Background: an optimization exercise with open tools, aiming at small area. Do not read the settings as production practice. At most, simulation tests tie the RTL to the original design; equivalence was not proved. The series may have gaps, and a smaller design here may also do less where the tests do not look. For runs 3, 4, 12, 13 and 19, only the layout was checked, not whether the RTL still works. In runs 16 to 22 the design's own scripts or RTL, not TritonCTS, make the clock network. The clock port is modelled as an ideal driver, which makes a skipped or thinned clock tree look cheaper than it is; a real chip needs a root buffer or a tree. Power figures rest on the tool's default switching activity, not on a simulated workload.

==> design/flow/design.v <==
`timescale 1ns / 1ps
module btn_debounce(
	input wire clk,		 
	input wire rst,		 
	input wire btn,		 
	output reg press	 
    );
	parameter DELAY_TIME = 20;	 
	reg btn_r0;		 
	reg btn_r1;		 
	wire btn_nedge;	 
	reg [4:0] delay_cnt;	 
	reg delay_flag;			 
	always @(posedge clk)
	if(rst)
	begin
		btn_r0 <= 1'b0;
		btn_r1 <= 1'b0;
	end
	else
	begin
		btn_r0 <= btn;		 
		btn_r1 <= btn_r0;	 
	end
	assign btn_nedge = ~btn_r0 & btn_r1;	 
	always @(posedge clk)
	if(rst)
		delay_flag <= 1'b0;
	else
	begin
		if(btn_nedge)
		begin	 
			delay_flag <= 1'b1;
		end
		if(delay_cnt == DELAY_TIME - 1)
		begin	 
			delay_flag <= 1'b0;
		end
	end
	always @(posedge clk)
	if(rst)
		delay_cnt <= 0;
	else
	begin
		if(delay_flag)
		begin
			if(delay_cnt == DELAY_TIME - 1)
			begin	 
				delay_cnt <= 0;
			end
			else	
			begin	 
				delay_cnt <= delay_cnt + 1;
			end
		end	
	end
	always @(posedge clk)
	if(rst)
		press <= 1'b0;
	else
	begin
		if(delay_cnt == DELAY_TIME - 1)
		begin	 
			press <= ~btn_r0;
		end
		else
		begin	 
			press <= 1'b0;
		end
	end
endmodule
`timescale 1ns / 1ps
module call(
	input wire clk,
	input wire rst,
	output reg call_state,
	input wire press_call
    );
	always @(posedge clk)
	if(rst)
		call_state <= 1'b0;
	else
	begin
		if(press_call)
		begin
			call_state <= ~call_state;
		end
	end
endmodule
`timescale 1ns / 1ps
module door(
	input wire clk,
	input wire rst,
	output reg door_state,
	input wire[1:0] direction,
	input wire[4:0] state,
	input wire door_open_sw,
	input wire door_close_sw
    );
	parameter max=2000;  
	reg[10:0] n;
	always @(posedge clk)
	if(rst)
	begin
		door_state <= 1'b0;
		n <= 0;
	end
	else
	begin
		if(direction == 2'b00)
		begin
			if(door_open_sw && door_close_sw)	 
				door_state <= 1;
			else if(door_open_sw)	 
				door_state <= 1;
			else if(door_close_sw)	 
				door_state <= 0;
		end
		if(n == max)
		begin
			n <= 0;
			case(state)
			5'b00000: 
				begin
					if(door_open_sw == 0)
						door_state <= 0;
				end
			5'b00001: 
				begin
					door_state <= 1;
				end
			5'b00010: 
				begin
				end
			5'b00011: 
				begin
				end
			5'b00100: 
				begin
				end
			5'b00101: 
				begin
				end
			5'b00110: 
				begin
					door_state <= 1;
				end
			5'b00111: 
				begin
				end
			5'b01000: 
				begin
				end
			5'b01001: 
				begin
				end
			5'b01010: 
				begin
				end
			5'b01011: 
				begin
					door_state <= 1;
				end
			5'b01100: 
				begin
				end
			5'b01101: 
				begin
				end
			5'b01110: 
				begin
				end
			5'b01111: 
				begin
				end
			5'b10000: 
				begin
					door_state <= 1;
				end
			endcase
		end
		else n <= n + 1;
	end
endmodule
`timescale 1ns / 1ps
module display_seg(
	input wire clk,
	input wire rst,
	output reg[10:0] display_floor,
	input wire[1:0] now_floor,
	input wire[1:0] direction,
	input wire door_state,
	input wire[1:0] pointer
    );
	reg count;
	reg[2:0] select;
    parameter T1MS=1;    
	always @(posedge clk)
	if(rst)
	begin
		display_floor <= 11'b1110_1001111;
	end
	else
	begin
		case(select)
		0:
			begin
				case(now_floor)
				2'b00:	 
					begin
					display_floor <= 11'b1110_1001111;
					end
				2'b01:	 
					begin
					display_floor <= 11'b1110_0010010;
					end
				2'b10:	 
					begin
					display_floor <= 11'b1110_0000110;
					end
				2'b11:	 
					begin
					display_floor <= 11'b1110_1001100;
					end
				endcase
			end
		1:
			begin
				case(pointer)
				2'b00:
					begin
					display_floor <= 11'b1111_1111111;
					end
				2'b01:
					begin
					display_floor <= 11'b1101_0011101;
					end
				2'b10:
					begin
					display_floor <= 11'b1101_1100011;
					end
				endcase
			end
		2:
			begin
				if(door_state == 0)	 
				begin
					display_floor <= 11'b1011_0110001;
				end
				else				 
				begin
					display_floor <= 11'b1011_0000001;
				end
			end
		3:
			begin
				case(direction)
				2'b00:	 
					begin
					display_floor <= 11'b0111_1111110;
					end
				2'b01:	 
					begin
					display_floor <= 11'b0111_0111111;
					end
				2'b10:	 
					begin
					display_floor <= 11'b0111_1110111;
					end
				endcase
			end
		endcase
	end
	always@(posedge clk)
	if(rst)
	begin
		count <= 0;
		select <= 0;
	end
	else
	begin
		count <= count + 1;
		if(count == T1MS)
			begin
			count <= 0;
			select <= select + 1;
			if(select == 4)
				select <= 0;
			end
	end
endmodule
`timescale 1ns / 1ps
module in_btn(
	input wire clk,
	input wire rst,
	input wire press1,
	input wire press2,
	input wire press3,
	input wire press4,
	output reg press_in1,
	output reg press_in2,
	output reg press_in3,
	output reg press_in4,
	input wire[4:0] state
    );
	parameter max=2000;  
	reg[10:0] n;
	always @(posedge clk)
	if(rst)
	begin
		press_in1 <= 1'b0;
		press_in2 <= 1'b0;
		press_in3 <= 1'b0;
		press_in4 <= 1'b0;
		n <= 0;
	end
	else
	begin
		if(press1)
			press_in1 <= ~press_in1;
		if(press2)
			press_in2 <= ~press_in2;
		if(press3)
			press_in3 <= ~press_in3;
		if(press4)
			press_in4 <= ~press_in4;
		if(n == max)
		begin
			n <= 0;
			case(state)
			5'b00000: 
				begin
				end
			5'b00001: 
				begin
				press_in1 <= 0;
				end
			5'b00010: 
				begin
				end
			5'b00011: 
				begin
				end
			5'b00100: 
				begin
				end
			5'b00101: 
				begin
				end
			5'b00110: 
				begin
				press_in2 <= 0;
				end
			5'b00111: 
				begin
				end
			5'b01000: 
				begin
				end
			5'b01001: 
				begin
				end
			5'b01010: 
				begin
				end
			5'b01011: 
				begin
				press_in3 <= 0;
				end
			5'b01100: 
				begin
				end
			5'b01101: 
				begin
				end
			5'b01110: 
				begin
				end
			5'b01111: 
				begin
				end
			5'b10000: 
				begin
				press_in4 <= 0;
				end
			endcase
		end
		else n <= n + 1;
	end
endmodule
`timescale 1ns / 1ps
module out_btn(
	input wire clk,
	input wire rst,
	output reg press_out1_up,
	output reg press_out2_up,
	output reg press_out2_down,
	output reg press_out3_up,
	output reg press_out3_down,
	output reg press_out4_down,
	input wire out1_up_sw,
	input wire out2_up_sw,
	input wire out2_down_sw,
	input wire out3_up_sw,
	input wire out3_down_sw,
	input wire out4_down_sw,
	input wire led_out_test_sw,
	input wire[4:0] state,
	input wire[1:0]	pointer,
	input wire[3:0] request_total,
	input wire press_in1,
	input wire press_in2, 
	input wire press_in3, 
	input wire press_in4
    );
	reg[5:0] last_state;	 
	parameter max=2000;  
	reg[10:0] n;
	always @(posedge clk)
	if(rst)
	begin
		press_out1_up <= 1'b0;
		press_out2_up <= 1'b0;
		press_out2_down <= 1'b0;
		press_out3_up <= 1'b0;
		press_out3_down <= 1'b0;
		press_out4_down <= 1'b0;
		last_state <= 6'b000000;
		n <= 0;
	end
	else
	begin
		if(last_state[5] != out1_up_sw)
			press_out1_up <= ~press_out1_up;
		if(last_state[4] != out2_up_sw)
			press_out2_up <= ~press_out2_up;
		if(last_state[3] != out2_down_sw)
			press_out2_down <= ~press_out2_down;
		if(last_state[2] != out3_up_sw)
			press_out3_up <= ~press_out3_up;
		if(last_state[1] != out3_down_sw)
			press_out3_down <= ~press_out3_down;
		if(last_state[0] != out4_down_sw)
			press_out4_down <= ~press_out4_down;
		last_state <= {out1_up_sw,out2_up_sw,out2_down_sw,out3_up_sw,out3_down_sw,out4_down_sw};
		if(led_out_test_sw)
		begin
			press_out1_up <= 0;
			press_out2_up <= 0;
			press_out2_down <= 0;
			press_out3_up <= 0;
			press_out3_down <= 0;
			press_out4_down <= 0;
		end
		if(n == max)
		begin
			n <= 0;
			case(state)
			5'b00000: 
				begin
				end
			5'b00001: 
				begin
					press_out1_up <= 0;
				end
			5'b00010: 
				begin
				end
			5'b00011: 
				begin
				end
			5'b00100: 
				begin
				end
			5'b00101: 
				begin
				end
			5'b00110: 
				begin
					if(press_out2_up == 0 && press_out2_down == 1 && (request_total == 4 ||
						(press_out3_up == 0 && press_out3_down == 1  && request_total == 6)))
						press_out2_down <= 0;
					if(press_out2_up == 1 && press_out2_down == 0 && (request_total == 4 ||
						(press_out3_up == 1 && press_out3_down == 0 && request_total == 6)))
						press_out2_up <= 0;
					if(pointer == 2'b10)
						press_out2_down <= 0;
					if(pointer == 2'b01)
						press_out2_up <= 0;
					if(pointer == 2'b00)
					begin
						press_out2_down <= 0;
						press_out2_up <= 0;
					end
				end
			5'b00111: 
				begin
				end
			5'b01000: 
				begin
				end
			5'b01001: 
				begin
				end
			5'b01010: 
				begin
				end
			5'b01011: 
				begin
					if(press_out3_up == 0 && press_out3_down == 1 && (request_total == 2 ||
						(request_total == 6 && press_out2_up == 0 && press_out2_down == 1)))
						press_out3_down <= 0;
					if(press_out3_up == 1 && press_out3_down == 0 && (request_total == 2 ||
						(request_total == 6 && press_out2_up == 1 && press_out2_down == 0)))
						press_out3_up <= 0;
					if(pointer == 2'b10)
						press_out3_down <= 0;
					if(pointer == 2'b01)
						press_out3_up <= 0;
					if(pointer == 2'b00)
					begin
						press_out3_down <= 0;
						press_out3_up <= 0;
					end
				end
			5'b01100: 
				begin
				end
			5'b01101: 
				begin
				end
			5'b01110: 
				begin
				end
			5'b01111: 
				begin
				end
			5'b10000: 
				begin
					press_out4_down <= 0;
				end
			endcase
		end
		else n <= n + 1;
	end
endmodule
`timescale 1ns / 1ps
module led(
	input wire clk,
	input wire rst,
	input wire press_in1,
	input wire press_in2, 
	input wire press_in3, 
	input wire press_in4,
	output reg led1,
	output reg led2,
	output reg led3,
	output reg led4,
	input wire[4:0] state,
	input wire door_open_sw,
	input wire door_close_sw,
	output reg door_open_led,
	output reg door_close_led,
	input wire call_state,
	output reg call_led1,
	output reg call_led2,
	input wire press_out1_up,
	input wire press_out2_up,
	input wire press_out2_down,
	input wire press_out3_up,
	input wire press_out3_down,
	input wire press_out4_down,
	output reg out1_up_led,
	output reg out2_up_led,
	output reg out2_down_led,
	output reg out3_up_led,
	output reg out3_down_led,
	output reg out4_down_led
    );
	parameter max=2000;  
	reg[10:0] n;
	parameter max_5HZ = 200;	 
	reg[7:0] n_5HZ;
	reg clk_5HZ;
	reg clk_5HZ_d;	 
	always @(posedge clk)
	if(rst)
	begin
		out1_up_led <= 1'b0;
		out2_up_led <= 1'b0;
		out2_down_led <= 1'b0;
		out3_up_led <= 1'b0;
		out3_down_led <= 1'b0;
		out4_down_led <= 1'b0;
	end
	else
	begin
		if(press_out1_up == 1)
			out1_up_led <= 1;
		else
			out1_up_led <= 0;
		if(press_out2_up == 1)
			out2_up_led <= 1;
		else
			out2_up_led <= 0;
		if(press_out2_down == 1)
			out2_down_led <= 1;
		else
			out2_down_led <= 0;
		if(press_out3_up == 1)
			out3_up_led <= 1;
		else
			out3_up_led <= 0;
		if(press_out3_down == 1)
			out3_down_led <= 1;
		else
			out3_down_led <= 0;
		if(press_out4_down == 1)
			out4_down_led <= 1;
		else
			out4_down_led <= 0;
	end
	always @(posedge clk)
	if(rst)
	begin
		n_5HZ <= 0;
		clk_5HZ <= 1'b0;
		clk_5HZ_d <= 1'b0;
	end
	else
	begin
		clk_5HZ_d <= clk_5HZ;
		if(n_5HZ == max_5HZ)
		begin
			clk_5HZ <= ~clk_5HZ;
			n_5HZ <= 0;
		end
		else
		begin
			n_5HZ <= n_5HZ + 1;
		end
	end
	always @(posedge clk)
	if(rst)
	begin
		call_led1 <= 1'b0;
		call_led2 <= 1'b0;
	end
	else if(clk_5HZ & ~clk_5HZ_d)
	begin
		if(call_state == 1)
		begin
			if(call_led1 == 0 && call_led2 == 0)
			begin
				call_led1 <= 1;
				call_led2 <= 0;
			end
			else
			begin
				call_led1 <= ~call_led1;
				call_led2 <= ~call_led2;
			end
		end
		else
		begin
			call_led1 <= 0;
			call_led2 <= 0;
		end
	end
	always @(posedge clk)
	if(rst)
	begin
		led1 <= 1'b0;
		led2 <= 1'b0;
		led3 <= 1'b0;
		led4 <= 1'b0;
		door_open_led <= 1'b0;
		door_close_led <= 1'b0;
		n <= 0;
	end
	else
	begin
		led1 <= press_in1;
		led2 <= press_in2;
		led3 <= press_in3;
		led4 <= press_in4;
		if(door_open_sw)
			door_open_led <= 1;
		else
			door_open_led <= 0;
		if(door_close_sw)
			door_close_led <= 1;
		else
			door_close_led <= 0;
		if(n == max)
		begin
			n <= 0;
			case(state)
			5'b00000: 
				begin
				end
			5'b00001: 
				begin
					led1 <= 0;
				end
			5'b00010: 
				begin
				end
			5'b00011: 
				begin
				end
			5'b00100: 
				begin
				end
			5'b00101: 
				begin
				end
			5'b00110: 
				begin
					led2 <= 0;
				end
			5'b00111: 
				begin
				end
			5'b01000: 
				begin
				end
			5'b01001: 
				begin
				end
			5'b01010: 
				begin
				end
			5'b01011: 
				begin
					led3 <= 0;
				end
			5'b01100: 
				begin
				end
			5'b01101: 
				begin
				end
			5'b01110: 
				begin
				end
			5'b01111: 
				begin
				end
			5'b10000: 
				begin
					led4 <= 0;
				end
			endcase
		end
		else n <= n + 1;
	end
endmodule
`timescale 1ns / 1ps
module state(
	input wire clk,
	input wire rst,
	(* fsm_encoding = "none" *) output reg[1:0] now_floor,
	(* fsm_encoding = "none" *) output reg[4:0] state,
	(* fsm_encoding = "none" *) output reg[1:0] direction,
	input wire door_state,
	(* fsm_encoding = "none" *) output reg[1:0]	pointer,
	input wire press_out1_up,
	input wire press_out2_up,
	input wire press_out2_down,
	input wire press_out3_up,
	input wire press_out3_down,
	input wire press_out4_down,
	output reg[3:0] request_total,
	input wire press_in1,
	input wire press_in2, 
	input wire press_in3, 
	input wire press_in4
    );
	parameter max=2000;  
	reg[10:0] n;
	wire [3:0] request_now = {press_in1 | press_out1_up, press_in2 | press_out2_up | press_out2_down,
					press_in3 | press_out3_up | press_out3_down, press_in4 | press_out4_down};
	function [4:0] jump_state;
	input [1:0] floor;
		begin
		case(floor)
		2'b00:	 
			begin
			case(now_floor)
			2'b00:
				begin
				jump_state = 5'b00001;
				end
			2'b01:
				begin
				jump_state = 5'b00010;
				end
			2'b10:
				begin
				jump_state = 5'b00011;
				end
			2'b11:
				begin
				jump_state = 5'b00100;
				end
			endcase
			end
		2'b01:	 
			begin
			case(now_floor)
			2'b00:
				begin
				jump_state = 5'b00101;
				end
			2'b01:
				begin
				jump_state = 5'b00110;
				end
			2'b10:
				begin
				jump_state = 5'b00111;
				end
			2'b11:
				begin
				jump_state = 5'b01000;
				end
			endcase
			end
		2'b10:	 
			begin
			case(now_floor)
			2'b00:
				begin
				jump_state = 5'b01001;
				end
			2'b01:
				begin
				jump_state = 5'b01010;
				end
			2'b10:
				begin
				jump_state = 5'b01011;
				end
			2'b11:
				begin
				jump_state = 5'b01100;
				end
			endcase
			end
		2'b11:	 
			begin
			case(now_floor)
			2'b00:
				begin
				jump_state = 5'b01101;
				end
			2'b01:
				begin
				jump_state = 5'b01110;
				end
			2'b10:
				begin
				jump_state = 5'b01111;
				end
			2'b11:
				begin
				jump_state = 5'b10000;
				end
			endcase
			end
		endcase
		end
	endfunction
	always @(posedge clk)
	if(rst)
	begin
		now_floor <= 2'b00;
		state <= 5'b00000;
		direction <= 2'b00;
		pointer <= 2'b00;
		request_total <= 4'b0000;
		n <= 0;
	end
	else
	begin
		if(press_in1 || press_out1_up)
		begin
			if(direction == 2'b00 && door_state == 0)
			begin
				if(now_floor > 0)	 
					direction <= 2'b10;
			end
			if(pointer == 2'b00)
			begin
				if(now_floor > 0)	 
					pointer <= 2'b10;
				else 
				begin
					if(press_out1_up == 1)
						pointer <= 2'b01;
				end
			end
		end
		if(press_in2 || press_out2_up || press_out2_down)
		begin
			if(direction == 2'b00 && door_state == 0)
			begin
				if(now_floor == 0)	 
					direction <= 2'b01;
				if(now_floor > 1)	 
					direction <= 2'b10;
			end
			if(pointer == 2'b00)
			begin
				if(now_floor == 0)	 
					pointer <= 2'b01;
				else if(now_floor > 1)	 
					pointer <= 2'b10;
				else
				begin
					if(press_out2_down == 1)
						pointer <= 2'b10;
					if(press_out2_up == 1)
						pointer <= 2'b01;
				end
			end
		end
		if(press_in3 || press_out3_up || press_out3_down)
		begin
			if(direction == 2'b00 && door_state == 0)
			begin
				if(now_floor == 3)	 
					direction <= 2'b10;
				if(now_floor < 2)	 
					direction <= 2'b01;
			end
			if(pointer == 2'b00)
			begin
				if(now_floor == 3)	 
					pointer <= 2'b10;
				else if(now_floor < 2)	 
					pointer <= 2'b01;
				else
				begin
					if(press_out3_down == 1)
						pointer <= 2'b10;
					if(press_out3_up == 1)
						pointer <= 2'b01;
				end
			end
		end
		if(press_in4 || press_out4_down)
		begin
			if(direction == 2'b00 && door_state == 0)
			begin
				if(now_floor < 3)	 
					direction <= 2'b01;
			end
			if(pointer == 2'b00)
			begin
				if(now_floor < 3)	 
					pointer <= 2'b01;
				else
				begin
					if(press_out4_down == 1)
						pointer <= 2'b10;
				end
			end
		end
		request_total <= request_now;	 
		if(n == max)
		begin
			n <= 0;
			case(state)
			5'b00000: 
				begin
					if(door_state == 1)	 
						state <= 5'b00000;
					else				 
					begin
						case(request_now)
						4'b0000:	 
							begin
							state <= 5'b00000;
							pointer <= 2'b00;
							direction <= 2'b00;
							end
						4'b0001:	 
							begin
							state <= jump_state(4-1);
							end
						4'b0010:	 
							begin
							state <= jump_state(3-1);
							end
						4'b0011:	 
							begin
							case(pointer)
							2'b00:	 
								begin
								case(now_floor)
								2'b00:	 
									begin
									state <= jump_state(3-1);
									end
								2'b01:	 
									begin
									state <= jump_state(3-1);
									end
								2'b10:	 
									begin
									state <= jump_state(3-1);
									end
								2'b11:	 
									begin
									state <= jump_state(4-1);
									end
								endcase
								end
							2'b01:	 
								begin
								if(press_out3_down == 1 && press_out3_up == 0)
									state <= jump_state(4-1);
								else
									state <= jump_state(3-1);
								end
							2'b10:	 
								begin
								state <= jump_state(4-1);
								end
							endcase
							end
						4'b0100:	 
							begin
							state <= jump_state(2-1);
							end
						4'b0101:	 
							begin
							case(pointer)
							2'b00:	 
								begin
								case(now_floor)
								2'b00:	 
									begin
									state <= jump_state(2-1);
									end
								2'b01:	 
									begin
									state <= jump_state(2-1);
									end
								2'b10:	 
									begin
									end
								2'b11:	 
									begin
									state <= jump_state(4-1);
									end
								endcase
								end
							2'b01:	 
								begin
								state <= jump_state(4-1);
								end
							2'b10:	 
								begin
								if(press_out2_down == 0 && press_out2_up == 1)
									state <= jump_state(4-1);
								else
									state <= jump_state(2-1);
								end
							endcase
							end
						4'b0110:	 
							begin
							case(pointer)
							2'b00:	 
								begin
								case(now_floor)
								2'b00:	 
									begin
									if(press_out3_down == 1 && press_out3_up == 0 && press_out2_down == 1 && press_out2_up == 0 && press_in2 == 0 && press_in3 == 0)
										state <= jump_state(3-1);
									else
										state <= jump_state(2-1);
									end
								2'b01:	 
									begin
									state <= jump_state(2-1);
									end
								2'b10:	 
									begin
									state <= jump_state(3-1);
									end
								2'b11:	 
									begin
									if(press_out3_down == 0 && press_out3_up == 1 && press_out2_down == 0 && press_out2_up == 1 && press_in2 == 0 && press_in3 == 0)
										state <= jump_state(2-1);
									else
										state <= jump_state(3-1);
									end
								endcase
								end
							2'b01:	 
								begin
								if(press_out2_up == 0 && press_out2_down == 1)
								begin
									if(press_out3_up == 0 && press_out3_down == 1 && now_floor == 2'b10)
										pointer <= 2'b10;
									else
										state <= jump_state(3-1);
								end
								else
									state <= jump_state(2-1);
								end
							2'b10:	 
								begin
								if(press_out3_down == 0 && press_out3_up == 1)
								begin
									if(press_out2_down == 0 && press_out2_up == 1 && now_floor == 2'b01) 
										pointer <= 2'b01;
									else
										state <= jump_state(2-1);
								end
								else
									state <= jump_state(3-1);
								end
							endcase
							end
						4'b0111:	 
							begin
							case(pointer)
							2'b00:	 
								begin
								case(now_floor)
								2'b00:	 
									begin
									state <= jump_state(2-1);
									end
								2'b01:	 
									begin
									state <= jump_state(2-1);
									end
								2'b10:	 
									begin
									state <= jump_state(3-1);
									end
								2'b11:	 
									begin
									state <= jump_state(4-1);
									end
								endcase
								end
							2'b01:	 
								begin
								if(press_out2_down == 1 && press_out2_up == 0)
								begin
									if(press_out3_down == 1 && press_out3_up == 0)
										state <= jump_state(4-1);
									else
										state <= jump_state(3-1);
								end
								else
									state <= jump_state(2-1);
								end
							2'b10:	 
								begin
								state <= jump_state(4-1);
								end
							endcase
							end
						4'b1000:	 
							begin
							state <= jump_state(1-1);
							end
						4'b1001:	 
							begin
							case(pointer)
							2'b00:	 
								begin
								case(now_floor)
								2'b00:	 
									begin
									state <= jump_state(1-1);
									end
								2'b01:	 
									begin
									end
								2'b10:	 
									begin
									end
								2'b11:	 
									begin
									state <= jump_state(4-1);
									end
								endcase
								end
							2'b01:	 
								begin
								state <= jump_state(4-1);
								end
							2'b10:	 
								begin
								state <= jump_state(1-1);
								end
							endcase
							end
						4'b1010:	 
							begin
							case(pointer)
							2'b00:	 
								begin
								case(now_floor)
								2'b00:	 
									begin
									state <= jump_state(1-1);
									end
								2'b01:	 
									begin
									end
								2'b10:	 
									begin
									state <= jump_state(3-1);
									end
								2'b11:	 
									begin
									state <= jump_state(3-1);
									end
								endcase
								end
							2'b01:	 
								begin
								if(press_out3_up == 0 && press_out3_down == 1)
									state <= jump_state(1-1);
								else
									state <= jump_state(3-1);
								end
							2'b10:	 
								begin
								state <= jump_state(1-1);
								end
							endcase
							end
						4'b1011:	 
							begin
							case(pointer)
							2'b00:	 
								begin
								case(now_floor)
								2'b00:	 
									begin
									state <= jump_state(1-1);
									end
								2'b01:	 
									begin
									end
								2'b10:	 
									begin
									state <= jump_state(3-1);
									end
								2'b11:	 
									begin
									state <= jump_state(4-1);
									end
								endcase
								end
							2'b01:	 
								begin
								if(press_out3_up == 0 && press_out3_down == 1)
									state <= jump_state(4-1);
								else
									state <= jump_state(3-1);
								end
							2'b10:	 
								begin
								state <= jump_state(1-1);
								end
							endcase
							end
						4'b1100:	 
							begin
							case(pointer)
							2'b00:	 
								begin
								case(now_floor)
								2'b00:	 
									begin
									state <= jump_state(1-1);
									end
								2'b01:	 
									begin
									state <= jump_state(2-1);
									end
								2'b10:	 
									begin
									state <= jump_state(2-1);
									end
								2'b11:	 
									begin
									state <= jump_state(2-1);
									end
								endcase
								end
							2'b01:	 
								begin
								state <= jump_state(1-1);
								end
							2'b10:	 
								begin
								if(press_out2_down == 0 && press_out2_up == 1)
									state <= jump_state(1-1);
								else
									state <= jump_state(2-1);
								end
							endcase
							end
						4'b1101:	 
							begin
							case(pointer)
							2'b00:	 
								begin
								case(now_floor)
								2'b00:	 
									begin
									state <= jump_state(1-1);
									end
								2'b01:	 
									begin
									state <= jump_state(2-1);
									end
								2'b10:	 
									begin
									end
								2'b11:	 
									begin
									state <= jump_state(4-1);
									end
								endcase
								end
							2'b01:	 
								begin
								state <= jump_state(4-1);
								end
							2'b10:	 
								begin
								if(press_out2_down == 0 && press_out2_up == 1)
									state <= jump_state(1-1);
								else
									state <= jump_state(2-1);
								end
							endcase
							end
						4'b1110:	 
							begin
							case(pointer)
							2'b00:	 
								begin
								case(now_floor)
								2'b00:	 
									begin
									state <= jump_state(1-1);
									end
								2'b01:	 
									begin
									state <= jump_state(2-1);
									end
								2'b10:	 
									begin
									state <= jump_state(3-1);
									end
								2'b11:	 
									begin
									end
								endcase
								end
							2'b01:	 
								begin
								state <= jump_state(1-1);
								end
							2'b10:	 
								begin
								if(press_out3_down == 0 && press_out3_up == 1)
								begin
									if(press_out2_down == 0 && press_out2_up == 1)
										state <= jump_state(1-1);
									else
										state <= jump_state(2-1);
								end
								else
									state <= jump_state(3-1);
								end
							endcase
							end
						4'b1111:	 
							begin
							case(pointer)
							2'b00:	 
								begin
								case(now_floor)
								2'b00:	 
									begin
									state <= jump_state(1-1);
									end
								2'b01:	 
									begin
									state <= jump_state(2-1);
									end
								2'b10:	 
									begin
									state <= jump_state(3-1);
									end
								2'b11:	 
									begin
									state <= jump_state(4-1);
									end
								endcase
								end
							2'b01:	 
								begin
								state <= jump_state(1-1);
								end
							2'b10:	 
								begin
								state <= jump_state(4-4);
								end
							endcase
							end
						endcase
					end
				end
			5'b00001: 
				begin
					if(press_out1_up == 1)
						pointer <= 2'b01;
					state <= 5'b00000;
					now_floor <= 2'b00;
					direction <= 2'b00;
				end
			5'b00010: 
				begin
					if(press_in2 == 1 ||
						(press_out2_down == 1 && pointer == 2'b10) ||
						(press_out2_up == 1 && pointer == 2'b01))	 
						state <= 5'b00110;
					else
					begin
						state <= 5'b00001;
						now_floor <= 2'b00;
						direction <= 2'b10;
						pointer <= 2'b10;
					end
				end
			5'b00011: 
				begin
					if(press_in3 == 1 ||
						(press_out3_down == 1 && pointer == 2'b10) ||
						(press_out3_up == 1 && pointer == 2'b01))	 
						state <= 5'b01011;
					else
					begin
						state <= 5'b00010;
						now_floor <= 2'b01;
						direction <= 2'b10;
						pointer <= 2'b10;
					end
				end
			5'b00100: 
				begin
					if(press_in4 == 1 || press_out4_down == 1)	 
						state <= 5'b10000;
					else
					begin
						state <= 5'b00011;
						now_floor <= 2'b10;
						direction <= 2'b10;
						pointer <= 2'b10;
					end
				end
			5'b00101: 
				begin
					if(press_in1 == 1 || press_out1_up == 1)	 
						state <= 5'b00001;
					else
					begin
						state <= 5'b00110;
						now_floor <= 2'b01;
						direction <= 2'b01;
						pointer <= 2'b01;
					end
				end
			5'b00110: 
				begin
					if(press_out2_up == 0 && press_out2_down == 1 && (request_now == 4 ||
						(press_out3_up == 0 && press_out3_down == 1 && request_now == 6)))
						pointer <= 2'b10;
					if(press_out2_up == 1 && press_out2_down == 0 && (request_now == 4 ||
						(press_out3_up == 1 && press_out3_down == 0 && request_now == 6)))
						pointer <= 2'b01;
					state <= 5'b00000;
					direction <= 2'b00;
					now_floor <= 2'b01;
				end
			5'b00111: 
				begin
					if(press_in3 == 1 ||
						(press_out3_down == 1 && pointer == 2'b10) ||
						(press_out3_up == 1 && pointer == 2'b01))	 
						state <= 5'b01011;
					else
					begin
						state <= 5'b00110;
						now_floor <= 2'b01;
						direction <= 2'b10;
						pointer <= 2'b10;
					end
				end
			5'b01000: 
				begin
					if(press_in4 == 1 || press_out4_down == 1)	 
						state <= 5'b10000;
					else
					begin
						state <= 5'b00111;
						now_floor <= 2'b10;
						direction <= 2'b10;
						pointer <= 2'b10;
					end
				end
			5'b01001: 
				begin
					if(press_in1 == 1 || press_out1_up == 1)	 
						state <= 5'b00001;
					else
					begin
						state <= 5'b01010;
						now_floor <= 2'b01;
						direction <= 2'b01;
						pointer <= 2'b01;
					end
				end
			5'b01010: 
				begin
					if(press_in2 == 1 ||
						(press_out2_down == 1 && pointer == 2'b10) ||
						(press_out2_up == 1 && pointer == 2'b01))	 
						state <= 5'b00110;
					else
					begin
						state <= 5'b01011;
						now_floor <= 2'b10;
						direction <= 2'b01;
						pointer <= 2'b01;
					end
				end
			5'b01011: 
				begin
					if(press_out3_up == 0 && press_out3_down == 1 && (request_now == 2 ||
						(request_now == 6 && press_out2_up == 0 && press_out2_down == 1)))
						pointer <= 2'b10;
					if(press_out3_up == 1 && press_out3_down == 0 && (request_now == 2 ||
						(request_now == 6 && press_out2_up == 1 && press_out2_down == 0)))
						pointer <= 2'b01;
					state <= 5'b00000;
					now_floor <= 2'b10;
					direction <= 2'b00;
				end
			5'b01100: 
				begin
					if(press_in4 == 1 || press_out4_down == 1)	 
						state <= 5'b10000;
					else
					begin
						state <= 5'b01011;
						now_floor <= 2'b10;
						direction <= 2'b10;
						pointer <= 2'b10;
					end
				end
			5'b01101: 
				begin
					if(press_in1 == 1 || press_out1_up == 1)	 
						state <= 5'b00001;
					else
					begin
						state <= 5'b01110;
						now_floor <= 2'b01;
						direction <= 2'b01;
						pointer <= 2'b01;
					end
				end
			5'b01110: 
				begin
					if(press_in2 == 1 ||
						(press_out2_down == 1 && pointer == 2'b10) ||
						(press_out2_up == 1 && pointer == 2'b01))	 
						state <= 5'b00110;
					else
					begin
						state <= 5'b01111;
						now_floor <= 2'b10;
						direction <= 2'b01;
						pointer <= 2'b01;
					end
				end
			5'b01111: 
				begin
					if(press_in3 == 1 ||
						(press_out3_down == 1 && pointer == 2'b10) ||
						(press_out3_up == 1 && pointer == 2'b01))	 
						state <= 5'b01011;
					else
					begin
						state <= 5'b10000;
						now_floor <= 2'b11;
						direction <= 2'b01;
						pointer <= 2'b01;
					end
				end
			5'b10000: 
				begin
					if(press_out4_down == 1)
						pointer <= 2'b10;
					state <= 5'b00000;
					now_floor <= 2'b11;
					direction <= 2'b00;
				end
			endcase
		end
		else n <= n + 1;
	end
endmodule
`timescale 1ns / 1ps
module top_module(
	input wire floor1_btn,				 
	input wire floor2_btn,				 
	input wire floor3_btn,				 
	input wire floor4_btn,				 
	output wire floor1_led,				 
	output wire floor2_led,				 
	output wire floor3_led,				 
	output wire floor4_led,				 
	output wire door_open_led,			 
	output wire door_close_led,			 
	input wire door_open_sw,			 
	input wire door_close_sw,			 
	input clk,							 
	input wire rst,						 
	output wire[10:0] display_floor,	 
	input wire call_btn,				 
	output wire call_led1,				 
	output wire call_led2,				 
	input wire out1_up_sw,				 
	input wire out2_up_sw,				 
	input wire out2_down_sw,			 
	input wire out3_up_sw,				 
	input wire out3_down_sw,			 
	input wire out4_down_sw,			 
	output wire out1_up_led,			 
	output wire out2_up_led,			 
	output wire out2_down_led,			 
	output wire out3_up_led,			 
	output wire out3_down_led,			 
	output wire out4_down_led,			 
	input wire led_out_test_sw			 
    );
	wire press1, press2, press3, press4;	 
	wire press_call;		 
	wire call_state;		 
	wire press_out1_up, press_out2_up, press_out2_down, press_out3_up, press_out3_down, press_out4_down;
	wire [1:0] now_floor;	 
	wire [4:0] state;	 
	wire [1:0] direction;	 
	wire [1:0] pointer;	 
	wire door_state;	 
	wire [3:0] request_total;	 
	wire press_in1, press_in2, press_in3, press_in4;	 
	btn_debounce u_btn_debounce1(
		.clk	(clk),
		.rst	(rst),
		.btn	(floor1_btn),
		.press	(press1)
	);
	btn_debounce u_btn_debounce2(
		.clk	(clk),
		.rst	(rst),
		.btn	(floor2_btn),
		.press	(press2)
	);
	btn_debounce u_btn_debounce3(
		.clk	(clk),
		.rst	(rst),
		.btn	(floor3_btn),
		.press	(press3)
	);
	btn_debounce u_btn_debounce4(
		.clk	(clk),
		.rst	(rst),
		.btn	(floor4_btn),
		.press	(press4)
	);
	btn_debounce u_btn_debounce_call(
		.clk	(clk),
		.rst	(rst),
		.btn	(call_btn),
		.press	(press_call)
	);
	state u_state(
		.clk	(clk),
		.rst	(rst),
		.now_floor		(now_floor),
		.state			(state),
		.direction		(direction),
		.door_state		(door_state),
		.pointer		(pointer),
		.press_out1_up		(press_out1_up),
		.press_out2_up		(press_out2_up),
		.press_out2_down	(press_out2_down),
		.press_out3_up		(press_out3_up),
		.press_out3_down	(press_out3_down),
		.press_out4_down	(press_out4_down),
		.request_total		(request_total),
		.press_in1	(press_in1),
		.press_in2	(press_in2),
		.press_in3	(press_in3),
		.press_in4	(press_in4)
	);
	led u_led(
		.clk	(clk),
		.rst	(rst),
		.press_in1	(press_in1),
		.press_in2	(press_in2),
		.press_in3	(press_in3),
		.press_in4	(press_in4),
		.led1	(floor1_led),
		.led2	(floor2_led),
		.led3	(floor3_led),
		.led4	(floor4_led),
		.state	(state),
		.door_open_sw	(door_open_sw),
		.door_close_sw	(door_close_sw),
		.door_open_led	(door_open_led),
		.door_close_led	(door_close_led),
		.call_state		(call_state),
		.call_led1		(call_led1),
		.call_led2		(call_led2),
		.press_out1_up		(press_out1_up),
		.press_out2_up		(press_out2_up),
		.press_out2_down	(press_out2_down),
		.press_out3_up		(press_out3_up),
		.press_out3_down	(press_out3_down),
		.press_out4_down	(press_out4_down),
		.out1_up_led		(out1_up_led),
		.out2_up_led		(out2_up_led),
		.out2_down_led		(out2_down_led),
		.out3_up_led		(out3_up_led),
		.out3_down_led		(out3_down_led),
		.out4_down_led		(out4_down_led)
	);
	display_seg u_display_seg(
		.clk	(clk),
		.rst	(rst),
		.display_floor	(display_floor),
		.now_floor		(now_floor),
		.direction		(direction),
		.door_state		(door_state),
		.pointer		(pointer)
	);
	door u_door(
		.clk	(clk),
		.rst	(rst),
		.door_state	(door_state),
		.direction	(direction),
		.state		(state),
		.door_open_sw	(door_open_sw),
		.door_close_sw	(door_close_sw)
	);
	call u_call(
		.clk	(clk),
		.rst	(rst),
		.call_state	(call_state),
		.press_call	(press_call)
	);
	in_btn u_in_btn(
		.clk	(clk),
		.rst	(rst),
		.press1	(press1),
		.press2 (press2),
		.press3 (press3),
		.press4 (press4),
		.press_in1	(press_in1),
		.press_in2	(press_in2),
		.press_in3	(press_in3),
		.press_in4	(press_in4),
		.state		(state)
	);
	out_btn u_out_btn(
		.clk	(clk),
		.rst	(rst),
		.press_out1_up		(press_out1_up),
		.press_out2_up		(press_out2_up),
		.press_out2_down	(press_out2_down),
		.press_out3_up		(press_out3_up),
		.press_out3_down	(press_out3_down),
		.press_out4_down	(press_out4_down),
		.out1_up_sw			(out1_up_sw),
		.out2_up_sw			(out2_up_sw),
		.out2_down_sw		(out2_down_sw),
		.out3_up_sw			(out3_up_sw),
		.out3_down_sw		(out3_down_sw),
		.out4_down_sw		(out4_down_sw),
		.led_out_test_sw	(led_out_test_sw),
		.state				(state),
		.pointer			(pointer),
		.request_total		(request_total),
		.press_in1			(press_in1),
		.press_in2			(press_in2),
		.press_in3			(press_in3),
		.press_in4			(press_in4)
	);
endmodule
==> design/flow/run.sh <==
#!/bin/bash
# synth_recipe.tcl (not shown) runs the flow's synth.tcl, then flattens the netlist and writes it again
# the make line also repeats each setting of config.mk as NAME=value (left out here)
make -C /OpenROAD-flow-scripts/flow DESIGN_CONFIG=/design/flow/config.mk WORK_HOME=/design/flow/orfs CLKGATE_MAP_FILE= SYNTH_SCRIPT=/design/flow/synth_recipe.tcl finish
==> design/flow/config.mk <==
export PLATFORM = sky130hd
export DESIGN_NAME = top_module
export DESIGN_NICKNAME = top_module
export VERILOG_FILES = /design/flow/design.v
export SDC_FILE = /design/flow/constraint.sdc
export NUM_CORES = 4
export LEC_CHECK = 0
export CAP_MARGIN = 20
export CORE_MARGIN = 2
export CORE_UTILIZATION = 40
export SLEW_MARGIN = 20
==> design/flow/constraint.sdc <==
create_clock -name core_clock -period 10.0 [get_ports {clk}]
set_input_delay 2.0000 -clock core_clock [delete_from_list [all_inputs] [get_ports {clk}]]
set_output_delay 2.0000 -clock core_clock [all_outputs]
set_load 0.01 [all_outputs]
Run 1, close-up of the layout:
Region (64, 32) to (94, 62) µm. Cells in grey, sequential cells in the stronger grey; small squares are vias.
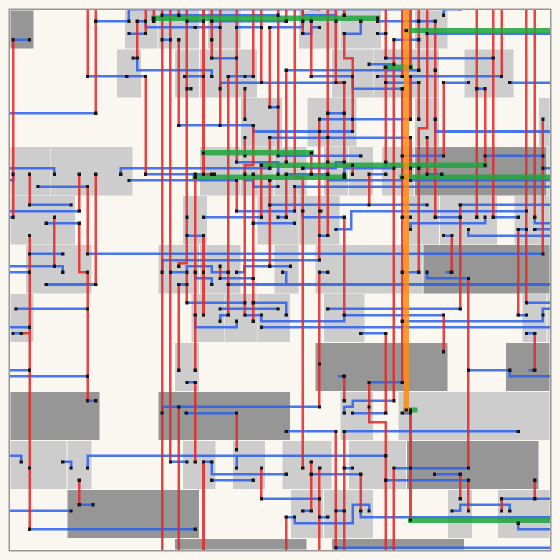
| layer | colour |
|---|---|
| M4 | orange |
| M2 | red |
| M3 | green |
| M1 | blue |
cells with their middle in the window: 61
netlist names of flops here include: u_state.state (3), u_state.n (2)
most frequent: dfxtp_1 (7), nor2_1 (6)
sequential cells in the window: 7

Run 1, signal routing as the flow saved it:
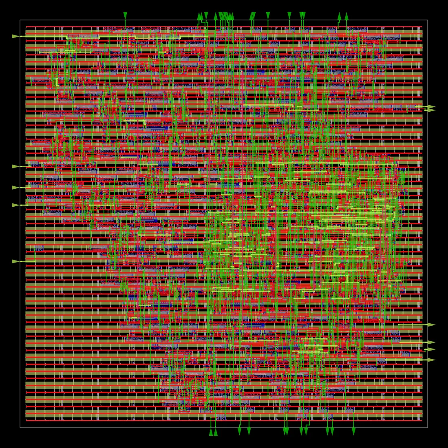
via count: 8,250
amount of wire on met3 after detailed routing: 1.12 mm
met2 wire length: 10.2 mm
total routing usage reported by global routing: 18.5%

Run 1, the metal 1 layer:
Scale: 3 px per µm.
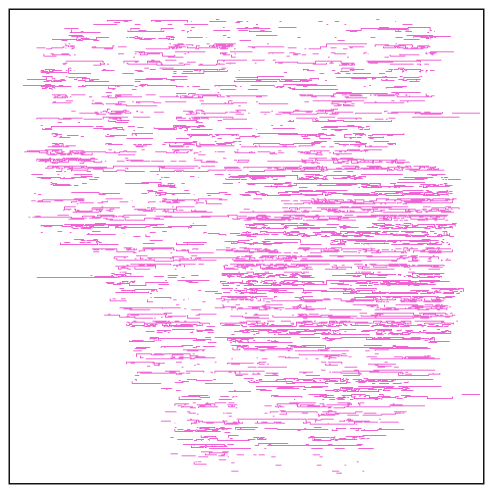
share of all routed wire: 48%
nets with wire on the layer: 1,142
wire length on this layer: 10,800 µm
main direction: horizontal
longest straight run: 32.2 µm

==> notes.md, run 1 <==
Logic synthesis
The number of distinct library cells after synthesis is 79. The number of flops mapped to enable cells by yosys is 0. Counting every net in the synthesized netlist gives 1,220.

Synthesis produced a netlist whose cell count is 1,168. The primary flip-flop cell chosen by synthesis mapping is sky130_fd_sc_hd__dfxtp_1. The netlist area before placement is 0.00944 mm².

The synthesized design contains 172 register bits.

Critical path
In this design, the stage delay of the slowest critical-path cell is 550 ps. The maximum fanout along the worst path is 4. At the worst endpoint, the required time is 8000 ps. On the critical path, the stage with the largest delay is an instance of sky130_fd_sc_hd__clkdlybuf4s50_1. The critical path buffer and inverter count is 1. The critical path arrival is 1350 ps. The element type at the critical path end is a primary output. Traced cell by cell, the critical path runs through clkdlybuf4s50_1.

Floorplan
The floorplan step set the die width to 158 µm. The starting density of the core is 40.5%. The area of the die is 0.0248 mm².

In this run the count of I/O pins placed on the die edge is 41. The area of the core is 0.0233 mm². The die extent in y is 158 µm.

Clock network
The number of hold buffers added after CTS is 0. The H-tree was split into 4 levels. The clock drives 172 sinks. The clock passes through at most 2 buffers.

Routing
The final routed DRC violation total is 0. The number of search-and-repair iterations in the first detailed-routing pass is 5. The average wire length per cell after detail routing is 15.1 µm. The count of nets left with antenna violations once routing finished came out at 0. In the routed layout, each cell is associated on average with a via count of 5.51.

Timing
The highest achievable clock rate is 298 MHz. The transition time at the pin with the least slew margin is 979 ps. Measured against its own limit, the worst slew margin works out to 34.8%. The total negative slack for setup checks is 0 ps. On the final layout, the worst clock skew is 12.2 ps. The number of max-slew violations in the final report was 0.

Placement
Routability-driven placement finished with a final weighted congestion of 0.885. Summing all placed instances gives a cell area of 0.0100 mm².

Global route
Entering global routing, the biggest net connects 54 pins. The number of antenna violations at the first check in global routing is 0. The via count of the first global-routing pass is 7,544. Global routing finished with a remaining overflow of 0.

Finish
The total number of nets in the final design is 1,217. Registers take 0.00344 mm². Once layout is complete, the utilization of the core stands at 45.4%. In the layout the commonest cells are sky130_fd_sc_hd__dfxtp_1, sky130_fd_sc_hd__nor2_1, sky130_fd_sc_hd__nand2_1. The filler cell count is 2,338.

Run status
The flow ran to the end and the layout has no timing, DRC or antenna violations.

Hold path
The class of the worst hold path is flip-flop to flip-flop.

Run
Across the run, the number of max-cap violations was 0.
[run 1: through the flow]
stage | total power [W] | cells
5_1_grt | 0.00171 | 1496
3_5_place_dp | 0.000989 | 1465
4_1_cts | 0.00165 | 1496
3_3_place_gp | 0.000988 | 1465
6_report | 0.00163 | 1496
2_1_floorplan | 0.000919 | 1168
[run 1: sequential cells by signal (all words and copies together), names as in the netlist, 6 cells and up]
name / cells
u_in_btn.n: 11
u_out_btn.n: 11
u_led.n: 11
u_door.n: 11
u_led.n_5HZ: 8
u_out_btn.last_state: 6
u_state.n: 11
u_display_seg.display_floor: 11
[run 1: layout make-up]
type                       count  share of cell area, %
multi-input combinational    881                   52.3
tap                          319                   3.77
sequential                   172                   32.5
inverter                      43                   1.52
clock buffer                  17                   4.01
clock inverter                14                   1.44
timing repair buffer          50                   4.46
[run 1: cells by family after synthesis]
logic type	Yosys count	synth area share, %
compound gates	255	18.1
xor+xnor	75	6.96
fa+ha+maj	36	4.77
buf+inv	115	4.84
flops	172	36.5
mux	17	1.83
simple gates	498	27.1
[run 1: Yosys cell counts, drive strengths merged, types with 8 or more instances]
cell	instances	area (µm²)
xnor2	41	359
clkbuf	49	184
nand4	16	106
a21oi	78	390
dfxtp	172	3440
a211oi	17	133
or2	9	56.3
nor2	145	547
nor3	39	205
xor2	34	298
o31ai	10	80.1
nand3	55	275
inv	43	161
nand2b	22	138
buf	23	111
or3	8	50.1
ha	36	450
nand2	84	315
o22ai	8	50.1
o21ai	47	235
nor2b	48	300
nor4	14	109
a31oi	12	75.1
and3	17	106
mux2i	15	150
[run 1: where the power goes]
part           internal, W  leakage [nW]  switching [W]
logic            0.0000910          2.09       0.000152
clock network     0.000353         0.285       0.000304
registers         0.000709          1.40      0.0000247
total              0.00115          3.78       0.000481
[run 1: metal layers]
metal  track usage (%)  part of all wire [%]  wire [µm]  up-vias
met5                 0                     0          0        -
met4              7.19                   1.8        414        0
met3              2.96                   4.9       1120       34
met2              29.2                    45      10200      236
met1              25.4                    48      10800     3844
li1                  -                     -          -     4136
[run 1: final timing paths]
path,from,to,slack [ps],cells past startpoint
setup / recovery,u_led.call_led1,call_led1,6650,1
hold / removal,u_btn_debounce_call.btn_r0,u_btn_debounce_call.press,420,1
setup reg to reg,u_state.pointer[0],u_state.direction[1],6680,9
hold reg to reg,u_btn_debounce_call.btn_r0,u_btn_debounce_call.press,420,1
Run 1, cells by drive strength:
Scale: 4 px per µm.
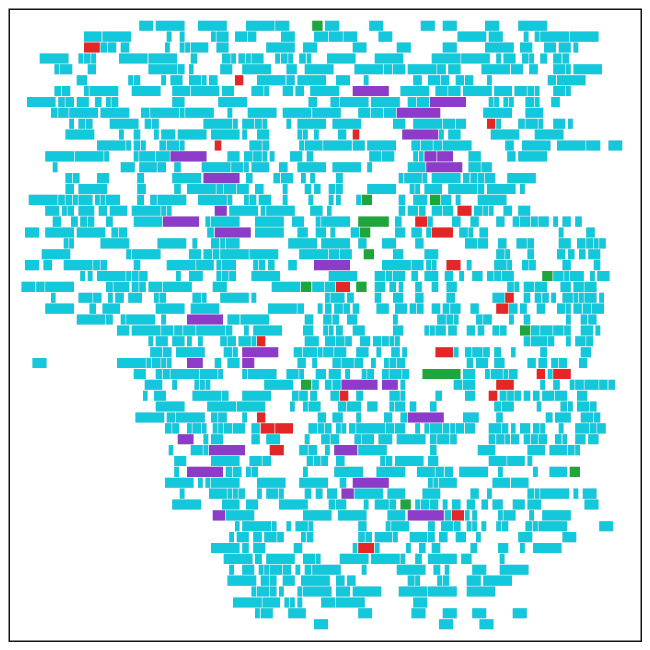

## Run 2: files that changed since run 1, shown whole
==> design/flow/design.v <==
`timescale 1ns / 1ps
module btn_debounce(input wire clk, input wire rst, input wire btn, output wire press);
	localparam [4:0] I1 = 5'b00010;
	localparam [4:0] C19 = 5'b00000;
	localparam [4:0] P = 5'b00001;
	localparam [4:0] I0 = 5'b00011;
	reg btn_r0;
	reg [4:0] st;
	wire ld1 = btn_r0 & (st == C19 || st == P || st == I0 || st == I1);
	wire ld0 = ~btn_r0 & (st == I0);
	always @(posedge clk)
	if(rst) begin btn_r0 <= 1'b0; st <= I0; end
	else begin
		btn_r0 <= btn;
		if(ld1) st <= I1;
		else if(ld0) st <= I0;
		else st <= {st[3:0], st[4] ~^ st[2]};
	end
	assign press = (st == P);
endmodule
`timescale 1ns / 1ps
module top_module(
	input wire floor1_btn,
	input wire floor2_btn,
	input wire floor3_btn,
	input wire floor4_btn,
	output reg floor1_led,
	output reg floor2_led,
	output reg floor3_led,
	output reg floor4_led,
	output reg door_open_led,
	output reg door_close_led,
	input wire door_open_sw,
	input wire door_close_sw,
	input clk,
	input wire rst,
	output reg [10:0] display_floor,
	input wire call_btn,
	output reg call_led1,
	output reg call_led2,
	input wire out1_up_sw,
	input wire out2_up_sw,
	input wire out2_down_sw,
	input wire out3_up_sw,
	input wire out3_down_sw,
	input wire out4_down_sw,
	output reg out1_up_led,
	output reg out2_up_led,
	output reg out2_down_led,
	output reg out3_up_led,
	output reg out3_down_led,
	output reg out4_down_led,
	input wire led_out_test_sw
    );
	wire press1, press2, press3, press4, press_call;
	btn_debounce u_db1(.clk(clk), .rst(rst), .btn(floor1_btn), .press(press1));
	btn_debounce u_db2(.clk(clk), .rst(rst), .btn(floor2_btn), .press(press2));
	btn_debounce u_db3(.clk(clk), .rst(rst), .btn(floor3_btn), .press(press3));
	btn_debounce u_db4(.clk(clk), .rst(rst), .btn(floor4_btn), .press(press4));
	btn_debounce u_dbc(.clk(clk), .rst(rst), .btn(call_btn), .press(press_call));
	reg [10:0] n;
	wire tick = (n == 11'b01110100111);
	always @(posedge clk)
	if(rst || tick)
		n <= 11'd0;
	else
		n <= {n[9:0], n[10] ~^ n[8]};
	reg [1:0] now_floor;
	reg act;				 
	reg [1:0] tgt;			 
	reg [1:0] direction;
	reg [1:0] pointer;
	reg door_state;
	reg [1:0] rt;			 
	reg i1, i2, i3, i4;		 
	reg o1u, o2u, o2d, o3u, o3d, o4d;	 
	reg [5:0] last_sw;
	wire r1 = i1 | o1u;
	wire r2 = i2 | o2u | o2d;
	wire r3 = i3 | o3u | o3d;
	wire r4 = i4 | o4d;
	wire [3:0] req = {r1, r2, r3, r4};
	wire at_tgt = act & (tgt == now_floor);
	wire arr0 = at_tgt & (now_floor == 2'd0);
	wire arr1 = at_tgt & (now_floor == 2'd1);
	wire arr2 = at_tgt & (now_floor == 2'd2);
	wire arr3 = at_tgt & (now_floor == 2'd3);
	wire moving = act & (tgt != now_floor);
	reg        j_go;		 
	reg [1:0]  j_tgt;
	reg        j_ptr;		 
	reg [1:0]  j_pval;
	reg        j_clr;		 
	always @(*)
	begin
		j_go = 1'b0;
		j_tgt = 2'd0;
		j_ptr = 1'b0;
		j_pval = 2'b00;
		j_clr = 1'b0;
		case(req)
		4'b0000: j_clr = 1'b1;
		4'b0001: begin j_go = 1'b1; j_tgt = 2'd3; end
		4'b0010: begin j_go = 1'b1; j_tgt = 2'd2; end
		4'b0011:
			case(pointer)
			2'b00: begin j_go = 1'b1; j_tgt = (now_floor == 2'd3) ? 2'd3 : 2'd2; end
			2'b01: begin j_go = 1'b1; j_tgt = (o3d && !o3u) ? 2'd3 : 2'd2; end
			2'b10: begin j_go = 1'b1; j_tgt = 2'd3; end
			default: ;
			endcase
		4'b0100: begin j_go = 1'b1; j_tgt = 2'd1; end
		4'b0101:
			case(pointer)
			2'b00:
				case(now_floor)
				2'd0, 2'd1: begin j_go = 1'b1; j_tgt = 2'd1; end
				2'd3: begin j_go = 1'b1; j_tgt = 2'd3; end
				default: ;
				endcase
			2'b01: begin j_go = 1'b1; j_tgt = 2'd3; end
			2'b10: begin j_go = 1'b1; j_tgt = (!o2d && o2u) ? 2'd3 : 2'd1; end
			default: ;
			endcase
		4'b0110:
			case(pointer)
			2'b00:
				case(now_floor)
				2'd0: begin j_go = 1'b1; j_tgt = (o3d && !o3u && o2d && !o2u && !i2 && !i3) ? 2'd2 : 2'd1; end
				2'd1: begin j_go = 1'b1; j_tgt = 2'd1; end
				2'd2: begin j_go = 1'b1; j_tgt = 2'd2; end
				2'd3: begin j_go = 1'b1; j_tgt = (!o3d && o3u && !o2d && o2u && !i2 && !i3) ? 2'd1 : 2'd2; end
				endcase
			2'b01:
				if(!o2u && o2d)
				begin
					if(!o3u && o3d && now_floor == 2'd2)
					begin j_ptr = 1'b1; j_pval = 2'b10; end
					else
					begin j_go = 1'b1; j_tgt = 2'd2; end
				end
				else
				begin j_go = 1'b1; j_tgt = 2'd1; end
			2'b10:
				if(!o3d && o3u)
				begin
					if(!o2d && o2u && now_floor == 2'd1)
					begin j_ptr = 1'b1; j_pval = 2'b01; end
					else
					begin j_go = 1'b1; j_tgt = 2'd1; end
				end
				else
				begin j_go = 1'b1; j_tgt = 2'd2; end
			default: ;
			endcase
		4'b0111:
			case(pointer)
			2'b00: begin j_go = 1'b1; j_tgt = (now_floor == 2'd0) ? 2'd1 : now_floor; end
			2'b01: begin j_go = 1'b1; j_tgt = (o2d && !o2u) ? ((o3d && !o3u) ? 2'd3 : 2'd2) : 2'd1; end
			2'b10: begin j_go = 1'b1; j_tgt = 2'd3; end
			default: ;
			endcase
		4'b1000: begin j_go = 1'b1; j_tgt = 2'd0; end
		4'b1001:
			case(pointer)
			2'b00:
				case(now_floor)
				2'd0: begin j_go = 1'b1; j_tgt = 2'd0; end
				2'd3: begin j_go = 1'b1; j_tgt = 2'd3; end
				default: ;
				endcase
			2'b01: begin j_go = 1'b1; j_tgt = 2'd3; end
			2'b10: begin j_go = 1'b1; j_tgt = 2'd0; end
			default: ;
			endcase
		4'b1010:
			case(pointer)
			2'b00:
				case(now_floor)
				2'd0: begin j_go = 1'b1; j_tgt = 2'd0; end
				2'd2, 2'd3: begin j_go = 1'b1; j_tgt = 2'd2; end
				default: ;
				endcase
			2'b01: begin j_go = 1'b1; j_tgt = (!o3u && o3d) ? 2'd0 : 2'd2; end
			2'b10: begin j_go = 1'b1; j_tgt = 2'd0; end
			default: ;
			endcase
		4'b1011:
			case(pointer)
			2'b00:
				case(now_floor)
				2'd0: begin j_go = 1'b1; j_tgt = 2'd0; end
				2'd2: begin j_go = 1'b1; j_tgt = 2'd2; end
				2'd3: begin j_go = 1'b1; j_tgt = 2'd3; end
				default: ;
				endcase
			2'b01: begin j_go = 1'b1; j_tgt = (!o3u && o3d) ? 2'd3 : 2'd2; end
			2'b10: begin j_go = 1'b1; j_tgt = 2'd0; end
			default: ;
			endcase
		4'b1100:
			case(pointer)
			2'b00: begin j_go = 1'b1; j_tgt = (now_floor == 2'd0) ? 2'd0 : 2'd1; end
			2'b01: begin j_go = 1'b1; j_tgt = 2'd0; end
			2'b10: begin j_go = 1'b1; j_tgt = (!o2d && o2u) ? 2'd0 : 2'd1; end
			default: ;
			endcase
		4'b1101:
			case(pointer)
			2'b00:
				case(now_floor)
				2'd0: begin j_go = 1'b1; j_tgt = 2'd0; end
				2'd1: begin j_go = 1'b1; j_tgt = 2'd1; end
				2'd3: begin j_go = 1'b1; j_tgt = 2'd3; end
				default: ;
				endcase
			2'b01: begin j_go = 1'b1; j_tgt = 2'd3; end
			2'b10: begin j_go = 1'b1; j_tgt = (!o2d && o2u) ? 2'd0 : 2'd1; end
			default: ;
			endcase
		4'b1110:
			case(pointer)
			2'b00:
				if(now_floor != 2'd3)
				begin j_go = 1'b1; j_tgt = now_floor; end
			2'b01: begin j_go = 1'b1; j_tgt = 2'd0; end
			2'b10: begin j_go = 1'b1; j_tgt = (!o3d && o3u) ? ((!o2d && o2u) ? 2'd0 : 2'd1) : 2'd2; end
			default: ;
			endcase
		4'b1111:
			case(pointer)
			2'b00: begin j_go = 1'b1; j_tgt = now_floor; end
			2'b01: begin j_go = 1'b1; j_tgt = 2'd0; end
			2'b10: begin j_go = 1'b1; j_tgt = 2'd0; end
			default: ;
			endcase
		endcase
	end
	reg stop_here;
	always @(*)
	case(now_floor)
	2'd0: stop_here = i1 | o1u;
	2'd1: stop_here = i2 | (o2d && pointer == 2'b10) | (o2u && pointer == 2'b01);
	2'd2: stop_here = i3 | (o3d && pointer == 2'b10) | (o3u && pointer == 2'b01);
	default: stop_here = i4 | o4d;
	endcase
	wire going_up = tgt > now_floor;
	wire a1_dn = !o2u && o2d && (req == 4'd4 || (!o3u && o3d && req == 4'd6));
	wire a1_up = o2u && !o2d && (req == 4'd4 || (o3u && !o3d && req == 4'd6));
	wire a2_dn = !o3u && o3d && (req == 4'd2 || (req == 4'd6 && !o2u && o2d));
	wire a2_up = o3u && !o3d && (req == 4'd2 || (req == 4'd6 && o2u && !o2d));
	always @(posedge clk)
	if(rst)
	begin
		now_floor <= 2'b00;
		act <= 1'b0;
		tgt <= 2'b00;
		direction <= 2'b00;
		pointer <= 2'b00;
		rt <= 2'b00;
	end
	else
	begin
		if(r1)
		begin
			if(direction == 2'b00 && door_state == 0)
			begin
				if(now_floor > 0)
					direction <= 2'b10;
			end
			if(pointer == 2'b00)
			begin
				if(now_floor > 0)
					pointer <= 2'b10;
				else if(o1u)
					pointer <= 2'b01;
			end
		end
		if(r2)
		begin
			if(direction == 2'b00 && door_state == 0)
			begin
				if(now_floor == 0)
					direction <= 2'b01;
				if(now_floor > 1)
					direction <= 2'b10;
			end
			if(pointer == 2'b00)
			begin
				if(now_floor == 0)
					pointer <= 2'b01;
				else if(now_floor > 1)
					pointer <= 2'b10;
				else
				begin
					if(o2d)
						pointer <= 2'b10;
					if(o2u)
						pointer <= 2'b01;
				end
			end
		end
		if(r3)
		begin
			if(direction == 2'b00 && door_state == 0)
			begin
				if(now_floor == 3)
					direction <= 2'b10;
				if(now_floor < 2)
					direction <= 2'b01;
			end
			if(pointer == 2'b00)
			begin
				if(now_floor == 3)
					pointer <= 2'b10;
				else if(now_floor < 2)
					pointer <= 2'b01;
				else
				begin
					if(o3d)
						pointer <= 2'b10;
					if(o3u)
						pointer <= 2'b01;
				end
			end
		end
		if(r4)
		begin
			if(direction == 2'b00 && door_state == 0)
			begin
				if(now_floor < 3)
					direction <= 2'b01;
			end
			if(pointer == 2'b00)
			begin
				if(now_floor < 3)
					pointer <= 2'b01;
				else if(o4d)
					pointer <= 2'b10;
			end
		end
		rt <= (req == 4'd2) ? 2'd1 : (req == 4'd4) ? 2'd2 : (req == 4'd6) ? 2'd3 : 2'd0;
		if(tick)
		begin
			if(!act)
			begin
				if(!door_state)
				begin
					if(j_clr)
					begin
						pointer <= 2'b00;
						direction <= 2'b00;
					end
					if(j_go)
					begin
						act <= 1'b1;
						tgt <= j_tgt;
					end
					if(j_ptr)
						pointer <= j_pval;
				end
			end
			else if(moving)
			begin
				if(stop_here)
					tgt <= now_floor;
				else if(going_up)
				begin
					now_floor <= now_floor + 2'd1;
					direction <= 2'b01;
					pointer <= 2'b01;
				end
				else
				begin
					now_floor <= now_floor - 2'd1;
					direction <= 2'b10;
					pointer <= 2'b10;
				end
			end
			else
			begin
				act <= 1'b0;
				direction <= 2'b00;
				if(arr0 && o1u)
					pointer <= 2'b01;
				if(arr1 && a1_dn)
					pointer <= 2'b10;
				if(arr1 && a1_up)
					pointer <= 2'b01;
				if(arr2 && a2_dn)
					pointer <= 2'b10;
				if(arr2 && a2_up)
					pointer <= 2'b01;
				if(arr3 && o4d)
					pointer <= 2'b10;
			end
		end
	end
	always @(posedge clk)
	if(rst)
		door_state <= 1'b0;
	else
	begin
		if(direction == 2'b00)
		begin
			if(door_open_sw)
				door_state <= 1'b1;
			else if(door_close_sw)
				door_state <= 1'b0;
		end
		if(tick)
		begin
			if(!act)
			begin
				if(!door_open_sw)
					door_state <= 1'b0;
			end
			else if(at_tgt)
				door_state <= 1'b1;
		end
	end
	wire clr1 = tick & arr0;
	wire clr2 = tick & arr1;
	wire clr3 = tick & arr2;
	wire clr4 = tick & arr3;
	always @(posedge clk)
	if(rst)
	begin
		i1 <= 1'b0; i2 <= 1'b0; i3 <= 1'b0; i4 <= 1'b0;
		floor1_led <= 1'b0; floor2_led <= 1'b0; floor3_led <= 1'b0; floor4_led <= 1'b0;
	end
	else
	begin
		i1 <= (i1 ^ press1) & ~clr1;
		i2 <= (i2 ^ press2) & ~clr2;
		i3 <= (i3 ^ press3) & ~clr3;
		i4 <= (i4 ^ press4) & ~clr4;
		floor1_led <= i1 & ~clr1;
		floor2_led <= i2 & ~clr2;
		floor3_led <= i3 & ~clr3;
		floor4_led <= i4 & ~clr4;
	end
	wire [5:0] sw = {out1_up_sw, out2_up_sw, out2_down_sw, out3_up_sw, out3_down_sw, out4_down_sw};
	wire [5:0] tog = sw ^ last_sw;
	wire rt2 = (rt == 2'd1);
	wire rt4 = (rt == 2'd2);
	wire rt6 = (rt == 2'd3);
	always @(posedge clk)
	if(rst)
	begin
		o1u <= 1'b0; o2u <= 1'b0; o2d <= 1'b0; o3u <= 1'b0; o3d <= 1'b0; o4d <= 1'b0;
		last_sw <= 6'b0;
	end
	else
	begin
		last_sw <= sw;
		if(led_out_test_sw)
		begin
			o1u <= 1'b0; o2u <= 1'b0; o2d <= 1'b0; o3u <= 1'b0; o3d <= 1'b0; o4d <= 1'b0;
		end
		else
		begin
			o1u <= o1u ^ tog[5];
			o2u <= o2u ^ tog[4];
			o2d <= o2d ^ tog[3];
			o3u <= o3u ^ tog[2];
			o3d <= o3d ^ tog[1];
			o4d <= o4d ^ tog[0];
		end
		if(tick)
		begin
			if(arr0)
				o1u <= 1'b0;
			if(arr1)
			begin
				if(!o2u && o2d && (rt4 || (!o3u && o3d && rt6)))
					o2d <= 1'b0;
				if(o2u && !o2d && (rt4 || (o3u && !o3d && rt6)))
					o2u <= 1'b0;
				if(pointer == 2'b10)
					o2d <= 1'b0;
				if(pointer == 2'b01)
					o2u <= 1'b0;
				if(pointer == 2'b00)
				begin
					o2d <= 1'b0;
					o2u <= 1'b0;
				end
			end
			if(arr2)
			begin
				if(!o3u && o3d && (rt2 || (rt6 && !o2u && o2d)))
					o3d <= 1'b0;
				if(o3u && !o3d && (rt2 || (rt6 && o2u && !o2d)))
					o3u <= 1'b0;
				if(pointer == 2'b10)
					o3d <= 1'b0;
				if(pointer == 2'b01)
					o3u <= 1'b0;
				if(pointer == 2'b00)
				begin
					o3d <= 1'b0;
					o3u <= 1'b0;
				end
			end
			if(arr3)
				o4d <= 1'b0;
		end
	end
	always @(posedge clk)
	if(rst)
	begin
		out1_up_led <= 1'b0; out2_up_led <= 1'b0; out2_down_led <= 1'b0;
		out3_up_led <= 1'b0; out3_down_led <= 1'b0; out4_down_led <= 1'b0;
		door_open_led <= 1'b0; door_close_led <= 1'b0;
	end
	else
	begin
		out1_up_led <= o1u; out2_up_led <= o2u; out2_down_led <= o2d;
		out3_up_led <= o3u; out3_down_led <= o3d; out4_down_led <= o4d;
		door_open_led <= door_open_sw;
		door_close_led <= door_close_sw;
	end
	reg call_state;
	reg [8:0] m;
	wire blink = (m == 9'b110101001);
	always @(posedge clk)
	if(rst)
	begin
		call_state <= 1'b0;
		m <= 9'd0;
		call_led1 <= 1'b0;
		call_led2 <= 1'b0;
	end
	else
	begin
		if(press_call)
			call_state <= ~call_state;
		m <= (m == 9'b010100001) ? 9'd0 : {m[7:0], m[8] ~^ m[4]};
		if(blink)
		begin
			if(call_state)
			begin
				call_led1 <= ~call_led1;
				call_led2 <= call_led1;
			end
			else
			begin
				call_led1 <= 1'b0;
				call_led2 <= 1'b0;
			end
		end
	end
	reg [3:0] ph;
	reg [1:0] val;
	reg [3:0] ph_next;
	always @(*)
	case(ph)
	4'b0000: ph_next = 4'b0001;
	4'b0001: ph_next = 4'b0010;
	4'b0010: ph_next = 4'b0100;
	4'b0100: ph_next = 4'b0101;
	4'b0101: ph_next = 4'b1000;
	4'b1000: ph_next = 4'b1001;
	4'b1001: ph_next = 4'b1100;
	4'b1100: ph_next = 4'b1101;
	4'b1101: ph_next = 4'b1110;
	4'b1110: ph_next = 4'b1111;
	default: ph_next = 4'b0001;
	endcase
	wire hold = (ph == 4'b1101) | (ph == 4'b1110);
	always @(posedge clk)
	if(rst)
	begin
		ph <= 4'b0000;
		val <= 2'b00;
	end
	else
	begin
		ph <= ph_next;
		if(!hold)
			case(ph_next[3:2])
			2'd0: val <= now_floor;
			2'd1: val <= pointer;
			2'd2: val <= {1'b0, door_state};
			default: val <= direction;
			endcase
	end
	always @(*)
	case({ph[3:2], val})
	4'b00_00: display_floor = 11'b1110_1001111;
	4'b00_01: display_floor = 11'b1110_0010010;
	4'b00_10: display_floor = 11'b1110_0000110;
	4'b00_11: display_floor = 11'b1110_1001100;
	4'b01_00: display_floor = 11'b1111_1111111;
	4'b01_01: display_floor = 11'b1101_0011101;
	4'b01_10: display_floor = 11'b1101_1100011;
	4'b10_00: display_floor = 11'b1011_0110001;
	4'b10_01: display_floor = 11'b1011_0000001;
	4'b11_00: display_floor = 11'b0111_1111110;
	4'b11_01: display_floor = 11'b0111_0111111;
	4'b11_10: display_floor = 11'b0111_1110111;
	default:  display_floor = 11'b1111_1111111;
	endcase
endmodule
Run 2, cells by drive strength:
Scale: 6 px per µm.
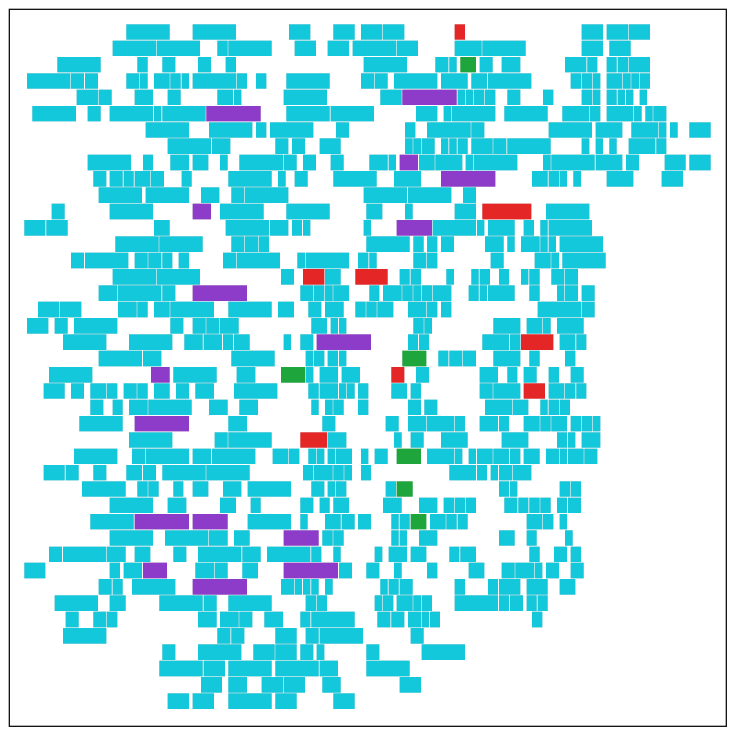
| size | colour | cells |
|---|---|---|
| x6 and larger | purple | 16 |
| x3 and x4 | green | 6 |
| x1 and smaller | cyan | 618 |
| x2 | red | 8 |

==> run 2 against run 1 <==
  * First-iteration DRC count decreased by 64%
  * Sequential power decreased by 35%
  * Register-to-register slack improved by 380 ps
  * Largest power group unchanged
  * Critical endpoint is now display_floor[3]
  * Die area decreased by 43%
  * Non-clock buffer count decreased by 7
  * Core utilization increased by 1.0 points
  * Via count decreased by 44%
  * Sequential share of layout area increased by 1.4 points
  * Highest routed layer unchanged
  * Maximum frequency decreased by 17%
  * Synthesized cell count decreased by 46%
==> notes.md, run 2 <==
Critical path
The critical path buffer and inverter count is 2 (+1). The critical path arrival is 2060 ps (+710 ps). The data required time at the worst endpoint came to 8000 ps (about the same). The element type at the critical path end is a primary output. The delay of the slowest cell on the worst path was 560 ps (about the same).

The minimum setup slack among reg-to-reg paths is 7060 ps (+380 ps). The maximum fanout along the worst path came to 5 (+1). The cell type of the slowest stage on the worst timing path is sky130_fd_sc_hd__clkdlybuf4s50_1.

The endpoint identified for the worst register-to-register timing path is pointer[1]. The depth of the worst register-to-register path is 9 (unchanged). The number of cells on the critical path is 6 (+5). The critical path goes through inv_1 > ha_1 > a21oi_1 > nand2_1 > o21ai_0 > clkdlybuf4s50_1.

Floorplan
The starting density of the core is 40.6% (+0.16 points). The area of the die is 0.0142 mm² (-43%). The area of the core is 0.0131 mm² (-44%). The floorplan die width was 119 µm (-24%). The number of ports placed on the die boundary is 41 (unchanged).

Run status
The run finished with no timing, DRC or antenna violations.

Power and ir drop
The share of total power in the clock network is 33.7% (-6.5 points). The total power of the final layout is 0.00105 W (-35%). The cell-internal power is 0.000719 W (-38%). The combinational cell fraction of total power came to 21.3% (+6.4 points). The part of the power in registers is 45.0% (about the same).

The switching part of the total is 31.8% (+2.3 points).

Timing
The worst clock skew on the final layout is 11.0 ps (-1.19 ps). The tightest slew margin relative to the limit is 39.3% (+4.6 points). The highest achievable clock rate came to 246 MHz (-17%).

The number of max-slew violations in the final report is 0 (unchanged). The total negative slack for setup checks is 0 ps (unchanged).

Global route
The number of antenna violations at the first check in global routing is 0 (unchanged). The all-layer global routing usage was 18.1% (-0.46 points). The most used routing layer in global routing is met2. The global-route congestion overflow total came to 0 (unchanged). The met1 track demand over resource was 24.1% (-1.3 points).

Hold path
The endpoint with the worst hold slack is m[6]. The worst hold path stage count is 1 (unchanged). The class of the worst hold path is flip-flop to flip-flop. The startpoint identified for the worst hold timing path is m[5].

Clock network
The number of levels the H-tree was split into came to 3 (-1). The maximum buffer depth of the clock tree is 2 (unchanged). The number of hold buffers added after CTS was 0 (unchanged).

Routing
The remaining antenna violation count is 0 (unchanged). The final routed DRC violation total was 0 (unchanged). The number of vias in the routed layout came to 4,603 (-44%). The average via count per standard cell was 5.59 (+1.3%). The number of search-and-repair iterations in the first detailed-routing pass came to 5 (unchanged).

Logic synthesis
The top-area cell type share of the netlist area is 38.8% (+2.3 points). Of all cell types, the one taking the most synthesized area is sky130_fd_sc_hd__dfxtp_1. By area the synthesized netlist is led by sky130_fd_sc_hd__dfxtp_1, sky130_fd_sc_hd__nor2b_1, sky130_fd_sc_hd__ha_1.

The gate count after technology mapping is 629 (-46%). The flip-flop and latch count after synthesis is 103 (-40%).

Finish
More flip-flops sit in one register than any other, and that register is n. The register with the most flip-flops in the layout has 11 of them.

Placement
The routability-driven placement congestion ratio was 0.929 (+5.0%).
Run 2, signal routing as the flow saved it:
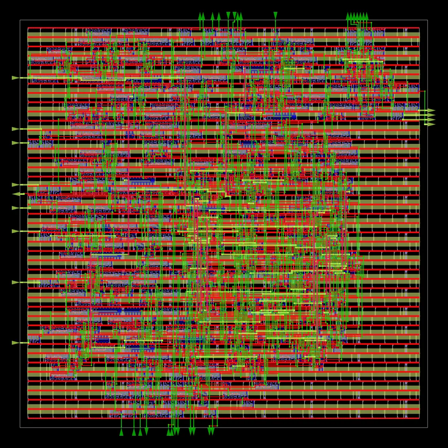
mean routed wirelength per cell: 15.4 µm
wire length the detailed router placed on met1: 5.84 mm

## run 2: cell types whose count changed after synthesis, sizes merged, moves of 22 or more
| cell | previous run | this run |
|---|---|---|
| clkbuf | 49 | 27 |
| xor2 | 34 | 10 |
| a21oi | 78 | 45 |
| xnor2 | 41 | 12 |
| dfxtp | 172 | 103 |
| nand2 | 84 | 42 |
| nor2 | 145 | 35 |
| nand3 | 55 | 24 |
## run 2: worst max path at each step
stage	from	to	slack [ps]
CTS	val[0]	display_floor[3]	5920
finish	val[0]	display_floor[3]	5940
detailed placement	rst	ph_next[2]	6080
global route	val[1]	display_floor[3]	5790
global placement	rst	ph_next[2]	6220
floorplan	rst	ph_next[2]	6870
## run 2: cells by family (layout without fill, tap and decap cells)
| group | Yosys count | count (layout) | synth area share (%) |
|---|---|---|---|
| AND/OR/NAND/NOR | 251 | 251 | 26.2 |
| AO/OA/AOI/OAI | 164 | 164 | 19.9 |
| flip-flops | 103 | 103 | 38.8 |
| buffers and inverters | 62 | 81 | 5.04 |
| adder cells (fa/ha/maj) | 24 | 24 | 5.65 |
| XOR/XNOR | 22 | 22 | 3.63 |
| multiplexers | 3 | 3 | 0.800 |
## run 2: power groups by stage
| stage | clock network, W | logic [W] | registers (W) |
|---|---|---|---|
| floorplan | 0 | 0.000171 | 0.000469 |
| global placement | 0 | 0.000218 | 0.000482 |
| detailed placement | 0 | 0.000222 | 0.000483 |
| CTS | 0.000362 | 0.000223 | 0.000474 |
| global route | 0.000376 | 0.000248 | 0.000479 |
| finish | 0.000355 | 0.000225 | 0.000474 |
## run 2: cell type report
cell class,count,area (µm²)
tap,176,220
sequential,103,2060
clock inverter,7,86.3
inverter,22,82.6
multi-input combinational,464,2990
fill,1261,7010
clock buffer,9,225
timing repair buffer,43,418
## run 2: through the flow
step | instance area (µm²) | util [%] | std cells | setup WS [ps]
2_1_floorplan | 5320 | - | 629 | 6870
5_1_grt | 6080 | 46.5 | 824 | 5790
3_5_place_dp | 5770 | 44.1 | 808 | 6080
6_report | 6080 | 46.5 | 824 | 5940
3_3_place_gp | 5770 | 44.1 | 808 | 6220
4_1_cts | 6080 | 46.5 | 824 | 5920
## run 2: per-layer routing
metal  vias up  wire (µm)
met4         0        365
li1       2264          -
met3        33        653
met2       138       5820
met5         -          0
met1      2168       5840
Run 2, close-up of the layout:
Region (45, 21) to (75, 51) µm. Cells in grey, sequential cells in the stronger grey; small squares are vias.
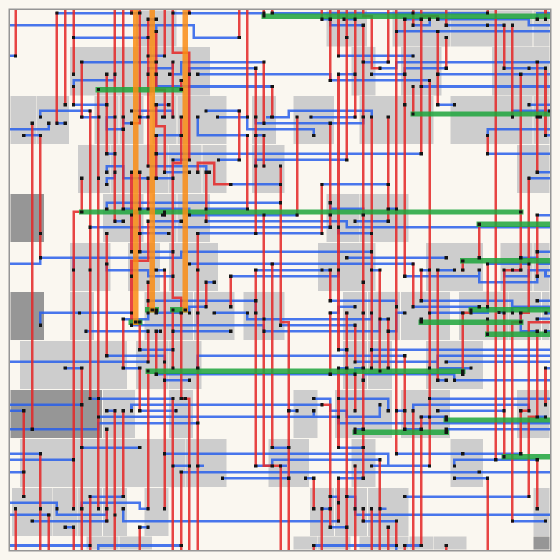

--- run 3 (diff from run 2) ---
--- a/design/flow/design.v
+++ b/design/flow/design.v
@@ -71,7 +71,6 @@
 	reg [1:0] direction;
 	reg [1:0] pointer;
 	reg door_state;
-	reg [1:0] rt;			 
 	reg i1, i2, i3, i4;		 
 	reg o1u, o2u, o2d, o3u, o3d, o4d;	 
 	reg [5:0] last_sw;
@@ -245,6 +244,14 @@
 	default: stop_here = i4 | o4d;
 	endcase
 	wire going_up = tgt > now_floor;
+	reg above, below, up_here, dn_here;
+	always @(*)
+	case(now_floor)
+	2'd0: begin above = r2 | r3 | r4; below = 1'b0; up_here = o1u; dn_here = 1'b0; end
+	2'd1: begin above = r3 | r4; below = r1; up_here = o2u; dn_here = o2d; end
+	2'd2: begin above = r4; below = r1 | r2; up_here = o3u; dn_here = o3d; end
+	default: begin above = 1'b0; below = r1 | r2 | r3; up_here = 1'b0; dn_here = o4d; end
+	endcase
 	wire a1_dn = !o2u && o2d && (req == 4'd4 || (!o3u && o3d && req == 4'd6));
 	wire a1_up = o2u && !o2d && (req == 4'd4 || (o3u && !o3d && req == 4'd6));
 	wire a2_dn = !o3u && o3d && (req == 4'd2 || (req == 4'd6 && !o2u && o2d));
@@ -257,89 +264,23 @@
 		tgt <= 2'b00;
 		direction <= 2'b00;
 		pointer <= 2'b00;
-		rt <= 2'b00;
 	end
 	else
 	begin
-		if(r1)
+		if(direction == 2'b00 && door_state == 0)
 		begin
-			if(direction == 2'b00 && door_state == 0)
-			begin
-				if(now_floor > 0)
-					direction <= 2'b10;
-			end
-			if(pointer == 2'b00)
-			begin
-				if(now_floor > 0)
-					pointer <= 2'b10;
-				else if(o1u)
-					pointer <= 2'b01;
-			end
+			if(above)
+				direction <= 2'b01;
+			else if(below)
+				direction <= 2'b10;
 		end
-		if(r2)
+		if(pointer == 2'b00)
 		begin
-			if(direction == 2'b00 && door_state == 0)
-			begin
-				if(now_floor == 0)
-					direction <= 2'b01;
-				if(now_floor > 1)
-					direction <= 2'b10;
-			end
-			if(pointer == 2'b00)
-			begin
-				if(now_floor == 0)
-					pointer <= 2'b01;
-				else if(now_floor > 1)
-					pointer <= 2'b10;
-				else
-				begin
-					if(o2d)
-						pointer <= 2'b10;
-					if(o2u)
-						pointer <= 2'b01;
-				end
-			end
-		end
-		if(r3)
-		begin
-			if(direction == 2'b00 && door_state == 0)
-			begin
-				if(now_floor == 3)
-					direction <= 2'b10;
-				if(now_floor < 2)
-					direction <= 2'b01;
-			end
-			if(pointer == 2'b00)
-			begin
-				if(now_floor == 3)
-					pointer <= 2'b10;
-				else if(now_floor < 2)
-					pointer <= 2'b01;
-				else
-				begin
-					if(o3d)
-						pointer <= 2'b10;
-					if(o3u)
-						pointer <= 2'b01;
-				end
-			end
-		end
-		if(r4)
-		begin
-			if(direction == 2'b00 && door_state == 0)
-			begin
-				if(now_floor < 3)
-					direction <= 2'b01;
-			end
-			if(pointer == 2'b00)
-			begin
-				if(now_floor < 3)
-					pointer <= 2'b01;
-				else if(o4d)
-					pointer <= 2'b10;
-			end
+			if(above | up_here)
+				pointer <= 2'b01;
+			else if(dn_here | below)
+				pointer <= 2'b10;
 		end
-		rt <= (req == 4'd2) ? 2'd1 : (req == 4'd4) ? 2'd2 : (req == 4'd6) ? 2'd3 : 2'd0;
 		if(tick)
 		begin
 			if(!act)
@@ -442,9 +383,11 @@
 	end
 	wire [5:0] sw = {out1_up_sw, out2_up_sw, out2_down_sw, out3_up_sw, out3_down_sw, out4_down_sw};
 	wire [5:0] tog = sw ^ last_sw;
-	wire rt2 = (rt == 2'd1);
-	wire rt4 = (rt == 2'd2);
-	wire rt6 = (rt == 2'd3);
+	wire [3:0] req_d = {floor1_led | out1_up_led, floor2_led | out2_up_led | out2_down_led,
+		floor3_led | out3_up_led | out3_down_led, floor4_led | out4_down_led};
+	wire rt2 = (req_d == 4'd2);
+	wire rt4 = (req_d == 4'd4);
+	wire rt6 = (req_d == 4'd6);
 	always @(posedge clk)
 	if(rst)
 	begin
==> design/flow/flow/run.sh (new file) <==
#!/bin/bash
# The standard ORFS layout (standard.sh) with three changes:
#  - synthesis maps the logic with an area-oriented ABC script (synth_area.tcl,
#    area.abc); yosys's steps, registers and names are those of synth_recipe.tcl
#  - ports are buffered with the smallest buffer
#  - clock tree: smaller clock buffers, no dummy loads
# Each tool's output is in orfs/logs/; make's output in standard.log.
F=$PWD/flow
bash standard.sh \
  SYNTH_SCRIPT=$F/synth_area.tcl AREA_ABC_SCRIPT=$F/area.abc \
  BUFFER_PORTS_ARGS="-buffer_cell sky130_fd_sc_hd__buf_1" \
  CTS_ARGS="-sink_clustering_enable -repair_clock_nets -dont_use_dummy_load -buf_list sky130_fd_sc_hd__clkbuf_8" RECOVER_POWER=100 \
  ${EXTRA_MAKE_ARGS:-} finish > standard.log 2>&1
==> design/flow/flow/area.abc (new file) <==
strash
&get -n
&deepsyn -T 30
&put
dch -f
map -a
topo
==> design/flow/flow/synth_area.tcl (new file) <==
# synth_recipe.tcl with an area-oriented ABC mapping in place of ORFS's
# delay-oriented one: the same yosys steps, registers and names; only the
# combinational logic between the registers is mapped differently.
proc synth {args} { yosys synth -nofsm -noshare {*}$args }
proc abc {args} {
  puts "area ABC script: $::env(AREA_ABC_SCRIPT)"
  set out {}
  set skip 0
  foreach a $args {
    if { $skip } { set skip 0; continue }
    if { $a eq "-script" || $a eq "-D" || $a eq "-constr" } { set skip 1; continue }
    lappend out $a
  }
  yosys abc -script $::env(AREA_ABC_SCRIPT) {*}$out
}
source $::env(SCRIPTS_DIR)/synth.tcl
# left out here: clear keep_hierarchy, flatten, clean up, hide names made inside functions, write 1_2_yosys.v
==> design/flow/standard.sh (new file) <==
#!/bin/bash
# synth_recipe.tcl (not shown) runs the flow's synth.tcl, then flattens the netlist and writes it again
# the make line also repeats each setting of config.mk as NAME=value (left out here)
make -C /OpenROAD-flow-scripts/flow DESIGN_CONFIG=/design/flow/config.mk WORK_HOME=/design/flow/orfs CLKGATE_MAP_FILE= SYNTH_SCRIPT=/design/flow/synth_recipe.tcl "${@:-finish}"
removed: design/flow/run.sh
Run 3, close-up of the layout:
Region (41, 19) to (71, 49) µm. Cells in grey, sequential cells in the stronger grey; small squares are vias.
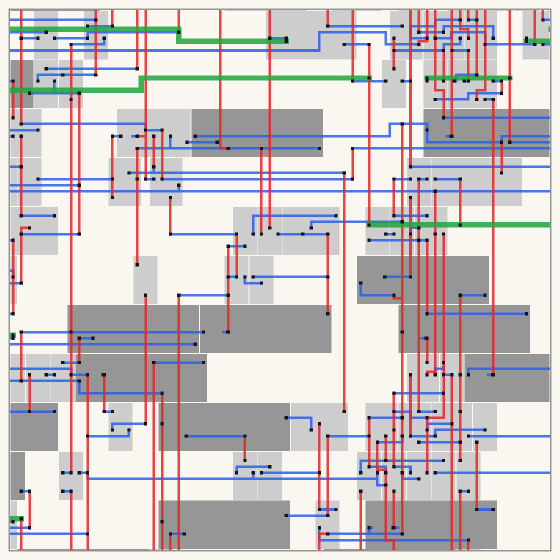
| layer | colour |
|---|---|
| M3 | green |
| M1 | blue |
| M2 | red |
sequential cells in the window: 11
most frequent: nor2_1 (14), dfxtp_1 (11), clkinv_1 (10)
cells with their middle in the window: 59
netlist names of flops here include: u_db1.st (3), pointer (2)

Run 3, signal routing as the flow saved it:
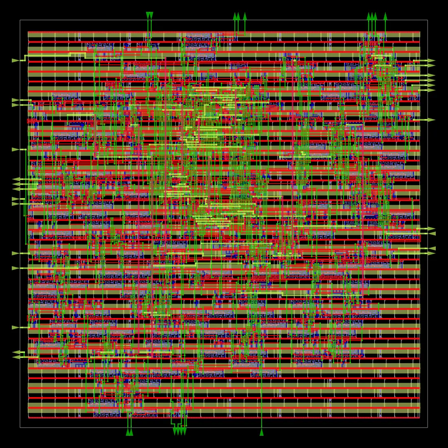
total routing usage reported by global routing: 19.2%
mean routed wirelength per cell: 14.0 µm
met2 wire length: 5.40 mm

==> run 3 against run 2 <==
  * The layout now fails its checks (capacitance limit, slew limit)
  * Via count shrank 6.0%
  * Power shrank 21%
  * Register-to-register slack lost 250 ps
  * Area after synthesis shrank 12%
  * Sequential share of layout area grew 5.5 points
  * Critical path depth grew 3
  * Non-clock buffer count shrank 1
  * Global-route usage grew 1.1 points
  * Synthesized cell count shrank 0.79%
  * Setup slack lost 590 ps
  * Largest cell class unchanged
  * Largest power group unchanged
==> notes.md, run 3 <==
Logic synthesis
After synthesis, the cell types taking the most area are sky130_fd_sc_hd__dfxtp_1, sky130_fd_sc_hd__nor2_1, sky130_fd_sc_hd__clkinv_1. The top-area cell type share of the netlist area is 43.2% (+4.4 points). Of all cell types, the one taking the most synthesized area is sky130_fd_sc_hd__dfxtp_1.

Run status
The reasons given for failing layout checks are capacitance limit, slew limit. The run finished, with violations left.

Global route
The global-route congestion overflow total came to 0 (unchanged). The number of antenna violations at the first check in global routing is 0 (unchanged).

Critical path
The data required time at the worst endpoint is 10,270 ps (+2270 ps). The element type at the critical path end is a flip-flop. Among all stages on the critical path, the largest delay is contributed by sky130_fd_sc_hd__clkbuf_1. The delay of the slowest cell on the worst path was 1400 ps (+840 ps). The destination of the worst register-to-register timing path is pointer[0]. The minimum setup slack among reg-to-reg paths is 6810 ps (-250 ps). The critical path arrival is 4930 ps (+2870 ps). The most critical setup path has its startpoint at rst. The maximum fanout along the worst path is 42 (+37).

Routing
The final routed DRC violation total is 0 (unchanged). The average via count per standard cell is 5.30 (-5.1%). The number of search-and-repair iterations in the first detailed-routing pass is 5 (unchanged).

The number of vias in the routed layout is 4,328 (-6.0%).

Placement
The placement-stage worst setup slack is 6110 ps (+30.8 ps). The routability-driven placement congestion ratio was 0.970 (+4.4%).

Timing
The final worst setup slack came to 5350 ps (-591 ps). The total negative slack for setup checks is 0 ps (unchanged). The number of max-slew violations in the final report is 43 (+43). The tightest slew margin relative to the limit was -24.8% (-64 points).

Floorplan
The number of ports placed on the die boundary is 41 (unchanged). The floorplan die width is 112 µm (-6.0%). The area of the die was 0.0126 mm² (-12%).

Hold path
The endpoint with the worst hold slack is m[6]. In this run the most critical hold path is launched from m[5]. The worst hold path stage count came to 2 (+1).

Clock network
The number of hold buffers added after CTS is 0 (unchanged). The number of levels the H-tree was split into is 3 (unchanged).

Run
The tool flagged a number of max-cap violations equal to 1.
-- run 3: cell types whose count changed in the layout (fill, tap and decap cells not counted), sizes merged, moves of 16 or more --
cell / previous run / this run
nor2: 35 / 127
inv: 26 / 0
clkinv: 3 / 117
nand2: 42 / 58
buf: 4 / 39
a21oi: 45 / 27
clkdlybuf4s50: 39 / 0
nor2b: 54 / 0
-- run 3: area by class of cell --
cell class / count / area (µm²)
Clock buffer: 9 / 124
Fill cell: 1196 / 6290
Inverter: 117 / 439
Multi-Input combinational cell: 404 / 2210
Sequential cell: 101 / 2020
Tap cell: 143 / 179
Timing Repair Buffer: 42 / 159
-- run 3: stage by stage --
| stage | cell area (µm²) | utilization (%) | power, W | std cells | hold WS, ps |
|---|---|---|---|---|---|
| floorplan | 4680 | - | 0.000586 | 624 | 397 |
| global placement | 5010 | 43.9 | 0.000635 | 807 | 405 |
| detailed placement | 5010 | 43.9 | 0.000638 | 807 | 410 |
| CTS | 5140 | 45.0 | 0.000842 | 816 | 420 |
| global route | 5130 | 44.9 | 0.000885 | 816 | 439 |
| finish | 5130 | 44.9 | 0.000832 | 816 | 412 |
-- run 3: metal layers --
metal	global-route usage, %	share of wire [%]	vias up	wire length (µm)
met2	31.9	47	163	5400
met5	0	0	-	0
met4	9.27	3.0	0	346
met1	23.6	44	1959	5010
li1	-	-	2180	-
met3	4.21	6.1	26	701
-- run 3: report_power, final --
part,total [W],leakage (nW),internal [W],switching [W]
logic,0.000173,1.03,0.0000595,0.000113
clock network,0.000201,0.0647,0.0000808,0.000120
registers,0.000458,0.827,0.000433,0.0000255
-- run 3: how the worst max path moves through the flow --
stage / endpoint / slack, ps / depth (start not counted)
floorplan: display_floor[4] / 6780 / 5
global placement: ph_next[0] / 6170 / 8
detailed placement: ph_next[0] / 6110 / 8
CTS: display_floor[4] / 6250 / 6
global route: tgt[1] / 4960 / 9
finish: tgt[1] / 5350 / 9
-- run 3: critical path: cells and delay by family --
family,cells,cell delay [ps]
and+or+nand+nor,5,840
buffers and inverters,3,2010
AOI/OAI and AO/OA,1,60
-- run 3: cell families after synthesis --
kind of cell,Yosys count,synth area share [%]
XOR/XNOR,11,2.06
AO/OA/AOI/OAI,114,15.7
buffers and inverters,119,9.55
flip-flops,101,43.2
adder cells (fa/ha/maj),24,6.42
AND/OR/NAND/NOR,255,23.1
Run 3, the metal 1 layer:
Scale: 4 px per µm.
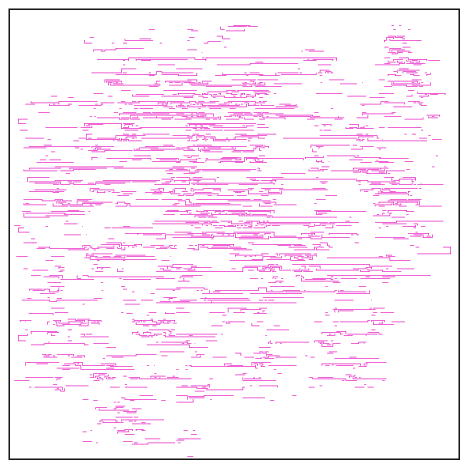

--- run 4 (diff from run 3) ---
--- a/design/flow/flow/run.sh
+++ b/design/flow/flow/run.sh
@@ -9,5 +9,5 @@
 bash standard.sh \
   SYNTH_SCRIPT=$F/synth_area.tcl AREA_ABC_SCRIPT=$F/area.abc \
   BUFFER_PORTS_ARGS="-buffer_cell sky130_fd_sc_hd__buf_1" \
-  CTS_ARGS="-sink_clustering_enable -repair_clock_nets -dont_use_dummy_load -buf_list sky130_fd_sc_hd__clkbuf_8" RECOVER_POWER=100 \
+  CTS_ARGS="-sink_clustering_enable -repair_clock_nets -dont_use_dummy_load -buf_list sky130_fd_sc_hd__clkbuf_16" RECOVER_POWER=100 \
   ${EXTRA_MAKE_ARGS:-} finish > standard.log 2>&1
Run 4, the metal 1 layer:
Scale: 4 px per µm.
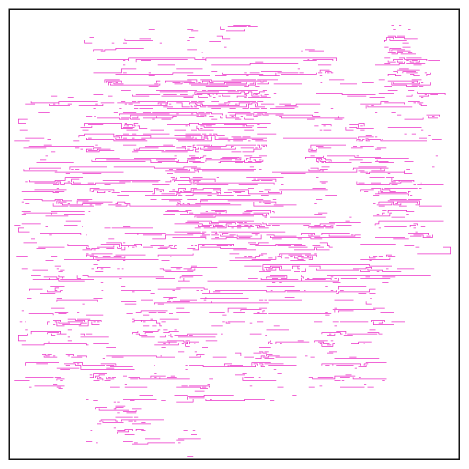
longest straight run: 32.7 µm
main direction: horizontal
nets with wire on the layer: 646
wire length on this layer: 4,990 µm
share of all routed wire: 43%

Run 4, register map, names as in the netlist:
Scale: 4 px per µm. Other sequential cells in the stronger grey, the rest of the logic in the fainter grey.
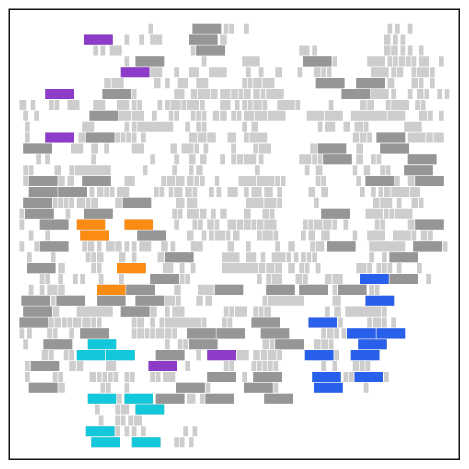
| netlist name | colour | flops |
|---|---|---|
| m | cyan | 9 |
| u_db3.st | orange | 5 |
| n | blue | 11 |
| last_sw | purple | 6 |

==> run 4 against run 3 <==
  * Still fails the layout checks on capacitance limit, slew limit
  * Combinational power about the same
  * Routed wire length up 0.24%
  * Final cell count unchanged
  * Critical endpoint unchanged
  * Highest routed layer unchanged
==> notes.md, run 4 <==
Run status
The flow ran to the end, but the layout failed its checks. The run did not pass the layout checks because of capacitance limit, slew limit.

Timing
The total negative slack for setup checks is 0 ps (unchanged). The number of max-slew violations in the final report was 43 (unchanged). The final worst setup slack is 5300 ps (-47.8 ps). The tightest slew margin relative to the limit is -26.7% (-1.9 points).

Routing
The number of search-and-repair iterations in the first detailed-routing pass is 5 (unchanged). The average via count per standard cell came to 5.30 (about the same). The average wire length per cell after detail routing was 14.1 µm (+0.24%). The number of vias in the routed layout came to 4,324 (-0.092%).

Placement
The routability-driven placement congestion ratio is 0.970 (unchanged). The cell count after placement was 807 (unchanged).

Power and ir drop
The cell-internal power is 0.000651 W (+14%). The share of total power in the clock network came to 31.3% (+7.1 points). The combinational cell fraction of total power was 18.8% (-2.0 points). The part of the power in registers is 49.9% (-5.2 points).

The switching part of the total was 29.2% (-1.9 points).

Run
The max-cap check violation count was 1 (unchanged).

Logic synthesis
After synthesis, the largest family of logic cells by area is simple AND/OR/NAND/NOR gates. The fraction of synthesized cell area in xor and xnor cells came to 2.06% (unchanged). The fraction of the mapped netlist area in adder cells is 6.42% (unchanged). The biggest area consumer among synthesized cells is sky130_fd_sc_hd__dfxtp_1.

The complex-gate fraction of the synthesized area came to 15.7% (unchanged). The simple-gate area share of the yosys netlist is 23.1% (unchanged).

Clock network
The number of hold buffers added after CTS is 0 (unchanged).

Floorplan
The floorplan die width is 112 µm (unchanged). The number of ports placed on the die boundary came to 41 (unchanged).

Critical path
The element type at the critical path end is a flip-flop. The maximum fanout along the worst path is 42 (unchanged). The data required time at the worst endpoint was 10,250 ps (-20 ps).

Finish
The number of standard cells in the layout, taps in and fillers out is 816 (unchanged).

Global route
The number of antenna violations at the first check in global routing is 0 (unchanged). The all-layer global routing usage is 19.1% (-0.057 points). The global-route congestion overflow total came to 0 (unchanged).
-- run 4: cell counts after synthesis --
No cell type changed its count.
-- run 4: final cells by class --
| type | instances | area share, % |
|---|---|---|
| sequential | 101 | 38.6 |
| timing repair buffer | 42 | 3.04 |
| multi-input combinational | 404 | 42.2 |
| clock buffer | 9 | 4.30 |
| tap | 143 | 3.42 |
| inverter | 117 | 8.39 |
-- run 4: per-stage QoR --
stage	util [%]	cell area [µm²]	power, W	hold WS [ps]
6_report	45.8	5230	0.000920	417
5_1_grt	45.8	5230	0.000972	436
4_1_cts	45.9	5240	0.000928	420
3_5_place_dp	43.9	5010	0.000638	410
3_3_place_gp	43.9	5010	0.000635	405
2_1_floorplan	-	4680	0.000586	397
-- run 4: metal layers --
metal / wire [µm] / part of all wire, % / track usage, % / vias up
li1: - / - / - / 2181
met2: 5460 / 48 / 32.2 / 153
met3: 698 / 6.1 / 3.73 / 25
met1: 4990 / 43 / 23.7 / 1965
met5: 0 / 0 / 0 / -
met4: 335 / 2.9 / 8.78 / 0
-- run 4: cells by family after synthesis --
kind of cell,Yosys count
AOI/OAI and AO/OA,114
xor gates and xnor gates,11
adders and majority gates,24
buffers and inverters,119
DFF,101
and+or+nand+nor,255
-- run 4: worst paths after layout --
| path | slack, ps | endpoint | depth (start not counted) | start |
|---|---|---|---|---|
| hold / removal | 420 | m[6] | 2 | m[5] |
| setup / recovery | 5300 | tgt[1] | 9 | rst |
| hold reg to reg | 420 | m[6] | 2 | m[5] |
| setup reg to reg | 6860 | tgt[1] | 12 | o2d |
-- run 4: critical path: stages --
cell and delay, ps:
sky130_fd_sc_hd__clkbuf_2 70, sky130_fd_sc_hd__clkbuf_1 540, sky130_fd_sc_hd__clkbuf_1 1420, sky130_fd_sc_hd__nor2_1 280, sky130_fd_sc_hd__nand3_1 210, sky130_fd_sc_hd__nand2_1 140
sky130_fd_sc_hd__nor2_1 140, sky130_fd_sc_hd__nand2_1 70, sky130_fd_sc_hd__o31ai_1 60
-- run 4: power groups by stage --
stage          Sequential, W  Combinational (W)  Clock [W]
6_report            0.000459           0.000173   0.000288
5_1_grt             0.000462           0.000198   0.000312
4_1_cts             0.000459           0.000172   0.000297
3_5_place_dp        0.000467           0.000171          0
3_3_place_gp        0.000466           0.000169          0
2_1_floorplan       0.000461           0.000125          0
--- run 5 (diff from run 4) ---
--- a/design/flow/design.v
+++ b/design/flow/design.v
@@ -496,33 +496,35 @@
 	end
 	reg [3:0] ph;
 	reg [1:0] val;
-	reg [3:0] ph_next;
+	reg [1:0] slot, nslot;
+	reg hold;
+	wire [3:0] ph_next = (ph == 4'b0001) ? 4'b0110 : {ph[2:0], ph[3] ~^ ph[2]};
 	always @(*)
 	case(ph)
-	4'b0000: ph_next = 4'b0001;
-	4'b0001: ph_next = 4'b0010;
-	4'b0010: ph_next = 4'b0100;
-	4'b0100: ph_next = 4'b0101;
-	4'b0101: ph_next = 4'b1000;
-	4'b1000: ph_next = 4'b1001;
-	4'b1001: ph_next = 4'b1100;
-	4'b1100: ph_next = 4'b1101;
-	4'b1101: ph_next = 4'b1110;
-	4'b1110: ph_next = 4'b1111;
-	default: ph_next = 4'b0001;
+	4'b1011: begin slot = 2'd0; nslot = 2'd0; hold = 1'b0; end
+	4'b0110: begin slot = 2'd0; nslot = 2'd0; hold = 1'b0; end
+	4'b1100: begin slot = 2'd0; nslot = 2'd1; hold = 1'b0; end
+	4'b1001: begin slot = 2'd1; nslot = 2'd1; hold = 1'b0; end
+	4'b0010: begin slot = 2'd1; nslot = 2'd2; hold = 1'b0; end
+	4'b0101: begin slot = 2'd2; nslot = 2'd2; hold = 1'b0; end
+	4'b1010: begin slot = 2'd2; nslot = 2'd3; hold = 1'b0; end
+	4'b0100: begin slot = 2'd3; nslot = 2'd3; hold = 1'b0; end
+	4'b1000: begin slot = 2'd3; nslot = 2'd3; hold = 1'b1; end
+	4'b0000: begin slot = 2'd3; nslot = 2'd3; hold = 1'b1; end
+	4'b0001: begin slot = 2'd3; nslot = 2'd0; hold = 1'b0; end
+	default: begin slot = 2'd0; nslot = 2'd0; hold = 1'b0; end
 	endcase
-	wire hold = (ph == 4'b1101) | (ph == 4'b1110);
 	always @(posedge clk)
 	if(rst)
 	begin
-		ph <= 4'b0000;
+		ph <= 4'b1011;
 		val <= 2'b00;
 	end
 	else
 	begin
 		ph <= ph_next;
 		if(!hold)
-			case(ph_next[3:2])
+			case(nslot)
 			2'd0: val <= now_floor;
 			2'd1: val <= pointer;
 			2'd2: val <= {1'b0, door_state};
@@ -530,7 +532,7 @@
 			endcase
 	end
 	always @(*)
-	case({ph[3:2], val})
+	case({slot, val})
 	4'b00_00: display_floor = 11'b1110_1001111;
 	4'b00_01: display_floor = 11'b1110_0010010;
 	4'b00_10: display_floor = 11'b1110_0000110;
==> design/flow/flow/run.sh (replaced) <==
#!/bin/bash
# The standard ORFS layout (standard.sh) with three changes:
#  - synthesis maps the logic with an area-oriented ABC script (synth_area.tcl,
#    area.abc); yosys's steps, registers and names are those of synth_recipe.tcl
#  - ports are buffered with the smallest buffer
#  - clock tree: 8x clock buffers, no dummy loads
# Each tool's output is in orfs/logs/; make's output in standard.log.
F=$PWD/flow
bash standard.sh \
  SYNTH_SCRIPT=$F/synth_area.tcl AREA_ABC_SCRIPT=$F/area.abc \
  BUFFER_PORTS_ARGS="-buffer_cell sky130_fd_sc_hd__buf_1" \
  CTS_ARGS="-sink_clustering_enable -repair_clock_nets -dont_use_dummy_load -buf_list \"sky130_fd_sc_hd__clkbuf_4 sky130_fd_sc_hd__clkbuf_8\"" \
  ${EXTRA_MAKE_ARGS:-} finish > standard.log 2>&1
==> design/flow/flow/area.abc (replaced) <==
strash
&get -n
&deepsyn -T 30
&put
dch -f
amap
topo
==> run 5 against run 4 <==
  * Synthesized cell count fell by 10%
  * The run now fails in clock tree synthesis
  * Area after synthesis decreased by 5.5%
==> notes.md, run 5 <==
Floorplan
The floorplan die width is 109 µm (-2.7%). The starting density of the core is 41.0%. The number of ports placed on the die boundary is 41 (unchanged).

The total number of placement rows is 38. The die extent in y is 109 µm.

Logic synthesis
In the post-synthesis netlist, the biggest area contributors are sky130_fd_sc_hd__dfxtp_1, sky130_fd_sc_hd__nor2_1, sky130_fd_sc_hd__clkinv_1. In this run the cell area of the synthesized design comes to 0.00442 mm². Dividing the synthesized area by the synthesized cell count gives 7.89 µm². The synthesized design spends more area on one cell type than any other, namely sky130_fd_sc_hd__dfxtp_1. By instance count, the leading cell after synthesis is sky130_fd_sc_hd__nor2_1.

The share of the Yosys chip area taken by registers is 43.9%. The gate count after technology mapping is 560. The commonest cells after synthesis are sky130_fd_sc_hd__nor2_1, sky130_fd_sc_hd__dfxtp_1, sky130_fd_sc_hd__clkinv_1. The primary flip-flop cell chosen by synthesis mapping is sky130_fd_sc_hd__dfxtp_1. The number of flops mapped to enable cells by yosys is 0. For this run, the number of Yosys warnings is 2. Synthesis instantiated 39 different standard cells from the library. The top-area cell type share of the netlist area is 43.9%. The synthesized design contains 97 register bits. Counting flops with an async set or reset pin after synthesis yields a share of 0%. The net count after synthesis is 595.

Run status
The run stopped with a tool error. The tool reported: "[ERROR STA-0564] clock_tree_synthesis positional arguments not supported". The last stage the flow got to is clock tree synthesis.

Placement
The routability-driven placement congestion ratio is 0.942 (-2.9%). Detailed placement ended at an HPWL of 7.84 mm. The count of input and output buffers is 40.
[run 5: stage by stage]
step	cells	setup slack [ps]	utilization [%]	total power, W	area, µm²
after detailed placement	741	5710	44.1	0.000570	4750
after global placement	741	5830	44.1	0.000569	4750
after floorplan	560	6110	-	0.000528	4420
[run 5: worst max path at each step]
stage	to	start	slack (ps)	depth (start not counted)
after floorplan	display_floor[1]	ph[0]	6110	6
after global placement	tgt[0]	rst	5830	8
after detailed placement	display_floor[10]	ph[0]	5710	7
[run 5: logic make-up after synthesis]
family	synth area share (%)
compound gates	18.7
flops	43.9
fa+ha+maj	5.38
simple gates	25.3
buf+inv	6.62
[run 5: power groups by stage]
stage                     Sequential, W  Combinational [W]  Clock (W)
after floorplan                0.000432          0.0000959          0
after global placement         0.000435           0.000134          0
after detailed placement       0.000435           0.000135          0
--- run 6 (diff from run 5) ---
--- a/design/flow/flow/run.sh
+++ b/design/flow/flow/run.sh
@@ -9,5 +9,5 @@
 bash standard.sh \
   SYNTH_SCRIPT=$F/synth_area.tcl AREA_ABC_SCRIPT=$F/area.abc \
   BUFFER_PORTS_ARGS="-buffer_cell sky130_fd_sc_hd__buf_1" \
-  CTS_ARGS="-sink_clustering_enable -repair_clock_nets -dont_use_dummy_load -buf_list \"sky130_fd_sc_hd__clkbuf_4 sky130_fd_sc_hd__clkbuf_8\"" \
+  CTS_ARGS="-sink_clustering_enable -repair_clock_nets -dont_use_dummy_load -buf_list {sky130_fd_sc_hd__clkbuf_4 sky130_fd_sc_hd__clkbuf_8}" \
   ${EXTRA_MAKE_ARGS:-} finish > standard.log 2>&1
Run 6, register map, names as in the netlist:
Scale: 4 px per µm. Other sequential cells in the stronger grey, the rest of the logic in the fainter grey.
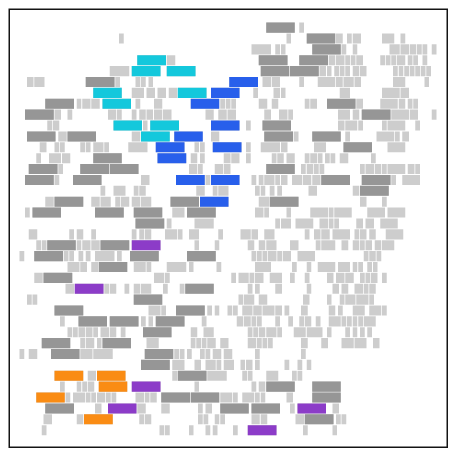
| netlist name | colour | flops |
|---|---|---|
| m | cyan | 9 |
| u_db3.st | orange | 5 |
| n | blue | 11 |
| last_sw | purple | 6 |
not coloured: 66

==> run 6 against run 5 <==
  * The run now finishes clean
  * Area after synthesis stayed put
  * Synthesized cell count stayed put
==> notes.md, run 6 <==
Placement
The count of input and output buffers came to 40 (unchanged). The placement-stage worst setup slack is 5710 ps (unchanged). The routability-driven placement congestion ratio was 0.942 (unchanged).

The half-perimeter wire length of the detailed placement result came to 7.84 mm (unchanged).

Floorplan
The total number of placement rows came to 38 (unchanged). The die extent in y came to 109 µm (unchanged). The starting density of the core is 41.0% (unchanged).

The number of ports placed on the die boundary is 41 (unchanged). The floorplan die width is 109 µm (unchanged).

Logic synthesis
The flip-flop and latch count after synthesis came to 97 (unchanged). The sequential element share of the synthesized area is 43.9% (unchanged). The net count after synthesis is 595 (unchanged). The async set-reset flop share out of synthesis is 0% (unchanged). The primary flip-flop cell chosen by synthesis mapping is sky130_fd_sc_hd__dfxtp_1. The top-area cell type share of the netlist area was 43.9% (unchanged). The netlist area before placement is 0.00442 mm² (unchanged).

After synthesis, the cell types taking the most area are sky130_fd_sc_hd__dfxtp_1, sky130_fd_sc_hd__nor2_1, sky130_fd_sc_hd__clkinv_1. The mean instance size in the synthesized netlist came to 7.89 µm² (unchanged). The commonest cells after synthesis are sky130_fd_sc_hd__nor2_1, sky130_fd_sc_hd__dfxtp_1, sky130_fd_sc_hd__clkinv_1. The gate count after technology mapping is 560 (unchanged). The number of flops mapped to enable cells by yosys came to 0 (unchanged).

The number of distinct library cells after synthesis is 39 (unchanged).

Power and ir drop
The switching part of the total is 28.9%. In this run the power spent charging and discharging nets is 0.000218 W.

Run status
The run finished with no timing, DRC or antenna violations.

Finish
The sequential cells in the finished layout cover a total of 0.00194 mm².

Hold path
The worst hold path passes through 2 cells.

Routing
In the routed design, unresolved DRC markers number 0.

Timing
The number of max-slew violations in the final report came to 0. The post-layout minimum cycle time is 4730 ps.

Critical path
The element type at the critical path end is a primary output.
Run 6, cells by drive strength:
Scale: 6 px per µm.
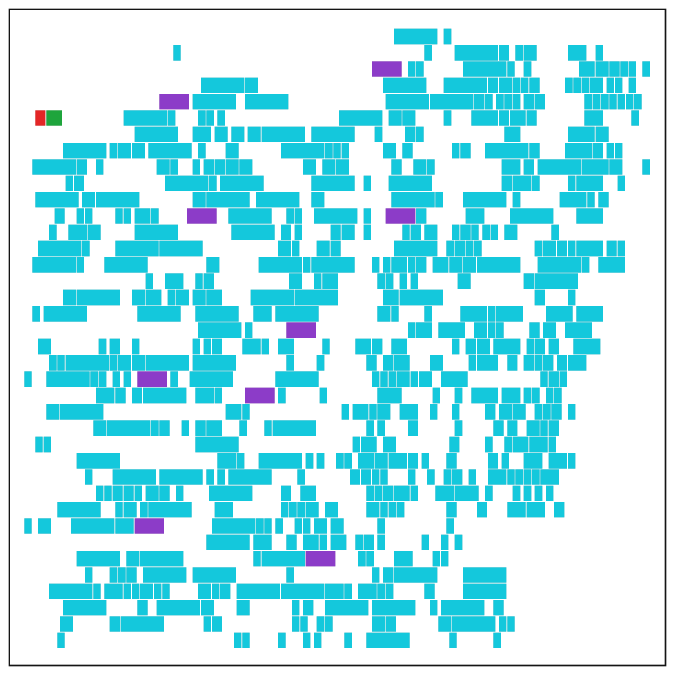
| size | colour | cells |
|---|---|---|
| x2 | red | 1 |
| x1 and smaller | cyan | 599 |
| x3 and x4 | green | 1 |
| x6 and larger | purple | 9 |

## run 6: cell counts after synthesis
No cell type changed its count.
## run 6: per-stage QoR
| stage | std cells | area [µm²] | total power (W) | util (%) | hold slack (ps) |
|---|---|---|---|---|---|
| 3_3_place_gp | 741 | 4750 | 0.000569 | 44.1 | 415 |
| 4_1_cts | 750 | 4880 | 0.000764 | 45.2 | 430 |
| 3_5_place_dp | 741 | 4750 | 0.000570 | 44.1 | 418 |
| 2_1_floorplan | 560 | 4420 | 0.000528 | - | 403 |
| 6_report | 750 | 4880 | 0.000757 | 45.2 | 428 |
| 5_1_grt | 750 | 4880 | 0.000803 | 45.2 | 452 |
## run 6: layer usage
layer	wire length [µm]	track usage, %	part of all wire (%)
met1	4790	24.4	45
met2	4760	29.6	45
met3	751	4.42	7.1
met4	240	7.88	2.3
met5	0	0	0
## run 6: path summary, 6_finish.rpt
check / endpoint / slack [ps]
worst min-delay path: n[7] / 430
worst max register to register: tgt[0] / 6850
worst max-delay path: display_floor[10] / 5270
worst min register to register: n[7] / 430
## run 6: logic make-up after synthesis
kind of cell	count (synthesis)	synth area share (%)
DFF	97	43.9
buffers and inverters	78	6.62
AOI/OAI and AO/OA	126	18.7
adders and majority gates	19	5.38
and+or+nand+nor	240	25.3
## run 6: power groups by stage
| stage | Clock [W] | Combinational (W) | Sequential (W) |
|---|---|---|---|
| 6_report | 0.000193 | 0.000137 | 0.000427 |
| 5_1_grt | 0.000217 | 0.000155 | 0.000430 |
| 4_1_cts | 0.000202 | 0.000135 | 0.000427 |
| 3_5_place_dp | 0 | 0.000135 | 0.000435 |
| 3_3_place_gp | 0 | 0.000134 | 0.000435 |
| 2_1_floorplan | 0 | 0.0000959 | 0.000432 |
## run 6: final cells by class
type,count,share of cell area [%]
multi-input combinational,385,44.8
sequential,97,39.8
inverter,78,6.00
tap,140,3.59
timing repair buffer,41,3.26
clock buffer,9,2.54
## run 6: worst max-delay path, cell delays in order (launching register included)
cell                       delay (ps)
sky130_fd_sc_hd__dfxtp_1          430
sky130_fd_sc_hd__clkinv_1         170
sky130_fd_sc_hd__a22oi_1          560
sky130_fd_sc_hd__nor2_1           190
sky130_fd_sc_hd__o21ai_0          280
sky130_fd_sc_hd__nand2_1          220
sky130_fd_sc_hd__or3_1            400
sky130_fd_sc_hd__buf_1            130
--- run 7 (diff from run 6) ---
--- a/design/flow/flow/run.sh
+++ b/design/flow/flow/run.sh
@@ -9,5 +9,5 @@
 bash standard.sh \
   SYNTH_SCRIPT=$F/synth_area.tcl AREA_ABC_SCRIPT=$F/area.abc \
   BUFFER_PORTS_ARGS="-buffer_cell sky130_fd_sc_hd__buf_1" \
-  CTS_ARGS="-sink_clustering_enable -repair_clock_nets -dont_use_dummy_load -buf_list {sky130_fd_sc_hd__clkbuf_4 sky130_fd_sc_hd__clkbuf_8}" \
+  CTS_ARGS="-sink_clustering_enable -repair_clock_nets -dont_use_dummy_load -buf_list sky130_fd_sc_hd__clkbuf_8 -sink_clustering_size 25" \
   ${EXTRA_MAKE_ARGS:-} finish > standard.log 2>&1
Run 7, close-up of the layout:
Region (40, 18) to (70, 48) µm. Cells in grey, sequential cells in the stronger grey; small squares are vias.
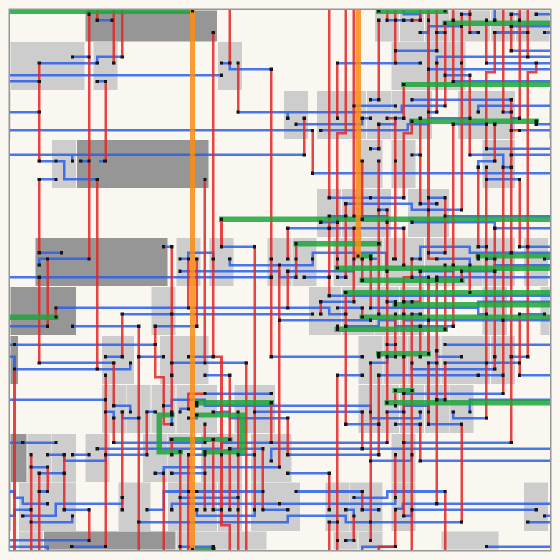
| layer | colour |
|---|---|
| M4 | orange |
| M2 | red |
| M3 | green |
| M1 | blue |
sequential cells in the window: 4
most frequent: nor2_1 (23), clkinv_1 (12), nand2_1 (5)
cells with their middle in the window: 74

Run 7, signal routing as the flow saved it:
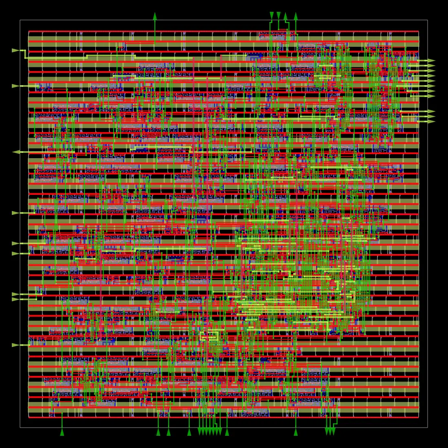
Top Layer Used: met4
met2 wire length: 4.76 mm
wire length the detailed router placed on met1: 4.79 mm
mean routed wirelength per cell: 14.1 µm

==> run 7 against run 6 <==
  * Still clean on timing, DRC and antenna
  * Critical path depth stayed put
  * Synthesized cell count stayed put
  * Routed wire length stayed put
  * Design area stayed put
  * Die area stayed put
  * Sequential power hardly changed
  * Hold slack stayed put
  * Power stayed put
  * Core utilization stayed put
  * Via count stayed put
  * Critical path type unchanged
  * Largest cell class unchanged
==> notes.md, run 7 <==
Logic synthesis
The primary flip-flop cell chosen by synthesis mapping is sky130_fd_sc_hd__dfxtp_1. The net count after synthesis is 595 (unchanged). The number of distinct library cells after synthesis came to 39 (unchanged).

Ranked by total cell area, the synthesized netlist is headed by sky130_fd_sc_hd__dfxtp_1, sky130_fd_sc_hd__nor2_1, sky130_fd_sc_hd__clkinv_1. The sequential element share of the synthesized area is 43.9% (unchanged). The mean instance size in the synthesized netlist was 7.89 µm² (unchanged).

Ranked by instance count, the synthesized netlist is headed by sky130_fd_sc_hd__nor2_1, sky130_fd_sc_hd__dfxtp_1, sky130_fd_sc_hd__clkinv_1. The netlist area before placement is 0.00442 mm² (unchanged). The gate count after technology mapping was 560 (unchanged).

The synthesized design spends more area on one cell type than any other, namely sky130_fd_sc_hd__dfxtp_1. The top-area cell type share of the netlist area came to 43.9% (unchanged). The async set-reset flop share out of synthesis is 0% (unchanged).

The flip-flop and latch count after synthesis is 97 (unchanged). The number of flops mapped to enable cells by yosys came to 0 (unchanged).

Critical path
STA classifies the critical path endpoint as a primary output. The data required time at the worst endpoint is 8000 ps. The endpoint identified for the worst register-to-register timing path is tgt[0]. The depth of the worst register-to-register path is 13. The capturing instance or port of the critical path is display_floor[10]. The critical path launch point is ph[0]. The minimum setup slack among reg-to-reg paths was 6850 ps (about the same).

Run
The max-cap check violation count is 0.

Floorplan
The starting density of the core is 41.0% (unchanged). The area of the core is 0.0108 mm². The floorplan die width was 109 µm (unchanged). The number of ports placed on the die boundary is 41 (unchanged). The total number of placement rows is 38 (unchanged). The die extent in y is 109 µm (unchanged).

Placement
The half-perimeter wire length of the detailed placement result is 7.84 mm (unchanged). The routability-driven placement congestion ratio is 0.942 (unchanged). The count of input and output buffers is 40 (unchanged). The placement-stage worst setup slack is 5710 ps (unchanged).

Finish
More flip-flops sit in one register than any other, and that register is n. The final standard cell utilization of the core is 45.2% (unchanged). The total number of nets in the final design is 647. The area growth from synthesis to layout is 10.4%. 0 antenna diodes ended up in the layout. The top cell types in the final layout, fill and taps aside, are sky130_fd_sc_hd__nor2_1, sky130_fd_sc_hd__dfxtp_1, sky130_fd_sc_hd__clkinv_1. The most common cell after layout, fill and taps aside is sky130_fd_sc_hd__nor2_1.

Timing
The final-report hold violation count is 0. The number of max-slew violations in the final report is 0 (unchanged). Summed over all failing endpoints, the final setup total negative slack is 0 ps. The post-layout minimum cycle time was 4730 ps (unchanged).

Global route
Summed over all layers, the global routing overflow is 0. The all-layer global routing usage is 18.7%.

Clock network
Clock tree synthesis inserted a total of 9 buffers. For this design, the CTS-stage hold fixing added 0 buffers. CTS placed an instance of sky130_fd_sc_hd__clkbuf_8 at the clock tree root. The total of cells resized after clock tree synthesis is 0.

Routing
In the routed layout, each cell is associated on average with a via count of 5.43. The final routed DRC violation total is 0 (unchanged). In this run, the number of DRC markers left after iteration 0 of detailed routing was 309.

Hold path
The class of the worst hold path is flip-flop to flip-flop. The startpoint identified for the worst hold timing path is n[6].

Run status
The flow ran to the end and the layout has no timing, DRC or antenna violations.

Power and ir drop
The power density over cell area is 155 mW/mm².
-- run 7: cell counts in the layout (fill, tap and decap cells not counted) --
No cell type changed its count.
-- run 7: critical path, stage by stage, from the launching register on --
cell	delay (ps)
sky130_fd_sc_hd__dfxtp_1	430
sky130_fd_sc_hd__clkinv_1	170
sky130_fd_sc_hd__a22oi_1	560
sky130_fd_sc_hd__nor2_1	190
sky130_fd_sc_hd__o21ai_0	280
sky130_fd_sc_hd__nand2_1	220
sky130_fd_sc_hd__or3_1	400
sky130_fd_sc_hd__buf_1	130
-- run 7: metal layers --
metal / share of wire [%] / track usage [%] / up-vias
li1: - / - / 2060
met1: 45 / 24.4 / 1838
met2: 45 / 29.6 / 148
met3: 7.1 / 4.42 / 23
met4: 2.3 / 7.88 / 0
met5: 0 / 0 / -
-- run 7: layout make-up --
class                      instances  area (µm²)
multi-input combinational        385        2190
sequential                        97        1940
timing repair buffer              41         159
fill                            1070        5910
clock buffer                       9         124
tap                              140         175
inverter                          78         293
-- run 7: cells by family after synthesis --
group                    after synthesis  share of synthesized area (%)
buffers and inverters                 78                           6.62
flip-flops                            97                           43.9
AO/OA/AOI/OAI                        126                           18.7
adder cells (fa/ha/maj)               19                           5.38
AND/OR/NAND/NOR                      240                           25.3
-- run 7: worst min-delay path by stage --
stage,endpoint,slack [ps],depth (start not counted)
floorplan,n[4],400,2
global placement,u_db4.st[4],420,2
detailed placement,n[5],420,2
CTS,n[5],430,2
global route,n[5],450,2
finish,n[7],430,2
-- run 7: stage by stage --
stage / hold slack (ps) / total power [W] / cells / instance area [µm²]
after global routing: 452 / 0.000803 / 750 / 4880
after global placement: 415 / 0.000569 / 741 / 4750
after detailed placement: 418 / 0.000570 / 741 / 4750
after CTS: 430 / 0.000764 / 750 / 4880
final: 428 / 0.000757 / 750 / 4880
after floorplan: 403 / 0.000528 / 560 / 4420
-- run 7: report_power, final --
part           total, W  internal [W]  leakage, nW  switching, W
Clock          0.000193     0.0000807       0.0647      0.000112
Sequential     0.000427      0.000409        0.795     0.0000175
Combinational  0.000137     0.0000484        0.916     0.0000891
Run 7, the metal 1 layer:
Scale: 4 px per µm.
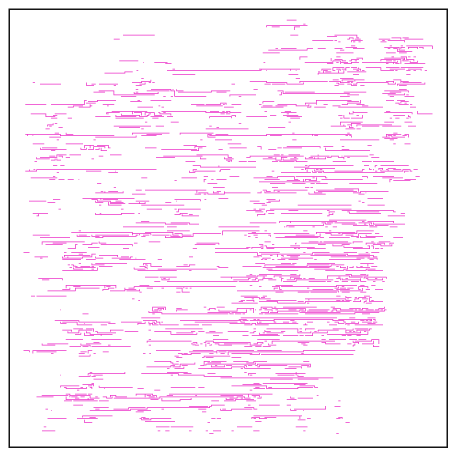

--- run 8 (diff from run 7) ---
--- a/design/flow/flow/run.sh
+++ b/design/flow/flow/run.sh
@@ -9,5 +9,5 @@
 bash standard.sh \
   SYNTH_SCRIPT=$F/synth_area.tcl AREA_ABC_SCRIPT=$F/area.abc \
   BUFFER_PORTS_ARGS="-buffer_cell sky130_fd_sc_hd__buf_1" \
-  CTS_ARGS="-sink_clustering_enable -repair_clock_nets -dont_use_dummy_load -buf_list sky130_fd_sc_hd__clkbuf_8 -sink_clustering_size 25" \
+  CTS_ARGS="-sink_clustering_enable -repair_clock_nets -dont_use_dummy_load -buf_list sky130_fd_sc_hd__clkbuf_16 -sink_clustering_size 30" \
   ${EXTRA_MAKE_ARGS:-} finish > standard.log 2>&1
Run 8, the metal 1 layer:
Scale: 4 px per µm.
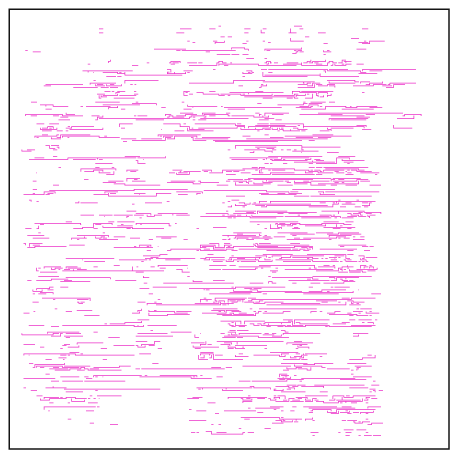
wire length on this layer: 4,940 µm
main direction: horizontal

==> run 8 against run 7 <==
  * Largest cell class unchanged
  * Routed wire length fell by 0.19%
  * Highest routed layer unchanged
  * Setup slack improved by 170 ps
  * Critical endpoint is now display_floor[2]
  * Sequential cell count is the same
  * Maximum frequency up 3.8%
  * Non-clock buffer count increased by 1
  * Die area is 0.84% higher
  * Still clean on timing, DRC and antenna
==> notes.md, run 8 <==
Critical path
In this run the critical register-to-register path is captured at tgt[0]. The depth of the worst register-to-register path is 12 (-1). The minimum setup slack among reg-to-reg paths is 6830 ps (-20 ps). The data required time at the worst endpoint is 8000 ps (about the same). The element type at the critical path end is a primary output.

Finish
The final standard cell utilization of the core is 46.4% (+1.2 points). The library cells used most frequently in the layout, excluding fill and tap cells, are sky130_fd_sc_hd__nor2_1, sky130_fd_sc_hd__dfxtp_1, sky130_fd_sc_hd__clkinv_1. Leaving out fill and tap cells, the most frequent cell in the layout is sky130_fd_sc_hd__nor2_1.

More flip-flops sit in one register than any other, and that register is n. The number of standard cells in the layout, taps in and fillers out came to 753 (+0.40%). The total number of nets in the final design is 650 (+0.46%). The relative area change from synthesis to final layout is 12.7%.

Clock network
The number of hold buffers added after CTS is 0 (unchanged). Clock tree synthesis selected as its root buffer the cell sky130_fd_sc_hd__clkbuf_16. The total of cells resized after clock tree synthesis came to 0 (unchanged).

Floorplan
The floorplan step defined a die boundary enclosing 0.0120 mm². The area of the core came to 0.0108 mm² (+0.44%). The die extent in y was 110 µm (+0.42%). The floorplan die width came to 110 µm (+0.42%). The number of ports placed on the die boundary is 41 (unchanged). The starting density of the core was 41.1% (+0.18 points).

Logic synthesis
The biggest area consumer among synthesized cells is sky130_fd_sc_hd__dfxtp_1. The number of distinct library cells after synthesis is 41 (+5.1%). The mean instance size in the synthesized netlist is 7.93 µm² (+0.52%). The commonest cells after synthesis are sky130_fd_sc_hd__nor2_1, sky130_fd_sc_hd__dfxtp_1, sky130_fd_sc_hd__clkinv_1. For this run, the leading register cell type out of synthesis is sky130_fd_sc_hd__dfxtp_1. The netlist area before placement is 0.00446 mm² (+0.88%). The async set-reset flop share out of synthesis was 0% (unchanged). The number of flops mapped to enable cells by yosys came to 0 (unchanged).

The gate count after technology mapping is 562 (+0.36%). The flip-flop and latch count after synthesis was 97 (unchanged). The net count after synthesis is 597 (+0.34%). The sequential element share of the synthesized area came to 43.5% (-0.38 points). Ranked by total cell area, the synthesized netlist is headed by sky130_fd_sc_hd__dfxtp_1, sky130_fd_sc_hd__nor2_1, sky130_fd_sc_hd__clkinv_1.

Timing
The share of the cycle needed by the critical path after routing is 45.6%. The post-layout minimum cycle time was 4560 ps (-171 ps). The final-report hold violation count is 0 (unchanged). The number of max-slew violations in the final report is 0 (unchanged). The total negative slack for setup checks came to 0 ps (unchanged). The highest achievable clock rate is 219 MHz.

Placement
The cell count after placement came to 744 (+0.40%). The half-perimeter wire length of the detailed placement result is 7.88 mm (+0.57%). The placement-stage worst setup slack is 5670 ps (-36.0 ps).

Power and ir drop
The power density over cell area is 199 mW/mm² (+28%). The total power of the final layout is 0.00100 W (+32%).

Global route
The all-layer global routing usage is 18.8% (+0.038 points). The global-route congestion overflow total came to 0 (unchanged).

Run
The max-cap check violation count is 0 (unchanged).

Routing
The final routed DRC violation total is 0 (unchanged). The iteration-0 DRC count of the detailed router is 204 (-34%). The average wire length per cell after detail routing is 14.0 µm (-0.59%).

Hold path
The endpoint with the worst hold slack is n[4]. The worst hold path stage count came to 2 (unchanged).

Run status
The run finished with no timing, DRC or antenna violations.
Run 8, cells by drive strength:
Scale: 6 px per µm.
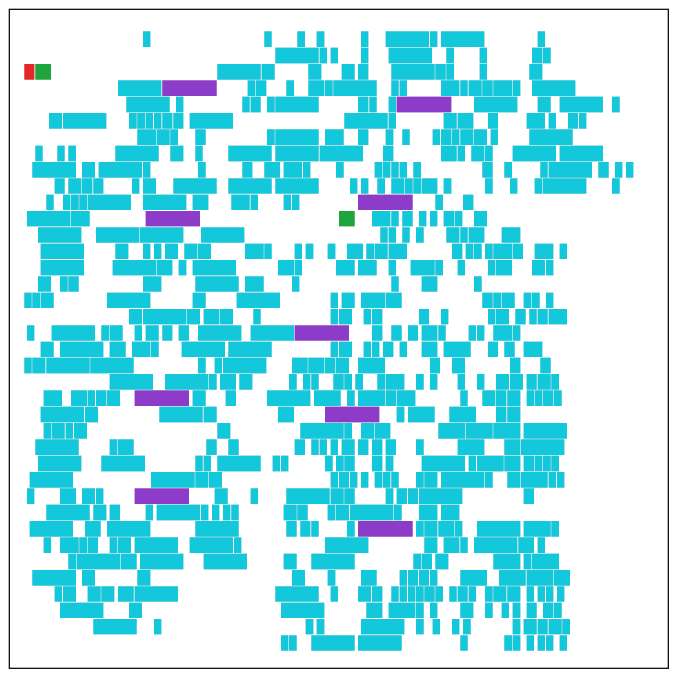
| size | colour | cells |
|---|---|---|
| x6 and larger | purple | 9 |
| x1 and smaller | cyan | 601 |
| x3 and x4 | green | 2 |
| x2 | red | 1 |

-- run 8: cell count changes in the layout (fill, tap and decap cells not counted), moves of 4 or more --
cell,previous run,this run
sky130_fd_sc_hd__nor2b_1,15,29
sky130_fd_sc_hd__and3_1,14,8
sky130_fd_sc_hd__clkbuf_16,0,9
sky130_fd_sc_hd__clkbuf_8,9,0
sky130_fd_sc_hd__o22ai_1,8,4
sky130_fd_sc_hd__nor2_1,110,103
sky130_fd_sc_hd__o21ai_0,33,29
sky130_fd_sc_hd__or2_0,4,10
-- run 8: cells by family after synthesis --
| group | share of synthesized area (%) |
|---|---|
| flip-flops | 43.5 |
| buffers and inverters | 6.48 |
| AND/OR/NAND/NOR | 26.5 |
| adder cells (fa/ha/maj) | 5.33 |
| AO/OA/AOI/OAI | 18.2 |
-- run 8: worst max path at each step --
| stage | from | endpoint | slack, ps | depth (start not counted) |
|---|---|---|---|---|
| after floorplan | ph[2] | display_floor[2] | 6140 | 6 |
| after global placement | rst | tgt[1] | 5780 | 8 |
| after detailed placement | rst | tgt[0] | 5670 | 8 |
| after CTS | ph[2] | display_floor[2] | 5430 | 7 |
| after global routing | ph[3] | display_floor[2] | 5180 | 7 |
| final | ph[2] | display_floor[2] | 5440 | 11 |
-- run 8: area by class of cell --
class / count / area, µm²
fillers: 1079 / 5810
multi-input cells: 388 / 2230
flip-flops and latches: 97 / 1940
inverters: 77 / 289
clock buffers: 9 / 225
well taps: 140 / 175
repair buffers: 42 / 166
-- run 8: per-stage QoR --
step	hold WS, ps	area [µm²]
after floorplan	403	4460
after global placement	413	4800
after detailed placement	418	4800
after CTS	429	5030
after global routing	449	5030
final	423	5030
-- run 8: where the power goes --
group	switching (W)	internal (W)
Clock	0.000128	0.000159
Combinational	0.000175	0.0000948
Sequential	0.0000267	0.000417
-- run 8: metal layers --
layer	vias to the layer above	global-route usage, %	wire length (µm)
met4	0	8.77	225
met2	107	29.6	4880
met1	1839	25.4	4940
met3	17	2.49	475
li1	2058	-	-
met5	-	0	0
-- run 8: worst max-delay path, stage by stage (launching register included) --
cell                       delay (ps)
sky130_fd_sc_hd__dfxtp_1          310
sky130_fd_sc_hd__clkinv_1          80
sky130_fd_sc_hd__nand2_1          100
sky130_fd_sc_hd__nand2_1          120
sky130_fd_sc_hd__nand2_1           60
sky130_fd_sc_hd__o21ai_0          190
sky130_fd_sc_hd__nor2b_1          250
sky130_fd_sc_hd__o21ai_0          290
sky130_fd_sc_hd__and3_1           250
sky130_fd_sc_hd__and2_0           180
sky130_fd_sc_hd__a211oi_1         220
sky130_fd_sc_hd__buf_1            180
Run 8, register map, names as in the netlist:
Scale: 4 px per µm. Other sequential cells in the stronger grey, the rest of the logic in the fainter grey.
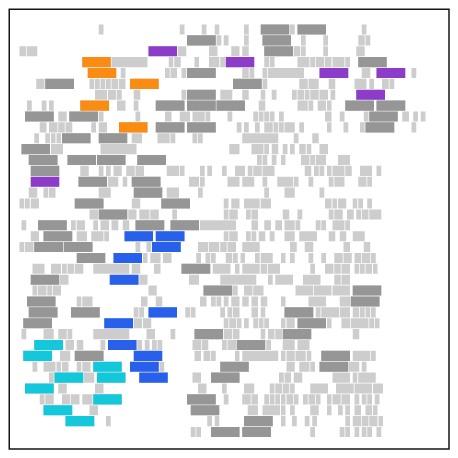

--- run 9 (diff from run 8) ---
--- a/design/flow/flow/run.sh
+++ b/design/flow/flow/run.sh
@@ -9,5 +9,5 @@
 bash standard.sh \
   SYNTH_SCRIPT=$F/synth_area.tcl AREA_ABC_SCRIPT=$F/area.abc \
   BUFFER_PORTS_ARGS="-buffer_cell sky130_fd_sc_hd__buf_1" \
-  CTS_ARGS="-sink_clustering_enable -repair_clock_nets -dont_use_dummy_load -buf_list sky130_fd_sc_hd__clkbuf_16 -sink_clustering_size 30" \
+  CTS_ARGS="-sink_clustering_enable -repair_clock_nets -dont_use_dummy_load -buf_list sky130_fd_sc_hd__clkbuf_8" \
   ${EXTRA_MAKE_ARGS:-} finish > standard.log 2>&1
==> design/flow/flow/area.abc (replaced) <==
strash
&get -n
&deepsyn -T 120
&put
dch -f
amap
topo
Run 9, register map, names as in the netlist:
Scale: 4 px per µm. Other sequential cells in the stronger grey, the rest of the logic in the fainter grey.
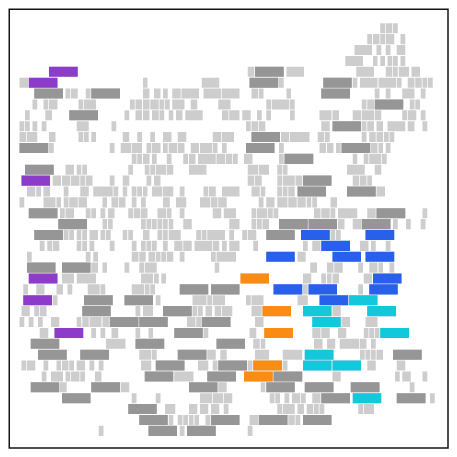
| netlist name | colour | flops |
|---|---|---|
| u_db3.st | orange | 5 |
| last_sw | purple | 6 |
| m | cyan | 9 |
| n | blue | 11 |

==> run 9 against run 8 <==
  * Still clean
  * Maximum frequency fell by 4.8%
  * Synthesized cell count up 1.1%
  * Power fell by 25%
  * Final cell count grew 0.66%
==> notes.md, run 9 <==
Floorplan
The die extent in y is 109 µm (-0.27%). The number of ports placed on the die boundary came to 41 (unchanged).

Critical path
The delay of the slowest cell on the worst path is 760 ps (+450 ps). Counting stages on the worst path, the most repeated cell is sky130_fd_sc_hd__nor3_1. The signal on the critical path passes through clkinv_1 > nor3_1 > nor2_1 > o21ai_0 > nand2_1 > nor3b_1 > nor3_1 > buf_1.

The depth of the worst register-to-register path came to 13 (+1). Broken down by cell family, the worst path's largest delay share belongs to simple AND/OR/NAND/NOR gates.

Power and ir drop
The share of total power in the clock network is 26.1% (-2.6 points). The switching part of the total was 28.7% (-4.3 points). The combinational cell fraction of total power is 17.3% (-9.7 points).

Timing
The share of the cycle needed by the critical path after routing is 47.9% (+2.3 points). The highest achievable clock rate is 209 MHz (-4.8%). The total negative slack for setup checks was 0 ps (unchanged).

Logic synthesis
Counting instances in the post-synthesis netlist gives the leading cell types as sky130_fd_sc_hd__nor2_1, sky130_fd_sc_hd__dfxtp_1, sky130_fd_sc_hd__clkinv_1. Sorting the synthesized cells by area gives the leading types as sky130_fd_sc_hd__dfxtp_1, sky130_fd_sc_hd__nor2_1, sky130_fd_sc_hd__clkinv_1. The sequential element share of the synthesized area came to 43.8% (+0.25 points). The gate count after technology mapping is 568 (+1.1%). The biggest area consumer among synthesized cells is sky130_fd_sc_hd__dfxtp_1. The primary flip-flop cell chosen by synthesis mapping is sky130_fd_sc_hd__dfxtp_1. The number of flops mapped to enable cells by yosys was 0 (unchanged). The net count after synthesis is 603 (+1.0%).

Finish
The top register by number of flip-flops is n. The filler cell count is 1,098 (+1.8%). The library cells used most frequently in the layout, excluding fill and tap cells, are sky130_fd_sc_hd__nor2_1, sky130_fd_sc_hd__dfxtp_1, sky130_fd_sc_hd__clkinv_1.

Run status
The run finished with no timing, DRC or antenna violations.

Routing
The final routed DRC violation total was 0 (unchanged). The iteration-0 DRC count of the detailed router came to 258 (+26%).

Hold path
The worst hold path stage count is 2 (unchanged).

Placement
The half-perimeter wire length of the detailed placement result is 8.04 mm (+2.0%).

Clock network
The total of cells resized after clock tree synthesis is 0 (unchanged).

Global route
The global-route congestion overflow total is 0 (unchanged).
Run 9, the metal 1 layer:
Scale: 4 px per µm.
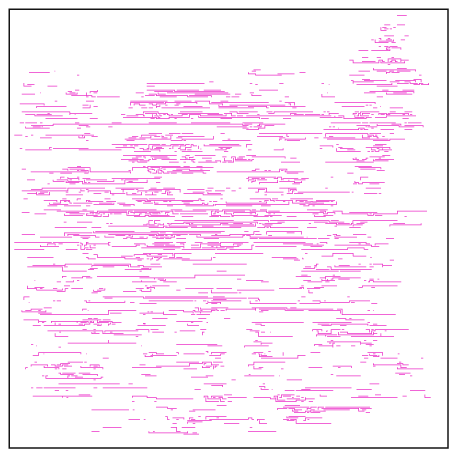
longest straight run: 47.4 µm
main direction: horizontal

[run 9: cells by family (layout without fill, tap and decap cells)]
group                      Yosys count  count (layout)  synth area share [%]
adders and majority gates           19              19                  5.36
DFF                                 97              97                  43.8
AOI/OAI and AO/OA                  118             118                  17.1
buffers and inverters               79             129                  6.69
and+or+nand+nor                    255             255                  27.1
[run 9: power groups by stage]
stage	clock network [W]	logic (W)	registers, W
finish	0.000196	0.000130	0.000425
global route	0.000222	0.000147	0.000428
CTS	0.000206	0.000129	0.000425
detailed placement	0	0.000128	0.000433
global placement	0	0.000127	0.000433
floorplan	0	0.0000916	0.000430
[run 9: layout make-up]
cell class                 count  area, µm²  share of cell area, %
multi-input combinational    392       2200                   44.9
sequential                    97       1940                   39.7
inverter                      79        297                   6.06
tap                          140        175                   3.58
timing repair buffer          41        159                   3.25
clock buffer                   9        124                   2.53
[run 9: worst max-delay path by stage]
stage | from | endpoint | depth (start not counted)
6_report | ph[3] | display_floor[2] | 8
3_3_place_gp | rst | pointer[0] | 10
2_1_floorplan | ph[3] | display_floor[2] | 7
4_1_cts | ph[3] | display_floor[2] | 8
5_1_grt | ph[1] | display_floor[4] | 9
3_5_place_dp | ph[3] | display_floor[2] | 8
[run 9: per-stage QoR]
stage	instance area [µm²]	util [%]	power, W	setup slack, ps	std cells
after floorplan	4430	-	0.000521	5950	568
after global placement	4770	44.0	0.000559	5780	749
after detailed placement	4770	44.0	0.000561	5620	749
after CTS	4890	45.1	0.000759	5200	758
after global routing	4890	45.1	0.000796	4890	758
final	4890	45.1	0.000751	5210	758
[run 9: tightest hold or removal path: stages, from the launching register on]
cell	delay, ps
sky130_fd_sc_hd__dfxtp_1	310
sky130_fd_sc_hd__clkinv_1	50
sky130_fd_sc_hd__nor2_1	30
[run 9: layer usage]
metal	routed length, µm	track usage, %
met1	4930	23.9
met2	4890	30.8
met3	605	4.21
met4	359	10.1
met5	0	0
--- run 10 (diff from run 9) ---
==> design/flow/flow/area.abc (replaced) <==
strash
&get -n
&deepsyn -T 30
&put
dch -f
amap
topo
==> run 10 against run 9 <==
  * Still clean on timing, DRC and antenna
  * Maximum frequency grew 1.3%
  * Critical path depth decreased by 1
  * Final cell count decreased by 1.1%
  * Synthesized cell count down 1.4%
  * Critical path type unchanged
  * Critical endpoint is now display_floor[10]
  * Largest power group unchanged
==> notes.md, run 10 <==
Logic synthesis
The top-area cell type share of the netlist area is 43.9%. The most common cell in the synthesized netlist is sky130_fd_sc_hd__nor2_1. After synthesis, the cell types taking the most area are sky130_fd_sc_hd__dfxtp_1, sky130_fd_sc_hd__nor2_1, sky130_fd_sc_hd__clkinv_1.

The net count after synthesis came to 595 (-1.3%). The sequential element share of the synthesized area is 43.9% (+0.14 points). The gate count after technology mapping is 560 (-1.4%). By count the netlist is led by sky130_fd_sc_hd__nor2_1, sky130_fd_sc_hd__dfxtp_1, sky130_fd_sc_hd__clkinv_1. The biggest area consumer among synthesized cells is sky130_fd_sc_hd__dfxtp_1. The number of flops mapped to enable cells by yosys is 0 (unchanged).

The number of distinct library cells after synthesis is 39. Among all flip-flop cells after synthesis, the most frequent one is sky130_fd_sc_hd__dfxtp_1. The warning count from the yosys run is 2.

Global route
The global-route congestion overflow total came to 0 (unchanged). The global-route wire length before repair is 17.6 mm.

Power and ir drop
The cell-internal power is 0.000538 W. The combinational cell fraction of total power is 18.2% (+0.9 points). Per report_power, the sequential group accounts for 56.4% of the total. The share of total power in the clock network is 25.4% (-0.7 points).

The switching part of the total is 28.9% (+0.17 points). The analysis attributes to net switching a power of 0.000218 W.

Clock network
The total of cells resized after clock tree synthesis is 0 (unchanged). Clock-pin slew was measured on the worst setup and hold paths at 70 ps. The number of clock buffers inserted by TritonCTS is 9.

Counting every sink on the clock net gives 97.

Timing
The highest achievable clock rate is 212 MHz (+1.3%). The clock arrives with 23.6 ps of skew. The share of the cycle needed by the critical path after routing is 47.3% (-0.60 points). The tightest slew margin relative to the limit is 56.4%.

The final worst setup slack was 5270 ps (+60.3 ps). The total negative slack for setup checks is 0 ps (unchanged). Setup violations remaining at the end of the flow were counted as 0.

Critical path
Along the worst path, the maximum fanout reaches 8. The delay of the slowest cell on the worst path is 560 ps (-200 ps). Data on the critical path is required at its endpoint by 8000 ps. The number of cells on the critical path is 7 (-1). Among cell families on the critical path, the largest total delay comes from compound AO/OA/AOI/OAI gates.

The signal on the critical path passes through clkinv_1 > a22oi_1 > nor2_1 > o21ai_0 > nand2_1 > or3_1 > buf_1. By startpoint and endpoint, the worst setup path is classified as flip-flop to primary output. The depth of the worst register-to-register path came to 13 (unchanged).

Finish
The filler cell count is 1,070 (-2.6%). The multi-input gate area in the final layout is 0.00219 mm² (-0.46%). The most common cell after layout, fill and taps aside is sky130_fd_sc_hd__nor2_1. The area used by sequential logic in the layout was 0.00194 mm² (unchanged). The top cell types in the final layout, fill and taps aside, are sky130_fd_sc_hd__nor2_1, sky130_fd_sc_hd__dfxtp_1, sky130_fd_sc_hd__clkinv_1. At the end of the flow, the number of nets in the layout was 647.

The top register by number of flip-flops is n.

Routing
The iteration-0 DRC count of the detailed router is 309 (+20%). The final routed DRC violation total was 0 (unchanged). The number of vias in the routed layout is 4,069.

The remaining antenna violation count is 0.

Floorplan
The starting density of the core is 41.0%. The die extent in y came to 109 µm (-0.15%). The floorplan die width is 109 µm. The number of ports placed on the die boundary is 41 (unchanged).

Placement
The half-perimeter wire length of the detailed placement result came to 7.84 mm (-2.5%). The placement-stage worst setup slack is 5710 ps (+87.0 ps).

Hold path
The worst hold path stage count was 2 (unchanged).

Run
Across the run, the number of max-cap violations was 0.

Run status
The flow ran to the end and the layout has no timing, DRC or antenna violations.
## run 10: changes by cell type after synthesis, sizes merged, moves of 4 or more
cell	previous run	this run
nand3	13	9
nor2	117	110
a31oi	19	15
or2	8	4
nor2b	20	15
nand2	29	33
## run 10: routing by layer
metal | up-vias | routed length (µm) | GRT usage (%)
met4 | 0 | 240 | 7.88
met3 | 23 | 751 | 4.42
li1 | 2060 | - | -
met1 | 1838 | 4790 | 24.4
met2 | 148 | 4760 | 29.6
met5 | - | 0 | 0
## run 10: path summary, 6_finish.rpt
| check | from | endpoint | slack, ps |
|---|---|---|---|
| max | ph[0] | display_floor[10] | 5270 |
| min | n[6] | n[7] | 430 |
| max reg2reg | now_floor[0] | tgt[0] | 6850 |
| min reg2reg | n[6] | n[7] | 430 |
## run 10: power by group through the flow
stage / registers [W] / clock network [W] / logic, W
after floorplan: 0.000432 / 0 / 0.0000959
after global placement: 0.000435 / 0 / 0.000134
after detailed placement: 0.000435 / 0 / 0.000135
after CTS: 0.000427 / 0.000202 / 0.000135
after global routing: 0.000430 / 0.000217 / 0.000155
final: 0.000427 / 0.000193 / 0.000137
## run 10: cell families after synthesis
logic type,synth area share [%]
simple gates,25.3
buf+inv,6.62
compound gates,18.7
fa+ha+maj,5.38
flops,43.9
## run 10: layout make-up
class / count / share of cell area, %
clock buffer: 9 / 2.54
timing repair buffer: 41 / 3.26
sequential: 97 / 39.8
tap: 140 / 3.59
multi-input combinational: 385 / 44.8
inverter: 78 / 6.00
## run 10: worst min-delay path, delay by kind of cell (launching register included)
| kind | cells | cell delay [ps] |
|---|---|---|
| buffers and inverters | 1 | 50 |
| AND/OR/NAND/NOR | 1 | 40 |
| flip-flops | 1 | 300 |
## run 10: stage by stage
stage	total power [W]	hold WS (ps)	std cells	util (%)	cell area, µm²
5_1_grt	0.000803	452	750	45.2	4880
6_report	0.000757	428	750	45.2	4880
4_1_cts	0.000764	430	750	45.2	4880
2_1_floorplan	0.000528	403	560	-	4420
3_3_place_gp	0.000569	415	741	44.1	4750
3_5_place_dp	0.000570	418	741	44.1	4750
--- run 11 (diff from run 10) ---
--- a/design/flow/config.mk
+++ b/design/flow/config.mk
@@ -7,5 +7,5 @@
 export LEC_CHECK = 0
 export CAP_MARGIN = 20
 export CORE_MARGIN = 2
-export CORE_UTILIZATION = 40
+export CORE_UTILIZATION = 65
 export SLEW_MARGIN = 20
Run 11, the metal 1 layer:
Scale: 6 px per µm.
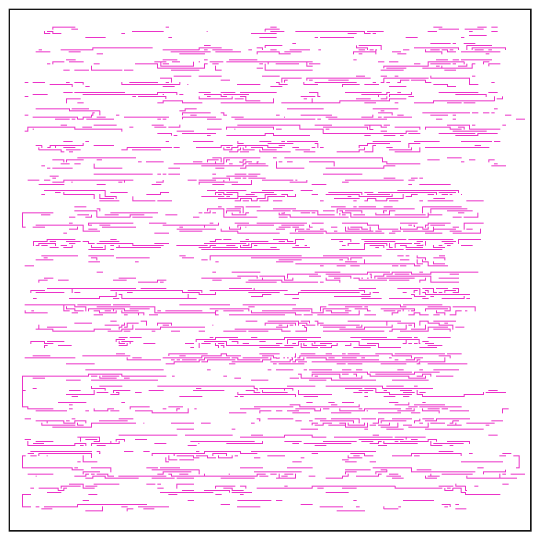
longest straight run: 20.7 µm
main direction: horizontal

Run 11, signal routing as the flow saved it:
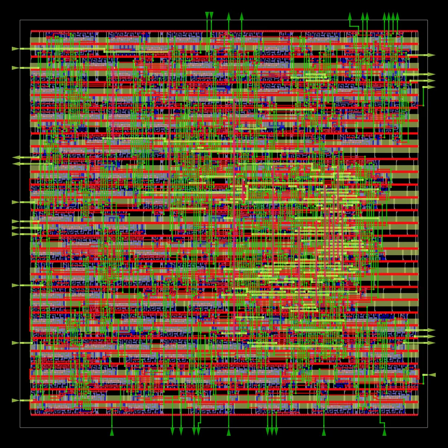
total routing usage reported by global routing: 28.0%
routed wire length: 10.3 mm
wire length the detailed router placed on met1: 4.54 mm
via count: 4,174

==> run 11 against run 10 <==
  * Still clean on timing, DRC and antenna
  * Hold slack improved by 0.70 ps
  * Setup slack improved by 230 ps
  * Design area fell by 1.1%
==> notes.md, run 11 <==
Global route
The global-route congestion overflow total is 0 (unchanged). The global-route wire length before repair is 16.8 mm (-4.7%).

Timing
The worst clock skew on the final layout is 33.9 ps (+10.3 ps). The highest achievable clock rate is 222 MHz (+5.0%). The share of the cycle needed by the critical path after routing is 45.0% (-2.3 points). The setup-violating endpoint count in the final report came to 0 (unchanged).

The total negative slack for setup checks is 0 ps (unchanged). The tightest slew margin relative to the limit is 59.5% (+3.2 points).

Hold path
The worst hold path stage count came to 2 (unchanged). The endpoint with the worst hold slack is n[4]. The launch instance of the worst min-delay path is n[3].

Logic synthesis
The gate count after technology mapping is 563 (+0.54%). The simple-gate area share of the yosys netlist is 25.8% (+0.46 points). The sequential element share of the synthesized area was 43.7% (-0.23 points). The fraction of synthesized cell area in xor and xnor cells is 0% (unchanged).

The top-area cell type share of the netlist area was 43.7% (-0.23 points). The biggest area consumer among synthesized cells is sky130_fd_sc_hd__dfxtp_1. In the post-synthesis netlist, the biggest area contributors are sky130_fd_sc_hd__dfxtp_1, sky130_fd_sc_hd__nor2_1, sky130_fd_sc_hd__clkinv_1.

The complex-gate fraction of the synthesized area is 18.9% (+0.18 points). The most repeated cell in the gate-level netlist after synthesis is sky130_fd_sc_hd__nor2_1. The net count after synthesis came to 598 (+0.50%). In the synthesized netlist, the cells that appear most often are sky130_fd_sc_hd__nor2_1, sky130_fd_sc_hd__dfxtp_1, sky130_fd_sc_hd__clkinv_1. The dominant combinational cell family by area after synthesis is simple AND/OR/NAND/NOR gates. The warning count from the yosys run was 2 (unchanged). The fraction of synthesized area in multiplexers is 0% (unchanged).

Clock network
The total of cells resized after clock tree synthesis is 0 (unchanged). The TritonCTS sink count is 97 (unchanged). The clock-pin slew on the worst setup and hold paths is 70 ps (about the same).

The number of clock buffers inserted by TritonCTS is 9 (unchanged).

Finish
The number of standard cells in the layout, taps in and fillers out is 693 (-7.6%). Leaving out fill and tap cells, the most frequent cell in the layout is sky130_fd_sc_hd__nor2_1. In the layout the commonest cells are sky130_fd_sc_hd__nor2_1, sky130_fd_sc_hd__dfxtp_1, sky130_fd_sc_hd__clkinv_1. The top register by number of flip-flops is n. The total number of nets in the final design came to 650 (+0.46%).

Critical path
The startpoint identified for the worst register-to-register timing path is i4. Walking the worst path, the cells encountered are clkinv_1 > a21oi_1 > clkinv_1 > nor3_1 > nor2_1 > and3_1 > a211oi_1 > buf_1. The data required time at the worst endpoint is 8000 ps (about the same). The worst register-to-register path ends at tgt[1]. The delay of the slowest cell on the worst path is 400 ps (-160 ps). The start-to-end type of the worst setup path is flip-flop to primary output. The maximum fanout along the worst path is 6 (-2).

Power and ir drop
The total power of the final layout is 0.000901 W (+19%).

Floorplan
The number of ports placed on the die boundary is 41 (unchanged). The floorplan die width is 86.7 µm (-21%).

Placement
The cell count after placement came to 684 (-7.7%). The half-perimeter wire length of the detailed placement result was 7.70 mm (-1.7%).

Routing
The iteration-0 DRC count of the detailed router is 345 (+12%). The remaining antenna violation count is 0 (unchanged). The final routed DRC violation total is 0 (unchanged).

Run
The max-cap check violation count was 0 (unchanged).

Run status
The flow ran to the end and the layout has no timing, DRC or antenna violations.
-- run 11: changes by cell type after synthesis, sizes merged, moves of 3 or more --
cell	change
or2	+4
a31oi	-5
clkinv	-4
a21oi	+5
nor3	-4
nor2b	+5
nand4	-3
o21ai	-4
nor2	+3
-- run 11: final cells by class --
type,count,area [µm²],area share [%]
multi-input cells,392,2220,46.1
inverters,74,278,5.75
clock buffers,9,124,2.57
repair buffers,41,159,3.29
well taps,80,100,2.07
flip-flops and latches,97,1940,40.2
-- run 11: layer usage --
| metal | track usage [%] | vias to the layer above | share of wire [%] |
|---|---|---|---|
| li1 | - | 2063 | - |
| met1 | 36.7 | 1899 | 44 |
| met2 | 45.4 | 177 | 47 |
| met3 | 5.90 | 35 | 6.7 |
| met4 | 10.8 | 0 | 2.4 |
| met5 | 0 | - | 0 |
-- run 11: per-stage QoR --
stage                     instance area [µm²]  setup slack [ps]  hold slack, ps  utilization (%)
final                                    4830              5500             429             71.8
after global routing                     4830              5260             453             71.8
after CTS                                4830              5510             431             71.8
after detailed placement                 4700              5760             418             70.0
after global placement                   4700              5840             411             70.0
after floorplan                          4440              6180             403                -
-- run 11: report_power, final --
part / switching (W) / internal [W]
Clock: 0.000113 / 0.0000808
Combinational: 0.000171 / 0.0000931
Sequential: 0.0000272 / 0.000416
Total: 0.000311 / 0.000590
-- run 11: cells by family after synthesis --
family / Yosys count
adder cells (fa/ha/maj): 19
AO/OA/AOI/OAI: 127
flip-flops: 97
buffers and inverters: 74
AND/OR/NAND/NOR: 246
-- run 11: worst max-delay path by stage --
stage	startpoint	to	slack, ps	cells after the start
after CTS	ph[2]	display_floor[4]	5510	8
after floorplan	ph[2]	display_floor[4]	6180	7
after global routing	ph[2]	display_floor[4]	5260	8
final	ph[2]	display_floor[4]	5500	8
after global placement	rst	now_floor[1]	5840	9
after detailed placement	rst	now_floor[1]	5760	9
-- run 11: tightest hold or removal path, cell delays in order (launching register included) --
cell                       delay (ps)
sky130_fd_sc_hd__dfxtp_1          310
sky130_fd_sc_hd__clkinv_1          50
sky130_fd_sc_hd__nor2_1            40
Run 11, close-up of the layout:
Region (28, 11) to (58, 41) µm. Cells in grey, sequential cells in the stronger grey; small squares are vias.
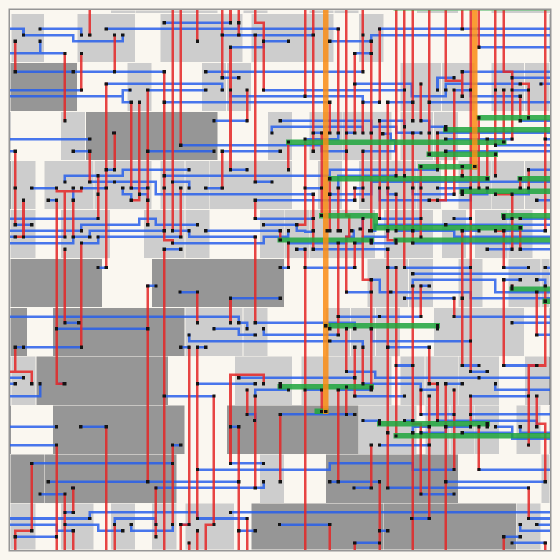

--- run 12 (diff from run 11) ---
--- a/design/flow/design.v
+++ b/design/flow/design.v
@@ -261,7 +261,6 @@
 	begin
 		now_floor <= 2'b00;
 		act <= 1'b0;
-		tgt <= 2'b00;
 		direction <= 2'b00;
 		pointer <= 2'b00;
 	end
@@ -464,41 +463,12 @@
 		door_open_led <= door_open_sw;
 		door_close_led <= door_close_sw;
 	end
-	reg call_state;
-	reg [8:0] m;
-	wire blink = (m == 9'b110101001);
-	always @(posedge clk)
-	if(rst)
-	begin
-		call_state <= 1'b0;
-		m <= 9'd0;
-		call_led1 <= 1'b0;
-		call_led2 <= 1'b0;
-	end
-	else
-	begin
-		if(press_call)
-			call_state <= ~call_state;
-		m <= (m == 9'b010100001) ? 9'd0 : {m[7:0], m[8] ~^ m[4]};
-		if(blink)
-		begin
-			if(call_state)
-			begin
-				call_led1 <= ~call_led1;
-				call_led2 <= call_led1;
-			end
-			else
-			begin
-				call_led1 <= 1'b0;
-				call_led2 <= 1'b0;
-			end
-		end
-	end
 	reg [3:0] ph;
 	reg [1:0] val;
 	reg [1:0] slot, nslot;
 	reg hold;
 	wire [3:0] ph_next = (ph == 4'b0001) ? 4'b0110 : {ph[2:0], ph[3] ~^ ph[2]};
+	wire t_odd = (ph == 4'b0110) | (ph == 4'b1001) | (ph == 4'b0101) | (ph == 4'b0100) | (ph == 4'b0000);
 	always @(*)
 	case(ph)
 	4'b1011: begin slot = 2'd0; nslot = 2'd0; hold = 1'b0; end
@@ -531,6 +501,36 @@
 			default: val <= direction;
 			endcase
 	end
+	reg call_state;
+	reg [7:0] b;
+	wire blink = (b == 8'd0) & t_odd;
+	always @(posedge clk)
+	if(rst)
+	begin
+		call_state <= 1'b0;
+		b <= 8'd0;
+		call_led1 <= 1'b0;
+		call_led2 <= 1'b0;
+	end
+	else
+	begin
+		if(press_call)
+			call_state <= ~call_state;
+		b <= (b == 8'b10100111) ? 8'd0 : {b[6:0], b[7] ~^ b[4]};
+		if(blink)
+		begin
+			if(call_state)
+			begin
+				call_led1 <= ~call_led1;
+				call_led2 <= call_led1;
+			end
+			else
+			begin
+				call_led1 <= 1'b0;
+				call_led2 <= 1'b0;
+			end
+		end
+	end
 	always @(*)
 	case({slot, val})
 	4'b00_00: display_floor = 11'b1110_1001111;
--- a/design/flow/config.mk
+++ b/design/flow/config.mk
@@ -7,5 +7,5 @@
 export LEC_CHECK = 0
 export CAP_MARGIN = 20
 export CORE_MARGIN = 2
-export CORE_UTILIZATION = 65
+export CORE_UTILIZATION = 40
 export SLEW_MARGIN = 20
Run 12, close-up of the layout:
Region (40, 18) to (70, 48) µm. Cells in grey, sequential cells in the stronger grey; small squares are vias.
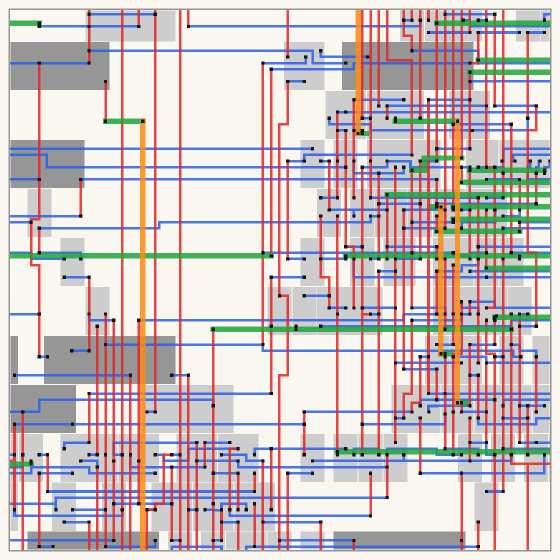
| layer | colour |
|---|---|
| M3 | green |
| M1 | blue |
| M4 | orange |
| M2 | red |
cells with their middle in the window: 66
sequential cells in the window: 5
most frequent: nor2_1 (18), clkinv_1 (10), a31oi_1 (6)

Run 12, register map, names as in the netlist:
Scale: 4 px per µm. Other sequential cells in the stronger grey, the rest of the logic in the fainter grey.
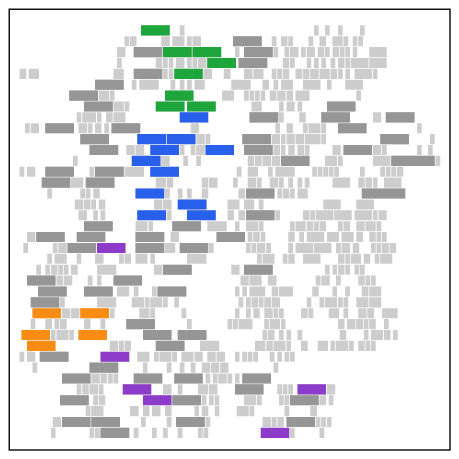
| netlist name | colour | flops |
|---|---|---|
| u_db3.st | orange | 5 |
| last_sw | purple | 6 |
| b | green | 8 |
| n | blue | 11 |
not coloured: 66

==> run 12 against run 11 <==
  * Still clean on timing, DRC and antenna
  * Sequential cell count is 1 lower
  * Hold slack worse by 30 ps
  * Register-to-register slack better by 40 ps
  * Core utilization is 27 points lower
  * Clock-buffer cell count stayed put
  * Sequential power is 4.7% lower
  * Synthesized cell count is 1.4% higher
  * Non-clock buffer count stayed put
  * Critical path type unchanged
==> notes.md, run 12 <==
Critical path
The data required time at the worst endpoint is 8000 ps (about the same). The delay of the slowest cell on the worst path is 490 ps (+90 ps). Traced cell by cell, the critical path runs through nor2_1 > clkinv_1 > a21oi_1 > nand2_1 > nor2_1 > and2_0 > nor3_1 > buf_1. The maximum fanout along the worst path is 8 (+2). The start-to-end type of the worst setup path is flip-flop to primary output.

Finish
The number of standard cells in the layout, taps in and fillers out is 761 (+9.8%). The multi-input gate area in the final layout came to 0.00224 mm² (+0.68%). The total number of nets in the final design is 657 (+1.1%).

The area used by sequential logic in the layout is 0.00194 mm² (unchanged). The top cell types in the final layout, fill and taps aside, are sky130_fd_sc_hd__nor2_1, sky130_fd_sc_hd__dfxtp_1, sky130_fd_sc_hd__clkinv_1. The most common cell after layout, fill and taps aside is sky130_fd_sc_hd__nor2_1. The cell area after layout was 0.00494 mm² (+2.3%).

Placement
The cell count after placement is 752 (+9.9%). The instance area at placement is 0.00481 mm² (+2.3%). The placement-stage worst setup slack is 6050 ps (+282 ps). The half-perimeter wire length of the detailed placement result is 8.26 mm (+7.3%).

Routing
The iteration-0 DRC count of the detailed router came to 293 (-15%). The total wire length was 11.0 mm (+6.7%). The number of vias in the routed layout is 4,164 (-0.24%). The remaining antenna violation count is 0 (unchanged). The final routed DRC violation total came to 0 (unchanged).

Run
The max-cap check violation count is 0 (unchanged).

Run status
The run finished with no timing, DRC or antenna violations.

Timing
The tightest slew margin relative to the limit is 54.8% (-4.7 points). The setup-violating endpoint count in the final report came to 0 (unchanged). The final worst setup slack is 5660 ps (+167 ps). The worst clock skew on the final layout is 26.6 ps (-7.22 ps).

Global route
The global-route congestion overflow total is 0 (unchanged).

Floorplan
The floorplan die width came to 110 µm (+27%). The number of ports placed on the die boundary was 41 (unchanged).

Logic synthesis
The gate count after technology mapping is 571 (+1.4%). The synthesized design spends more area on one cell type than any other, namely sky130_fd_sc_hd__dfxtp_1. The most common cell in the synthesized netlist is sky130_fd_sc_hd__nor2_1.

Clock network
The clock-pin slew on the worst setup and hold paths is 90 ps (+20 ps).

Power and ir drop
The combinational cell fraction of total power came to 18.6% (-11 points). The switching power is 0.000220 W (-29%). The cell-internal power came to 0.000537 W (-8.9%).

The part of the power in registers came to 55.8% (+6.6 points).
[run 12: cell types whose count changed after synthesis, sizes merged, moves of 4 or more]
| cell | before | now |
|---|---|---|
| clkinv | 74 | 79 |
| a221oi | 5 | 1 |
| o21ai | 29 | 38 |
| nor2b | 20 | 16 |
| a21oi | 25 | 17 |
| o31ai | 4 | 0 |
| nor2 | 113 | 121 |
| nor3 | 21 | 25 |
[run 12: power by group through the flow]
stage	clock network, W	registers, W	logic [W]
after global routing	0.000220	0.000426	0.000159
after CTS	0.000201	0.000422	0.000138
final	0.000194	0.000422	0.000140
after floorplan	0	0.000428	0.0000994
after detailed placement	0	0.000431	0.000138
after global placement	0	0.000431	0.000138
[run 12: final cells by class]
cell class | instances | area share [%]
Clock buffer | 9 | 2.51
Inverter | 79 | 6.01
Multi-Input combinational cell | 396 | 45.4
Sequential cell | 96 | 39.3
Tap cell | 140 | 3.55
Timing Repair Buffer | 41 | 3.22
[run 12: stage by stage]
step	hold slack, ps	total power [W]	utilization, %
after floorplan	403	0.000527	-
after global placement	412	0.000569	44.2
after detailed placement	416	0.000569	44.2
after CTS	403	0.000762	45.3
after global routing	421	0.000804	45.3
final	399	0.000757	45.3
[run 12: cells by family (layout without fill, tap and decap cells)]
group,count (synthesis),count (layout),synth area share (%)
simple gates,253,253,26.3
fa+ha+maj,18,18,5.03
flops,96,96,43.4
buf+inv,79,129,6.62
compound gates,125,125,18.6
[run 12: worst max-delay path, delay by kind of cell, from the launching register on]
kind | cells | cell delay (ps)
compound gates | 1 | 490
buf+inv | 2 | 300
flops | 1 | 350
simple gates | 5 | 870
[run 12: final timing paths]
path	start	endpoint	slack (ps)	cells past startpoint
max reg2reg	o4d	tgt[0]	6700	11
min	n[6]	n[7]	400	2
max	ph[2]	display_floor[2]	5660	8
min reg2reg	n[6]	n[7]	400	2
[run 12: routing by layer]
layer / GRT usage [%] / share of wire (%) / vias up
met3: 4.09 / 5.8 / 18
met1: 26.3 / 47 / 1915
met5: 0 / 0 / -
li1: - / - / 2093
met4: 7.69 / 1.7 / 0
met2: 29.5 / 45 / 138
Run 12, signal routing as the flow saved it:
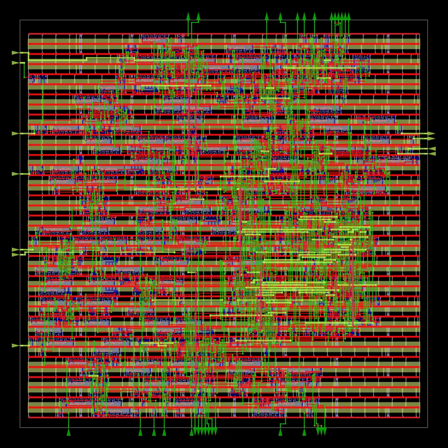

--- run 13 (diff from run 12) ---
==> design/flow/flow/run.sh (replaced) <==
#!/bin/bash
# The standard ORFS layout (standard.sh) with three changes:
#  - synthesis maps the logic with an area-oriented ABC script (synth_area.tcl),
#    best of a few &deepsyn seeds; yosys's steps, registers and names are those of synth_recipe.tcl
#  - ports are buffered with the smallest buffer
#  - clock tree: 8x clock buffers, no dummy loads
# Each tool's output is in orfs/logs/; make's output in standard.log.
F=$PWD/flow
bash standard.sh \
  SYNTH_SCRIPT=$F/synth_area.tcl AREA_ABC_SEEDS=8 AREA_ABC_SECS=30 \
  BUFFER_PORTS_ARGS="-buffer_cell sky130_fd_sc_hd__buf_1" \
  CTS_ARGS="-sink_clustering_enable -repair_clock_nets -dont_use_dummy_load -buf_list sky130_fd_sc_hd__clkbuf_8" \
  ${EXTRA_MAKE_ARGS:-} finish > standard.log 2>&1
==> design/flow/flow/synth_area.tcl (replaced) <==
# synth_recipe.tcl with an area-oriented ABC mapping in place of ORFS's
# delay-oriented one: the same yosys steps, registers and names; only the
# combinational logic between the registers is mapped differently.
# The mapping tries a few seeds of ABC's &deepsyn and keeps the netlist with
# the smallest cell area.
proc synth {args} { yosys synth -nofsm -noshare {*}$args }
proc abc {args} {
  set out {}
  set libs {}
  set skip 0
  set prev ""
  foreach a $args {
    if { $skip } { set skip 0; set prev $a; continue }
    if { $a eq "-script" || $a eq "-D" || $a eq "-constr" } { set skip 1; continue }
    if { $prev eq "-liberty" } { lappend libs -liberty $a }
    lappend out $a
    set prev $a
  }
  set seeds [expr { [info exists ::env(AREA_ABC_SEEDS)] ? $::env(AREA_ABC_SEEDS) : 4 }]
  set secs [expr { [info exists ::env(AREA_ABC_SECS)] ? $::env(AREA_ABC_SECS) : 30 }]
  yosys design -save pre_abc
  set best -1
  for { set s 0 } { $s < $seeds } { incr s } {
    yosys design -load pre_abc
    set f $::env(OBJECTS_DIR)/area_$s.abc
    set fh [open $f w]
    puts $fh "strash\n&get -n\n&deepsyn -S $s -T $secs\n&put\ndch -f\namap\ntopo"
    close $fh
    yosys abc -script $f {*}$out
    set rpt $::env(OBJECTS_DIR)/area_$s.txt
    yosys tee -q -o $rpt stat {*}$libs
    set fh [open $rpt r]
    set txt [read $fh]
    close $fh
    regexp {Chip area for module '[^']*': ([0-9.]+)} $txt -> area
    puts "area ABC seed $s: $area"
    if { $best < 0 || $area < $best } {
      set best $area
      yosys design -save best_abc
    }
  }
  yosys design -load best_abc
  puts "area ABC best: $best"
}
source $::env(SCRIPTS_DIR)/synth.tcl
# left out here: clear keep_hierarchy, flatten, clean up, hide names made inside functions, write 1_2_yosys.v
removed: design/flow/flow/area.abc
Run 13, signal routing as the flow saved it:
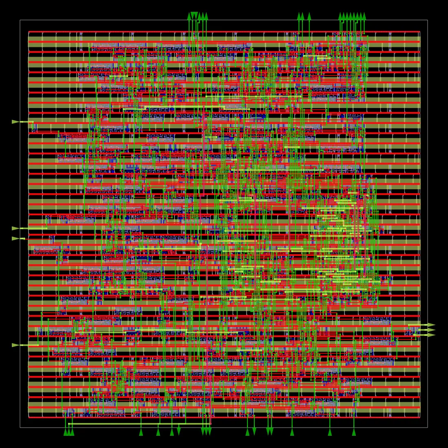
routed wire length: 10.7 mm
wire length the detailed router placed on met1: 5.13 mm
total routing usage reported by global routing: 19.1%

Run 13, close-up of the layout:
Region (40, 18) to (70, 48) µm. Cells in grey, sequential cells in the stronger grey; small squares are vias.
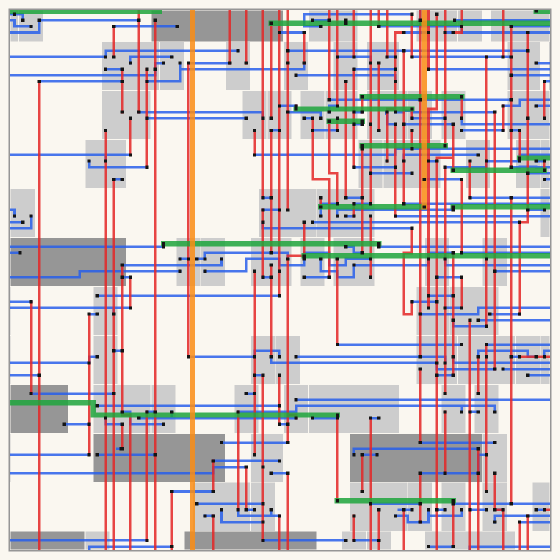
| layer | colour |
|---|---|
| M4 | orange |
| M2 | red |
| M3 | green |
| M1 | blue |
sequential cells in the window: 4
most frequent: nor2_1 (20), clkinv_1 (10)
cells with their middle in the window: 64

==> run 13 against run 12 <==
  * Non-clock buffer count unchanged
  * Maximum frequency down 1.9%
  * Routed wire length decreased by 2.3%
  * Sequential share of layout area up 0.40 points
  * Global-route usage fell by 0.13 points
  * Critical path depth shrank 2
  * Power shrank 0.46%
  * Sequential power hardly changed
  * Clock-buffer cell count unchanged
  * Register-to-register slack improved by 30 ps
  * Setup slack lost 83 ps
  * Design area is 1.0% lower
  * Critical path type unchanged
  * Highest routed layer unchanged
==> notes.md, run 13 <==
Run status
The run finished with no timing, DRC or antenna violations.

Critical path
Tracing the worst setup path back leads to its startpoint at ph[2]. The critical path buffer and inverter count is 3 (+1). The cell type of the slowest stage on the worst timing path is sky130_fd_sc_hd__a21oi_1. The delay of the slowest cell on the worst path came to 490 ps (about the same).

The source of the worst register-to-register timing path is now_floor[1]. The critical path is of the flip-flop to primary output type. Traced cell by cell, the critical path runs through nor2_1 > clkinv_1 > a21oi_1 > clkinv_1 > a211oi_1 > buf_1.

The critical path's top delay family is compound AO/OA/AOI/OAI gates. The data required time at the worst endpoint is 8000 ps (about the same). The number of cells on the critical path was 6 (-2). The depth of the worst register-to-register path is 14 (+3).

The maximum fanout along the worst path is 8 (unchanged).

Floorplan
The number of ports placed on the die boundary came to 41 (unchanged). The floorplan die width is 109 µm (-0.54%).

Clock network
The number of setup buffers added after CTS is 0. TritonCTS built the clock tree. The clock-pin slew on the worst setup and hold paths is 80 ps (about the same). Once the clock tree was built, the resizer swapped 0 gates to a different size.

Finish
The multi-input gate area in the final layout came to 0.00220 mm² (-1.7%). In the layout the commonest cells are sky130_fd_sc_hd__nor2_1, sky130_fd_sc_hd__dfxtp_1, sky130_fd_sc_hd__clkinv_1. The area used by sequential logic in the layout is 0.00194 mm² (unchanged). The cell area after layout was 0.00489 mm² (-1.0%). The final standard cell utilization of the core is 45.1% (-0.26 points). The total number of nets in the final design came to 652 (-0.76%). The most common cell after layout, fill and taps aside is sky130_fd_sc_hd__nor2_1.

Routing
The number of vias in the routed layout is 4,097 (-1.6%). The remaining antenna violation count is 0 (unchanged). The final routed DRC violation total was 0 (unchanged). The iteration-0 DRC count of the detailed router is 224 (-24%).

Logic synthesis
The synthesized design contains 2 enable-type register cells. The gate count after technology mapping is 566 (-0.88%). The most common cell in the synthesized netlist is sky130_fd_sc_hd__nor2_1.

In the post-synthesis netlist, the biggest area contributors are sky130_fd_sc_hd__dfxtp_1, sky130_fd_sc_hd__nor2_1, sky130_fd_sc_hd__clkinv_1. Sequential cells were found to cover 43.9% of the synthesized design area. The net count after synthesis is 600.

The biggest area contributor in the post-synthesis netlist is sky130_fd_sc_hd__dfxtp_1. The flip-flop and latch count after synthesis is 96.

Hold path
The startpoint identified for the worst hold timing path is n[3]. The worst hold path stage count came to 2 (unchanged).

Timing
The worst clock skew on the final layout is 17.0 ps (-9.62 ps). The share of the cycle needed by the critical path after routing is 44.2%. After routing, the total negative slack on setup checks comes to 0 ps. The highest achievable clock rate is 226 MHz.

Counting I/O delays and the setup requirement, the final critical path takes 4420 ps. The setup-violating endpoint count in the final report was 0 (unchanged). The tightest slew margin relative to the limit was 52.8% (-2.1 points).

Global route
The global-route congestion overflow total is 0 (unchanged). Entering global routing, the biggest net connects 59 pins.

Run
The max-cap check violation count was 0 (unchanged).

Placement
The instance area at placement is 0.00476 mm² (-1.0%). The half-perimeter wire length of the detailed placement result is 7.94 mm (-3.9%).

Power and ir drop
The total power of the final layout is 0.000753 W (-0.46%).
-- run 13: cell count changes after synthesis, moves of 4 or more --
| cell | previous run | this run |
|---|---|---|
| sky130_fd_sc_hd__o21ai_0 | 38 | 30 |
| sky130_fd_sc_hd__a211oi_1 | 7 | 3 |
| sky130_fd_sc_hd__nor2_1 | 121 | 128 |
| sky130_fd_sc_hd__nand2_1 | 32 | 38 |
| sky130_fd_sc_hd__nor3_1 | 25 | 14 |
| sky130_fd_sc_hd__nor4_1 | 2 | 6 |
-- run 13: metrics by stage --
stage / hold slack (ps) / worst slack [ps] / instances
6_report: 426 / 5580 / 756
5_1_grt: 459 / 5270 / 756
4_1_cts: 435 / 5610 / 756
3_5_place_dp: 412 / 5830 / 747
3_3_place_gp: 413 / 5910 / 747
2_1_floorplan: 400 / 6160 / 566
-- run 13: cell type report --
| type | count | share of cell area, % |
|---|---|---|
| multi-input combinational | 394 | 45.0 |
| sequential | 96 | 39.7 |
| timing repair buffer | 41 | 3.25 |
| clock buffer | 9 | 2.54 |
| inverter | 76 | 5.84 |
| tap | 140 | 3.59 |
-- run 13: final timing paths --
kind | endpoint | slack [ps]
max reg2reg | pointer[1] | 6730
min | n[4] | 430
min reg2reg | n[4] | 430
max | display_floor[2] | 5580
-- run 13: kinds of logic after synthesis --
family          Yosys count  share of synthesized area, %
buf+inv                  76                          6.44
flops                    96                          43.9
fa+ha+maj                18                          5.09
compound gates          123                          18.5
simple gates            253                          26.1
-- run 13: routing by layer --
metal | GRT usage, % | up-vias | part of all wire [%]
met3 | 4.72 | 17 | 5.9
met2 | 29.0 | 136 | 44
met4 | 7.32 | 0 | 1.8
met1 | 26.3 | 1863 | 48
met5 | 0 | - | 0
li1 | - | 2081 | -
-- run 13: worst register-to-register path: cells and delay by family, from the launching register on --
family	cells	cell delay (ps)
compound gates	7	1200
simple gates	4	600
flops	1	490
buf+inv	2	480
fa+ha+maj	1	360
-- run 13: where the power goes --
group          internal (W)  total (W)  switching, W
Sequential         0.000406   0.000422     0.0000161
Clock             0.0000809   0.000197      0.000116
Combinational     0.0000483   0.000134     0.0000860
Total              0.000535   0.000753      0.000218
Run 13, register map, names as in the netlist:
Scale: 4 px per µm. Other sequential cells in the stronger grey, the rest of the logic in the fainter grey.
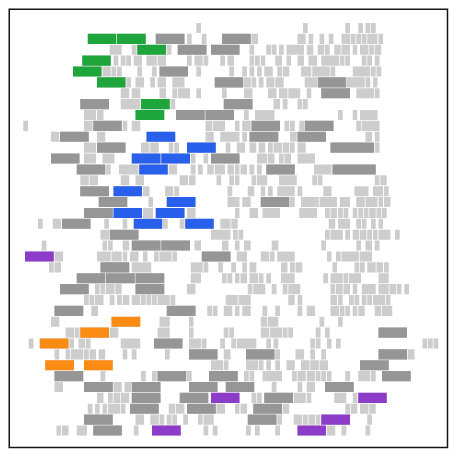

--- run 14 (diff from run 13) ---
--- a/design/flow/design.v
+++ b/design/flow/design.v
@@ -261,6 +261,7 @@
 	begin
 		now_floor <= 2'b00;
 		act <= 1'b0;
+		tgt <= 2'b00;
 		direction <= 2'b00;
 		pointer <= 2'b00;
 	end
@@ -463,12 +464,41 @@
 		door_open_led <= door_open_sw;
 		door_close_led <= door_close_sw;
 	end
+	reg call_state;
+	reg [8:0] m;
+	wire blink = (m == 9'b110101001);
+	always @(posedge clk)
+	if(rst)
+	begin
+		call_state <= 1'b0;
+		m <= 9'd0;
+		call_led1 <= 1'b0;
+		call_led2 <= 1'b0;
+	end
+	else
+	begin
+		if(press_call)
+			call_state <= ~call_state;
+		m <= (m == 9'b010100001) ? 9'd0 : {m[7:0], m[8] ~^ m[4]};
+		if(blink)
+		begin
+			if(call_state)
+			begin
+				call_led1 <= ~call_led1;
+				call_led2 <= call_led1;
+			end
+			else
+			begin
+				call_led1 <= 1'b0;
+				call_led2 <= 1'b0;
+			end
+		end
+	end
 	reg [3:0] ph;
 	reg [1:0] val;
 	reg [1:0] slot, nslot;
 	reg hold;
 	wire [3:0] ph_next = (ph == 4'b0001) ? 4'b0110 : {ph[2:0], ph[3] ~^ ph[2]};
-	wire t_odd = (ph == 4'b0110) | (ph == 4'b1001) | (ph == 4'b0101) | (ph == 4'b0100) | (ph == 4'b0000);
 	always @(*)
 	case(ph)
 	4'b1011: begin slot = 2'd0; nslot = 2'd0; hold = 1'b0; end
@@ -501,36 +531,6 @@
 			default: val <= direction;
 			endcase
 	end
-	reg call_state;
-	reg [7:0] b;
-	wire blink = (b == 8'd0) & t_odd;
-	always @(posedge clk)
-	if(rst)
-	begin
-		call_state <= 1'b0;
-		b <= 8'd0;
-		call_led1 <= 1'b0;
-		call_led2 <= 1'b0;
-	end
-	else
-	begin
-		if(press_call)
-			call_state <= ~call_state;
-		b <= (b == 8'b10100111) ? 8'd0 : {b[6:0], b[7] ~^ b[4]};
-		if(blink)
-		begin
-			if(call_state)
-			begin
-				call_led1 <= ~call_led1;
-				call_led2 <= call_led1;
-			end
-			else
-			begin
-				call_led1 <= 1'b0;
-				call_led2 <= 1'b0;
-			end
-		end
-	end
 	always @(*)
 	case({slot, val})
 	4'b00_00: display_floor = 11'b1110_1001111;
Run 14, register map, names as in the netlist:
Scale: 4 px per µm. Other sequential cells in the stronger grey, the rest of the logic in the fainter grey.
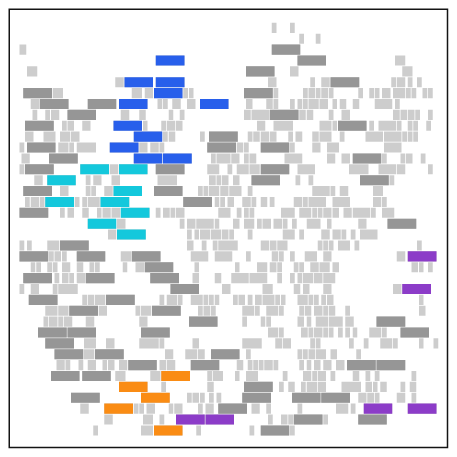
| netlist name | colour | flops |
|---|---|---|
| last_sw | purple | 6 |
| n | blue | 11 |
| m | cyan | 9 |
| u_db3.st | orange | 5 |
not coloured: 66

Run 14, close-up of the layout:
Region (40, 18) to (70, 48) µm. Cells in grey, sequential cells in the stronger grey; small squares are vias.
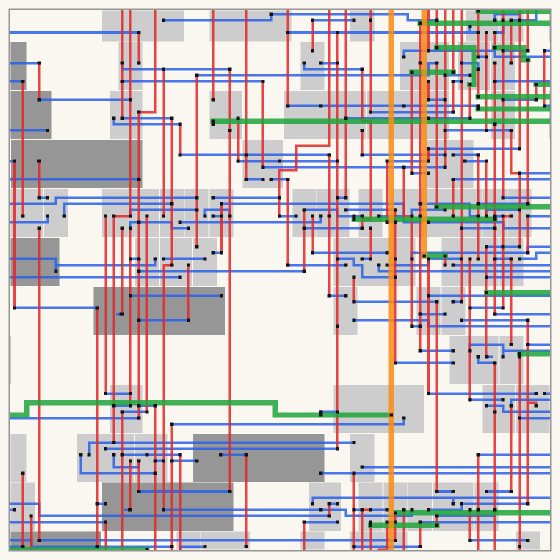
| layer | colour |
|---|---|
| M1 | blue |
| M4 | orange |
| M3 | green |
| M2 | red |
most frequent: nor2_1 (15), clkinv_1 (10), o21ai_0 (7)
cells with their middle in the window: 60
sequential cells in the window: 4

==> run 14 against run 13 <==
  * Still clean on timing, DRC and antenna
  * Power is 0.51% lower
  * Final cell count decreased by 2.4%
  * Sequential power rose by 0.9%
  * Clock skew increased by 10 ps
  * Synthesized cell count fell by 3.2%
  * Largest cell class unchanged
  * Largest power group unchanged
==> notes.md, run 14 <==
Run status
The run finished with no timing, DRC or antenna violations.

Finish
The total number of nets in the final design is 635 (-2.6%). The top cell types in the final layout, fill and taps aside, are sky130_fd_sc_hd__nor2_1, sky130_fd_sc_hd__dfxtp_1, sky130_fd_sc_hd__clkinv_1. The cell area after layout came to 0.00488 mm² (about the same). The multi-input gate area in the final layout is 0.00222 mm² (+1.1%).

The area used by sequential logic in the layout is 0.00194 mm² (unchanged). The most common cell after layout, fill and taps aside is sky130_fd_sc_hd__nor2_1.

Critical path
The setup path with the least slack is of type flip-flop to primary output. The critical path's top delay family is simple AND/OR/NAND/NOR gates. The data required time at the worst endpoint is 8000 ps (about the same). The critical path buffer and inverter count is 4 (+1). The signal on the critical path passes through nor2_1 > clkinv_1 > nor2_1 > o21ai_0 > clkinv_1 > nor2_1 > clkinv_1 > nor2_1 > and2_0 > a211oi_1 > buf_1.

The number of cells on the critical path is 11 (+5). The maximum fanout along the worst path is 6 (-2). The cell type of the slowest stage on the worst timing path is sky130_fd_sc_hd__dfxtp_1. The delay of the slowest cell on the worst path was 410 ps (-80 ps).

The depth of the worst register-to-register path was 12 (-2).

Floorplan
The floorplan die width is 109 µm (about the same). The number of ports placed on the die boundary is 41 (unchanged).

Run
The max-cap check violation count is 0 (unchanged).

Logic synthesis
In the post-synthesis netlist, the biggest area contributors are sky130_fd_sc_hd__dfxtp_1, sky130_fd_sc_hd__nor2_1, sky130_fd_sc_hd__clkinv_1. The flip-flop and latch count after synthesis came to 97 (+1.0%). The net count after synthesis is 583 (-2.8%). The biggest area consumer among synthesized cells is sky130_fd_sc_hd__dfxtp_1.

The most common cell in the synthesized netlist is sky130_fd_sc_hd__nor2_1. The gate count after technology mapping is 548 (-3.2%). The sequential element share of the synthesized area is 43.9% (about the same).

The number of flops mapped to enable cells by yosys is 0 (-2).

Clock network
The number of setup buffers added after CTS is 0 (unchanged). The clock-pin slew on the worst setup and hold paths came to 90 ps (about the same).

Timing
The worst hold margin came to 423 ps (-2.84 ps). The tightest slew margin relative to the limit came to 46.5% (-6.3 points). The worst clock skew on the final layout came to 27.4 ps (+10.4 ps). The total negative slack for setup checks was 0 ps (unchanged). The post-layout minimum cycle time came to 4450 ps (+34.4 ps).

Routing
The iteration-0 DRC count of the detailed router is 278 (+24%). The final routed DRC violation total is 0 (unchanged). The number of vias in the routed layout was 4,043 (-1.3%).

Global route
The all-layer global routing usage came to 19.4% (+0.22 points). The pin count of the biggest net entering global routing is 53 (-10%). The global-route congestion overflow total came to 0 (unchanged).

Hold path
The worst hold path stage count is 2 (unchanged).

Placement
The instance area at placement was 0.00476 mm² (about the same).
run 14: kinds of logic (layout without fill, tap and decap cells):
group                      count (synthesis)  after routing  share of synthesized area, %
AOI/OAI and AO/OA                        127            127                          19.2
buffers and inverters                     69            119                          5.85
DFF                                       97             97                          43.9
adders and majority gates                 19             19                          5.37
and+or+nand+nor                          236            236                          25.7
run 14: final cells by class:
cell class	count	area share, %
multi-input cells	382	45.6
well taps	140	3.59
repair buffers	41	3.25
clock buffers	9	2.54
inverters	69	5.30
flip-flops and latches	97	39.8
run 14: power by group:
part	internal, W	total, W	switching (W)
Sequential	0.000409	0.000426	0.0000170
Clock	0.0000808	0.000200	0.000120
Combinational	0.0000453	0.000123	0.0000781
run 14: worst paths after layout:
check               start               end  slack, ps
max                 ph[0]  display_floor[2]       5550
min                  n[6]              n[7]        420
max reg2reg  now_floor[1]      now_floor[1]       6410
min reg2reg          n[6]              n[7]        420
run 14: tightest hold or removal path, stage by stage (launching register included):
cell	delay (ps)
sky130_fd_sc_hd__dfxtp_1	310
sky130_fd_sc_hd__clkinv_1	50
sky130_fd_sc_hd__nor2_1	40
run 14: layer usage:
| metal | GRT usage, % | routed length (µm) |
|---|---|---|
| met2 | 30.0 | 4800 |
| met5 | 0 | 0 |
| met3 | 6.16 | 854 |
| met1 | 25.4 | 5020 |
| met4 | 6.69 | 196 |
run 14: per-stage QoR:
stage | setup slack, ps | std cells | utilization (%) | power (W)
2_1_floorplan | 6370 | 548 | - | 0.000517
3_3_place_gp | 5590 | 729 | 43.9 | 0.000554
3_5_place_dp | 5500 | 729 | 43.9 | 0.000555
4_1_cts | 5560 | 738 | 45.0 | 0.000758
5_1_grt | 5220 | 738 | 45.0 | 0.000794
6_report | 5550 | 738 | 45.0 | 0.000749
Run 14, the metal 1 layer:
Scale: 4 px per µm.
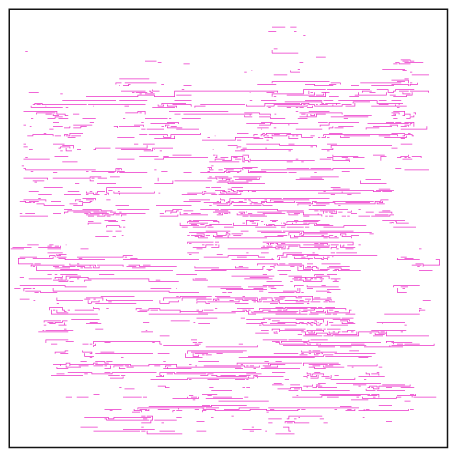

--- run 15 (diff from run 14) ---
==> design/flow/flow/run.sh (replaced) <==
#!/bin/bash
# The standard ORFS layout (standard.sh) with three changes:
#  - synthesis maps the logic with an area-oriented ABC script (synth_area.tcl),
#    best of a few &deepsyn seeds, and leaves adders to ABC (no half-adder
#    extraction); yosys's steps, registers and names are those of
#    synth_recipe.tcl
#  - ports are buffered with the smallest buffer
#  - clock tree: 8x clock buffers, no dummy loads
# Each tool's output is in orfs/logs/; make's output in standard.log.
F=$PWD/flow
bash standard.sh \
  SYNTH_SCRIPT=$F/synth_area.tcl AREA_ABC_SEEDS=8 AREA_ABC_SECS=30 ADDER_MAP_FILE= \
  BUFFER_PORTS_ARGS="-buffer_cell sky130_fd_sc_hd__buf_1" \
  CTS_ARGS="-sink_clustering_enable -repair_clock_nets -dont_use_dummy_load -buf_list sky130_fd_sc_hd__clkbuf_8" \
  ${EXTRA_MAKE_ARGS:-} finish > standard.log 2>&1
Run 15, the metal 1 layer:
Scale: 4 px per µm.
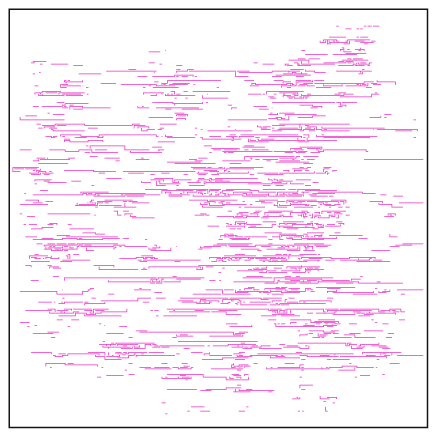
longest straight run: 25.3 µm
nets with wire on the layer: 535

==> run 15 against run 14 <==
  * Core utilization is 0.61 points higher
  * Clock power hardly changed
  * Power is 2.5% lower
  * Sequential power hardly changed
  * Area after synthesis is 9.3% lower
  * Routed wire length is 15% lower
  * Register-to-register slack better by 410 ps
  * First-iteration DRC count is 4.3% lower
  * Critical path depth is 4 lower
  * Final cell count is 7.0% lower
  * Clock-buffer cell count stayed put
  * Non-clock buffer count stayed put
==> notes.md, run 15 <==
Run status
The flow ran to the end and the layout has no timing, DRC or antenna violations.

Logic synthesis
The gate count after technology mapping is 503 (-8.2%). The sequential element share of the synthesized area is 48.4% (+4.5 points). The most repeated cell in the gate-level netlist after synthesis is sky130_fd_sc_hd__nor2_1. A synthesized cell averages 7.98 µm². The biggest area consumer among synthesized cells is sky130_fd_sc_hd__dfxtp_1.

By area the synthesized netlist is led by sky130_fd_sc_hd__dfxtp_1, sky130_fd_sc_hd__nor2_1, sky130_fd_sc_hd__clkinv_1. In this run, distinct cell masters in the synthesized netlist total 36. The net count after synthesis is 519 (-11%).

The primary flip-flop cell chosen by synthesis mapping is sky130_fd_sc_hd__dfxtp_1. The number of flops mapped to enable cells by yosys was 0 (unchanged). The flip-flop and latch count after synthesis is 97 (unchanged).

Global route
The pin count of the biggest net entering global routing is 63 (+19%). The all-layer global routing usage is 17.6% (-1.8 points). The global-route congestion overflow total is 0 (unchanged). The global-route wire length before repair is 15.8 mm.

Hold path
The worst hold path stage count came to 2 (unchanged). The endpoint with the worst hold slack is n[4]. The startpoint identified for the worst hold timing path is n[3].

Critical path
In this run the critical register-to-register path is launched from now_floor[0]. The start-to-end type of the worst setup path is flip-flop to primary output. The minimum setup slack among reg-to-reg paths was 6820 ps (+410 ps). The destination of the worst register-to-register timing path is tgt[0]. The delay of the slowest cell on the worst path is 390 ps (-20 ps). For this design, the slowest cell found on the critical path is sky130_fd_sc_hd__or3_1.

Walking the worst path, the cells encountered are clkinv_1 > nor2_1 > o22ai_1 > clkinv_1 > or2_0 > or3_1 > buf_1. The depth of the worst register-to-register path came to 13 (+1). The data required time at the worst endpoint is 8000 ps (about the same). The maximum fanout along the worst path is 6 (unchanged).

Routing
The remaining antenna violation count is 0. The final routed DRC violation total was 0 (unchanged). The number of search-and-repair iterations in the first detailed-routing pass is 7. The iteration-0 DRC count of the detailed router is 266 (-4.3%). The number of vias in the routed layout is 3,674 (-9.1%).

Finish
The number of inserted diodes is 0. The top cell types in the final layout, fill and taps aside, are sky130_fd_sc_hd__nor2_1, sky130_fd_sc_hd__dfxtp_1, sky130_fd_sc_hd__clkinv_1. The total number of nets in the final design is 571 (-10%). The most common cell after layout, fill and taps aside is sky130_fd_sc_hd__nor2_1.

Floorplan
The die covers 0.0109 mm². The floorplan die width came to 104 µm (-4.6%). The initial utilization of the core area, before any placement, comes to 41.1%. The number of ports placed on the die boundary came to 41 (unchanged).

Run
The max-cap check violation count is 0 (unchanged).

Timing
The final worst setup slack came to 5780 ps (+231 ps). The tightest slew margin relative to the limit is 56.9% (+10 points). The post-layout minimum cycle time was 4220 ps (-231 ps). The total negative slack for setup checks is 0 ps (unchanged). The worst clock skew on the final layout came to 31.7 ps (+4.35 ps).

Clock network
The number of setup buffers added after CTS is 0 (unchanged). The clock tree synthesis step divided the H-tree into 3 levels. The clock-pin slew on the worst setup and hold paths came to 90 ps (about the same). The TritonCTS sink count is 97.

Placement
The placement-stage worst setup slack is 6090 ps (+596 ps).
Run 15, close-up of the layout:
Region (37, 16) to (67, 46) µm. Cells in grey, sequential cells in the stronger grey; small squares are vias.
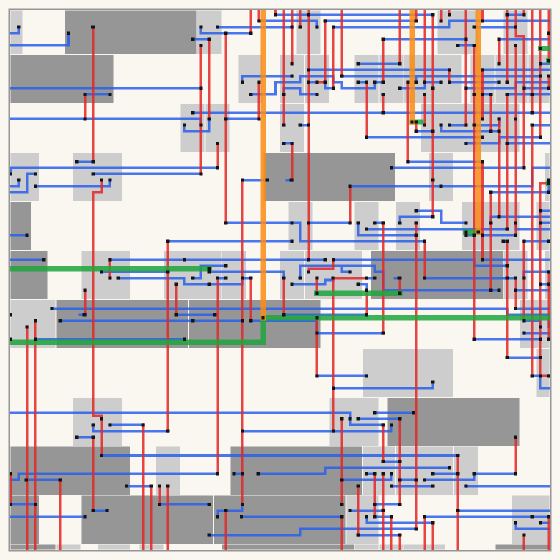
| layer | colour |
|---|---|
| M1 | blue |
| M2 | red |
| M3 | green |
| M4 | orange |
sequential cells in the window: 11
most frequent: nor2_1 (14), dfxtp_1 (11), clkinv_1 (9)
cells with their middle in the window: 55
netlist names of flops here include: u_db3.st (3)

## run 15: cell types whose count changed after synthesis, moves of 4 or more
cell                       change
sky130_fd_sc_hd__a221o_1       +5
sky130_fd_sc_hd__a211oi_1      -9
sky130_fd_sc_hd__clkinv_1      -9
sky130_fd_sc_hd__o21ai_0      -11
sky130_fd_sc_hd__or2_0        -10
sky130_fd_sc_hd__and4_1        +4
sky130_fd_sc_hd__a21oi_1       +7
sky130_fd_sc_hd__ha_1         -19
sky130_fd_sc_hd__nand3_1       +7
sky130_fd_sc_hd__nor2b_1       -6
sky130_fd_sc_hd__a31oi_1       -5
sky130_fd_sc_hd__nor2_1        +8
## run 15: routing by layer
layer	part of all wire [%]	vias to the layer above	track usage [%]
met2	45	127	28.5
met5	0	-	0
li1	-	1872	-
met3	6.1	21	4.89
met4	1.9	0	5.98
met1	47	1654	22.5
## run 15: power breakdown
part	total [W]	switching, W	internal (W)	leakage (nW)
clock network	0.000197	0.000117	0.0000809	0.0647
registers	0.000423	0.0000161	0.000407	0.795
logic	0.000110	0.0000699	0.0000401	0.739
## run 15: final cells by class
class	count	area [µm²]
fill	1013	5310
sequential	97	1940
multi-input combinational	346	1850
inverter	60	225
tap	133	166
timing repair buffer	41	159
clock buffer	9	124
## run 15: per-stage QoR
step | cell area (µm²) | hold slack, ps | cells | power (W) | util, %
finish | 4460 | 404 | 686 | 0.000730 | 45.7
floorplan | 4010 | 403 | 503 | 0.000506 | -
global route | 4460 | 439 | 686 | 0.000771 | 45.7
CTS | 4460 | 405 | 686 | 0.000738 | 45.7
global placement | 4340 | 415 | 677 | 0.000539 | 44.4
detailed placement | 4340 | 420 | 677 | 0.000540 | 44.4
## run 15: kinds of logic (layout without fill, tap and decap cells)
logic type | count (synthesis) | after routing | share of synthesized area, %
flip-flops | 97 | 97 | 48.4
AND/OR/NAND/NOR | 239 | 239 | 28.1
buffers and inverters | 60 | 110 | 5.61
AO/OA/AOI/OAI | 107 | 107 | 17.9
## run 15: how the worst max path moves through the flow
stage                     start  cells past startpoint               end  slack (ps)
final                     ph[2]                      7  display_floor[8]        5780
after global routing      ph[2]                      8  display_floor[4]        5570
after CTS                 ph[2]                      7  display_floor[8]        5770
after detailed placement    rst                      5              n[4]        6090
after global placement      rst                      5              n[5]        6120
after floorplan           ph[2]                      9  display_floor[4]        6260
## run 15: worst max-delay path: cells and delay by family, from the launching register on
family	cells	cell delay, ps
simple gates	3	800
flops	1	350
compound gates	1	260
buf+inv	3	470
Run 15, signal routing as the flow saved it:
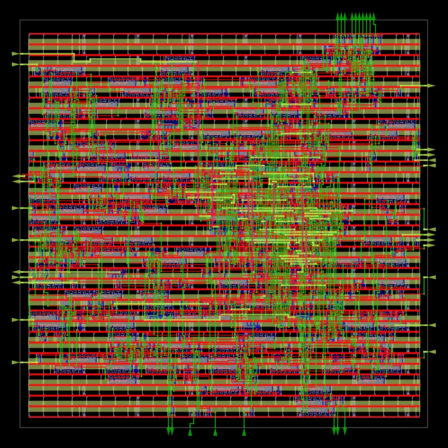

--- run 16 (diff from run 15) ---
==> design/flow/flow/run.sh (replaced) <==
#!/bin/bash
# The standard ORFS layout (standard.sh) with these changes:
#  - synthesis maps the logic with an area-oriented ABC script (synth_area.tcl),
#    best of a few &deepsyn seeds, and leaves adders to ABC (no half-adder
#    extraction); yosys's steps, registers and names are those of
#    synth_recipe.tcl
#  - ports are buffered with the smallest buffer
#  - clock tree: manual_cts.tcl replaces ORFS's CTS step; the clock port
#    drives four 16x clock buffers, each driving a quarter of the flip-flops
# Each tool's output is in orfs/logs/ (the clock tree step's in
# orfs/logs/sky130hd/top_module/base/4_1_cts.log); make's output in standard.log.
set -e
F=$PWD/flow
ARGS=(SYNTH_SCRIPT=$F/synth_area.tcl AREA_ABC_SEEDS=1 AREA_ABC_SECS=10 ADDER_MAP_FILE=
  "BUFFER_PORTS_ARGS=-buffer_cell sky130_fd_sc_hd__buf_1")
bash standard.sh "${ARGS[@]}" place > standard.log 2>&1
bash standard.sh "${ARGS[@]}" run RUN_SCRIPT=$F/manual_cts.tcl RUN_LOG_NAME_STEM=4_1_cts >> standard.log 2>&1
bash standard.sh "${ARGS[@]}" finish >> standard.log 2>&1
==> design/flow/flow/manual_cts.tcl (new file) <==
# In place of ORFS's CTS step (cts.tcl): the clock port drives four 16x
# clock buffers directly, each driving a quarter of the flip-flops, split by
# placement (at the median x, then at the median y in each half). The rest
# follows cts.tcl: legalize, repair timing, legalize, write 4_1_cts.odb and
# 4_cts.sdc.
utl::set_metrics_stage "cts__{}"
source $::env(SCRIPTS_DIR)/load.tcl
erase_non_stage_variables cts
load_design 3_place.odb 3_place.sdc

proc manual_clock_tree { nbuf master_name } {
  set block [ord::get_db_block]
  set master [[ord::get_db] findMaster $master_name]
  set clk_net [$block findNet clk]
  set sinks {}
  foreach it [$clk_net getITerms] {
    set box [[$it getInst] getBBox]
    lappend sinks [list $it [expr {([$box xMin] + [$box xMax]) / 2}] \
      [expr {([$box yMin] + [$box yMax]) / 2}]]
  }
  set byx [lsort -integer -index 1 $sinks]
  set half [expr {[llength $byx] / 2}]
  set k [expr {$nbuf / 2}]
  set groups {}
  foreach part [list [lrange $byx 0 [expr {$half - 1}]] [lrange $byx $half end]] {
    set byy [lsort -integer -index 2 $part]
    set m [llength $byy]
    for {set g 0} {$g < $k} {incr g} {
      lappend groups [lrange $byy [expr {$g * $m / $k}] [expr {($g + 1) * $m / $k - 1}]]
    }
  }
  set i 0
  foreach grp $groups {
    set net [odb::dbNet_create $block "clknet_$i"]
    $net setSigType CLOCK
    set inst [odb::dbInst_create $block $master "clkbuf_$i"]
    set sx 0
    set sy 0
    foreach s $grp {
      set it [lindex $s 0]
      $it disconnect
      $it connect $net
      incr sx [lindex $s 1]
      incr sy [lindex $s 2]
    }
    set cnt [llength $grp]
    [$inst findITerm A] connect $clk_net
    [$inst findITerm X] connect $net
    $inst setLocation [expr {$sx / $cnt}] [expr {$sy / $cnt}]
    $inst setPlacementStatus PLACED
    puts "clock buffer clkbuf_$i drives $cnt flip-flops"
    incr i
  }
}

manual_clock_tree 4 sky130_fd_sc_hd__clkbuf_16
set_propagated_clock [all_clocks]

set_placement_padding -global \
  -left $::env(CELL_PAD_IN_SITES_DETAIL_PLACEMENT) \
  -right $::env(CELL_PAD_IN_SITES_DETAIL_PLACEMENT)
detailed_placement
estimate_parasitics -placement
report_clock_skew
if { !$::env(SKIP_CTS_REPAIR_TIMING) } {
  repair_timing_helper
  detailed_placement
}
check_placement -verbose
report_metrics 4 "cts final"
orfs_write_db $::env(RESULTS_DIR)/4_1_cts.odb
orfs_write_sdc $::env(RESULTS_DIR)/4_cts.sdc
Run 16, signal routing as the flow saved it:
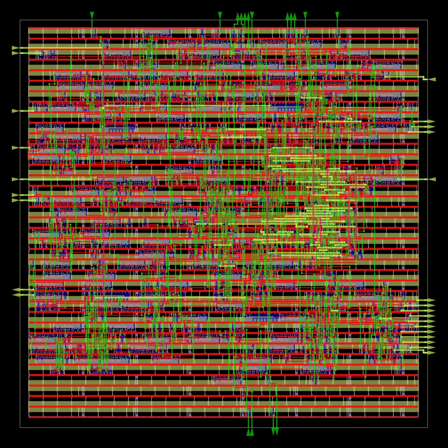
total routing usage reported by global routing: 16.7%
mean routed wirelength per cell: 13.2 µm
routed wire length: 9.32 mm
wire length the detailed router placed on met1: 4.32 mm

Run 16, the metal 1 layer:
Scale: 4 px per µm.
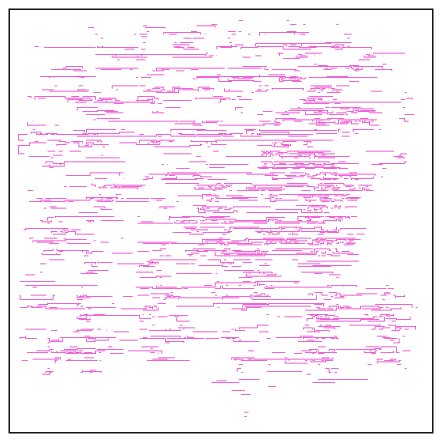
share of all routed wire: 46%
wire length on this layer: 4,320 µm
main direction: horizontal
longest straight run: 29.4 µm
nets with wire on the layer: 542

==> run 16 against run 15 <==
  * Largest power group unchanged
  * Routed wire length up 0.31%
  * Still clean
  * Core utilization down 0.73 points
  * Register-to-register slack worse by 210 ps
  * Design area up 2.1%
==> notes.md, run 16 <==
Clock network
The clock-pin slew on the worst setup and hold paths was 100 ps (about the same). The number of setup buffers added after CTS is 0 (unchanged).

Critical path
The data required time at the worst endpoint was 8000 ps (about the same). The critical path buffer and inverter count is 2 (-1). The minimum setup slack among reg-to-reg paths was 6610 ps (-210 ps). The depth of the worst register-to-register path is 13 (unchanged). Walking the worst path, the cells encountered are clkinv_1 > nor2_1 > nor2_1 > nand2_1 > nor2_1 > nor2_1 > nor2_1 > a211oi_1 > nand2_1 > o21bai_1 > nor2_1 > a311oi_1 > buf_1. The maximum fanout along the worst path is 5 (-1). The cell type of the slowest stage on the worst timing path is sky130_fd_sc_hd__dfxtp_1. The delay of the slowest cell on the worst path came to 400 ps (about the same).

Hold path
The launch instance of the worst min-delay path is m[1].

Global route
The global-route wire length before repair came to 16.1 mm (+2.1%). The met1 track demand over resource is 22.5% (-0.067 points).

Power and ir drop
The switching power is 0.000178 W (-12%). The total power of the final layout is 0.000698 W (-4.4%). The switching part of the total is 25.6% (-2.2 points). The cell-internal power is 0.000520 W (-1.5%).

Routing
The number of search-and-repair iterations in the first detailed-routing pass was 5 (-2).

Logic synthesis
The mean instance size in the synthesized netlist is 7.88 µm² (-1.3%). sky130_fd_sc_hd__dfxtp_1 takes more of the synthesized area than any other cell.

Run status
The flow ran to the end and the layout has no timing, DRC or antenna violations.

Placement
The instance area at placement is 0.00445 mm² (+2.5%). The cell count after placement came to 700 (+3.4%).

Floorplan
The area of the die is 0.0111 mm² (+2.5%).

Finish
In the layout the commonest cells are sky130_fd_sc_hd__nor2_1, sky130_fd_sc_hd__dfxtp_1, sky130_fd_sc_hd__clkinv_1. The library cell used most frequently in the layout, excluding fill and tap cells, is sky130_fd_sc_hd__nor2_1.
run 16: changes by cell type after synthesis, moves of 4 or more:
cell                       delta
sky130_fd_sc_hd__and3_1       -7
sky130_fd_sc_hd__or3_1        -5
sky130_fd_sc_hd__nor2b_1      +4
sky130_fd_sc_hd__o21ai_0      +7
sky130_fd_sc_hd__nor3_1       +5
sky130_fd_sc_hd__clkinv_1    +10
sky130_fd_sc_hd__nand3_1     -10
run 16: worst max path at each step:
stage                  endpoint  slack (ps)  cells past startpoint
6_report       display_floor[1]        5590                     13
5_1_grt        display_floor[1]        5190                     13
4_1_cts        display_floor[1]        5550                     13
3_5_place_dp   display_floor[1]        5760                     13
3_3_place_gp   display_floor[1]        5880                     13
2_1_floorplan  display_floor[1]        5680                     12
run 16: power by group through the flow:
stage	registers, W	logic [W]	clock network [W]
global placement	0.000432	0.000105	0
finish	0.000424	0.000107	0.000168
detailed placement	0.000432	0.000105	0
floorplan	0.000429	0.0000751	0
CTS	0.000424	0.000106	0.000176
global route	0.000427	0.000120	0.000189
run 16: cells by family (layout without fill, tap and decap cells):
logic type	after synthesis	count (layout)	share of synthesized area [%]
buf+inv	70	115	6.38
compound gates	128	128	21.1
flops	97	97	47.1
simple gates	228	228	25.4
run 16: stage by stage:
| stage | hold slack, ps | utilization (%) |
|---|---|---|
| after global placement | 411 | 43.9 |
| after global routing | 444 | 44.9 |
| final | 426 | 44.9 |
| after floorplan | 401 | - |
| after detailed placement | 417 | 43.9 |
run 16: metal layers:
layer	part of all wire, %	wire length [µm]	up-vias
met1	46	4320	1681
li1	-	-	1937
met4	1.8	166	0
met5	0	0	-
met3	6.8	630	19
met2	45	4200	143
run 16: layout make-up:
class / count / area (µm²)
fill: 1021 / 5580
sequential: 97 / 1940
multi-input combinational: 356 / 1920
inverter: 70 / 263
tap: 136 / 170
timing repair buffer: 41 / 159
buffer: 4 / 100
run 16: worst min-delay path: stages (launching register included):
cell and delay (ps):
sky130_fd_sc_hd__dfxtp_1 310, sky130_fd_sc_hd__clkinv_1 50, sky130_fd_sc_hd__nor2_1 30
Run 16, cells by drive strength:
Scale: 6 px per µm.
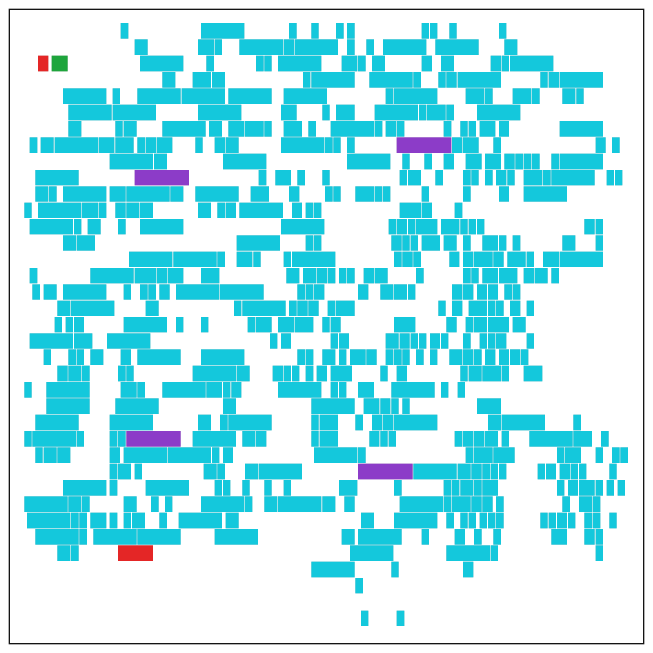

--- run 17 (diff from run 16) ---
--- a/design/flow/flow/run.sh
+++ b/design/flow/flow/run.sh
@@ -11,7 +11,7 @@
 # orfs/logs/sky130hd/top_module/base/4_1_cts.log); make's output in standard.log.
 set -e
 F=$PWD/flow
-ARGS=(SYNTH_SCRIPT=$F/synth_area.tcl AREA_ABC_SEEDS=1 AREA_ABC_SECS=10 ADDER_MAP_FILE=
+ARGS=(SYNTH_SCRIPT=$F/synth_area.tcl AREA_ABC_SEEDS=8 AREA_ABC_SECS=30 ADDER_MAP_FILE=
   "BUFFER_PORTS_ARGS=-buffer_cell sky130_fd_sc_hd__buf_1")
 bash standard.sh "${ARGS[@]}" place > standard.log 2>&1
 bash standard.sh "${ARGS[@]}" run RUN_SCRIPT=$F/manual_cts.tcl RUN_LOG_NAME_STEM=4_1_cts >> standard.log 2>&1
Run 17, cells by drive strength:
Scale: 6 px per µm.
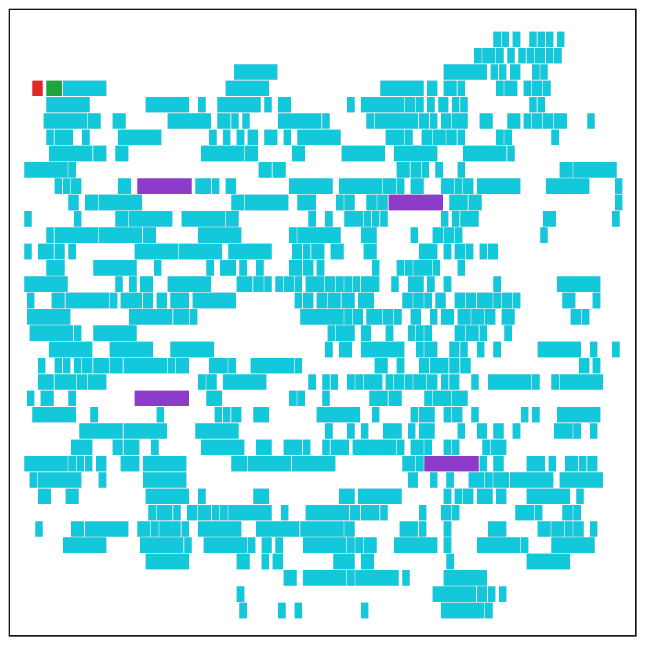
| size | colour | cells |
|---|---|---|
| x6 and larger | purple | 4 |
| x1 and smaller | cyan | 542 |
| x2 | red | 1 |
| x3 and x4 | green | 1 |

Run 17, signal routing as the flow saved it:
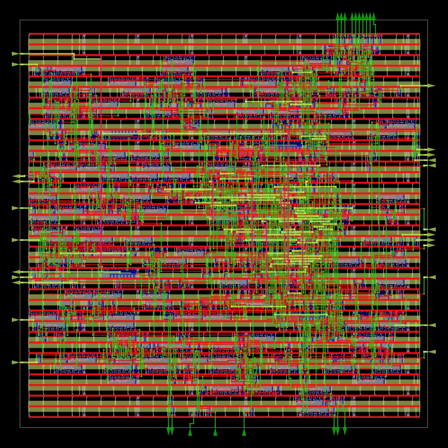
wire length the detailed router placed on met1: 4.27 mm
mean routed wirelength per cell: 13.4 µm

==> run 17 against run 16 <==
  * Still clean
  * Critical path depth down 6
  * Critical endpoint is now display_floor[8]
  * Sequential cell count unchanged
  * Largest cell class unchanged
  * Global-route usage down 0.35 points
  * Sequential power about the same
  * Sequential share of layout area up 1.1 points
  * Core utilization up 0.48 points
==> notes.md, run 17 <==
Critical path
The data required time at the worst endpoint is 8000 ps (about the same). Among all stages on the critical path, the largest delay is contributed by sky130_fd_sc_hd__or3_1. The maximum fanout along the worst path is 6 (+1).

The signal on the critical path passes through clkinv_1 > nor2_1 > o22ai_1 > clkinv_1 > or2_0 > or3_1 > buf_1.

Logic synthesis
Among all cell types in the netlist, the one instantiated most often is sky130_fd_sc_hd__nor2_1. sky130_fd_sc_hd__dfxtp_1 takes more of the synthesized area than any other cell. The mean instance size in the synthesized netlist is 7.98 µm² (+1.3%). The synthesized design contains 0 enable-type register cells.

Floorplan
The die is 104 µm wide. The area of the die is 0.0109 mm² (-2.5%).

Global route
The global-route wire length before repair came to 15.5 mm (-3.7%). The global-route congestion overflow total is 0. The all-layer global routing usage was 16.3% (-0.35 points).

Placement
The instance area at placement is 0.00434 mm² (-2.4%). The cell count after placement is 677 (-3.3%).

Finish
The filler cell count was 999 (-2.2%). Leaving out fill and tap cells, the most frequent cells in the layout are sky130_fd_sc_hd__nor2_1, sky130_fd_sc_hd__dfxtp_1, sky130_fd_sc_hd__clkinv_1. The top register by number of flip-flops is n. The multi-input gate area in the final layout is 0.00185 mm² (-3.9%). From synthesis to final layout, the design area changed by 10.6%. The area used by sequential logic in the layout was 0.00194 mm² (unchanged).

Power and ir drop
The total power of the final layout is 0.000701 W (+0.32%). The worst ir drop on vdd is 92.4 µV.

Run status
The flow ran to the end and the layout has no timing, DRC or antenna violations.

Routing
The number of search-and-repair iterations in the first detailed-routing pass is 5 (unchanged). The total wire length was 9.11 mm (-2.2%).

Clock network
The clock-pin slew on the worst setup and hold paths was 100 ps (about the same). The number of setup buffers added after CTS was 0 (unchanged).
[run 17: cell count changes after synthesis, sizes merged, moves of 4 or more]
cell,delta
nor2b,-4
clkinv,-10
nand3,+10
nor3,-5
or3,+5
o21ai,-7
and3,+7
[run 17: kinds of logic after synthesis]
group                  count (synthesis)  share of synthesized area [%]
AOI/OAI and AO/OA                    107                           17.9
DFF                                   97                           48.4
and+or+nand+nor                      239                           28.1
buffers and inverters                 60                           5.61
[run 17: stage by stage]
stage                     hold slack (ps)  util (%)  setup WS, ps
final                                 437      45.4          5950
after global routing                  460      45.4          5740
after detailed placement              420      44.4          6090
after global placement                415      44.4          6120
after floorplan                       403         -          6260
[run 17: worst max-delay path: cells and delay by family (launching register included)]
| kind | cells | cell delay, ps |
|---|---|---|
| AOI/OAI and AO/OA | 1 | 260 |
| buffers and inverters | 3 | 470 |
| DFF | 1 | 360 |
| and+or+nand+nor | 3 | 800 |
[run 17: path summary, 6_finish.rpt]
kind / from / to / slack (ps) / cells after the start
min reg2reg: n[4] / n[5] / 440 / 2
min: n[4] / n[5] / 440 / 2
max reg2reg: now_floor[0] / tgt[0] / 6830 / 13
max: ph[2] / display_floor[8] / 5950 / 7
[run 17: layout make-up]
class                   instances  area share [%]
repair buffers                 41            3.58
plain buffers                   4            2.25
flip-flops and latches         97            43.7
multi-input cells             346            41.6
inverters                      60            5.07
well taps                     133            3.75
[run 17: where the power goes]
part	leakage [nW]	total [W]	internal [W]	switching (W)
clock	0.0493	0.000168	0.0000733	0.0000942
sequential	0.795	0.000423	0.000407	0.0000161
combinational	0.739	0.000110	0.0000401	0.0000701
[run 17: layer usage]
layer	share of wire (%)	up-vias	track usage, %	wire, µm
met5	0	-	0	0
li1	-	1869	-	-
met3	6.1	21	1.38	559
met4	2.0	0	3.38	183
met1	47	1688	22.7	4270
met2	45	135	27.7	4090
Run 17, register map, names as in the netlist:
Scale: 4 px per µm. Other sequential cells in the stronger grey, the rest of the logic in the fainter grey.
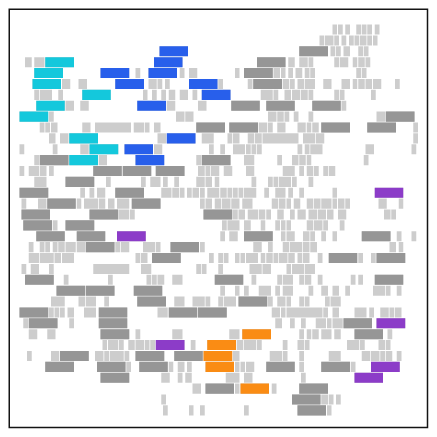

--- run 18 (diff from run 17) ---
--- a/design/flow/flow/run.sh
+++ b/design/flow/flow/run.sh
@@ -11,7 +11,7 @@
 # orfs/logs/sky130hd/top_module/base/4_1_cts.log); make's output in standard.log.
 set -e
 F=$PWD/flow
-ARGS=(SYNTH_SCRIPT=$F/synth_area.tcl AREA_ABC_SEEDS=8 AREA_ABC_SECS=30 ADDER_MAP_FILE=
+ARGS=(SYNTH_SCRIPT=$F/synth_area.tcl AREA_ABC_SEEDS=6 AREA_ABC_STEPS=500 ADDER_MAP_FILE=
   "BUFFER_PORTS_ARGS=-buffer_cell sky130_fd_sc_hd__buf_1")
 bash standard.sh "${ARGS[@]}" place > standard.log 2>&1
 bash standard.sh "${ARGS[@]}" run RUN_SCRIPT=$F/manual_cts.tcl RUN_LOG_NAME_STEM=4_1_cts >> standard.log 2>&1
--- a/design/flow/flow/synth_area.tcl
+++ b/design/flow/flow/synth_area.tcl
@@ -1,8 +1,9 @@
 # synth_recipe.tcl with an area-oriented ABC mapping in place of ORFS's
 # delay-oriented one: the same yosys steps, registers and names; only the
 # combinational logic between the registers is mapped differently.
-# The mapping tries a few seeds of ABC's &deepsyn and keeps the netlist with
-# the smallest cell area.
+# The mapping tries a few seeds of ABC's &deepsyn (each stopping after a
+# fixed number of steps without improvement, so the result does not depend on
+# the machine's speed) and keeps the netlist with the smallest cell area.
 proc synth {args} { yosys synth -nofsm -noshare {*}$args }
 proc abc {args} {
   set out {}
@@ -17,14 +18,14 @@
     set prev $a
   }
   set seeds [expr { [info exists ::env(AREA_ABC_SEEDS)] ? $::env(AREA_ABC_SEEDS) : 4 }]
-  set secs [expr { [info exists ::env(AREA_ABC_SECS)] ? $::env(AREA_ABC_SECS) : 30 }]
+  set steps [expr { [info exists ::env(AREA_ABC_STEPS)] ? $::env(AREA_ABC_STEPS) : 500 }]
   yosys design -save pre_abc
   set best -1
   for { set s 0 } { $s < $seeds } { incr s } {
     yosys design -load pre_abc
     set f $::env(OBJECTS_DIR)/area_$s.abc
     set fh [open $f w]
-    puts $fh "strash\n&get -n\n&deepsyn -S $s -T $secs\n&put\ndch -f\namap\ntopo"
+    puts $fh "strash\n&get -n\n&deepsyn -S $s -J $steps -T 600\n&put\ndch -f\namap\ntopo"
     close $fh
     yosys abc -script $f {*}$out
     set rpt $::env(OBJECTS_DIR)/area_$s.txt
Run 18, register map, names as in the netlist:
Scale: 4 px per µm. Other sequential cells in the stronger grey, the rest of the logic in the fainter grey.
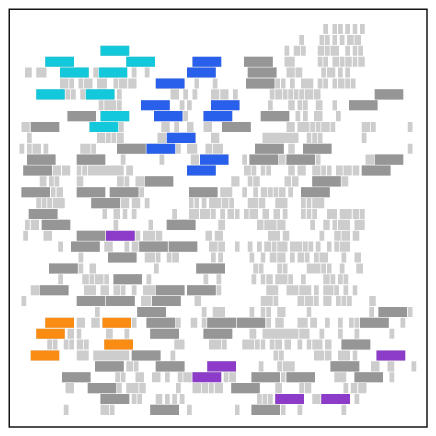
| netlist name | colour | flops |
|---|---|---|
| last_sw | purple | 6 |
| n | blue | 11 |
| m | cyan | 9 |
| u_db3.st | orange | 5 |

==> run 18 against run 17 <==
  * Combinational power is essentially flat
  * Power shrank 0.46%
  * First-iteration DRC count is 27% lower
  * Sequential power about the same
  * Setup slack worse by 130 ps
  * Global-route usage down 0.33 points
  * Clock power about the same
  * Sequential cell count unchanged
  * Critical path type unchanged
  * Largest cell class unchanged
==> notes.md, run 18 <==
Run status
The run finished with no timing, DRC or antenna violations.

Global route
The global-route congestion overflow total is 0 (unchanged). The all-layer global routing usage came to 16.0% (-0.33 points). The global-route track usage on met3 is 1.32% (-0.063 points). The global routing stage identified its most utilized layer as met2.

The global-route wire length before repair is 15.3 mm (-1.1%). The met2 demand-to-capacity share in global routing is 27.4% (-0.33 points). The met1 track demand over resource came to 22.6% (-0.13 points).

Floorplan
The area of the die was 0.0108 mm² (-0.24%). The floorplan die width was 104 µm (-0.12%).

Finish
The final standard cell utilization of the core was 45.5% (+0.11 points). The relative area change from synthesis to final layout came to 10.6% (about the same). In the layout the commonest cells are sky130_fd_sc_hd__nor2_1, sky130_fd_sc_hd__dfxtp_1, sky130_fd_sc_hd__clkinv_1. The register with the most flip-flops in the final layout is n. The filler cell count was 1,015 (+1.6%).

Critical path
The signal on the critical path passes through clkinv_1 > nor2_1 > nor2_1 > o21ai_0 > clkinv_1 > nor2_1 > clkinv_1 > nor4_1 > o22ai_1 > buf_1. The largest individual stage delay along the critical path comes from the cell sky130_fd_sc_hd__dfxtp_1. The maximum fanout along the worst path is 6 (unchanged). The data required time at the worst endpoint is 8000 ps (about the same). The delay of the slowest cell on the worst path is 430 ps.

Logic synthesis
Yosys instantiated no cell more often than sky130_fd_sc_hd__nor2_1. The mean instance size in the synthesized netlist is 7.74 µm² (-3.0%). The number of flops mapped to enable cells by yosys was 0 (unchanged).

Clock network
The number of setup buffers added after CTS is 0 (unchanged). The clock-pin slew on the worst setup and hold paths came to 90 ps (about the same).

Power and ir drop
The total power of the final layout came to 0.000697 W (-0.46%).

Placement
The cell count after placement is 691 (+2.1%). The HPWL after detailed placement is 6.46 mm.

Routing
The total wire length is 8.68 mm (-4.8%).
Run 18, signal routing as the flow saved it:
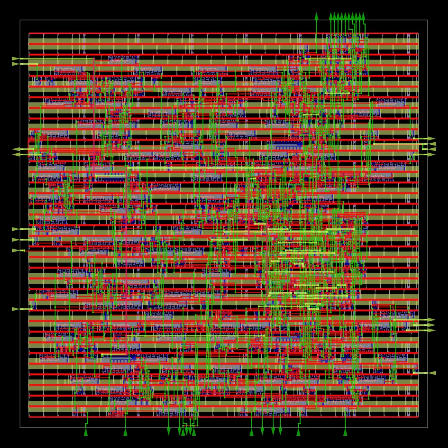
mean routed wirelength per cell: 12.5 µm
wire length the detailed router placed on met1: 4.33 mm

## run 18: changes by cell type in the layout (fill, tap and decap cells not counted), moves of 4 or more
cell and delta:
sky130_fd_sc_hd__nand4_1 +6, sky130_fd_sc_hd__nor4b_1 +5, sky130_fd_sc_hd__nor3_1 +10, sky130_fd_sc_hd__nand3b_1 -4
sky130_fd_sc_hd__a221o_1 -4, sky130_fd_sc_hd__nor2_1 +13, sky130_fd_sc_hd__o21ai_0 +6, sky130_fd_sc_hd__nand3_1 -11
sky130_fd_sc_hd__clkinv_1 +10, sky130_fd_sc_hd__nand2_1 +4, sky130_fd_sc_hd__and3_1 -6
## run 18: logic make-up (layout without fill, tap and decap cells)
group / count (synthesis) / after routing / synth area share [%]
AND/OR/NAND/NOR: 248 / 248 / 28.5
flip-flops: 97 / 97 / 48.5
AO/OA/AOI/OAI: 102 / 102 / 16.4
buffers and inverters: 70 / 115 / 6.56
## run 18: area by class of cell
type                       count  area (µm²)  area share (%)
sequential                    97        1940            43.8
multi-input combinational    350        1800            40.6
tap                          133         166            3.76
inverter                      70         263            5.93
buffer                         4         100            2.26
timing repair buffer          41         159            3.59
## run 18: layer usage
layer | vias to the layer above | wire [µm]
li1 | 1881 | -
met1 | 1686 | 4330
met2 | 73 | 3880
met3 | 10 | 358
met4 | 0 | 111
met5 | - | 0
## run 18: worst paths after layout
| check | cells after the start | from | end | slack [ps] |
|---|---|---|---|---|
| max | 10 | ph[2] | display_floor[4] | 5820 |
| min | 2 | n[4] | n[5] | 430 |
| max reg2reg | 15 | i3 | tgt[0] | 6490 |
| min reg2reg | 2 | n[4] | n[5] | 430 |
## run 18: through the flow
stage	hold slack [ps]	setup WS (ps)
detailed placement	418	6020
floorplan	401	6350
finish	426	5820
global route	450	5540
global placement	414	6110
## run 18: report_power, final
group / switching [W] / total (W) / internal, W
combinational: 0.0000687 / 0.000107 / 0.0000380
sequential: 0.0000161 / 0.000424 / 0.000408
clock: 0.0000932 / 0.000166 / 0.0000733
total: 0.000178 / 0.000697 / 0.000519
## run 18: critical path: cells and delay by family (launching register included)
family	cells	cell delay (ps)
AO/OA/AOI/OAI	2	300
buffers and inverters	4	550
flip-flops	1	430
AND/OR/NAND/NOR	4	750
Run 18, cells by drive strength:
Scale: 6 px per µm.
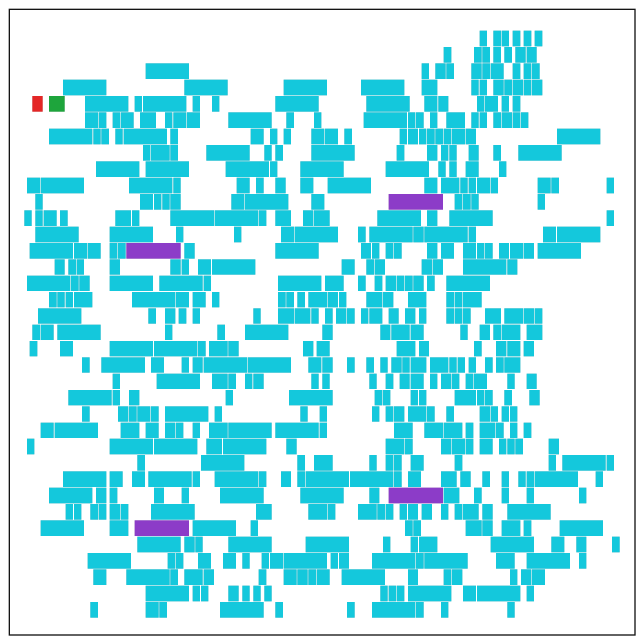

--- run 19 (diff from run 18) ---
--- a/design/flow/design.v
+++ b/design/flow/design.v
@@ -261,7 +261,6 @@
 	begin
 		now_floor <= 2'b00;
 		act <= 1'b0;
-		tgt <= 2'b00;
 		direction <= 2'b00;
 		pointer <= 2'b00;
 	end
@@ -464,41 +463,12 @@
 		door_open_led <= door_open_sw;
 		door_close_led <= door_close_sw;
 	end
-	reg call_state;
-	reg [8:0] m;
-	wire blink = (m == 9'b110101001);
-	always @(posedge clk)
-	if(rst)
-	begin
-		call_state <= 1'b0;
-		m <= 9'd0;
-		call_led1 <= 1'b0;
-		call_led2 <= 1'b0;
-	end
-	else
-	begin
-		if(press_call)
-			call_state <= ~call_state;
-		m <= (m == 9'b010100001) ? 9'd0 : {m[7:0], m[8] ~^ m[4]};
-		if(blink)
-		begin
-			if(call_state)
-			begin
-				call_led1 <= ~call_led1;
-				call_led2 <= call_led1;
-			end
-			else
-			begin
-				call_led1 <= 1'b0;
-				call_led2 <= 1'b0;
-			end
-		end
-	end
 	reg [3:0] ph;
 	reg [1:0] val;
 	reg [1:0] slot, nslot;
 	reg hold;
 	wire [3:0] ph_next = (ph == 4'b0001) ? 4'b0110 : {ph[2:0], ph[3] ~^ ph[2]};
+	wire t_odd = (ph == 4'b0110) | (ph == 4'b1001) | (ph == 4'b0101) | (ph == 4'b0100) | (ph == 4'b0000);
 	always @(*)
 	case(ph)
 	4'b1011: begin slot = 2'd0; nslot = 2'd0; hold = 1'b0; end
@@ -531,6 +501,36 @@
 			default: val <= direction;
 			endcase
 	end
+	reg call_state;
+	reg [7:0] b;
+	wire blink = (b == 8'd0) & t_odd;
+	always @(posedge clk)
+	if(rst)
+	begin
+		call_state <= 1'b0;
+		b <= 8'd0;
+		call_led1 <= 1'b0;
+		call_led2 <= 1'b0;
+	end
+	else
+	begin
+		if(press_call)
+			call_state <= ~call_state;
+		b <= (b == 8'b10100111) ? 8'd0 : {b[6:0], b[7] ~^ b[4]};
+		if(blink)
+		begin
+			if(call_state)
+			begin
+				call_led1 <= ~call_led1;
+				call_led2 <= call_led1;
+			end
+			else
+			begin
+				call_led1 <= 1'b0;
+				call_led2 <= 1'b0;
+			end
+		end
+	end
 	always @(*)
 	case({slot, val})
 	4'b00_00: display_floor = 11'b1110_1001111;
Run 19, cells by drive strength:
Scale: 6 px per µm.
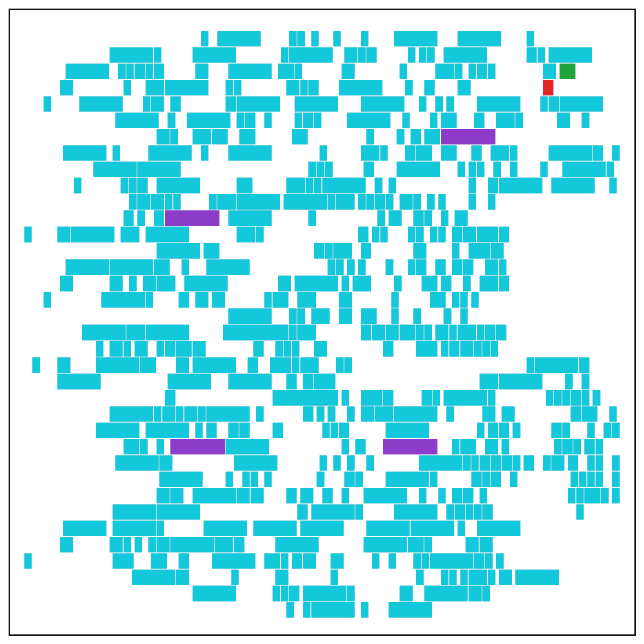
| size | colour | cells |
|---|---|---|
| x6 and larger | purple | 4 |
| x2 | red | 1 |
| x3 and x4 | green | 1 |
| x1 and smaller | cyan | 545 |

Run 19, signal routing as the flow saved it:
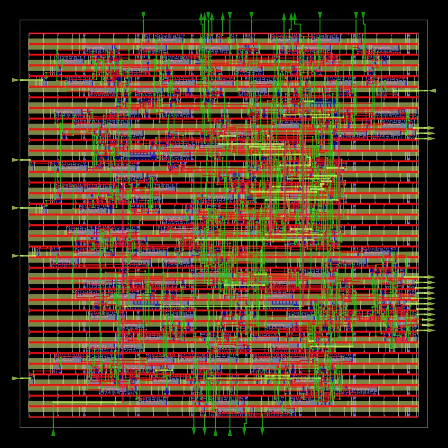
total routing usage reported by global routing: 16.1%
via count: 3,576

==> run 19 against run 18 <==
  * Highest routed layer unchanged
  * Critical endpoint is now display_floor[6]
  * First-iteration DRC count is 2.8% lower
  * Design area is essentially flat
  * Clock power barely moved
  * Setup slack got worse by 260 ps
  * Hold slack worse by 3.0 ps
  * Clock skew grew 6.0 ps
  * Combinational power increased by 7%
  * Sequential cell count shrank 1
  * Global-route usage increased by 0.13 points
  * Sequential share of layout area is essentially flat
==> notes.md, run 19 <==
Floorplan
The number of ports placed on the die boundary is 41. The floorplan die width was 104 µm (about the same). The area of the die came to 0.0108 mm² (about the same).

Logic synthesis
The number of distinct library cells after synthesis is 39. Ranked by instance count, the synthesized netlist is headed by sky130_fd_sc_hd__nor2_1, sky130_fd_sc_hd__dfxtp_1, sky130_fd_sc_hd__clkinv_1. The cell count after synthesis came out at 506.

In the synthesized netlist the async set-or-reset flop fraction comes to 0%. The warning count from the yosys run is 2. For this run, the register share of the synthesized area comes to 48.5%. The mean instance size in the synthesized netlist was 7.92 µm² (+2.2%). The most common cell in the synthesized netlist is sky130_fd_sc_hd__nor2_1. The number of flops mapped to enable cells by yosys was 2 (+2).

The flip-flop and latch count after synthesis is 96.

Finish
The final standard cell utilization of the core is 45.6% (about the same). The top cell types in the final layout, fill and taps aside, are sky130_fd_sc_hd__nor2_1, sky130_fd_sc_hd__dfxtp_1, sky130_fd_sc_hd__clkinv_1. The relative area change from synthesis to final layout came to 10.7% (about the same). The repair_antennas step left the layout with diodes totalling 0. Ranked by flip-flop count, first place goes to n.

Run status
The run finished with no timing, DRC or antenna violations.

Global route
The global-route wire length before repair was 15.3 mm (-0.50%). The number of antenna violations at the first check in global routing is 0. The global-route congestion overflow total was 0 (unchanged). The via count of the first global-routing pass is 3,375.

Placement
The half-perimeter wire length of the detailed placement result is 6.67 mm (+3.3%). The congestion estimate from routability-driven global placement came to 0.898.

Power and ir drop
The total power of the final layout is 0.000704 W (+0.96%). The switching power was 0.000182 W (+2.5%). The share of total power in the clock network is 23.9% (about the same). The part of the power in registers is 59.9% (-0.9 points).

The power density over cell area is 159 mW/mm². The switching part of the total came to 25.9% (+0.38 points). The combinational cell fraction of total power was 16.1% (+0.8 points).

The cell-internal power came to 0.000522 W (+0.44%).

Critical path
The maximum fanout along the worst path is 8 (+2). The data required time at the worst endpoint is 8000 ps (about the same).

Timing
The number of max-slew violations in the final report is 0. For the pin with the worst max-slew slack, the measured transition is 942 ps. Setup violations remaining at the end of the flow were counted as 0. Timing would allow up to 225 MHz.

Routing
The total wire length is 8.91 mm (+2.7%). The average wire length per cell after detail routing is 13.0 µm (+4.3%).

Clock network
The clock-pin slew on the worst setup and hold paths is 90 ps (about the same). Clock latency on the worst-skew pair, taken at its later pin, is 160 ps. The number of setup buffers added after CTS is 0 (unchanged).
-- run 19: kinds of logic after synthesis --
| family | count (synthesis) | synth area share, % |
|---|---|---|
| compound gates | 115 | 18.7 |
| buf+inv | 63 | 5.90 |
| flops | 96 | 48.5 |
| simple gates | 232 | 26.9 |
-- run 19: worst max-delay path, cell delays in order, from the launching register on --
cell,delay [ps]
sky130_fd_sc_hd__dfxtp_1,400
sky130_fd_sc_hd__clkinv_1,210
sky130_fd_sc_hd__a22oi_1,250
sky130_fd_sc_hd__o21ai_0,180
sky130_fd_sc_hd__nor2_1,210
sky130_fd_sc_hd__clkinv_1,130
sky130_fd_sc_hd__o21ai_0,370
sky130_fd_sc_hd__nor2_1,140
sky130_fd_sc_hd__nor2_1,130
sky130_fd_sc_hd__o21a_1,130
sky130_fd_sc_hd__buf_1,150
-- run 19: per-layer routing --
layer  up-vias  track usage (%)  wire length [µm]
met3        13             1.00               393
li1       1861                -                 -
met1      1616             22.5              4340
met2        86             27.8              3990
met4         0             2.80               186
met5         -                0                 0
-- run 19: worst paths after layout --
| check | endpoint | slack, ps | cells past startpoint | start |
|---|---|---|---|---|
| min reg2reg | n[4] | 420 | 2 | n[3] |
| min | n[4] | 420 | 2 | n[3] |
| max reg2reg | tgt[1] | 6760 | 12 | o4d |
| max | display_floor[6] | 5550 | 10 | ph[2] |
-- run 19: area by class of cell --
| class | count | area (µm²) |
|---|---|---|
| plain buffers | 4 | 100 |
| inverters | 63 | 236 |
| well taps | 133 | 166 |
| fillers | 1014 | 5300 |
| flip-flops and latches | 96 | 1940 |
| repair buffers | 41 | 159 |
| multi-input cells | 347 | 1830 |
-- run 19: power by group through the flow --
| stage | Clock, W | Sequential [W] | Combinational [W] |
|---|---|---|---|
| after floorplan | 0 | 0.000427 | 0.0000817 |
| after global placement | 0 | 0.000430 | 0.000113 |
| after detailed placement | 0 | 0.000430 | 0.000113 |
| after CTS | 0.000176 | 0.000422 | 0.000113 |
| after global routing | 0.000187 | 0.000425 | 0.000130 |
| final | 0.000168 | 0.000422 | 0.000114 |
-- run 19: stage by stage --
| step | hold WS, ps | cells | setup WS, ps |
|---|---|---|---|
| 2_1_floorplan | 398 | 506 | 6170 |
| 3_3_place_gp | 414 | 680 | 5940 |
| 3_5_place_dp | 418 | 680 | 5810 |
| 5_1_grt | 452 | 684 | 5250 |
| 6_report | 423 | 684 | 5550 |
Run 19, the metal 1 layer:
Scale: 4 px per µm.
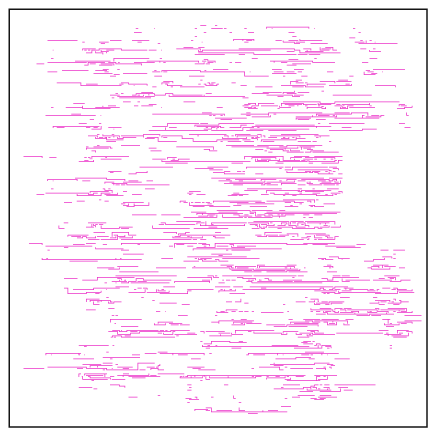

--- run 20 (diff from run 19) ---
--- a/design/flow/design.v
+++ b/design/flow/design.v
@@ -1,20 +1,33 @@
 `timescale 1ns / 1ps
-module btn_debounce(input wire clk, input wire rst, input wire btn, output wire press);
-	localparam [4:0] I1 = 5'b00010;
-	localparam [4:0] C19 = 5'b00000;
-	localparam [4:0] P = 5'b00001;
-	localparam [4:0] I0 = 5'b00011;
+module btn_debounce(
+	input wire clk,
+	input wire rst,
+	input wire btn,
+	output wire press
+    );
+	localparam [4:0] I1  = 5'b01000;
+	localparam [4:0] C19 = 5'b01010;
+	localparam [4:0] P   = 5'b01011;
+	localparam [4:0] I0  = 5'b01001;
 	reg btn_r0;
 	reg [4:0] st;
 	wire ld1 = btn_r0 & (st == C19 || st == P || st == I0 || st == I1);
 	wire ld0 = ~btn_r0 & (st == I0);
 	always @(posedge clk)
-	if(rst) begin btn_r0 <= 1'b0; st <= I0; end
-	else begin
+	if(rst)
+	begin
+		btn_r0 <= 1'b0;
+		st <= I0;
+	end
+	else
+	begin
 		btn_r0 <= btn;
-		if(ld1) st <= I1;
-		else if(ld0) st <= I0;
-		else st <= {st[3:0], st[4] ~^ st[2]};
+		if(ld1)
+			st <= I1;
+		else if(ld0)
+			st <= I0;
+		else
+			st <= {~st[3:0], st[4] ~^ st[2]};
 	end
 	assign press = (st == P);
 endmodule
@@ -59,12 +72,12 @@
 	btn_debounce u_db4(.clk(clk), .rst(rst), .btn(floor4_btn), .press(press4));
 	btn_debounce u_dbc(.clk(clk), .rst(rst), .btn(call_btn), .press(press_call));
 	reg [10:0] n;
-	wire tick = (n == 11'b01110100111);
+	wire tick = (n == 11'b00101100010);
 	always @(posedge clk)
 	if(rst || tick)
 		n <= 11'd0;
 	else
-		n <= {n[9:0], n[10] ~^ n[8]};
+		n <= {~n[9:0], n[10] ~^ n[8]};
 	reg [1:0] now_floor;
 	reg act;				 
 	reg [1:0] tgt;			 
@@ -261,6 +274,7 @@
 	begin
 		now_floor <= 2'b00;
 		act <= 1'b0;
+		tgt <= 2'b00;
 		direction <= 2'b00;
 		pointer <= 2'b00;
 	end
@@ -463,52 +477,14 @@
 		door_open_led <= door_open_sw;
 		door_close_led <= door_close_sw;
 	end
-	reg [3:0] ph;
-	reg [1:0] val;
-	reg [1:0] slot, nslot;
-	reg hold;
-	wire [3:0] ph_next = (ph == 4'b0001) ? 4'b0110 : {ph[2:0], ph[3] ~^ ph[2]};
-	wire t_odd = (ph == 4'b0110) | (ph == 4'b1001) | (ph == 4'b0101) | (ph == 4'b0100) | (ph == 4'b0000);
-	always @(*)
-	case(ph)
-	4'b1011: begin slot = 2'd0; nslot = 2'd0; hold = 1'b0; end
-	4'b0110: begin slot = 2'd0; nslot = 2'd0; hold = 1'b0; end
-	4'b1100: begin slot = 2'd0; nslot = 2'd1; hold = 1'b0; end
-	4'b1001: begin slot = 2'd1; nslot = 2'd1; hold = 1'b0; end
-	4'b0010: begin slot = 2'd1; nslot = 2'd2; hold = 1'b0; end
-	4'b0101: begin slot = 2'd2; nslot = 2'd2; hold = 1'b0; end
-	4'b1010: begin slot = 2'd2; nslot = 2'd3; hold = 1'b0; end
-	4'b0100: begin slot = 2'd3; nslot = 2'd3; hold = 1'b0; end
-	4'b1000: begin slot = 2'd3; nslot = 2'd3; hold = 1'b1; end
-	4'b0000: begin slot = 2'd3; nslot = 2'd3; hold = 1'b1; end
-	4'b0001: begin slot = 2'd3; nslot = 2'd0; hold = 1'b0; end
-	default: begin slot = 2'd0; nslot = 2'd0; hold = 1'b0; end
-	endcase
-	always @(posedge clk)
-	if(rst)
-	begin
-		ph <= 4'b1011;
-		val <= 2'b00;
-	end
-	else
-	begin
-		ph <= ph_next;
-		if(!hold)
-			case(nslot)
-			2'd0: val <= now_floor;
-			2'd1: val <= pointer;
-			2'd2: val <= {1'b0, door_state};
-			default: val <= direction;
-			endcase
-	end
 	reg call_state;
-	reg [7:0] b;
-	wire blink = (b == 8'd0) & t_odd;
+	reg [8:0] m;
+	wire blink = (m == 9'b010011000);
 	always @(posedge clk)
 	if(rst)
 	begin
 		call_state <= 1'b0;
-		b <= 8'd0;
+		m <= 9'd0;
 		call_led1 <= 1'b0;
 		call_led2 <= 1'b0;
 	end
@@ -516,7 +492,7 @@
 	begin
 		if(press_call)
 			call_state <= ~call_state;
-		b <= (b == 8'b10100111) ? 8'd0 : {b[6:0], b[7] ~^ b[4]};
+		m <= (m == 9'b110011111) ? 9'd0 : {~m[7:0], m[8] ~^ m[4]};
 		if(blink)
 		begin
 			if(call_state)
@@ -531,6 +507,43 @@
 			end
 		end
 	end
+	reg [3:0] ph;
+	reg [1:0] val;
+	reg [1:0] slot, nslot;
+	reg hold;
+	wire [3:0] ph_next = (ph == 4'b1001) ? 4'b0110 : {~ph[2:0], ph[3] ^ ph[0]};
+	always @(*)
+	case(ph)
+	4'b0100: begin slot = 2'd0; nslot = 2'd0; hold = 1'b0; end
+	4'b0110: begin slot = 2'd0; nslot = 2'd0; hold = 1'b0; end
+	4'b0010: begin slot = 2'd0; nslot = 2'd1; hold = 1'b0; end
+	4'b1010: begin slot = 2'd1; nslot = 2'd1; hold = 1'b0; end
+	4'b1011: begin slot = 2'd1; nslot = 2'd2; hold = 1'b0; end
+	4'b1000: begin slot = 2'd2; nslot = 2'd2; hold = 1'b0; end
+	4'b1111: begin slot = 2'd2; nslot = 2'd3; hold = 1'b0; end
+	4'b0000: begin slot = 2'd3; nslot = 2'd3; hold = 1'b0; end
+	4'b1110: begin slot = 2'd3; nslot = 2'd3; hold = 1'b1; end
+	4'b0011: begin slot = 2'd3; nslot = 2'd3; hold = 1'b1; end
+	4'b1001: begin slot = 2'd3; nslot = 2'd0; hold = 1'b0; end
+	default: begin slot = 2'd0; nslot = 2'd0; hold = 1'b0; end
+	endcase
+	always @(posedge clk)
+	if(rst)
+	begin
+		ph <= 4'b0100;
+		val <= 2'b00;
+	end
+	else
+	begin
+		ph <= ph_next;
+		if(!hold)
+			case(nslot)
+			2'd0: val <= now_floor;
+			2'd1: val <= pointer;
+			2'd2: val <= {1'b0, door_state};
+			default: val <= direction;
+			endcase
+	end
 	always @(*)
 	case({slot, val})
 	4'b00_00: display_floor = 11'b1110_1001111;
Run 20, the metal 1 layer:
Scale: 4 px per µm.
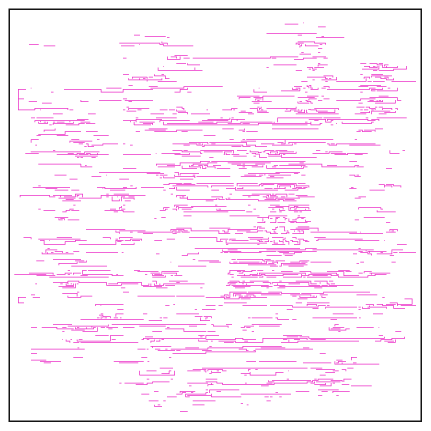
share of all routed wire: 47%
main direction: horizontal
wire length on this layer: 4,020 µm
nets with wire on the layer: 513

==> run 20 against run 19 <==
  * Die area down 2.7%
  * Sequential share of layout area grew 1.2 points
  * Via count decreased by 2.6%
  * First-iteration DRC count is 17% lower
  * Area after synthesis fell by 2.8%
  * Still clean on timing, DRC and antenna
  * Synthesized cell count fell by 3.4%
  * Register-to-register slack gained 250 ps
  * Critical endpoint is now display_floor[4]
  * Sequential cell count increased by 1
  * Maximum frequency grew 4.9%
  * Sequential power increased by 3%
  * Routed wire length decreased by 4.8%
==> notes.md, run 20 <==
Clock network
The number of setup buffers added after CTS is 0 (unchanged).

Routing
The average wire length per cell after detail routing came to 12.7 µm (-2.4%). The total wire length was 8.48 mm (-4.8%).

Global route
The number of antenna violations at the first check in global routing is 0 (unchanged). The global-route wire length before repair is 14.5 mm (-4.9%). The via count of the first global-routing pass is 3,166 (-6.2%). The all-layer global routing usage was 16.4% (+0.29 points).

Finish
The number of inserted diodes came to 0 (unchanged). The filler cell count is 984 (-3.0%). The multi-input gate area in the final layout came to 0.00177 mm² (-3.1%). In the layout the commonest cells are sky130_fd_sc_hd__nor2_1, sky130_fd_sc_hd__dfxtp_1, sky130_fd_sc_hd__clkinv_1. The area used by sequential logic in the layout is 0.00194 mm² (unchanged). The final standard cell utilization of the core is 45.0% (-0.55 points).

Power and ir drop
The total power of the final layout is 0.000705 W (+0.15%). The share of total power in the clock network is 23.5% (-0.4 points). The cell-internal power is 0.000527 W (+0.94%). The switching part of the total is 25.3% (-0.59 points).

Timing
The setup-violating endpoint count in the final report came to 0 (unchanged). The transition time at the pin with the least slew margin is 668 ps (-274 ps). The highest achievable clock rate is 236 MHz (+4.9%). The number of max-slew violations in the final report is 0 (unchanged).

Critical path
The data required time at the worst endpoint came to 8000 ps (about the same). The most critical setup path has its startpoint at ph[1]. The depth of the worst register-to-register path was 12 (unchanged). The maximum fanout along the worst path is 4 (-4). The minimum setup slack among reg-to-reg paths was 7010 ps (+250 ps).

Logic synthesis
sky130_fd_sc_hd__nor2_1 is the most common cell in the netlist. The flip-flop and latch count after synthesis is 97 (+1.0%). The commonest cells after synthesis are sky130_fd_sc_hd__nor2_1, sky130_fd_sc_hd__dfxtp_1, sky130_fd_sc_hd__clkinv_1. The gate count after technology mapping is 489 (-3.4%).

Placement
The routability-driven placement congestion ratio is 0.926 (+3.1%).

Run status
The flow ran to the end and the layout has no timing, DRC or antenna violations.
Run 20, close-up of the layout:
Region (36, 16) to (66, 46) µm. Cells in grey, sequential cells in the stronger grey; small squares are vias.
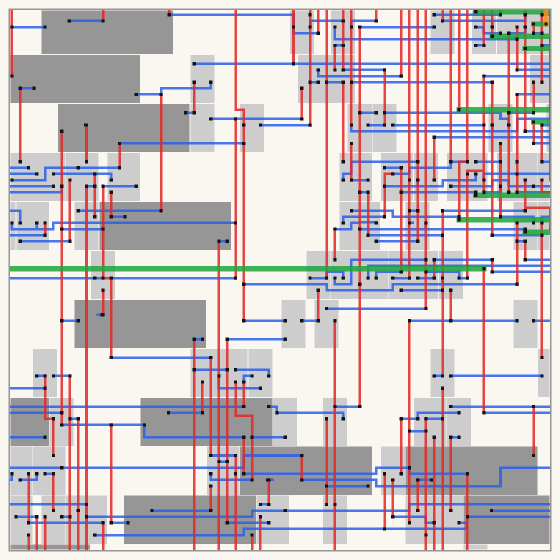
| layer | colour |
|---|---|
| M2 | red |
| M3 | green |
| M1 | blue |
| M4 | orange |
cells with their middle in the window: 62
most frequent: nor2_1 (17), clkinv_1 (10), dfxtp_1 (10)
sequential cells in the window: 10

==> run 20: per-layer routing <==
layer | vias up | GRT usage [%] | wire, µm
met5 | - | 0 | 0
met4 | 0 | 2.36 | 153
met3 | 16 | 1.15 | 446
met2 | 102 | 29.2 | 3860
met1 | 1563 | 22.3 | 4020
li1 | 1803 | - | -
==> run 20: worst min-delay path by stage <==
stage,start,end,slack [ps],depth (start not counted)
3_3_place_gp,u_dbc.st[2],u_dbc.st[3],380,1
5_1_grt,n[9],n[10],420,1
6_report,u_dbc.st[2],u_dbc.st[3],410,1
2_1_floorplan,u_dbc.st[2],u_dbc.st[3],370,1
3_5_place_dp,u_dbc.st[2],u_dbc.st[3],390,1
4_1_cts,u_dbc.st[2],u_dbc.st[3],410,1
==> run 20: final cells by class <==
type                    count  area share (%)
plain buffers               4            2.32
inverters                  48            4.17
multi-input cells         344            41.0
flip-flops and latches     97            45.0
well taps                 133            3.85
repair buffers             41            3.68
==> run 20: kinds of logic (layout without fill, tap and decap cells) <==
kind of cell           Yosys count  count (layout)  share of synthesized area, %
AO/OA/AOI/OAI                  111             111                          18.8
AND/OR/NAND/NOR                233             233                          26.7
flip-flops                      97              97                          49.9
buffers and inverters           48              93                          4.63
==> run 20: through the flow <==
stage | instances | hold slack, ps | cell area (µm²) | setup slack [ps]
final | 667 | 407 | 4320 | 5760
after global routing | 667 | 415 | 4320 | 5430
after detailed placement | 663 | 390 | 4220 | 5970
after global placement | 663 | 383 | 4220 | 6010
after floorplan | 489 | 371 | 3890 | 6240
==> run 20: power groups by stage <==
stage | clock network, W | registers, W | logic, W
5_1_grt | 0.000185 | 0.000440 | 0.000120
3_3_place_gp | 0 | 0.000444 | 0.000102
4_1_cts | 0.000171 | 0.000436 | 0.000104
2_1_floorplan | 0 | 0.000440 | 0.0000742
3_5_place_dp | 0 | 0.000445 | 0.000103
6_report | 0.000166 | 0.000436 | 0.000103
==> run 20: critical path: stages, from the launching register on <==
cell and delay, ps:
sky130_fd_sc_hd__dfxtp_1 380, sky130_fd_sc_hd__clkinv_1 100, sky130_fd_sc_hd__nor2_1 190, sky130_fd_sc_hd__clkinv_1 110, sky130_fd_sc_hd__nor2_1 180, sky130_fd_sc_hd__nor2_1 90
sky130_fd_sc_hd__nor2_1 220, sky130_fd_sc_hd__clkinv_1 180, sky130_fd_sc_hd__o21ai_0 260, sky130_fd_sc_hd__nor2_1 90, sky130_fd_sc_hd__nor2_1 110, sky130_fd_sc_hd__a21oi_1 40
sky130_fd_sc_hd__buf_1 130
Run 20, cells by drive strength:
Scale: 6 px per µm.
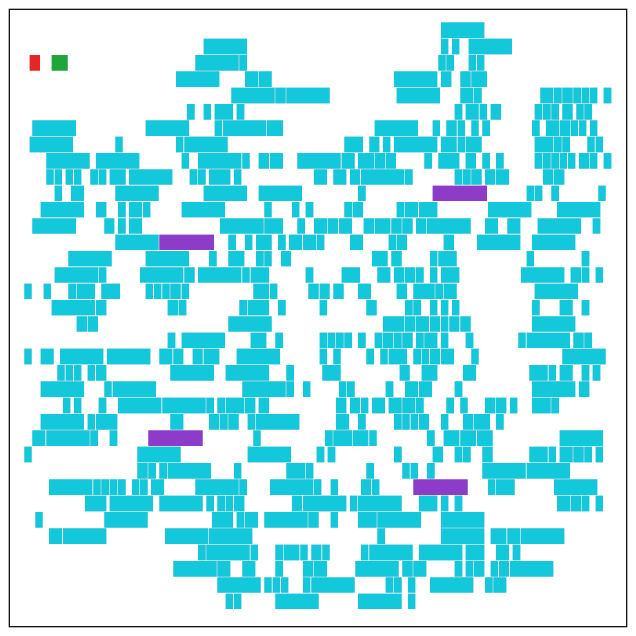

--- run 21 (diff from run 20) ---
--- a/design/flow/flow/run.sh
+++ b/design/flow/flow/run.sh
@@ -11,7 +11,7 @@
 # orfs/logs/sky130hd/top_module/base/4_1_cts.log); make's output in standard.log.
 set -e
 F=$PWD/flow
-ARGS=(SYNTH_SCRIPT=$F/synth_area.tcl AREA_ABC_SEEDS=6 AREA_ABC_STEPS=500 ADDER_MAP_FILE=
+ARGS=(SYNTH_SCRIPT=$F/synth_area.tcl AREA_ABC_SEEDS=1 AREA_ABC_STEPS=50 ADDER_MAP_FILE=
   "BUFFER_PORTS_ARGS=-buffer_cell sky130_fd_sc_hd__buf_1")
 bash standard.sh "${ARGS[@]}" place > standard.log 2>&1
 bash standard.sh "${ARGS[@]}" run RUN_SCRIPT=$F/manual_cts.tcl RUN_LOG_NAME_STEM=4_1_cts >> standard.log 2>&1
--- a/design/flow/flow/manual_cts.tcl
+++ b/design/flow/flow/manual_cts.tcl
@@ -1,14 +1,15 @@
-# In place of ORFS's CTS step (cts.tcl): the clock port drives four 16x
-# clock buffers directly, each driving a quarter of the flip-flops, split by
-# placement (at the median x, then at the median y in each half). The rest
-# follows cts.tcl: legalize, repair timing, legalize, write 4_1_cts.odb and
-# 4_cts.sdc.
+# In place of ORFS's CTS step (cts.tcl): the clock port drives three or four
+# 16x clock buffers directly, each driving a group of the flip-flops split by
+# placement. The rest follows cts.tcl: legalize, repair timing, legalize,
+# write 4_1_cts.odb and 4_cts.sdc.
 utl::set_metrics_stage "cts__{}"
 source $::env(SCRIPTS_DIR)/load.tcl
 erase_non_stage_variables cts
 load_design 3_place.odb 3_place.sdc
 
-proc manual_clock_tree { nbuf master_name } {
+# Build the tree: the flip-flops are split into nx columns by x, each column
+# into ny groups by y; a buffer at each group's centre drives the group.
+proc manual_clock_tree { nx ny master_name } {
   set block [ord::get_db_block]
   set master [[ord::get_db] findMaster $master_name]
   set clk_net [$block findNet clk]
@@ -19,14 +20,14 @@
       [expr {([$box yMin] + [$box yMax]) / 2}]]
   }
   set byx [lsort -integer -index 1 $sinks]
-  set half [expr {[llength $byx] / 2}]
-  set k [expr {$nbuf / 2}]
+  set n [llength $byx]
   set groups {}
-  foreach part [list [lrange $byx 0 [expr {$half - 1}]] [lrange $byx $half end]] {
+  for {set c 0} {$c < $nx} {incr c} {
+    set part [lrange $byx [expr {$c * $n / $nx}] [expr {($c + 1) * $n / $nx - 1}]]
     set byy [lsort -integer -index 2 $part]
     set m [llength $byy]
-    for {set g 0} {$g < $k} {incr g} {
-      lappend groups [lrange $byy [expr {$g * $m / $k}] [expr {($g + 1) * $m / $k - 1}]]
+    for {set g 0} {$g < $ny} {incr g} {
+      lappend groups [lrange $byy [expr {$g * $m / $ny}] [expr {($g + 1) * $m / $ny - 1}]]
     }
   }
   set i 0
@@ -51,11 +52,65 @@
     puts "clock buffer clkbuf_$i drives $cnt flip-flops"
     incr i
   }
+  return $i
 }
 
-manual_clock_tree 4 sky130_fd_sc_hd__clkbuf_16
+# Undo manual_clock_tree: the flip-flops go back on the clock net.
+proc remove_clock_tree { nbuf } {
+  set block [ord::get_db_block]
+  set clk_net [$block findNet clk]
+  for {set i 0} {$i < $nbuf} {incr i} {
+    set net [$block findNet "clknet_$i"]
+    set inst [$block findInst "clkbuf_$i"]
+    foreach it [$net getITerms] {
+      if { [$it getInst] != $inst } {
+        $it disconnect
+        $it connect $clk_net
+      }
+    }
+    odb::dbInst_destroy $inst
+    odb::dbNet_destroy $net
+  }
+}
+
+proc worst_clock_pin_slew { } {
+  set worst 0
+  foreach p [get_pins -hierarchical */CLK] {
+    set s [get_property $p slew_max]
+    if { $s > $worst } { set worst $s }
+  }
+  return $worst
+}
+
+set_placement_padding -global \
+  -left $::env(CELL_PAD_IN_SITES_DETAIL_PLACEMENT) \
+  -right $::env(CELL_PAD_IN_SITES_DETAIL_PLACEMENT)
+
+set best_nx 2
+set best_ny 2
+set best_slew 1e9
+foreach cfg {{1 3} {3 1}} {
+  lassign $cfg nx ny
+  set nb [manual_clock_tree $nx $ny sky130_fd_sc_hd__clkbuf_16]
+  detailed_placement
+  set_propagated_clock [all_clocks]
+  estimate_parasitics -placement
+  set sl [worst_clock_pin_slew]
+  puts "three buffers ($nx x $ny): worst estimated clock pin slew $sl"
+  remove_clock_tree $nb
+  if { $sl < $best_slew } {
+    set best_slew $sl
+    set best_nx $nx
+    set best_ny $ny
+  }
+}
+if { $best_slew > 0.124 } {
+  set best_nx 2
+  set best_ny 2
+}
+puts "clock tree: $best_nx x $best_ny buffers"
+manual_clock_tree $best_nx $best_ny sky130_fd_sc_hd__clkbuf_16
 set_propagated_clock [all_clocks]
-
 set_placement_padding -global \
   -left $::env(CELL_PAD_IN_SITES_DETAIL_PLACEMENT) \
   -right $::env(CELL_PAD_IN_SITES_DETAIL_PLACEMENT)
Run 21, cells by drive strength:
Scale: 6 px per µm.
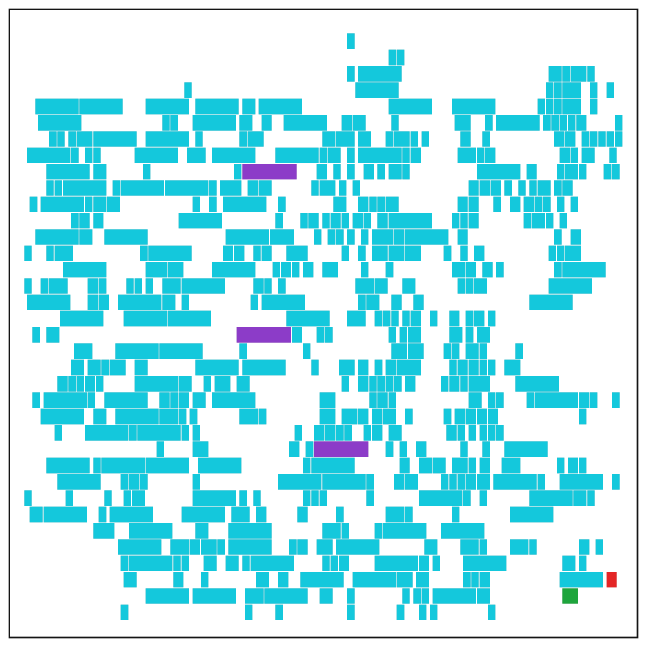
| size | colour | cells |
|---|---|---|
| x3 and x4 | green | 1 |
| x2 | red | 1 |
| x6 and larger | purple | 3 |
| x1 and smaller | cyan | 558 |

==> run 21 against run 20 <==
  * Global-route usage is 0.25 points higher
  * Via count is 4.9% higher
  * Sequential cell count stayed put
  * Highest routed layer unchanged
  * Core utilization is 0.40 points higher
  * Final cell count is 4.3% higher
  * Maximum frequency is 6.6% higher
==> notes.md, run 21 <==
Timing
The worst clock skew on the final layout is 9.13 ps. The final-report hold violation count was 0. The final worst setup slack came to 6020 ps (+264 ps). The setup-violating endpoint count in the final report was 0 (unchanged). The number of max-slew violations in the final report is 0 (unchanged). The highest achievable clock rate is 251 MHz (+6.6%).

The smallest clock period supported by the final layout is computed as 3980 ps. The transition time at the pin with the least slew margin is 745 ps (+77.0 ps).

Logic synthesis
The fraction of synthesized cell area in xor and xnor cells came to 0% (unchanged). The simple-gate area share of the yosys netlist is 28.0% (+1.2 points). By area, the combinational part of the netlist is dominated by simple AND/OR/NAND/NOR gates. The flip-flop and latch count after synthesis came to 97 (unchanged). Of all flip-flops after synthesis, the portion carrying an async set or reset was 0%. The gate count after technology mapping is 519 (+6.1%). Ranked by instance count, the synthesized netlist is headed by sky130_fd_sc_hd__nor2_1, sky130_fd_sc_hd__dfxtp_1, sky130_fd_sc_hd__clkinv_1. The complex-gate fraction of the synthesized area is 18.5% (-0.30 points). The fraction of the mapped netlist area in adder cells is 0% (unchanged). The fraction of synthesized area in multiplexers is 0% (unchanged).

Critical path
The number of cells on the critical path is 9 (-3). The cell type of the slowest stage on the worst timing path is sky130_fd_sc_hd__dfxtp_1. Traced cell by cell, the critical path runs through clkinv_1 > o22ai_1 > nor2_1 > o21ai_0 > clkinv_1 > nand2_1 > o21ai_0 > a31oi_1 > buf_1.

The maximum fanout along the worst path is 8 (+4). The minimum setup slack among reg-to-reg paths is 6780 ps (-230 ps). The delay of the slowest cell on the worst path is 360 ps (-20 ps). The depth of the worst register-to-register path is 11 (-1).

The data required time at the worst endpoint came to 8000 ps (about the same). The most critical setup path has its startpoint at ph[1]. The critical path's top delay family is compound AO/OA/AOI/OAI gates. The critical path buffer and inverter count was 3 (-1). The element type at the critical path end is a primary output.

Global route
The global-route wire length before repair is 16.0 mm (+10%). The pin count of the biggest net entering global routing is 64. The via count of the first global-routing pass is 3,466 (+9.5%).

The number of antenna violations at the first check in global routing is 0 (unchanged). The all-layer global routing usage is 16.7% (+0.25 points).

Power and ir drop
The total power of the final layout is 0.000691 W (-2.0%).

Run status
The flow ran to the end and the layout has no timing, DRC or antenna violations.

Floorplan
In this run the standard cell core region covers 0.00977 mm².

Finish
The number of standard cells in the layout, taps in and fillers out came to 696 (+4.3%). The cell area after layout is 0.00444 mm² (+2.8%). The relative area change from synthesis to final layout is 9.92%. The number of inserted diodes was 0 (unchanged).

In the layout the commonest cells are sky130_fd_sc_hd__nor2_1, sky130_fd_sc_hd__dfxtp_1, sky130_fd_sc_hd__clkinv_1.

Placement
The routability-driven placement congestion ratio is 0.962 (+3.9%). The placement-stage worst setup slack was 6110 ps (+143 ps). The cell count after placement is 693 (+4.5%). The instance area at placement came to 0.00436 mm² (+3.4%).

Clock network
The number of setup buffers added after CTS is 0 (unchanged).

Routing
The post-route met1 wirelength is 4.47 mm (+11%). The average wire length per cell after detail routing is 13.2 µm (+3.5%). The highest metal layer with signal wires is met4. The detail route stage leaves a number of antenna-violating nets equal to 0.

Hold path
For hold timing, the worst endpoint is n[7]. The worst hold path stage count is 1 (unchanged).
Run 21, signal routing as the flow saved it:
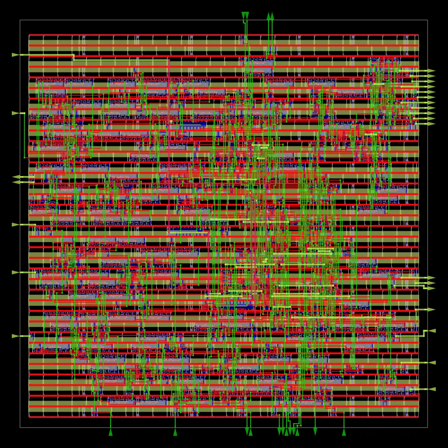
amount of wire on met3 after detailed routing: 346 µm
met2 wire length: 4.20 mm
routed wire length: 9.16 mm

## run 21: cell count changes after synthesis, sizes merged, moves of 5 or more
cell	previous run	this run
a21oi	28	33
clkinv	48	59
nand2	29	24
nor2	128	136
o21ai	23	28
## run 21: area by class of cell
cell class              instances  area, µm²
multi-input cells             363       1870
repair buffers                 41        159
inverters                      59        221
plain buffers                   3       75.1
fillers                      1026       5340
well taps                     133        166
flip-flops and latches         97       1940
## run 21: power breakdown
group          internal, W  switching, W  leakage [nW]
registers         0.000412     0.0000198         0.799
clock network    0.0000562     0.0000966        0.0370
logic            0.0000401     0.0000661         0.724
total             0.000509      0.000183          1.56
## run 21: metrics by stage
step	hold WS [ps]	utilization (%)
after floorplan	371	-
after global placement	391	44.6
after detailed placement	386	44.6
after global routing	432	45.4
final	410	45.4
## run 21: worst max path at each step
stage / endpoint / slack (ps)
after floorplan: display_floor[3] / 6450
after global placement: m[0] / 6170
after detailed placement: m[0] / 6110
after CTS: display_floor[3] / 6030
after global routing: display_floor[3] / 5810
final: display_floor[3] / 6020
## run 21: kinds of logic after synthesis
family,Yosys count
AND/OR/NAND/NOR,246
AO/OA/AOI/OAI,117
flip-flops,97
buffers and inverters,59
## run 21: layer usage
layer / vias up / GRT usage [%]
met5: - / 0
met4: 0 / 2.22
met3: 11 / 0.877
met2: 81 / 29.2
met1: 1672 / 23.1
li1: 1890 / -
Run 21, the metal 1 layer:
Scale: 4 px per µm.
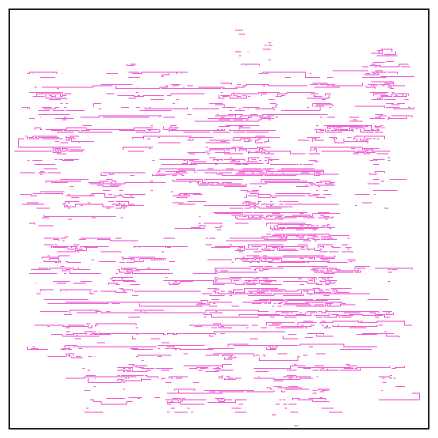

--- run 22 (diff from run 21) ---
--- a/design/flow/flow/run.sh
+++ b/design/flow/flow/run.sh
@@ -11,7 +11,7 @@
 # orfs/logs/sky130hd/top_module/base/4_1_cts.log); make's output in standard.log.
 set -e
 F=$PWD/flow
-ARGS=(SYNTH_SCRIPT=$F/synth_area.tcl AREA_ABC_SEEDS=1 AREA_ABC_STEPS=50 ADDER_MAP_FILE=
+ARGS=(SYNTH_SCRIPT=$F/synth_area.tcl AREA_ABC_SEEDS=6 AREA_ABC_STEPS=500 ADDER_MAP_FILE=
   "BUFFER_PORTS_ARGS=-buffer_cell sky130_fd_sc_hd__buf_1")
 bash standard.sh "${ARGS[@]}" place > standard.log 2>&1
 bash standard.sh "${ARGS[@]}" run RUN_SCRIPT=$F/manual_cts.tcl RUN_LOG_NAME_STEM=4_1_cts >> standard.log 2>&1
Run 22, the metal 1 layer:
Scale: 4 px per µm.
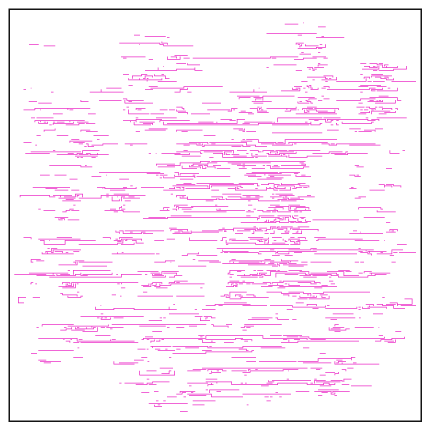
wire length on this layer: 4,070 µm
main direction: horizontal
share of all routed wire: 48%
longest straight run: 26.2 µm

==> run 22 against run 21 <==
  * Still clean
  * Global-route usage shrank 0.28 points
  * Core utilization shrank 0.66 points
  * Routed wire length shrank 7.4%
  * Setup slack lost 280 ps
  * Combinational power is essentially flat
  * Area after synthesis shrank 3.6%
  * Largest power group unchanged
==> notes.md, run 22 <==
Run status
The run finished with no timing, DRC or antenna violations.

Logic synthesis
The number of distinct library cells after synthesis is 40. By count the netlist is led by sky130_fd_sc_hd__nor2_1, sky130_fd_sc_hd__dfxtp_1, sky130_fd_sc_hd__clkinv_1. The async set-reset flop share out of synthesis is 0% (unchanged). The gate count after technology mapping is 489 (-5.8%). The flip-flop and latch count after synthesis is 97 (unchanged).

Critical path
The maximum fanout along the worst path is 4 (-4). The most critical setup path has its startpoint at ph[1]. In this run the worst setup path terminates at display_floor[4]. The endpoint identified for the worst register-to-register timing path is act. The minimum setup slack among reg-to-reg paths was 6980 ps (+200 ps).

The start-to-end type of the worst setup path is flip-flop to primary output. The element type at the critical path end is a primary output. The depth of the worst register-to-register path is 12 (+1).

Finish
The cell area after layout was 0.00429 mm² (-3.3%). The library cells used most frequently in the layout, excluding fill and tap cells, are sky130_fd_sc_hd__nor2_1, sky130_fd_sc_hd__dfxtp_1, sky130_fd_sc_hd__clkinv_1. The share of final-layout standard cells stronger than drive strength 1 is 0.938%. The multi-input gate area in the final layout came to 0.00177 mm² (-5.5%).

The number of inserted diodes is 0 (unchanged). Compared with the post-synthesis result, the final layout area differs by 10.3%. The filler cell count is 985 (-4.0%).

Power and ir drop
The worst ir drop on vdd is 84.4 µV. Dividing total power by cell area gives a power density of 161 mW/mm².

Timing
The highest achievable clock rate is 235 MHz (-6.5%). The tightest slew margin relative to the limit is 55.6%. The post-layout minimum cycle time was 4250 ps (+275 ps). The worst clock skew on the final layout is 8.34 ps (-0.792 ps). The transition time at the pin with the least slew margin came to 667 ps (-78.1 ps). The total negative slack for setup checks is 0 ps. The final-report hold violation count is 0 (unchanged). The worst hold margin was 412 ps (+2.43 ps).

The setup-violating endpoint count in the final report came to 0 (unchanged).

Global route
The number of antenna violations at the first check in global routing is 0 (unchanged). The all-layer global routing usage is 16.4% (-0.28 points). The pin count of the biggest net entering global routing is 66 (+3.1%). The via count of the first global-routing pass is 3,138 (-9.5%).

Routing
The amount of wire on met3 after detailed routing came to 420 µm (+21%). The average wire length per cell after detail routing was 12.7 µm (-3.3%). The highest metal layer carrying signal wires in the routed design is met4.

The remaining antenna violation count is 0 (unchanged). The post-route met1 wirelength was 4.07 mm (-8.8%).

Placement
The cell count after placement is 663 (-4.3%). The routability-driven placement congestion ratio came to 0.926 (-3.7%). The instance area at placement is 0.00422 mm² (-3.3%).

Floorplan
The area of the core is 0.00959 mm² (-1.8%).

Clock network
The number of setup buffers added after CTS is 0 (unchanged).

Hold path
The worst hold path belongs to the class flip-flop to flip-flop.
Run 22, cells by drive strength:
Scale: 6 px per µm.
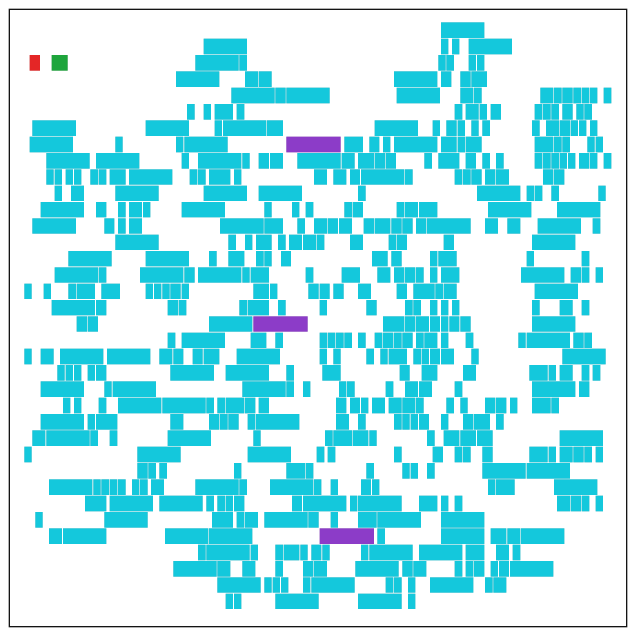
| size | colour | cells |
|---|---|---|
| x1 and smaller | cyan | 528 |
| x3 and x4 | green | 1 |
| x6 and larger | purple | 3 |
| x2 | red | 1 |

-- run 22: cell types whose count changed after synthesis, moves of 4 or more --
cell	delta
sky130_fd_sc_hd__clkinv_1	-11
sky130_fd_sc_hd__nor2_1	-8
sky130_fd_sc_hd__a21oi_1	-5
sky130_fd_sc_hd__nand2_1	+5
sky130_fd_sc_hd__o21ai_0	-5
sky130_fd_sc_hd__a31oi_1	-4
sky130_fd_sc_hd__o21a_1	-4
sky130_fd_sc_hd__o22ai_1	+4
-- run 22: through the flow --
stage          util, %  total power (W)  setup WS [ps]
3_3_place_gp      44.0         0.000546           6010
2_1_floorplan        -         0.000514           6240
5_1_grt           44.7         0.000731           5410
6_report          44.7         0.000689           5750
3_5_place_dp      44.0         0.000548           5970
-- run 22: final cells by class --
class                   instances  share of cell area, %
flip-flops and latches         97                   45.2
multi-input cells             344                   41.2
inverters                      48                   4.20
well taps                     133                   3.88
repair buffers                 41                   3.70
plain buffers                   3                   1.75
-- run 22: layer usage --
metal / vias to the layer above / track usage [%]
met1: 1556 / 22.8
met3: 17 / 0.610
met4: 0 / 2.67
met5: - / 0
met2: 100 / 28.8
li1: 1797 / -
-- run 22: cells by family after synthesis --
group	synth area share, %
simple gates	26.7
compound gates	18.8
buf+inv	4.63
flops	49.9
-- run 22: critical path, cell delays in order (launching register included) --
cell and delay (ps):
sky130_fd_sc_hd__dfxtp_1 390, sky130_fd_sc_hd__clkinv_1 100, sky130_fd_sc_hd__nor2_1 190, sky130_fd_sc_hd__clkinv_1 110, sky130_fd_sc_hd__nor2_1 180, sky130_fd_sc_hd__nor2_1 90, sky130_fd_sc_hd__nor2_1 220, sky130_fd_sc_hd__clkinv_1 180
sky130_fd_sc_hd__o21ai_0 260, sky130_fd_sc_hd__nor2_1 90, sky130_fd_sc_hd__nor2_1 110, sky130_fd_sc_hd__a21oi_1 40, sky130_fd_sc_hd__buf_1 130
-- run 22: worst min-delay path by stage --
stage / startpoint / endpoint / slack (ps) / cells past startpoint
after floorplan: u_dbc.st[2] / u_dbc.st[3] / 370 / 1
after global placement: u_dbc.st[2] / u_dbc.st[3] / 380 / 1
after detailed placement: u_dbc.st[2] / u_dbc.st[3] / 390 / 1
after CTS: u_dbc.st[2] / u_dbc.st[3] / 410 / 1
after global routing: n[9] / n[10] / 430 / 1
final: u_dbc.st[2] / u_dbc.st[3] / 410 / 1
-- run 22: report_power, final --
part / internal (W) / leakage [nW] / total, W / switching (W)
clock network: 0.0000560 / 0.0370 / 0.000150 / 0.0000935
logic: 0.0000388 / 0.682 / 0.000104 / 0.0000647
registers: 0.000415 / 0.799 / 0.000436 / 0.0000213
total: 0.000510 / 1.52 / 0.000689 / 0.000180

## re-timing with driven ports
In the flow no input, the clock included, has a driving cell. The finished layouts below were timed again as built, in two steps. Step 1: set_driving_cell puts a clkbuf_16 on clk and a buf_2 on each other input, an assumption about the parent block. Step 2 also shifts input and output timing later by t, the mid clock arrival at the registers, as if the neighbouring blocks saw the same clock. a / b / c = ideal ports / drivers / drivers and shift; a / b = the first two.
| run | shift t [ns] | slack for setup (ns) | clock arrival spread, ns | worst register clock-pin slew, ns | cell pins on the clock port's net |
|---|---|---|---|---|---|
| run 1 | 0.475 | 6.648 / 6.603 / 6.319 | 0.014 / 0.014 | 0.07 / 0.07 | 1 |
| run 2 | 0.386 | 5.939 / 5.901 / 6.135 | 0.012 / 0.012 | 0.08 / 0.08 | 1 |
| run 3 | 0.404 | 5.348 / 5.363 / 4.958 | 0.031 / 0.031 | 0.10 / 0.10 | 1 |
| run 4 | 0.377 | 5.300 / 5.317 / 4.940 | 0.021 / 0.021 | 0.07 / 0.07 | 1 |
| run 6 | 0.381 | 5.272 / 5.242 / 5.623 | 0.023 / 0.024 | 0.09 / 0.09 | 1 |
| run 7 | 0.381 | 5.272 / 5.242 / 5.623 | 0.023 / 0.024 | 0.09 / 0.09 | 1 |
| run 8 | 0.368 | 5.443 / 5.407 / 5.696 | 0.011 / 0.011 | 0.06 / 0.06 | 1 |
| run 9 | 0.388 | 5.212 / 5.177 / 5.565 | 0.029 / 0.029 | 0.09 / 0.09 | 1 |
| run 10 | 0.381 | 5.272 / 5.242 / 5.623 | 0.023 / 0.024 | 0.09 / 0.09 | 1 |
| run 11 | 0.383 | 5.497 / 5.466 / 5.728 | 0.036 / 0.036 | 0.10 / 0.10 | 1 |
| run 12 | 0.373 | 5.664 / 5.632 / 6.005 | 0.026 / 0.027 | 0.09 / 0.09 | 1 |
| run 13 | 0.374 | 5.582 / 5.551 / 5.833 | 0.018 / 0.017 | 0.08 / 0.08 | 1 |
| run 14 | 0.393 | 5.547 / 5.514 / 5.569 | 0.028 / 0.027 | 0.09 / 0.09 | 1 |
| run 15 | 0.387 | 5.779 / 5.747 / 6.133 | 0.032 / 0.031 | 0.10 / 0.10 | 1 |
| run 16 | 0.230 | 5.591 / 5.513 / 5.743 | 0.014 / 0.014 | 0.10 / 0.10 | 4 |
| run 17 | 0.231 | 5.948 / 5.869 / 6.100 | 0.015 / 0.014 | 0.10 / 0.10 | 4 |
| run 18 | 0.230 | 5.817 / 5.738 / 5.969 | 0.012 / 0.011 | 0.09 / 0.09 | 4 |
| run 19 | 0.234 | 5.553 / 5.475 / 5.709 | 0.015 / 0.016 | 0.10 / 0.10 | 4 |
| run 20 | 0.230 | 5.760 / 5.681 / 5.911 | 0.010 / 0.011 | 0.09 / 0.09 | 4 |
| run 21 | 0.230 | 6.024 / 5.966 / 6.178 | 0.009 / 0.009 | 0.12 / 0.12 | 3 |
| run 22 | 0.233 | 5.749 / 5.686 / 5.919 | 0.009 / 0.008 | 0.11 / 0.11 | 3 |
For run 3, which loses most, drivers alone change the setup slack by +0.015 ns; drivers and shift together by -0.390 ns.
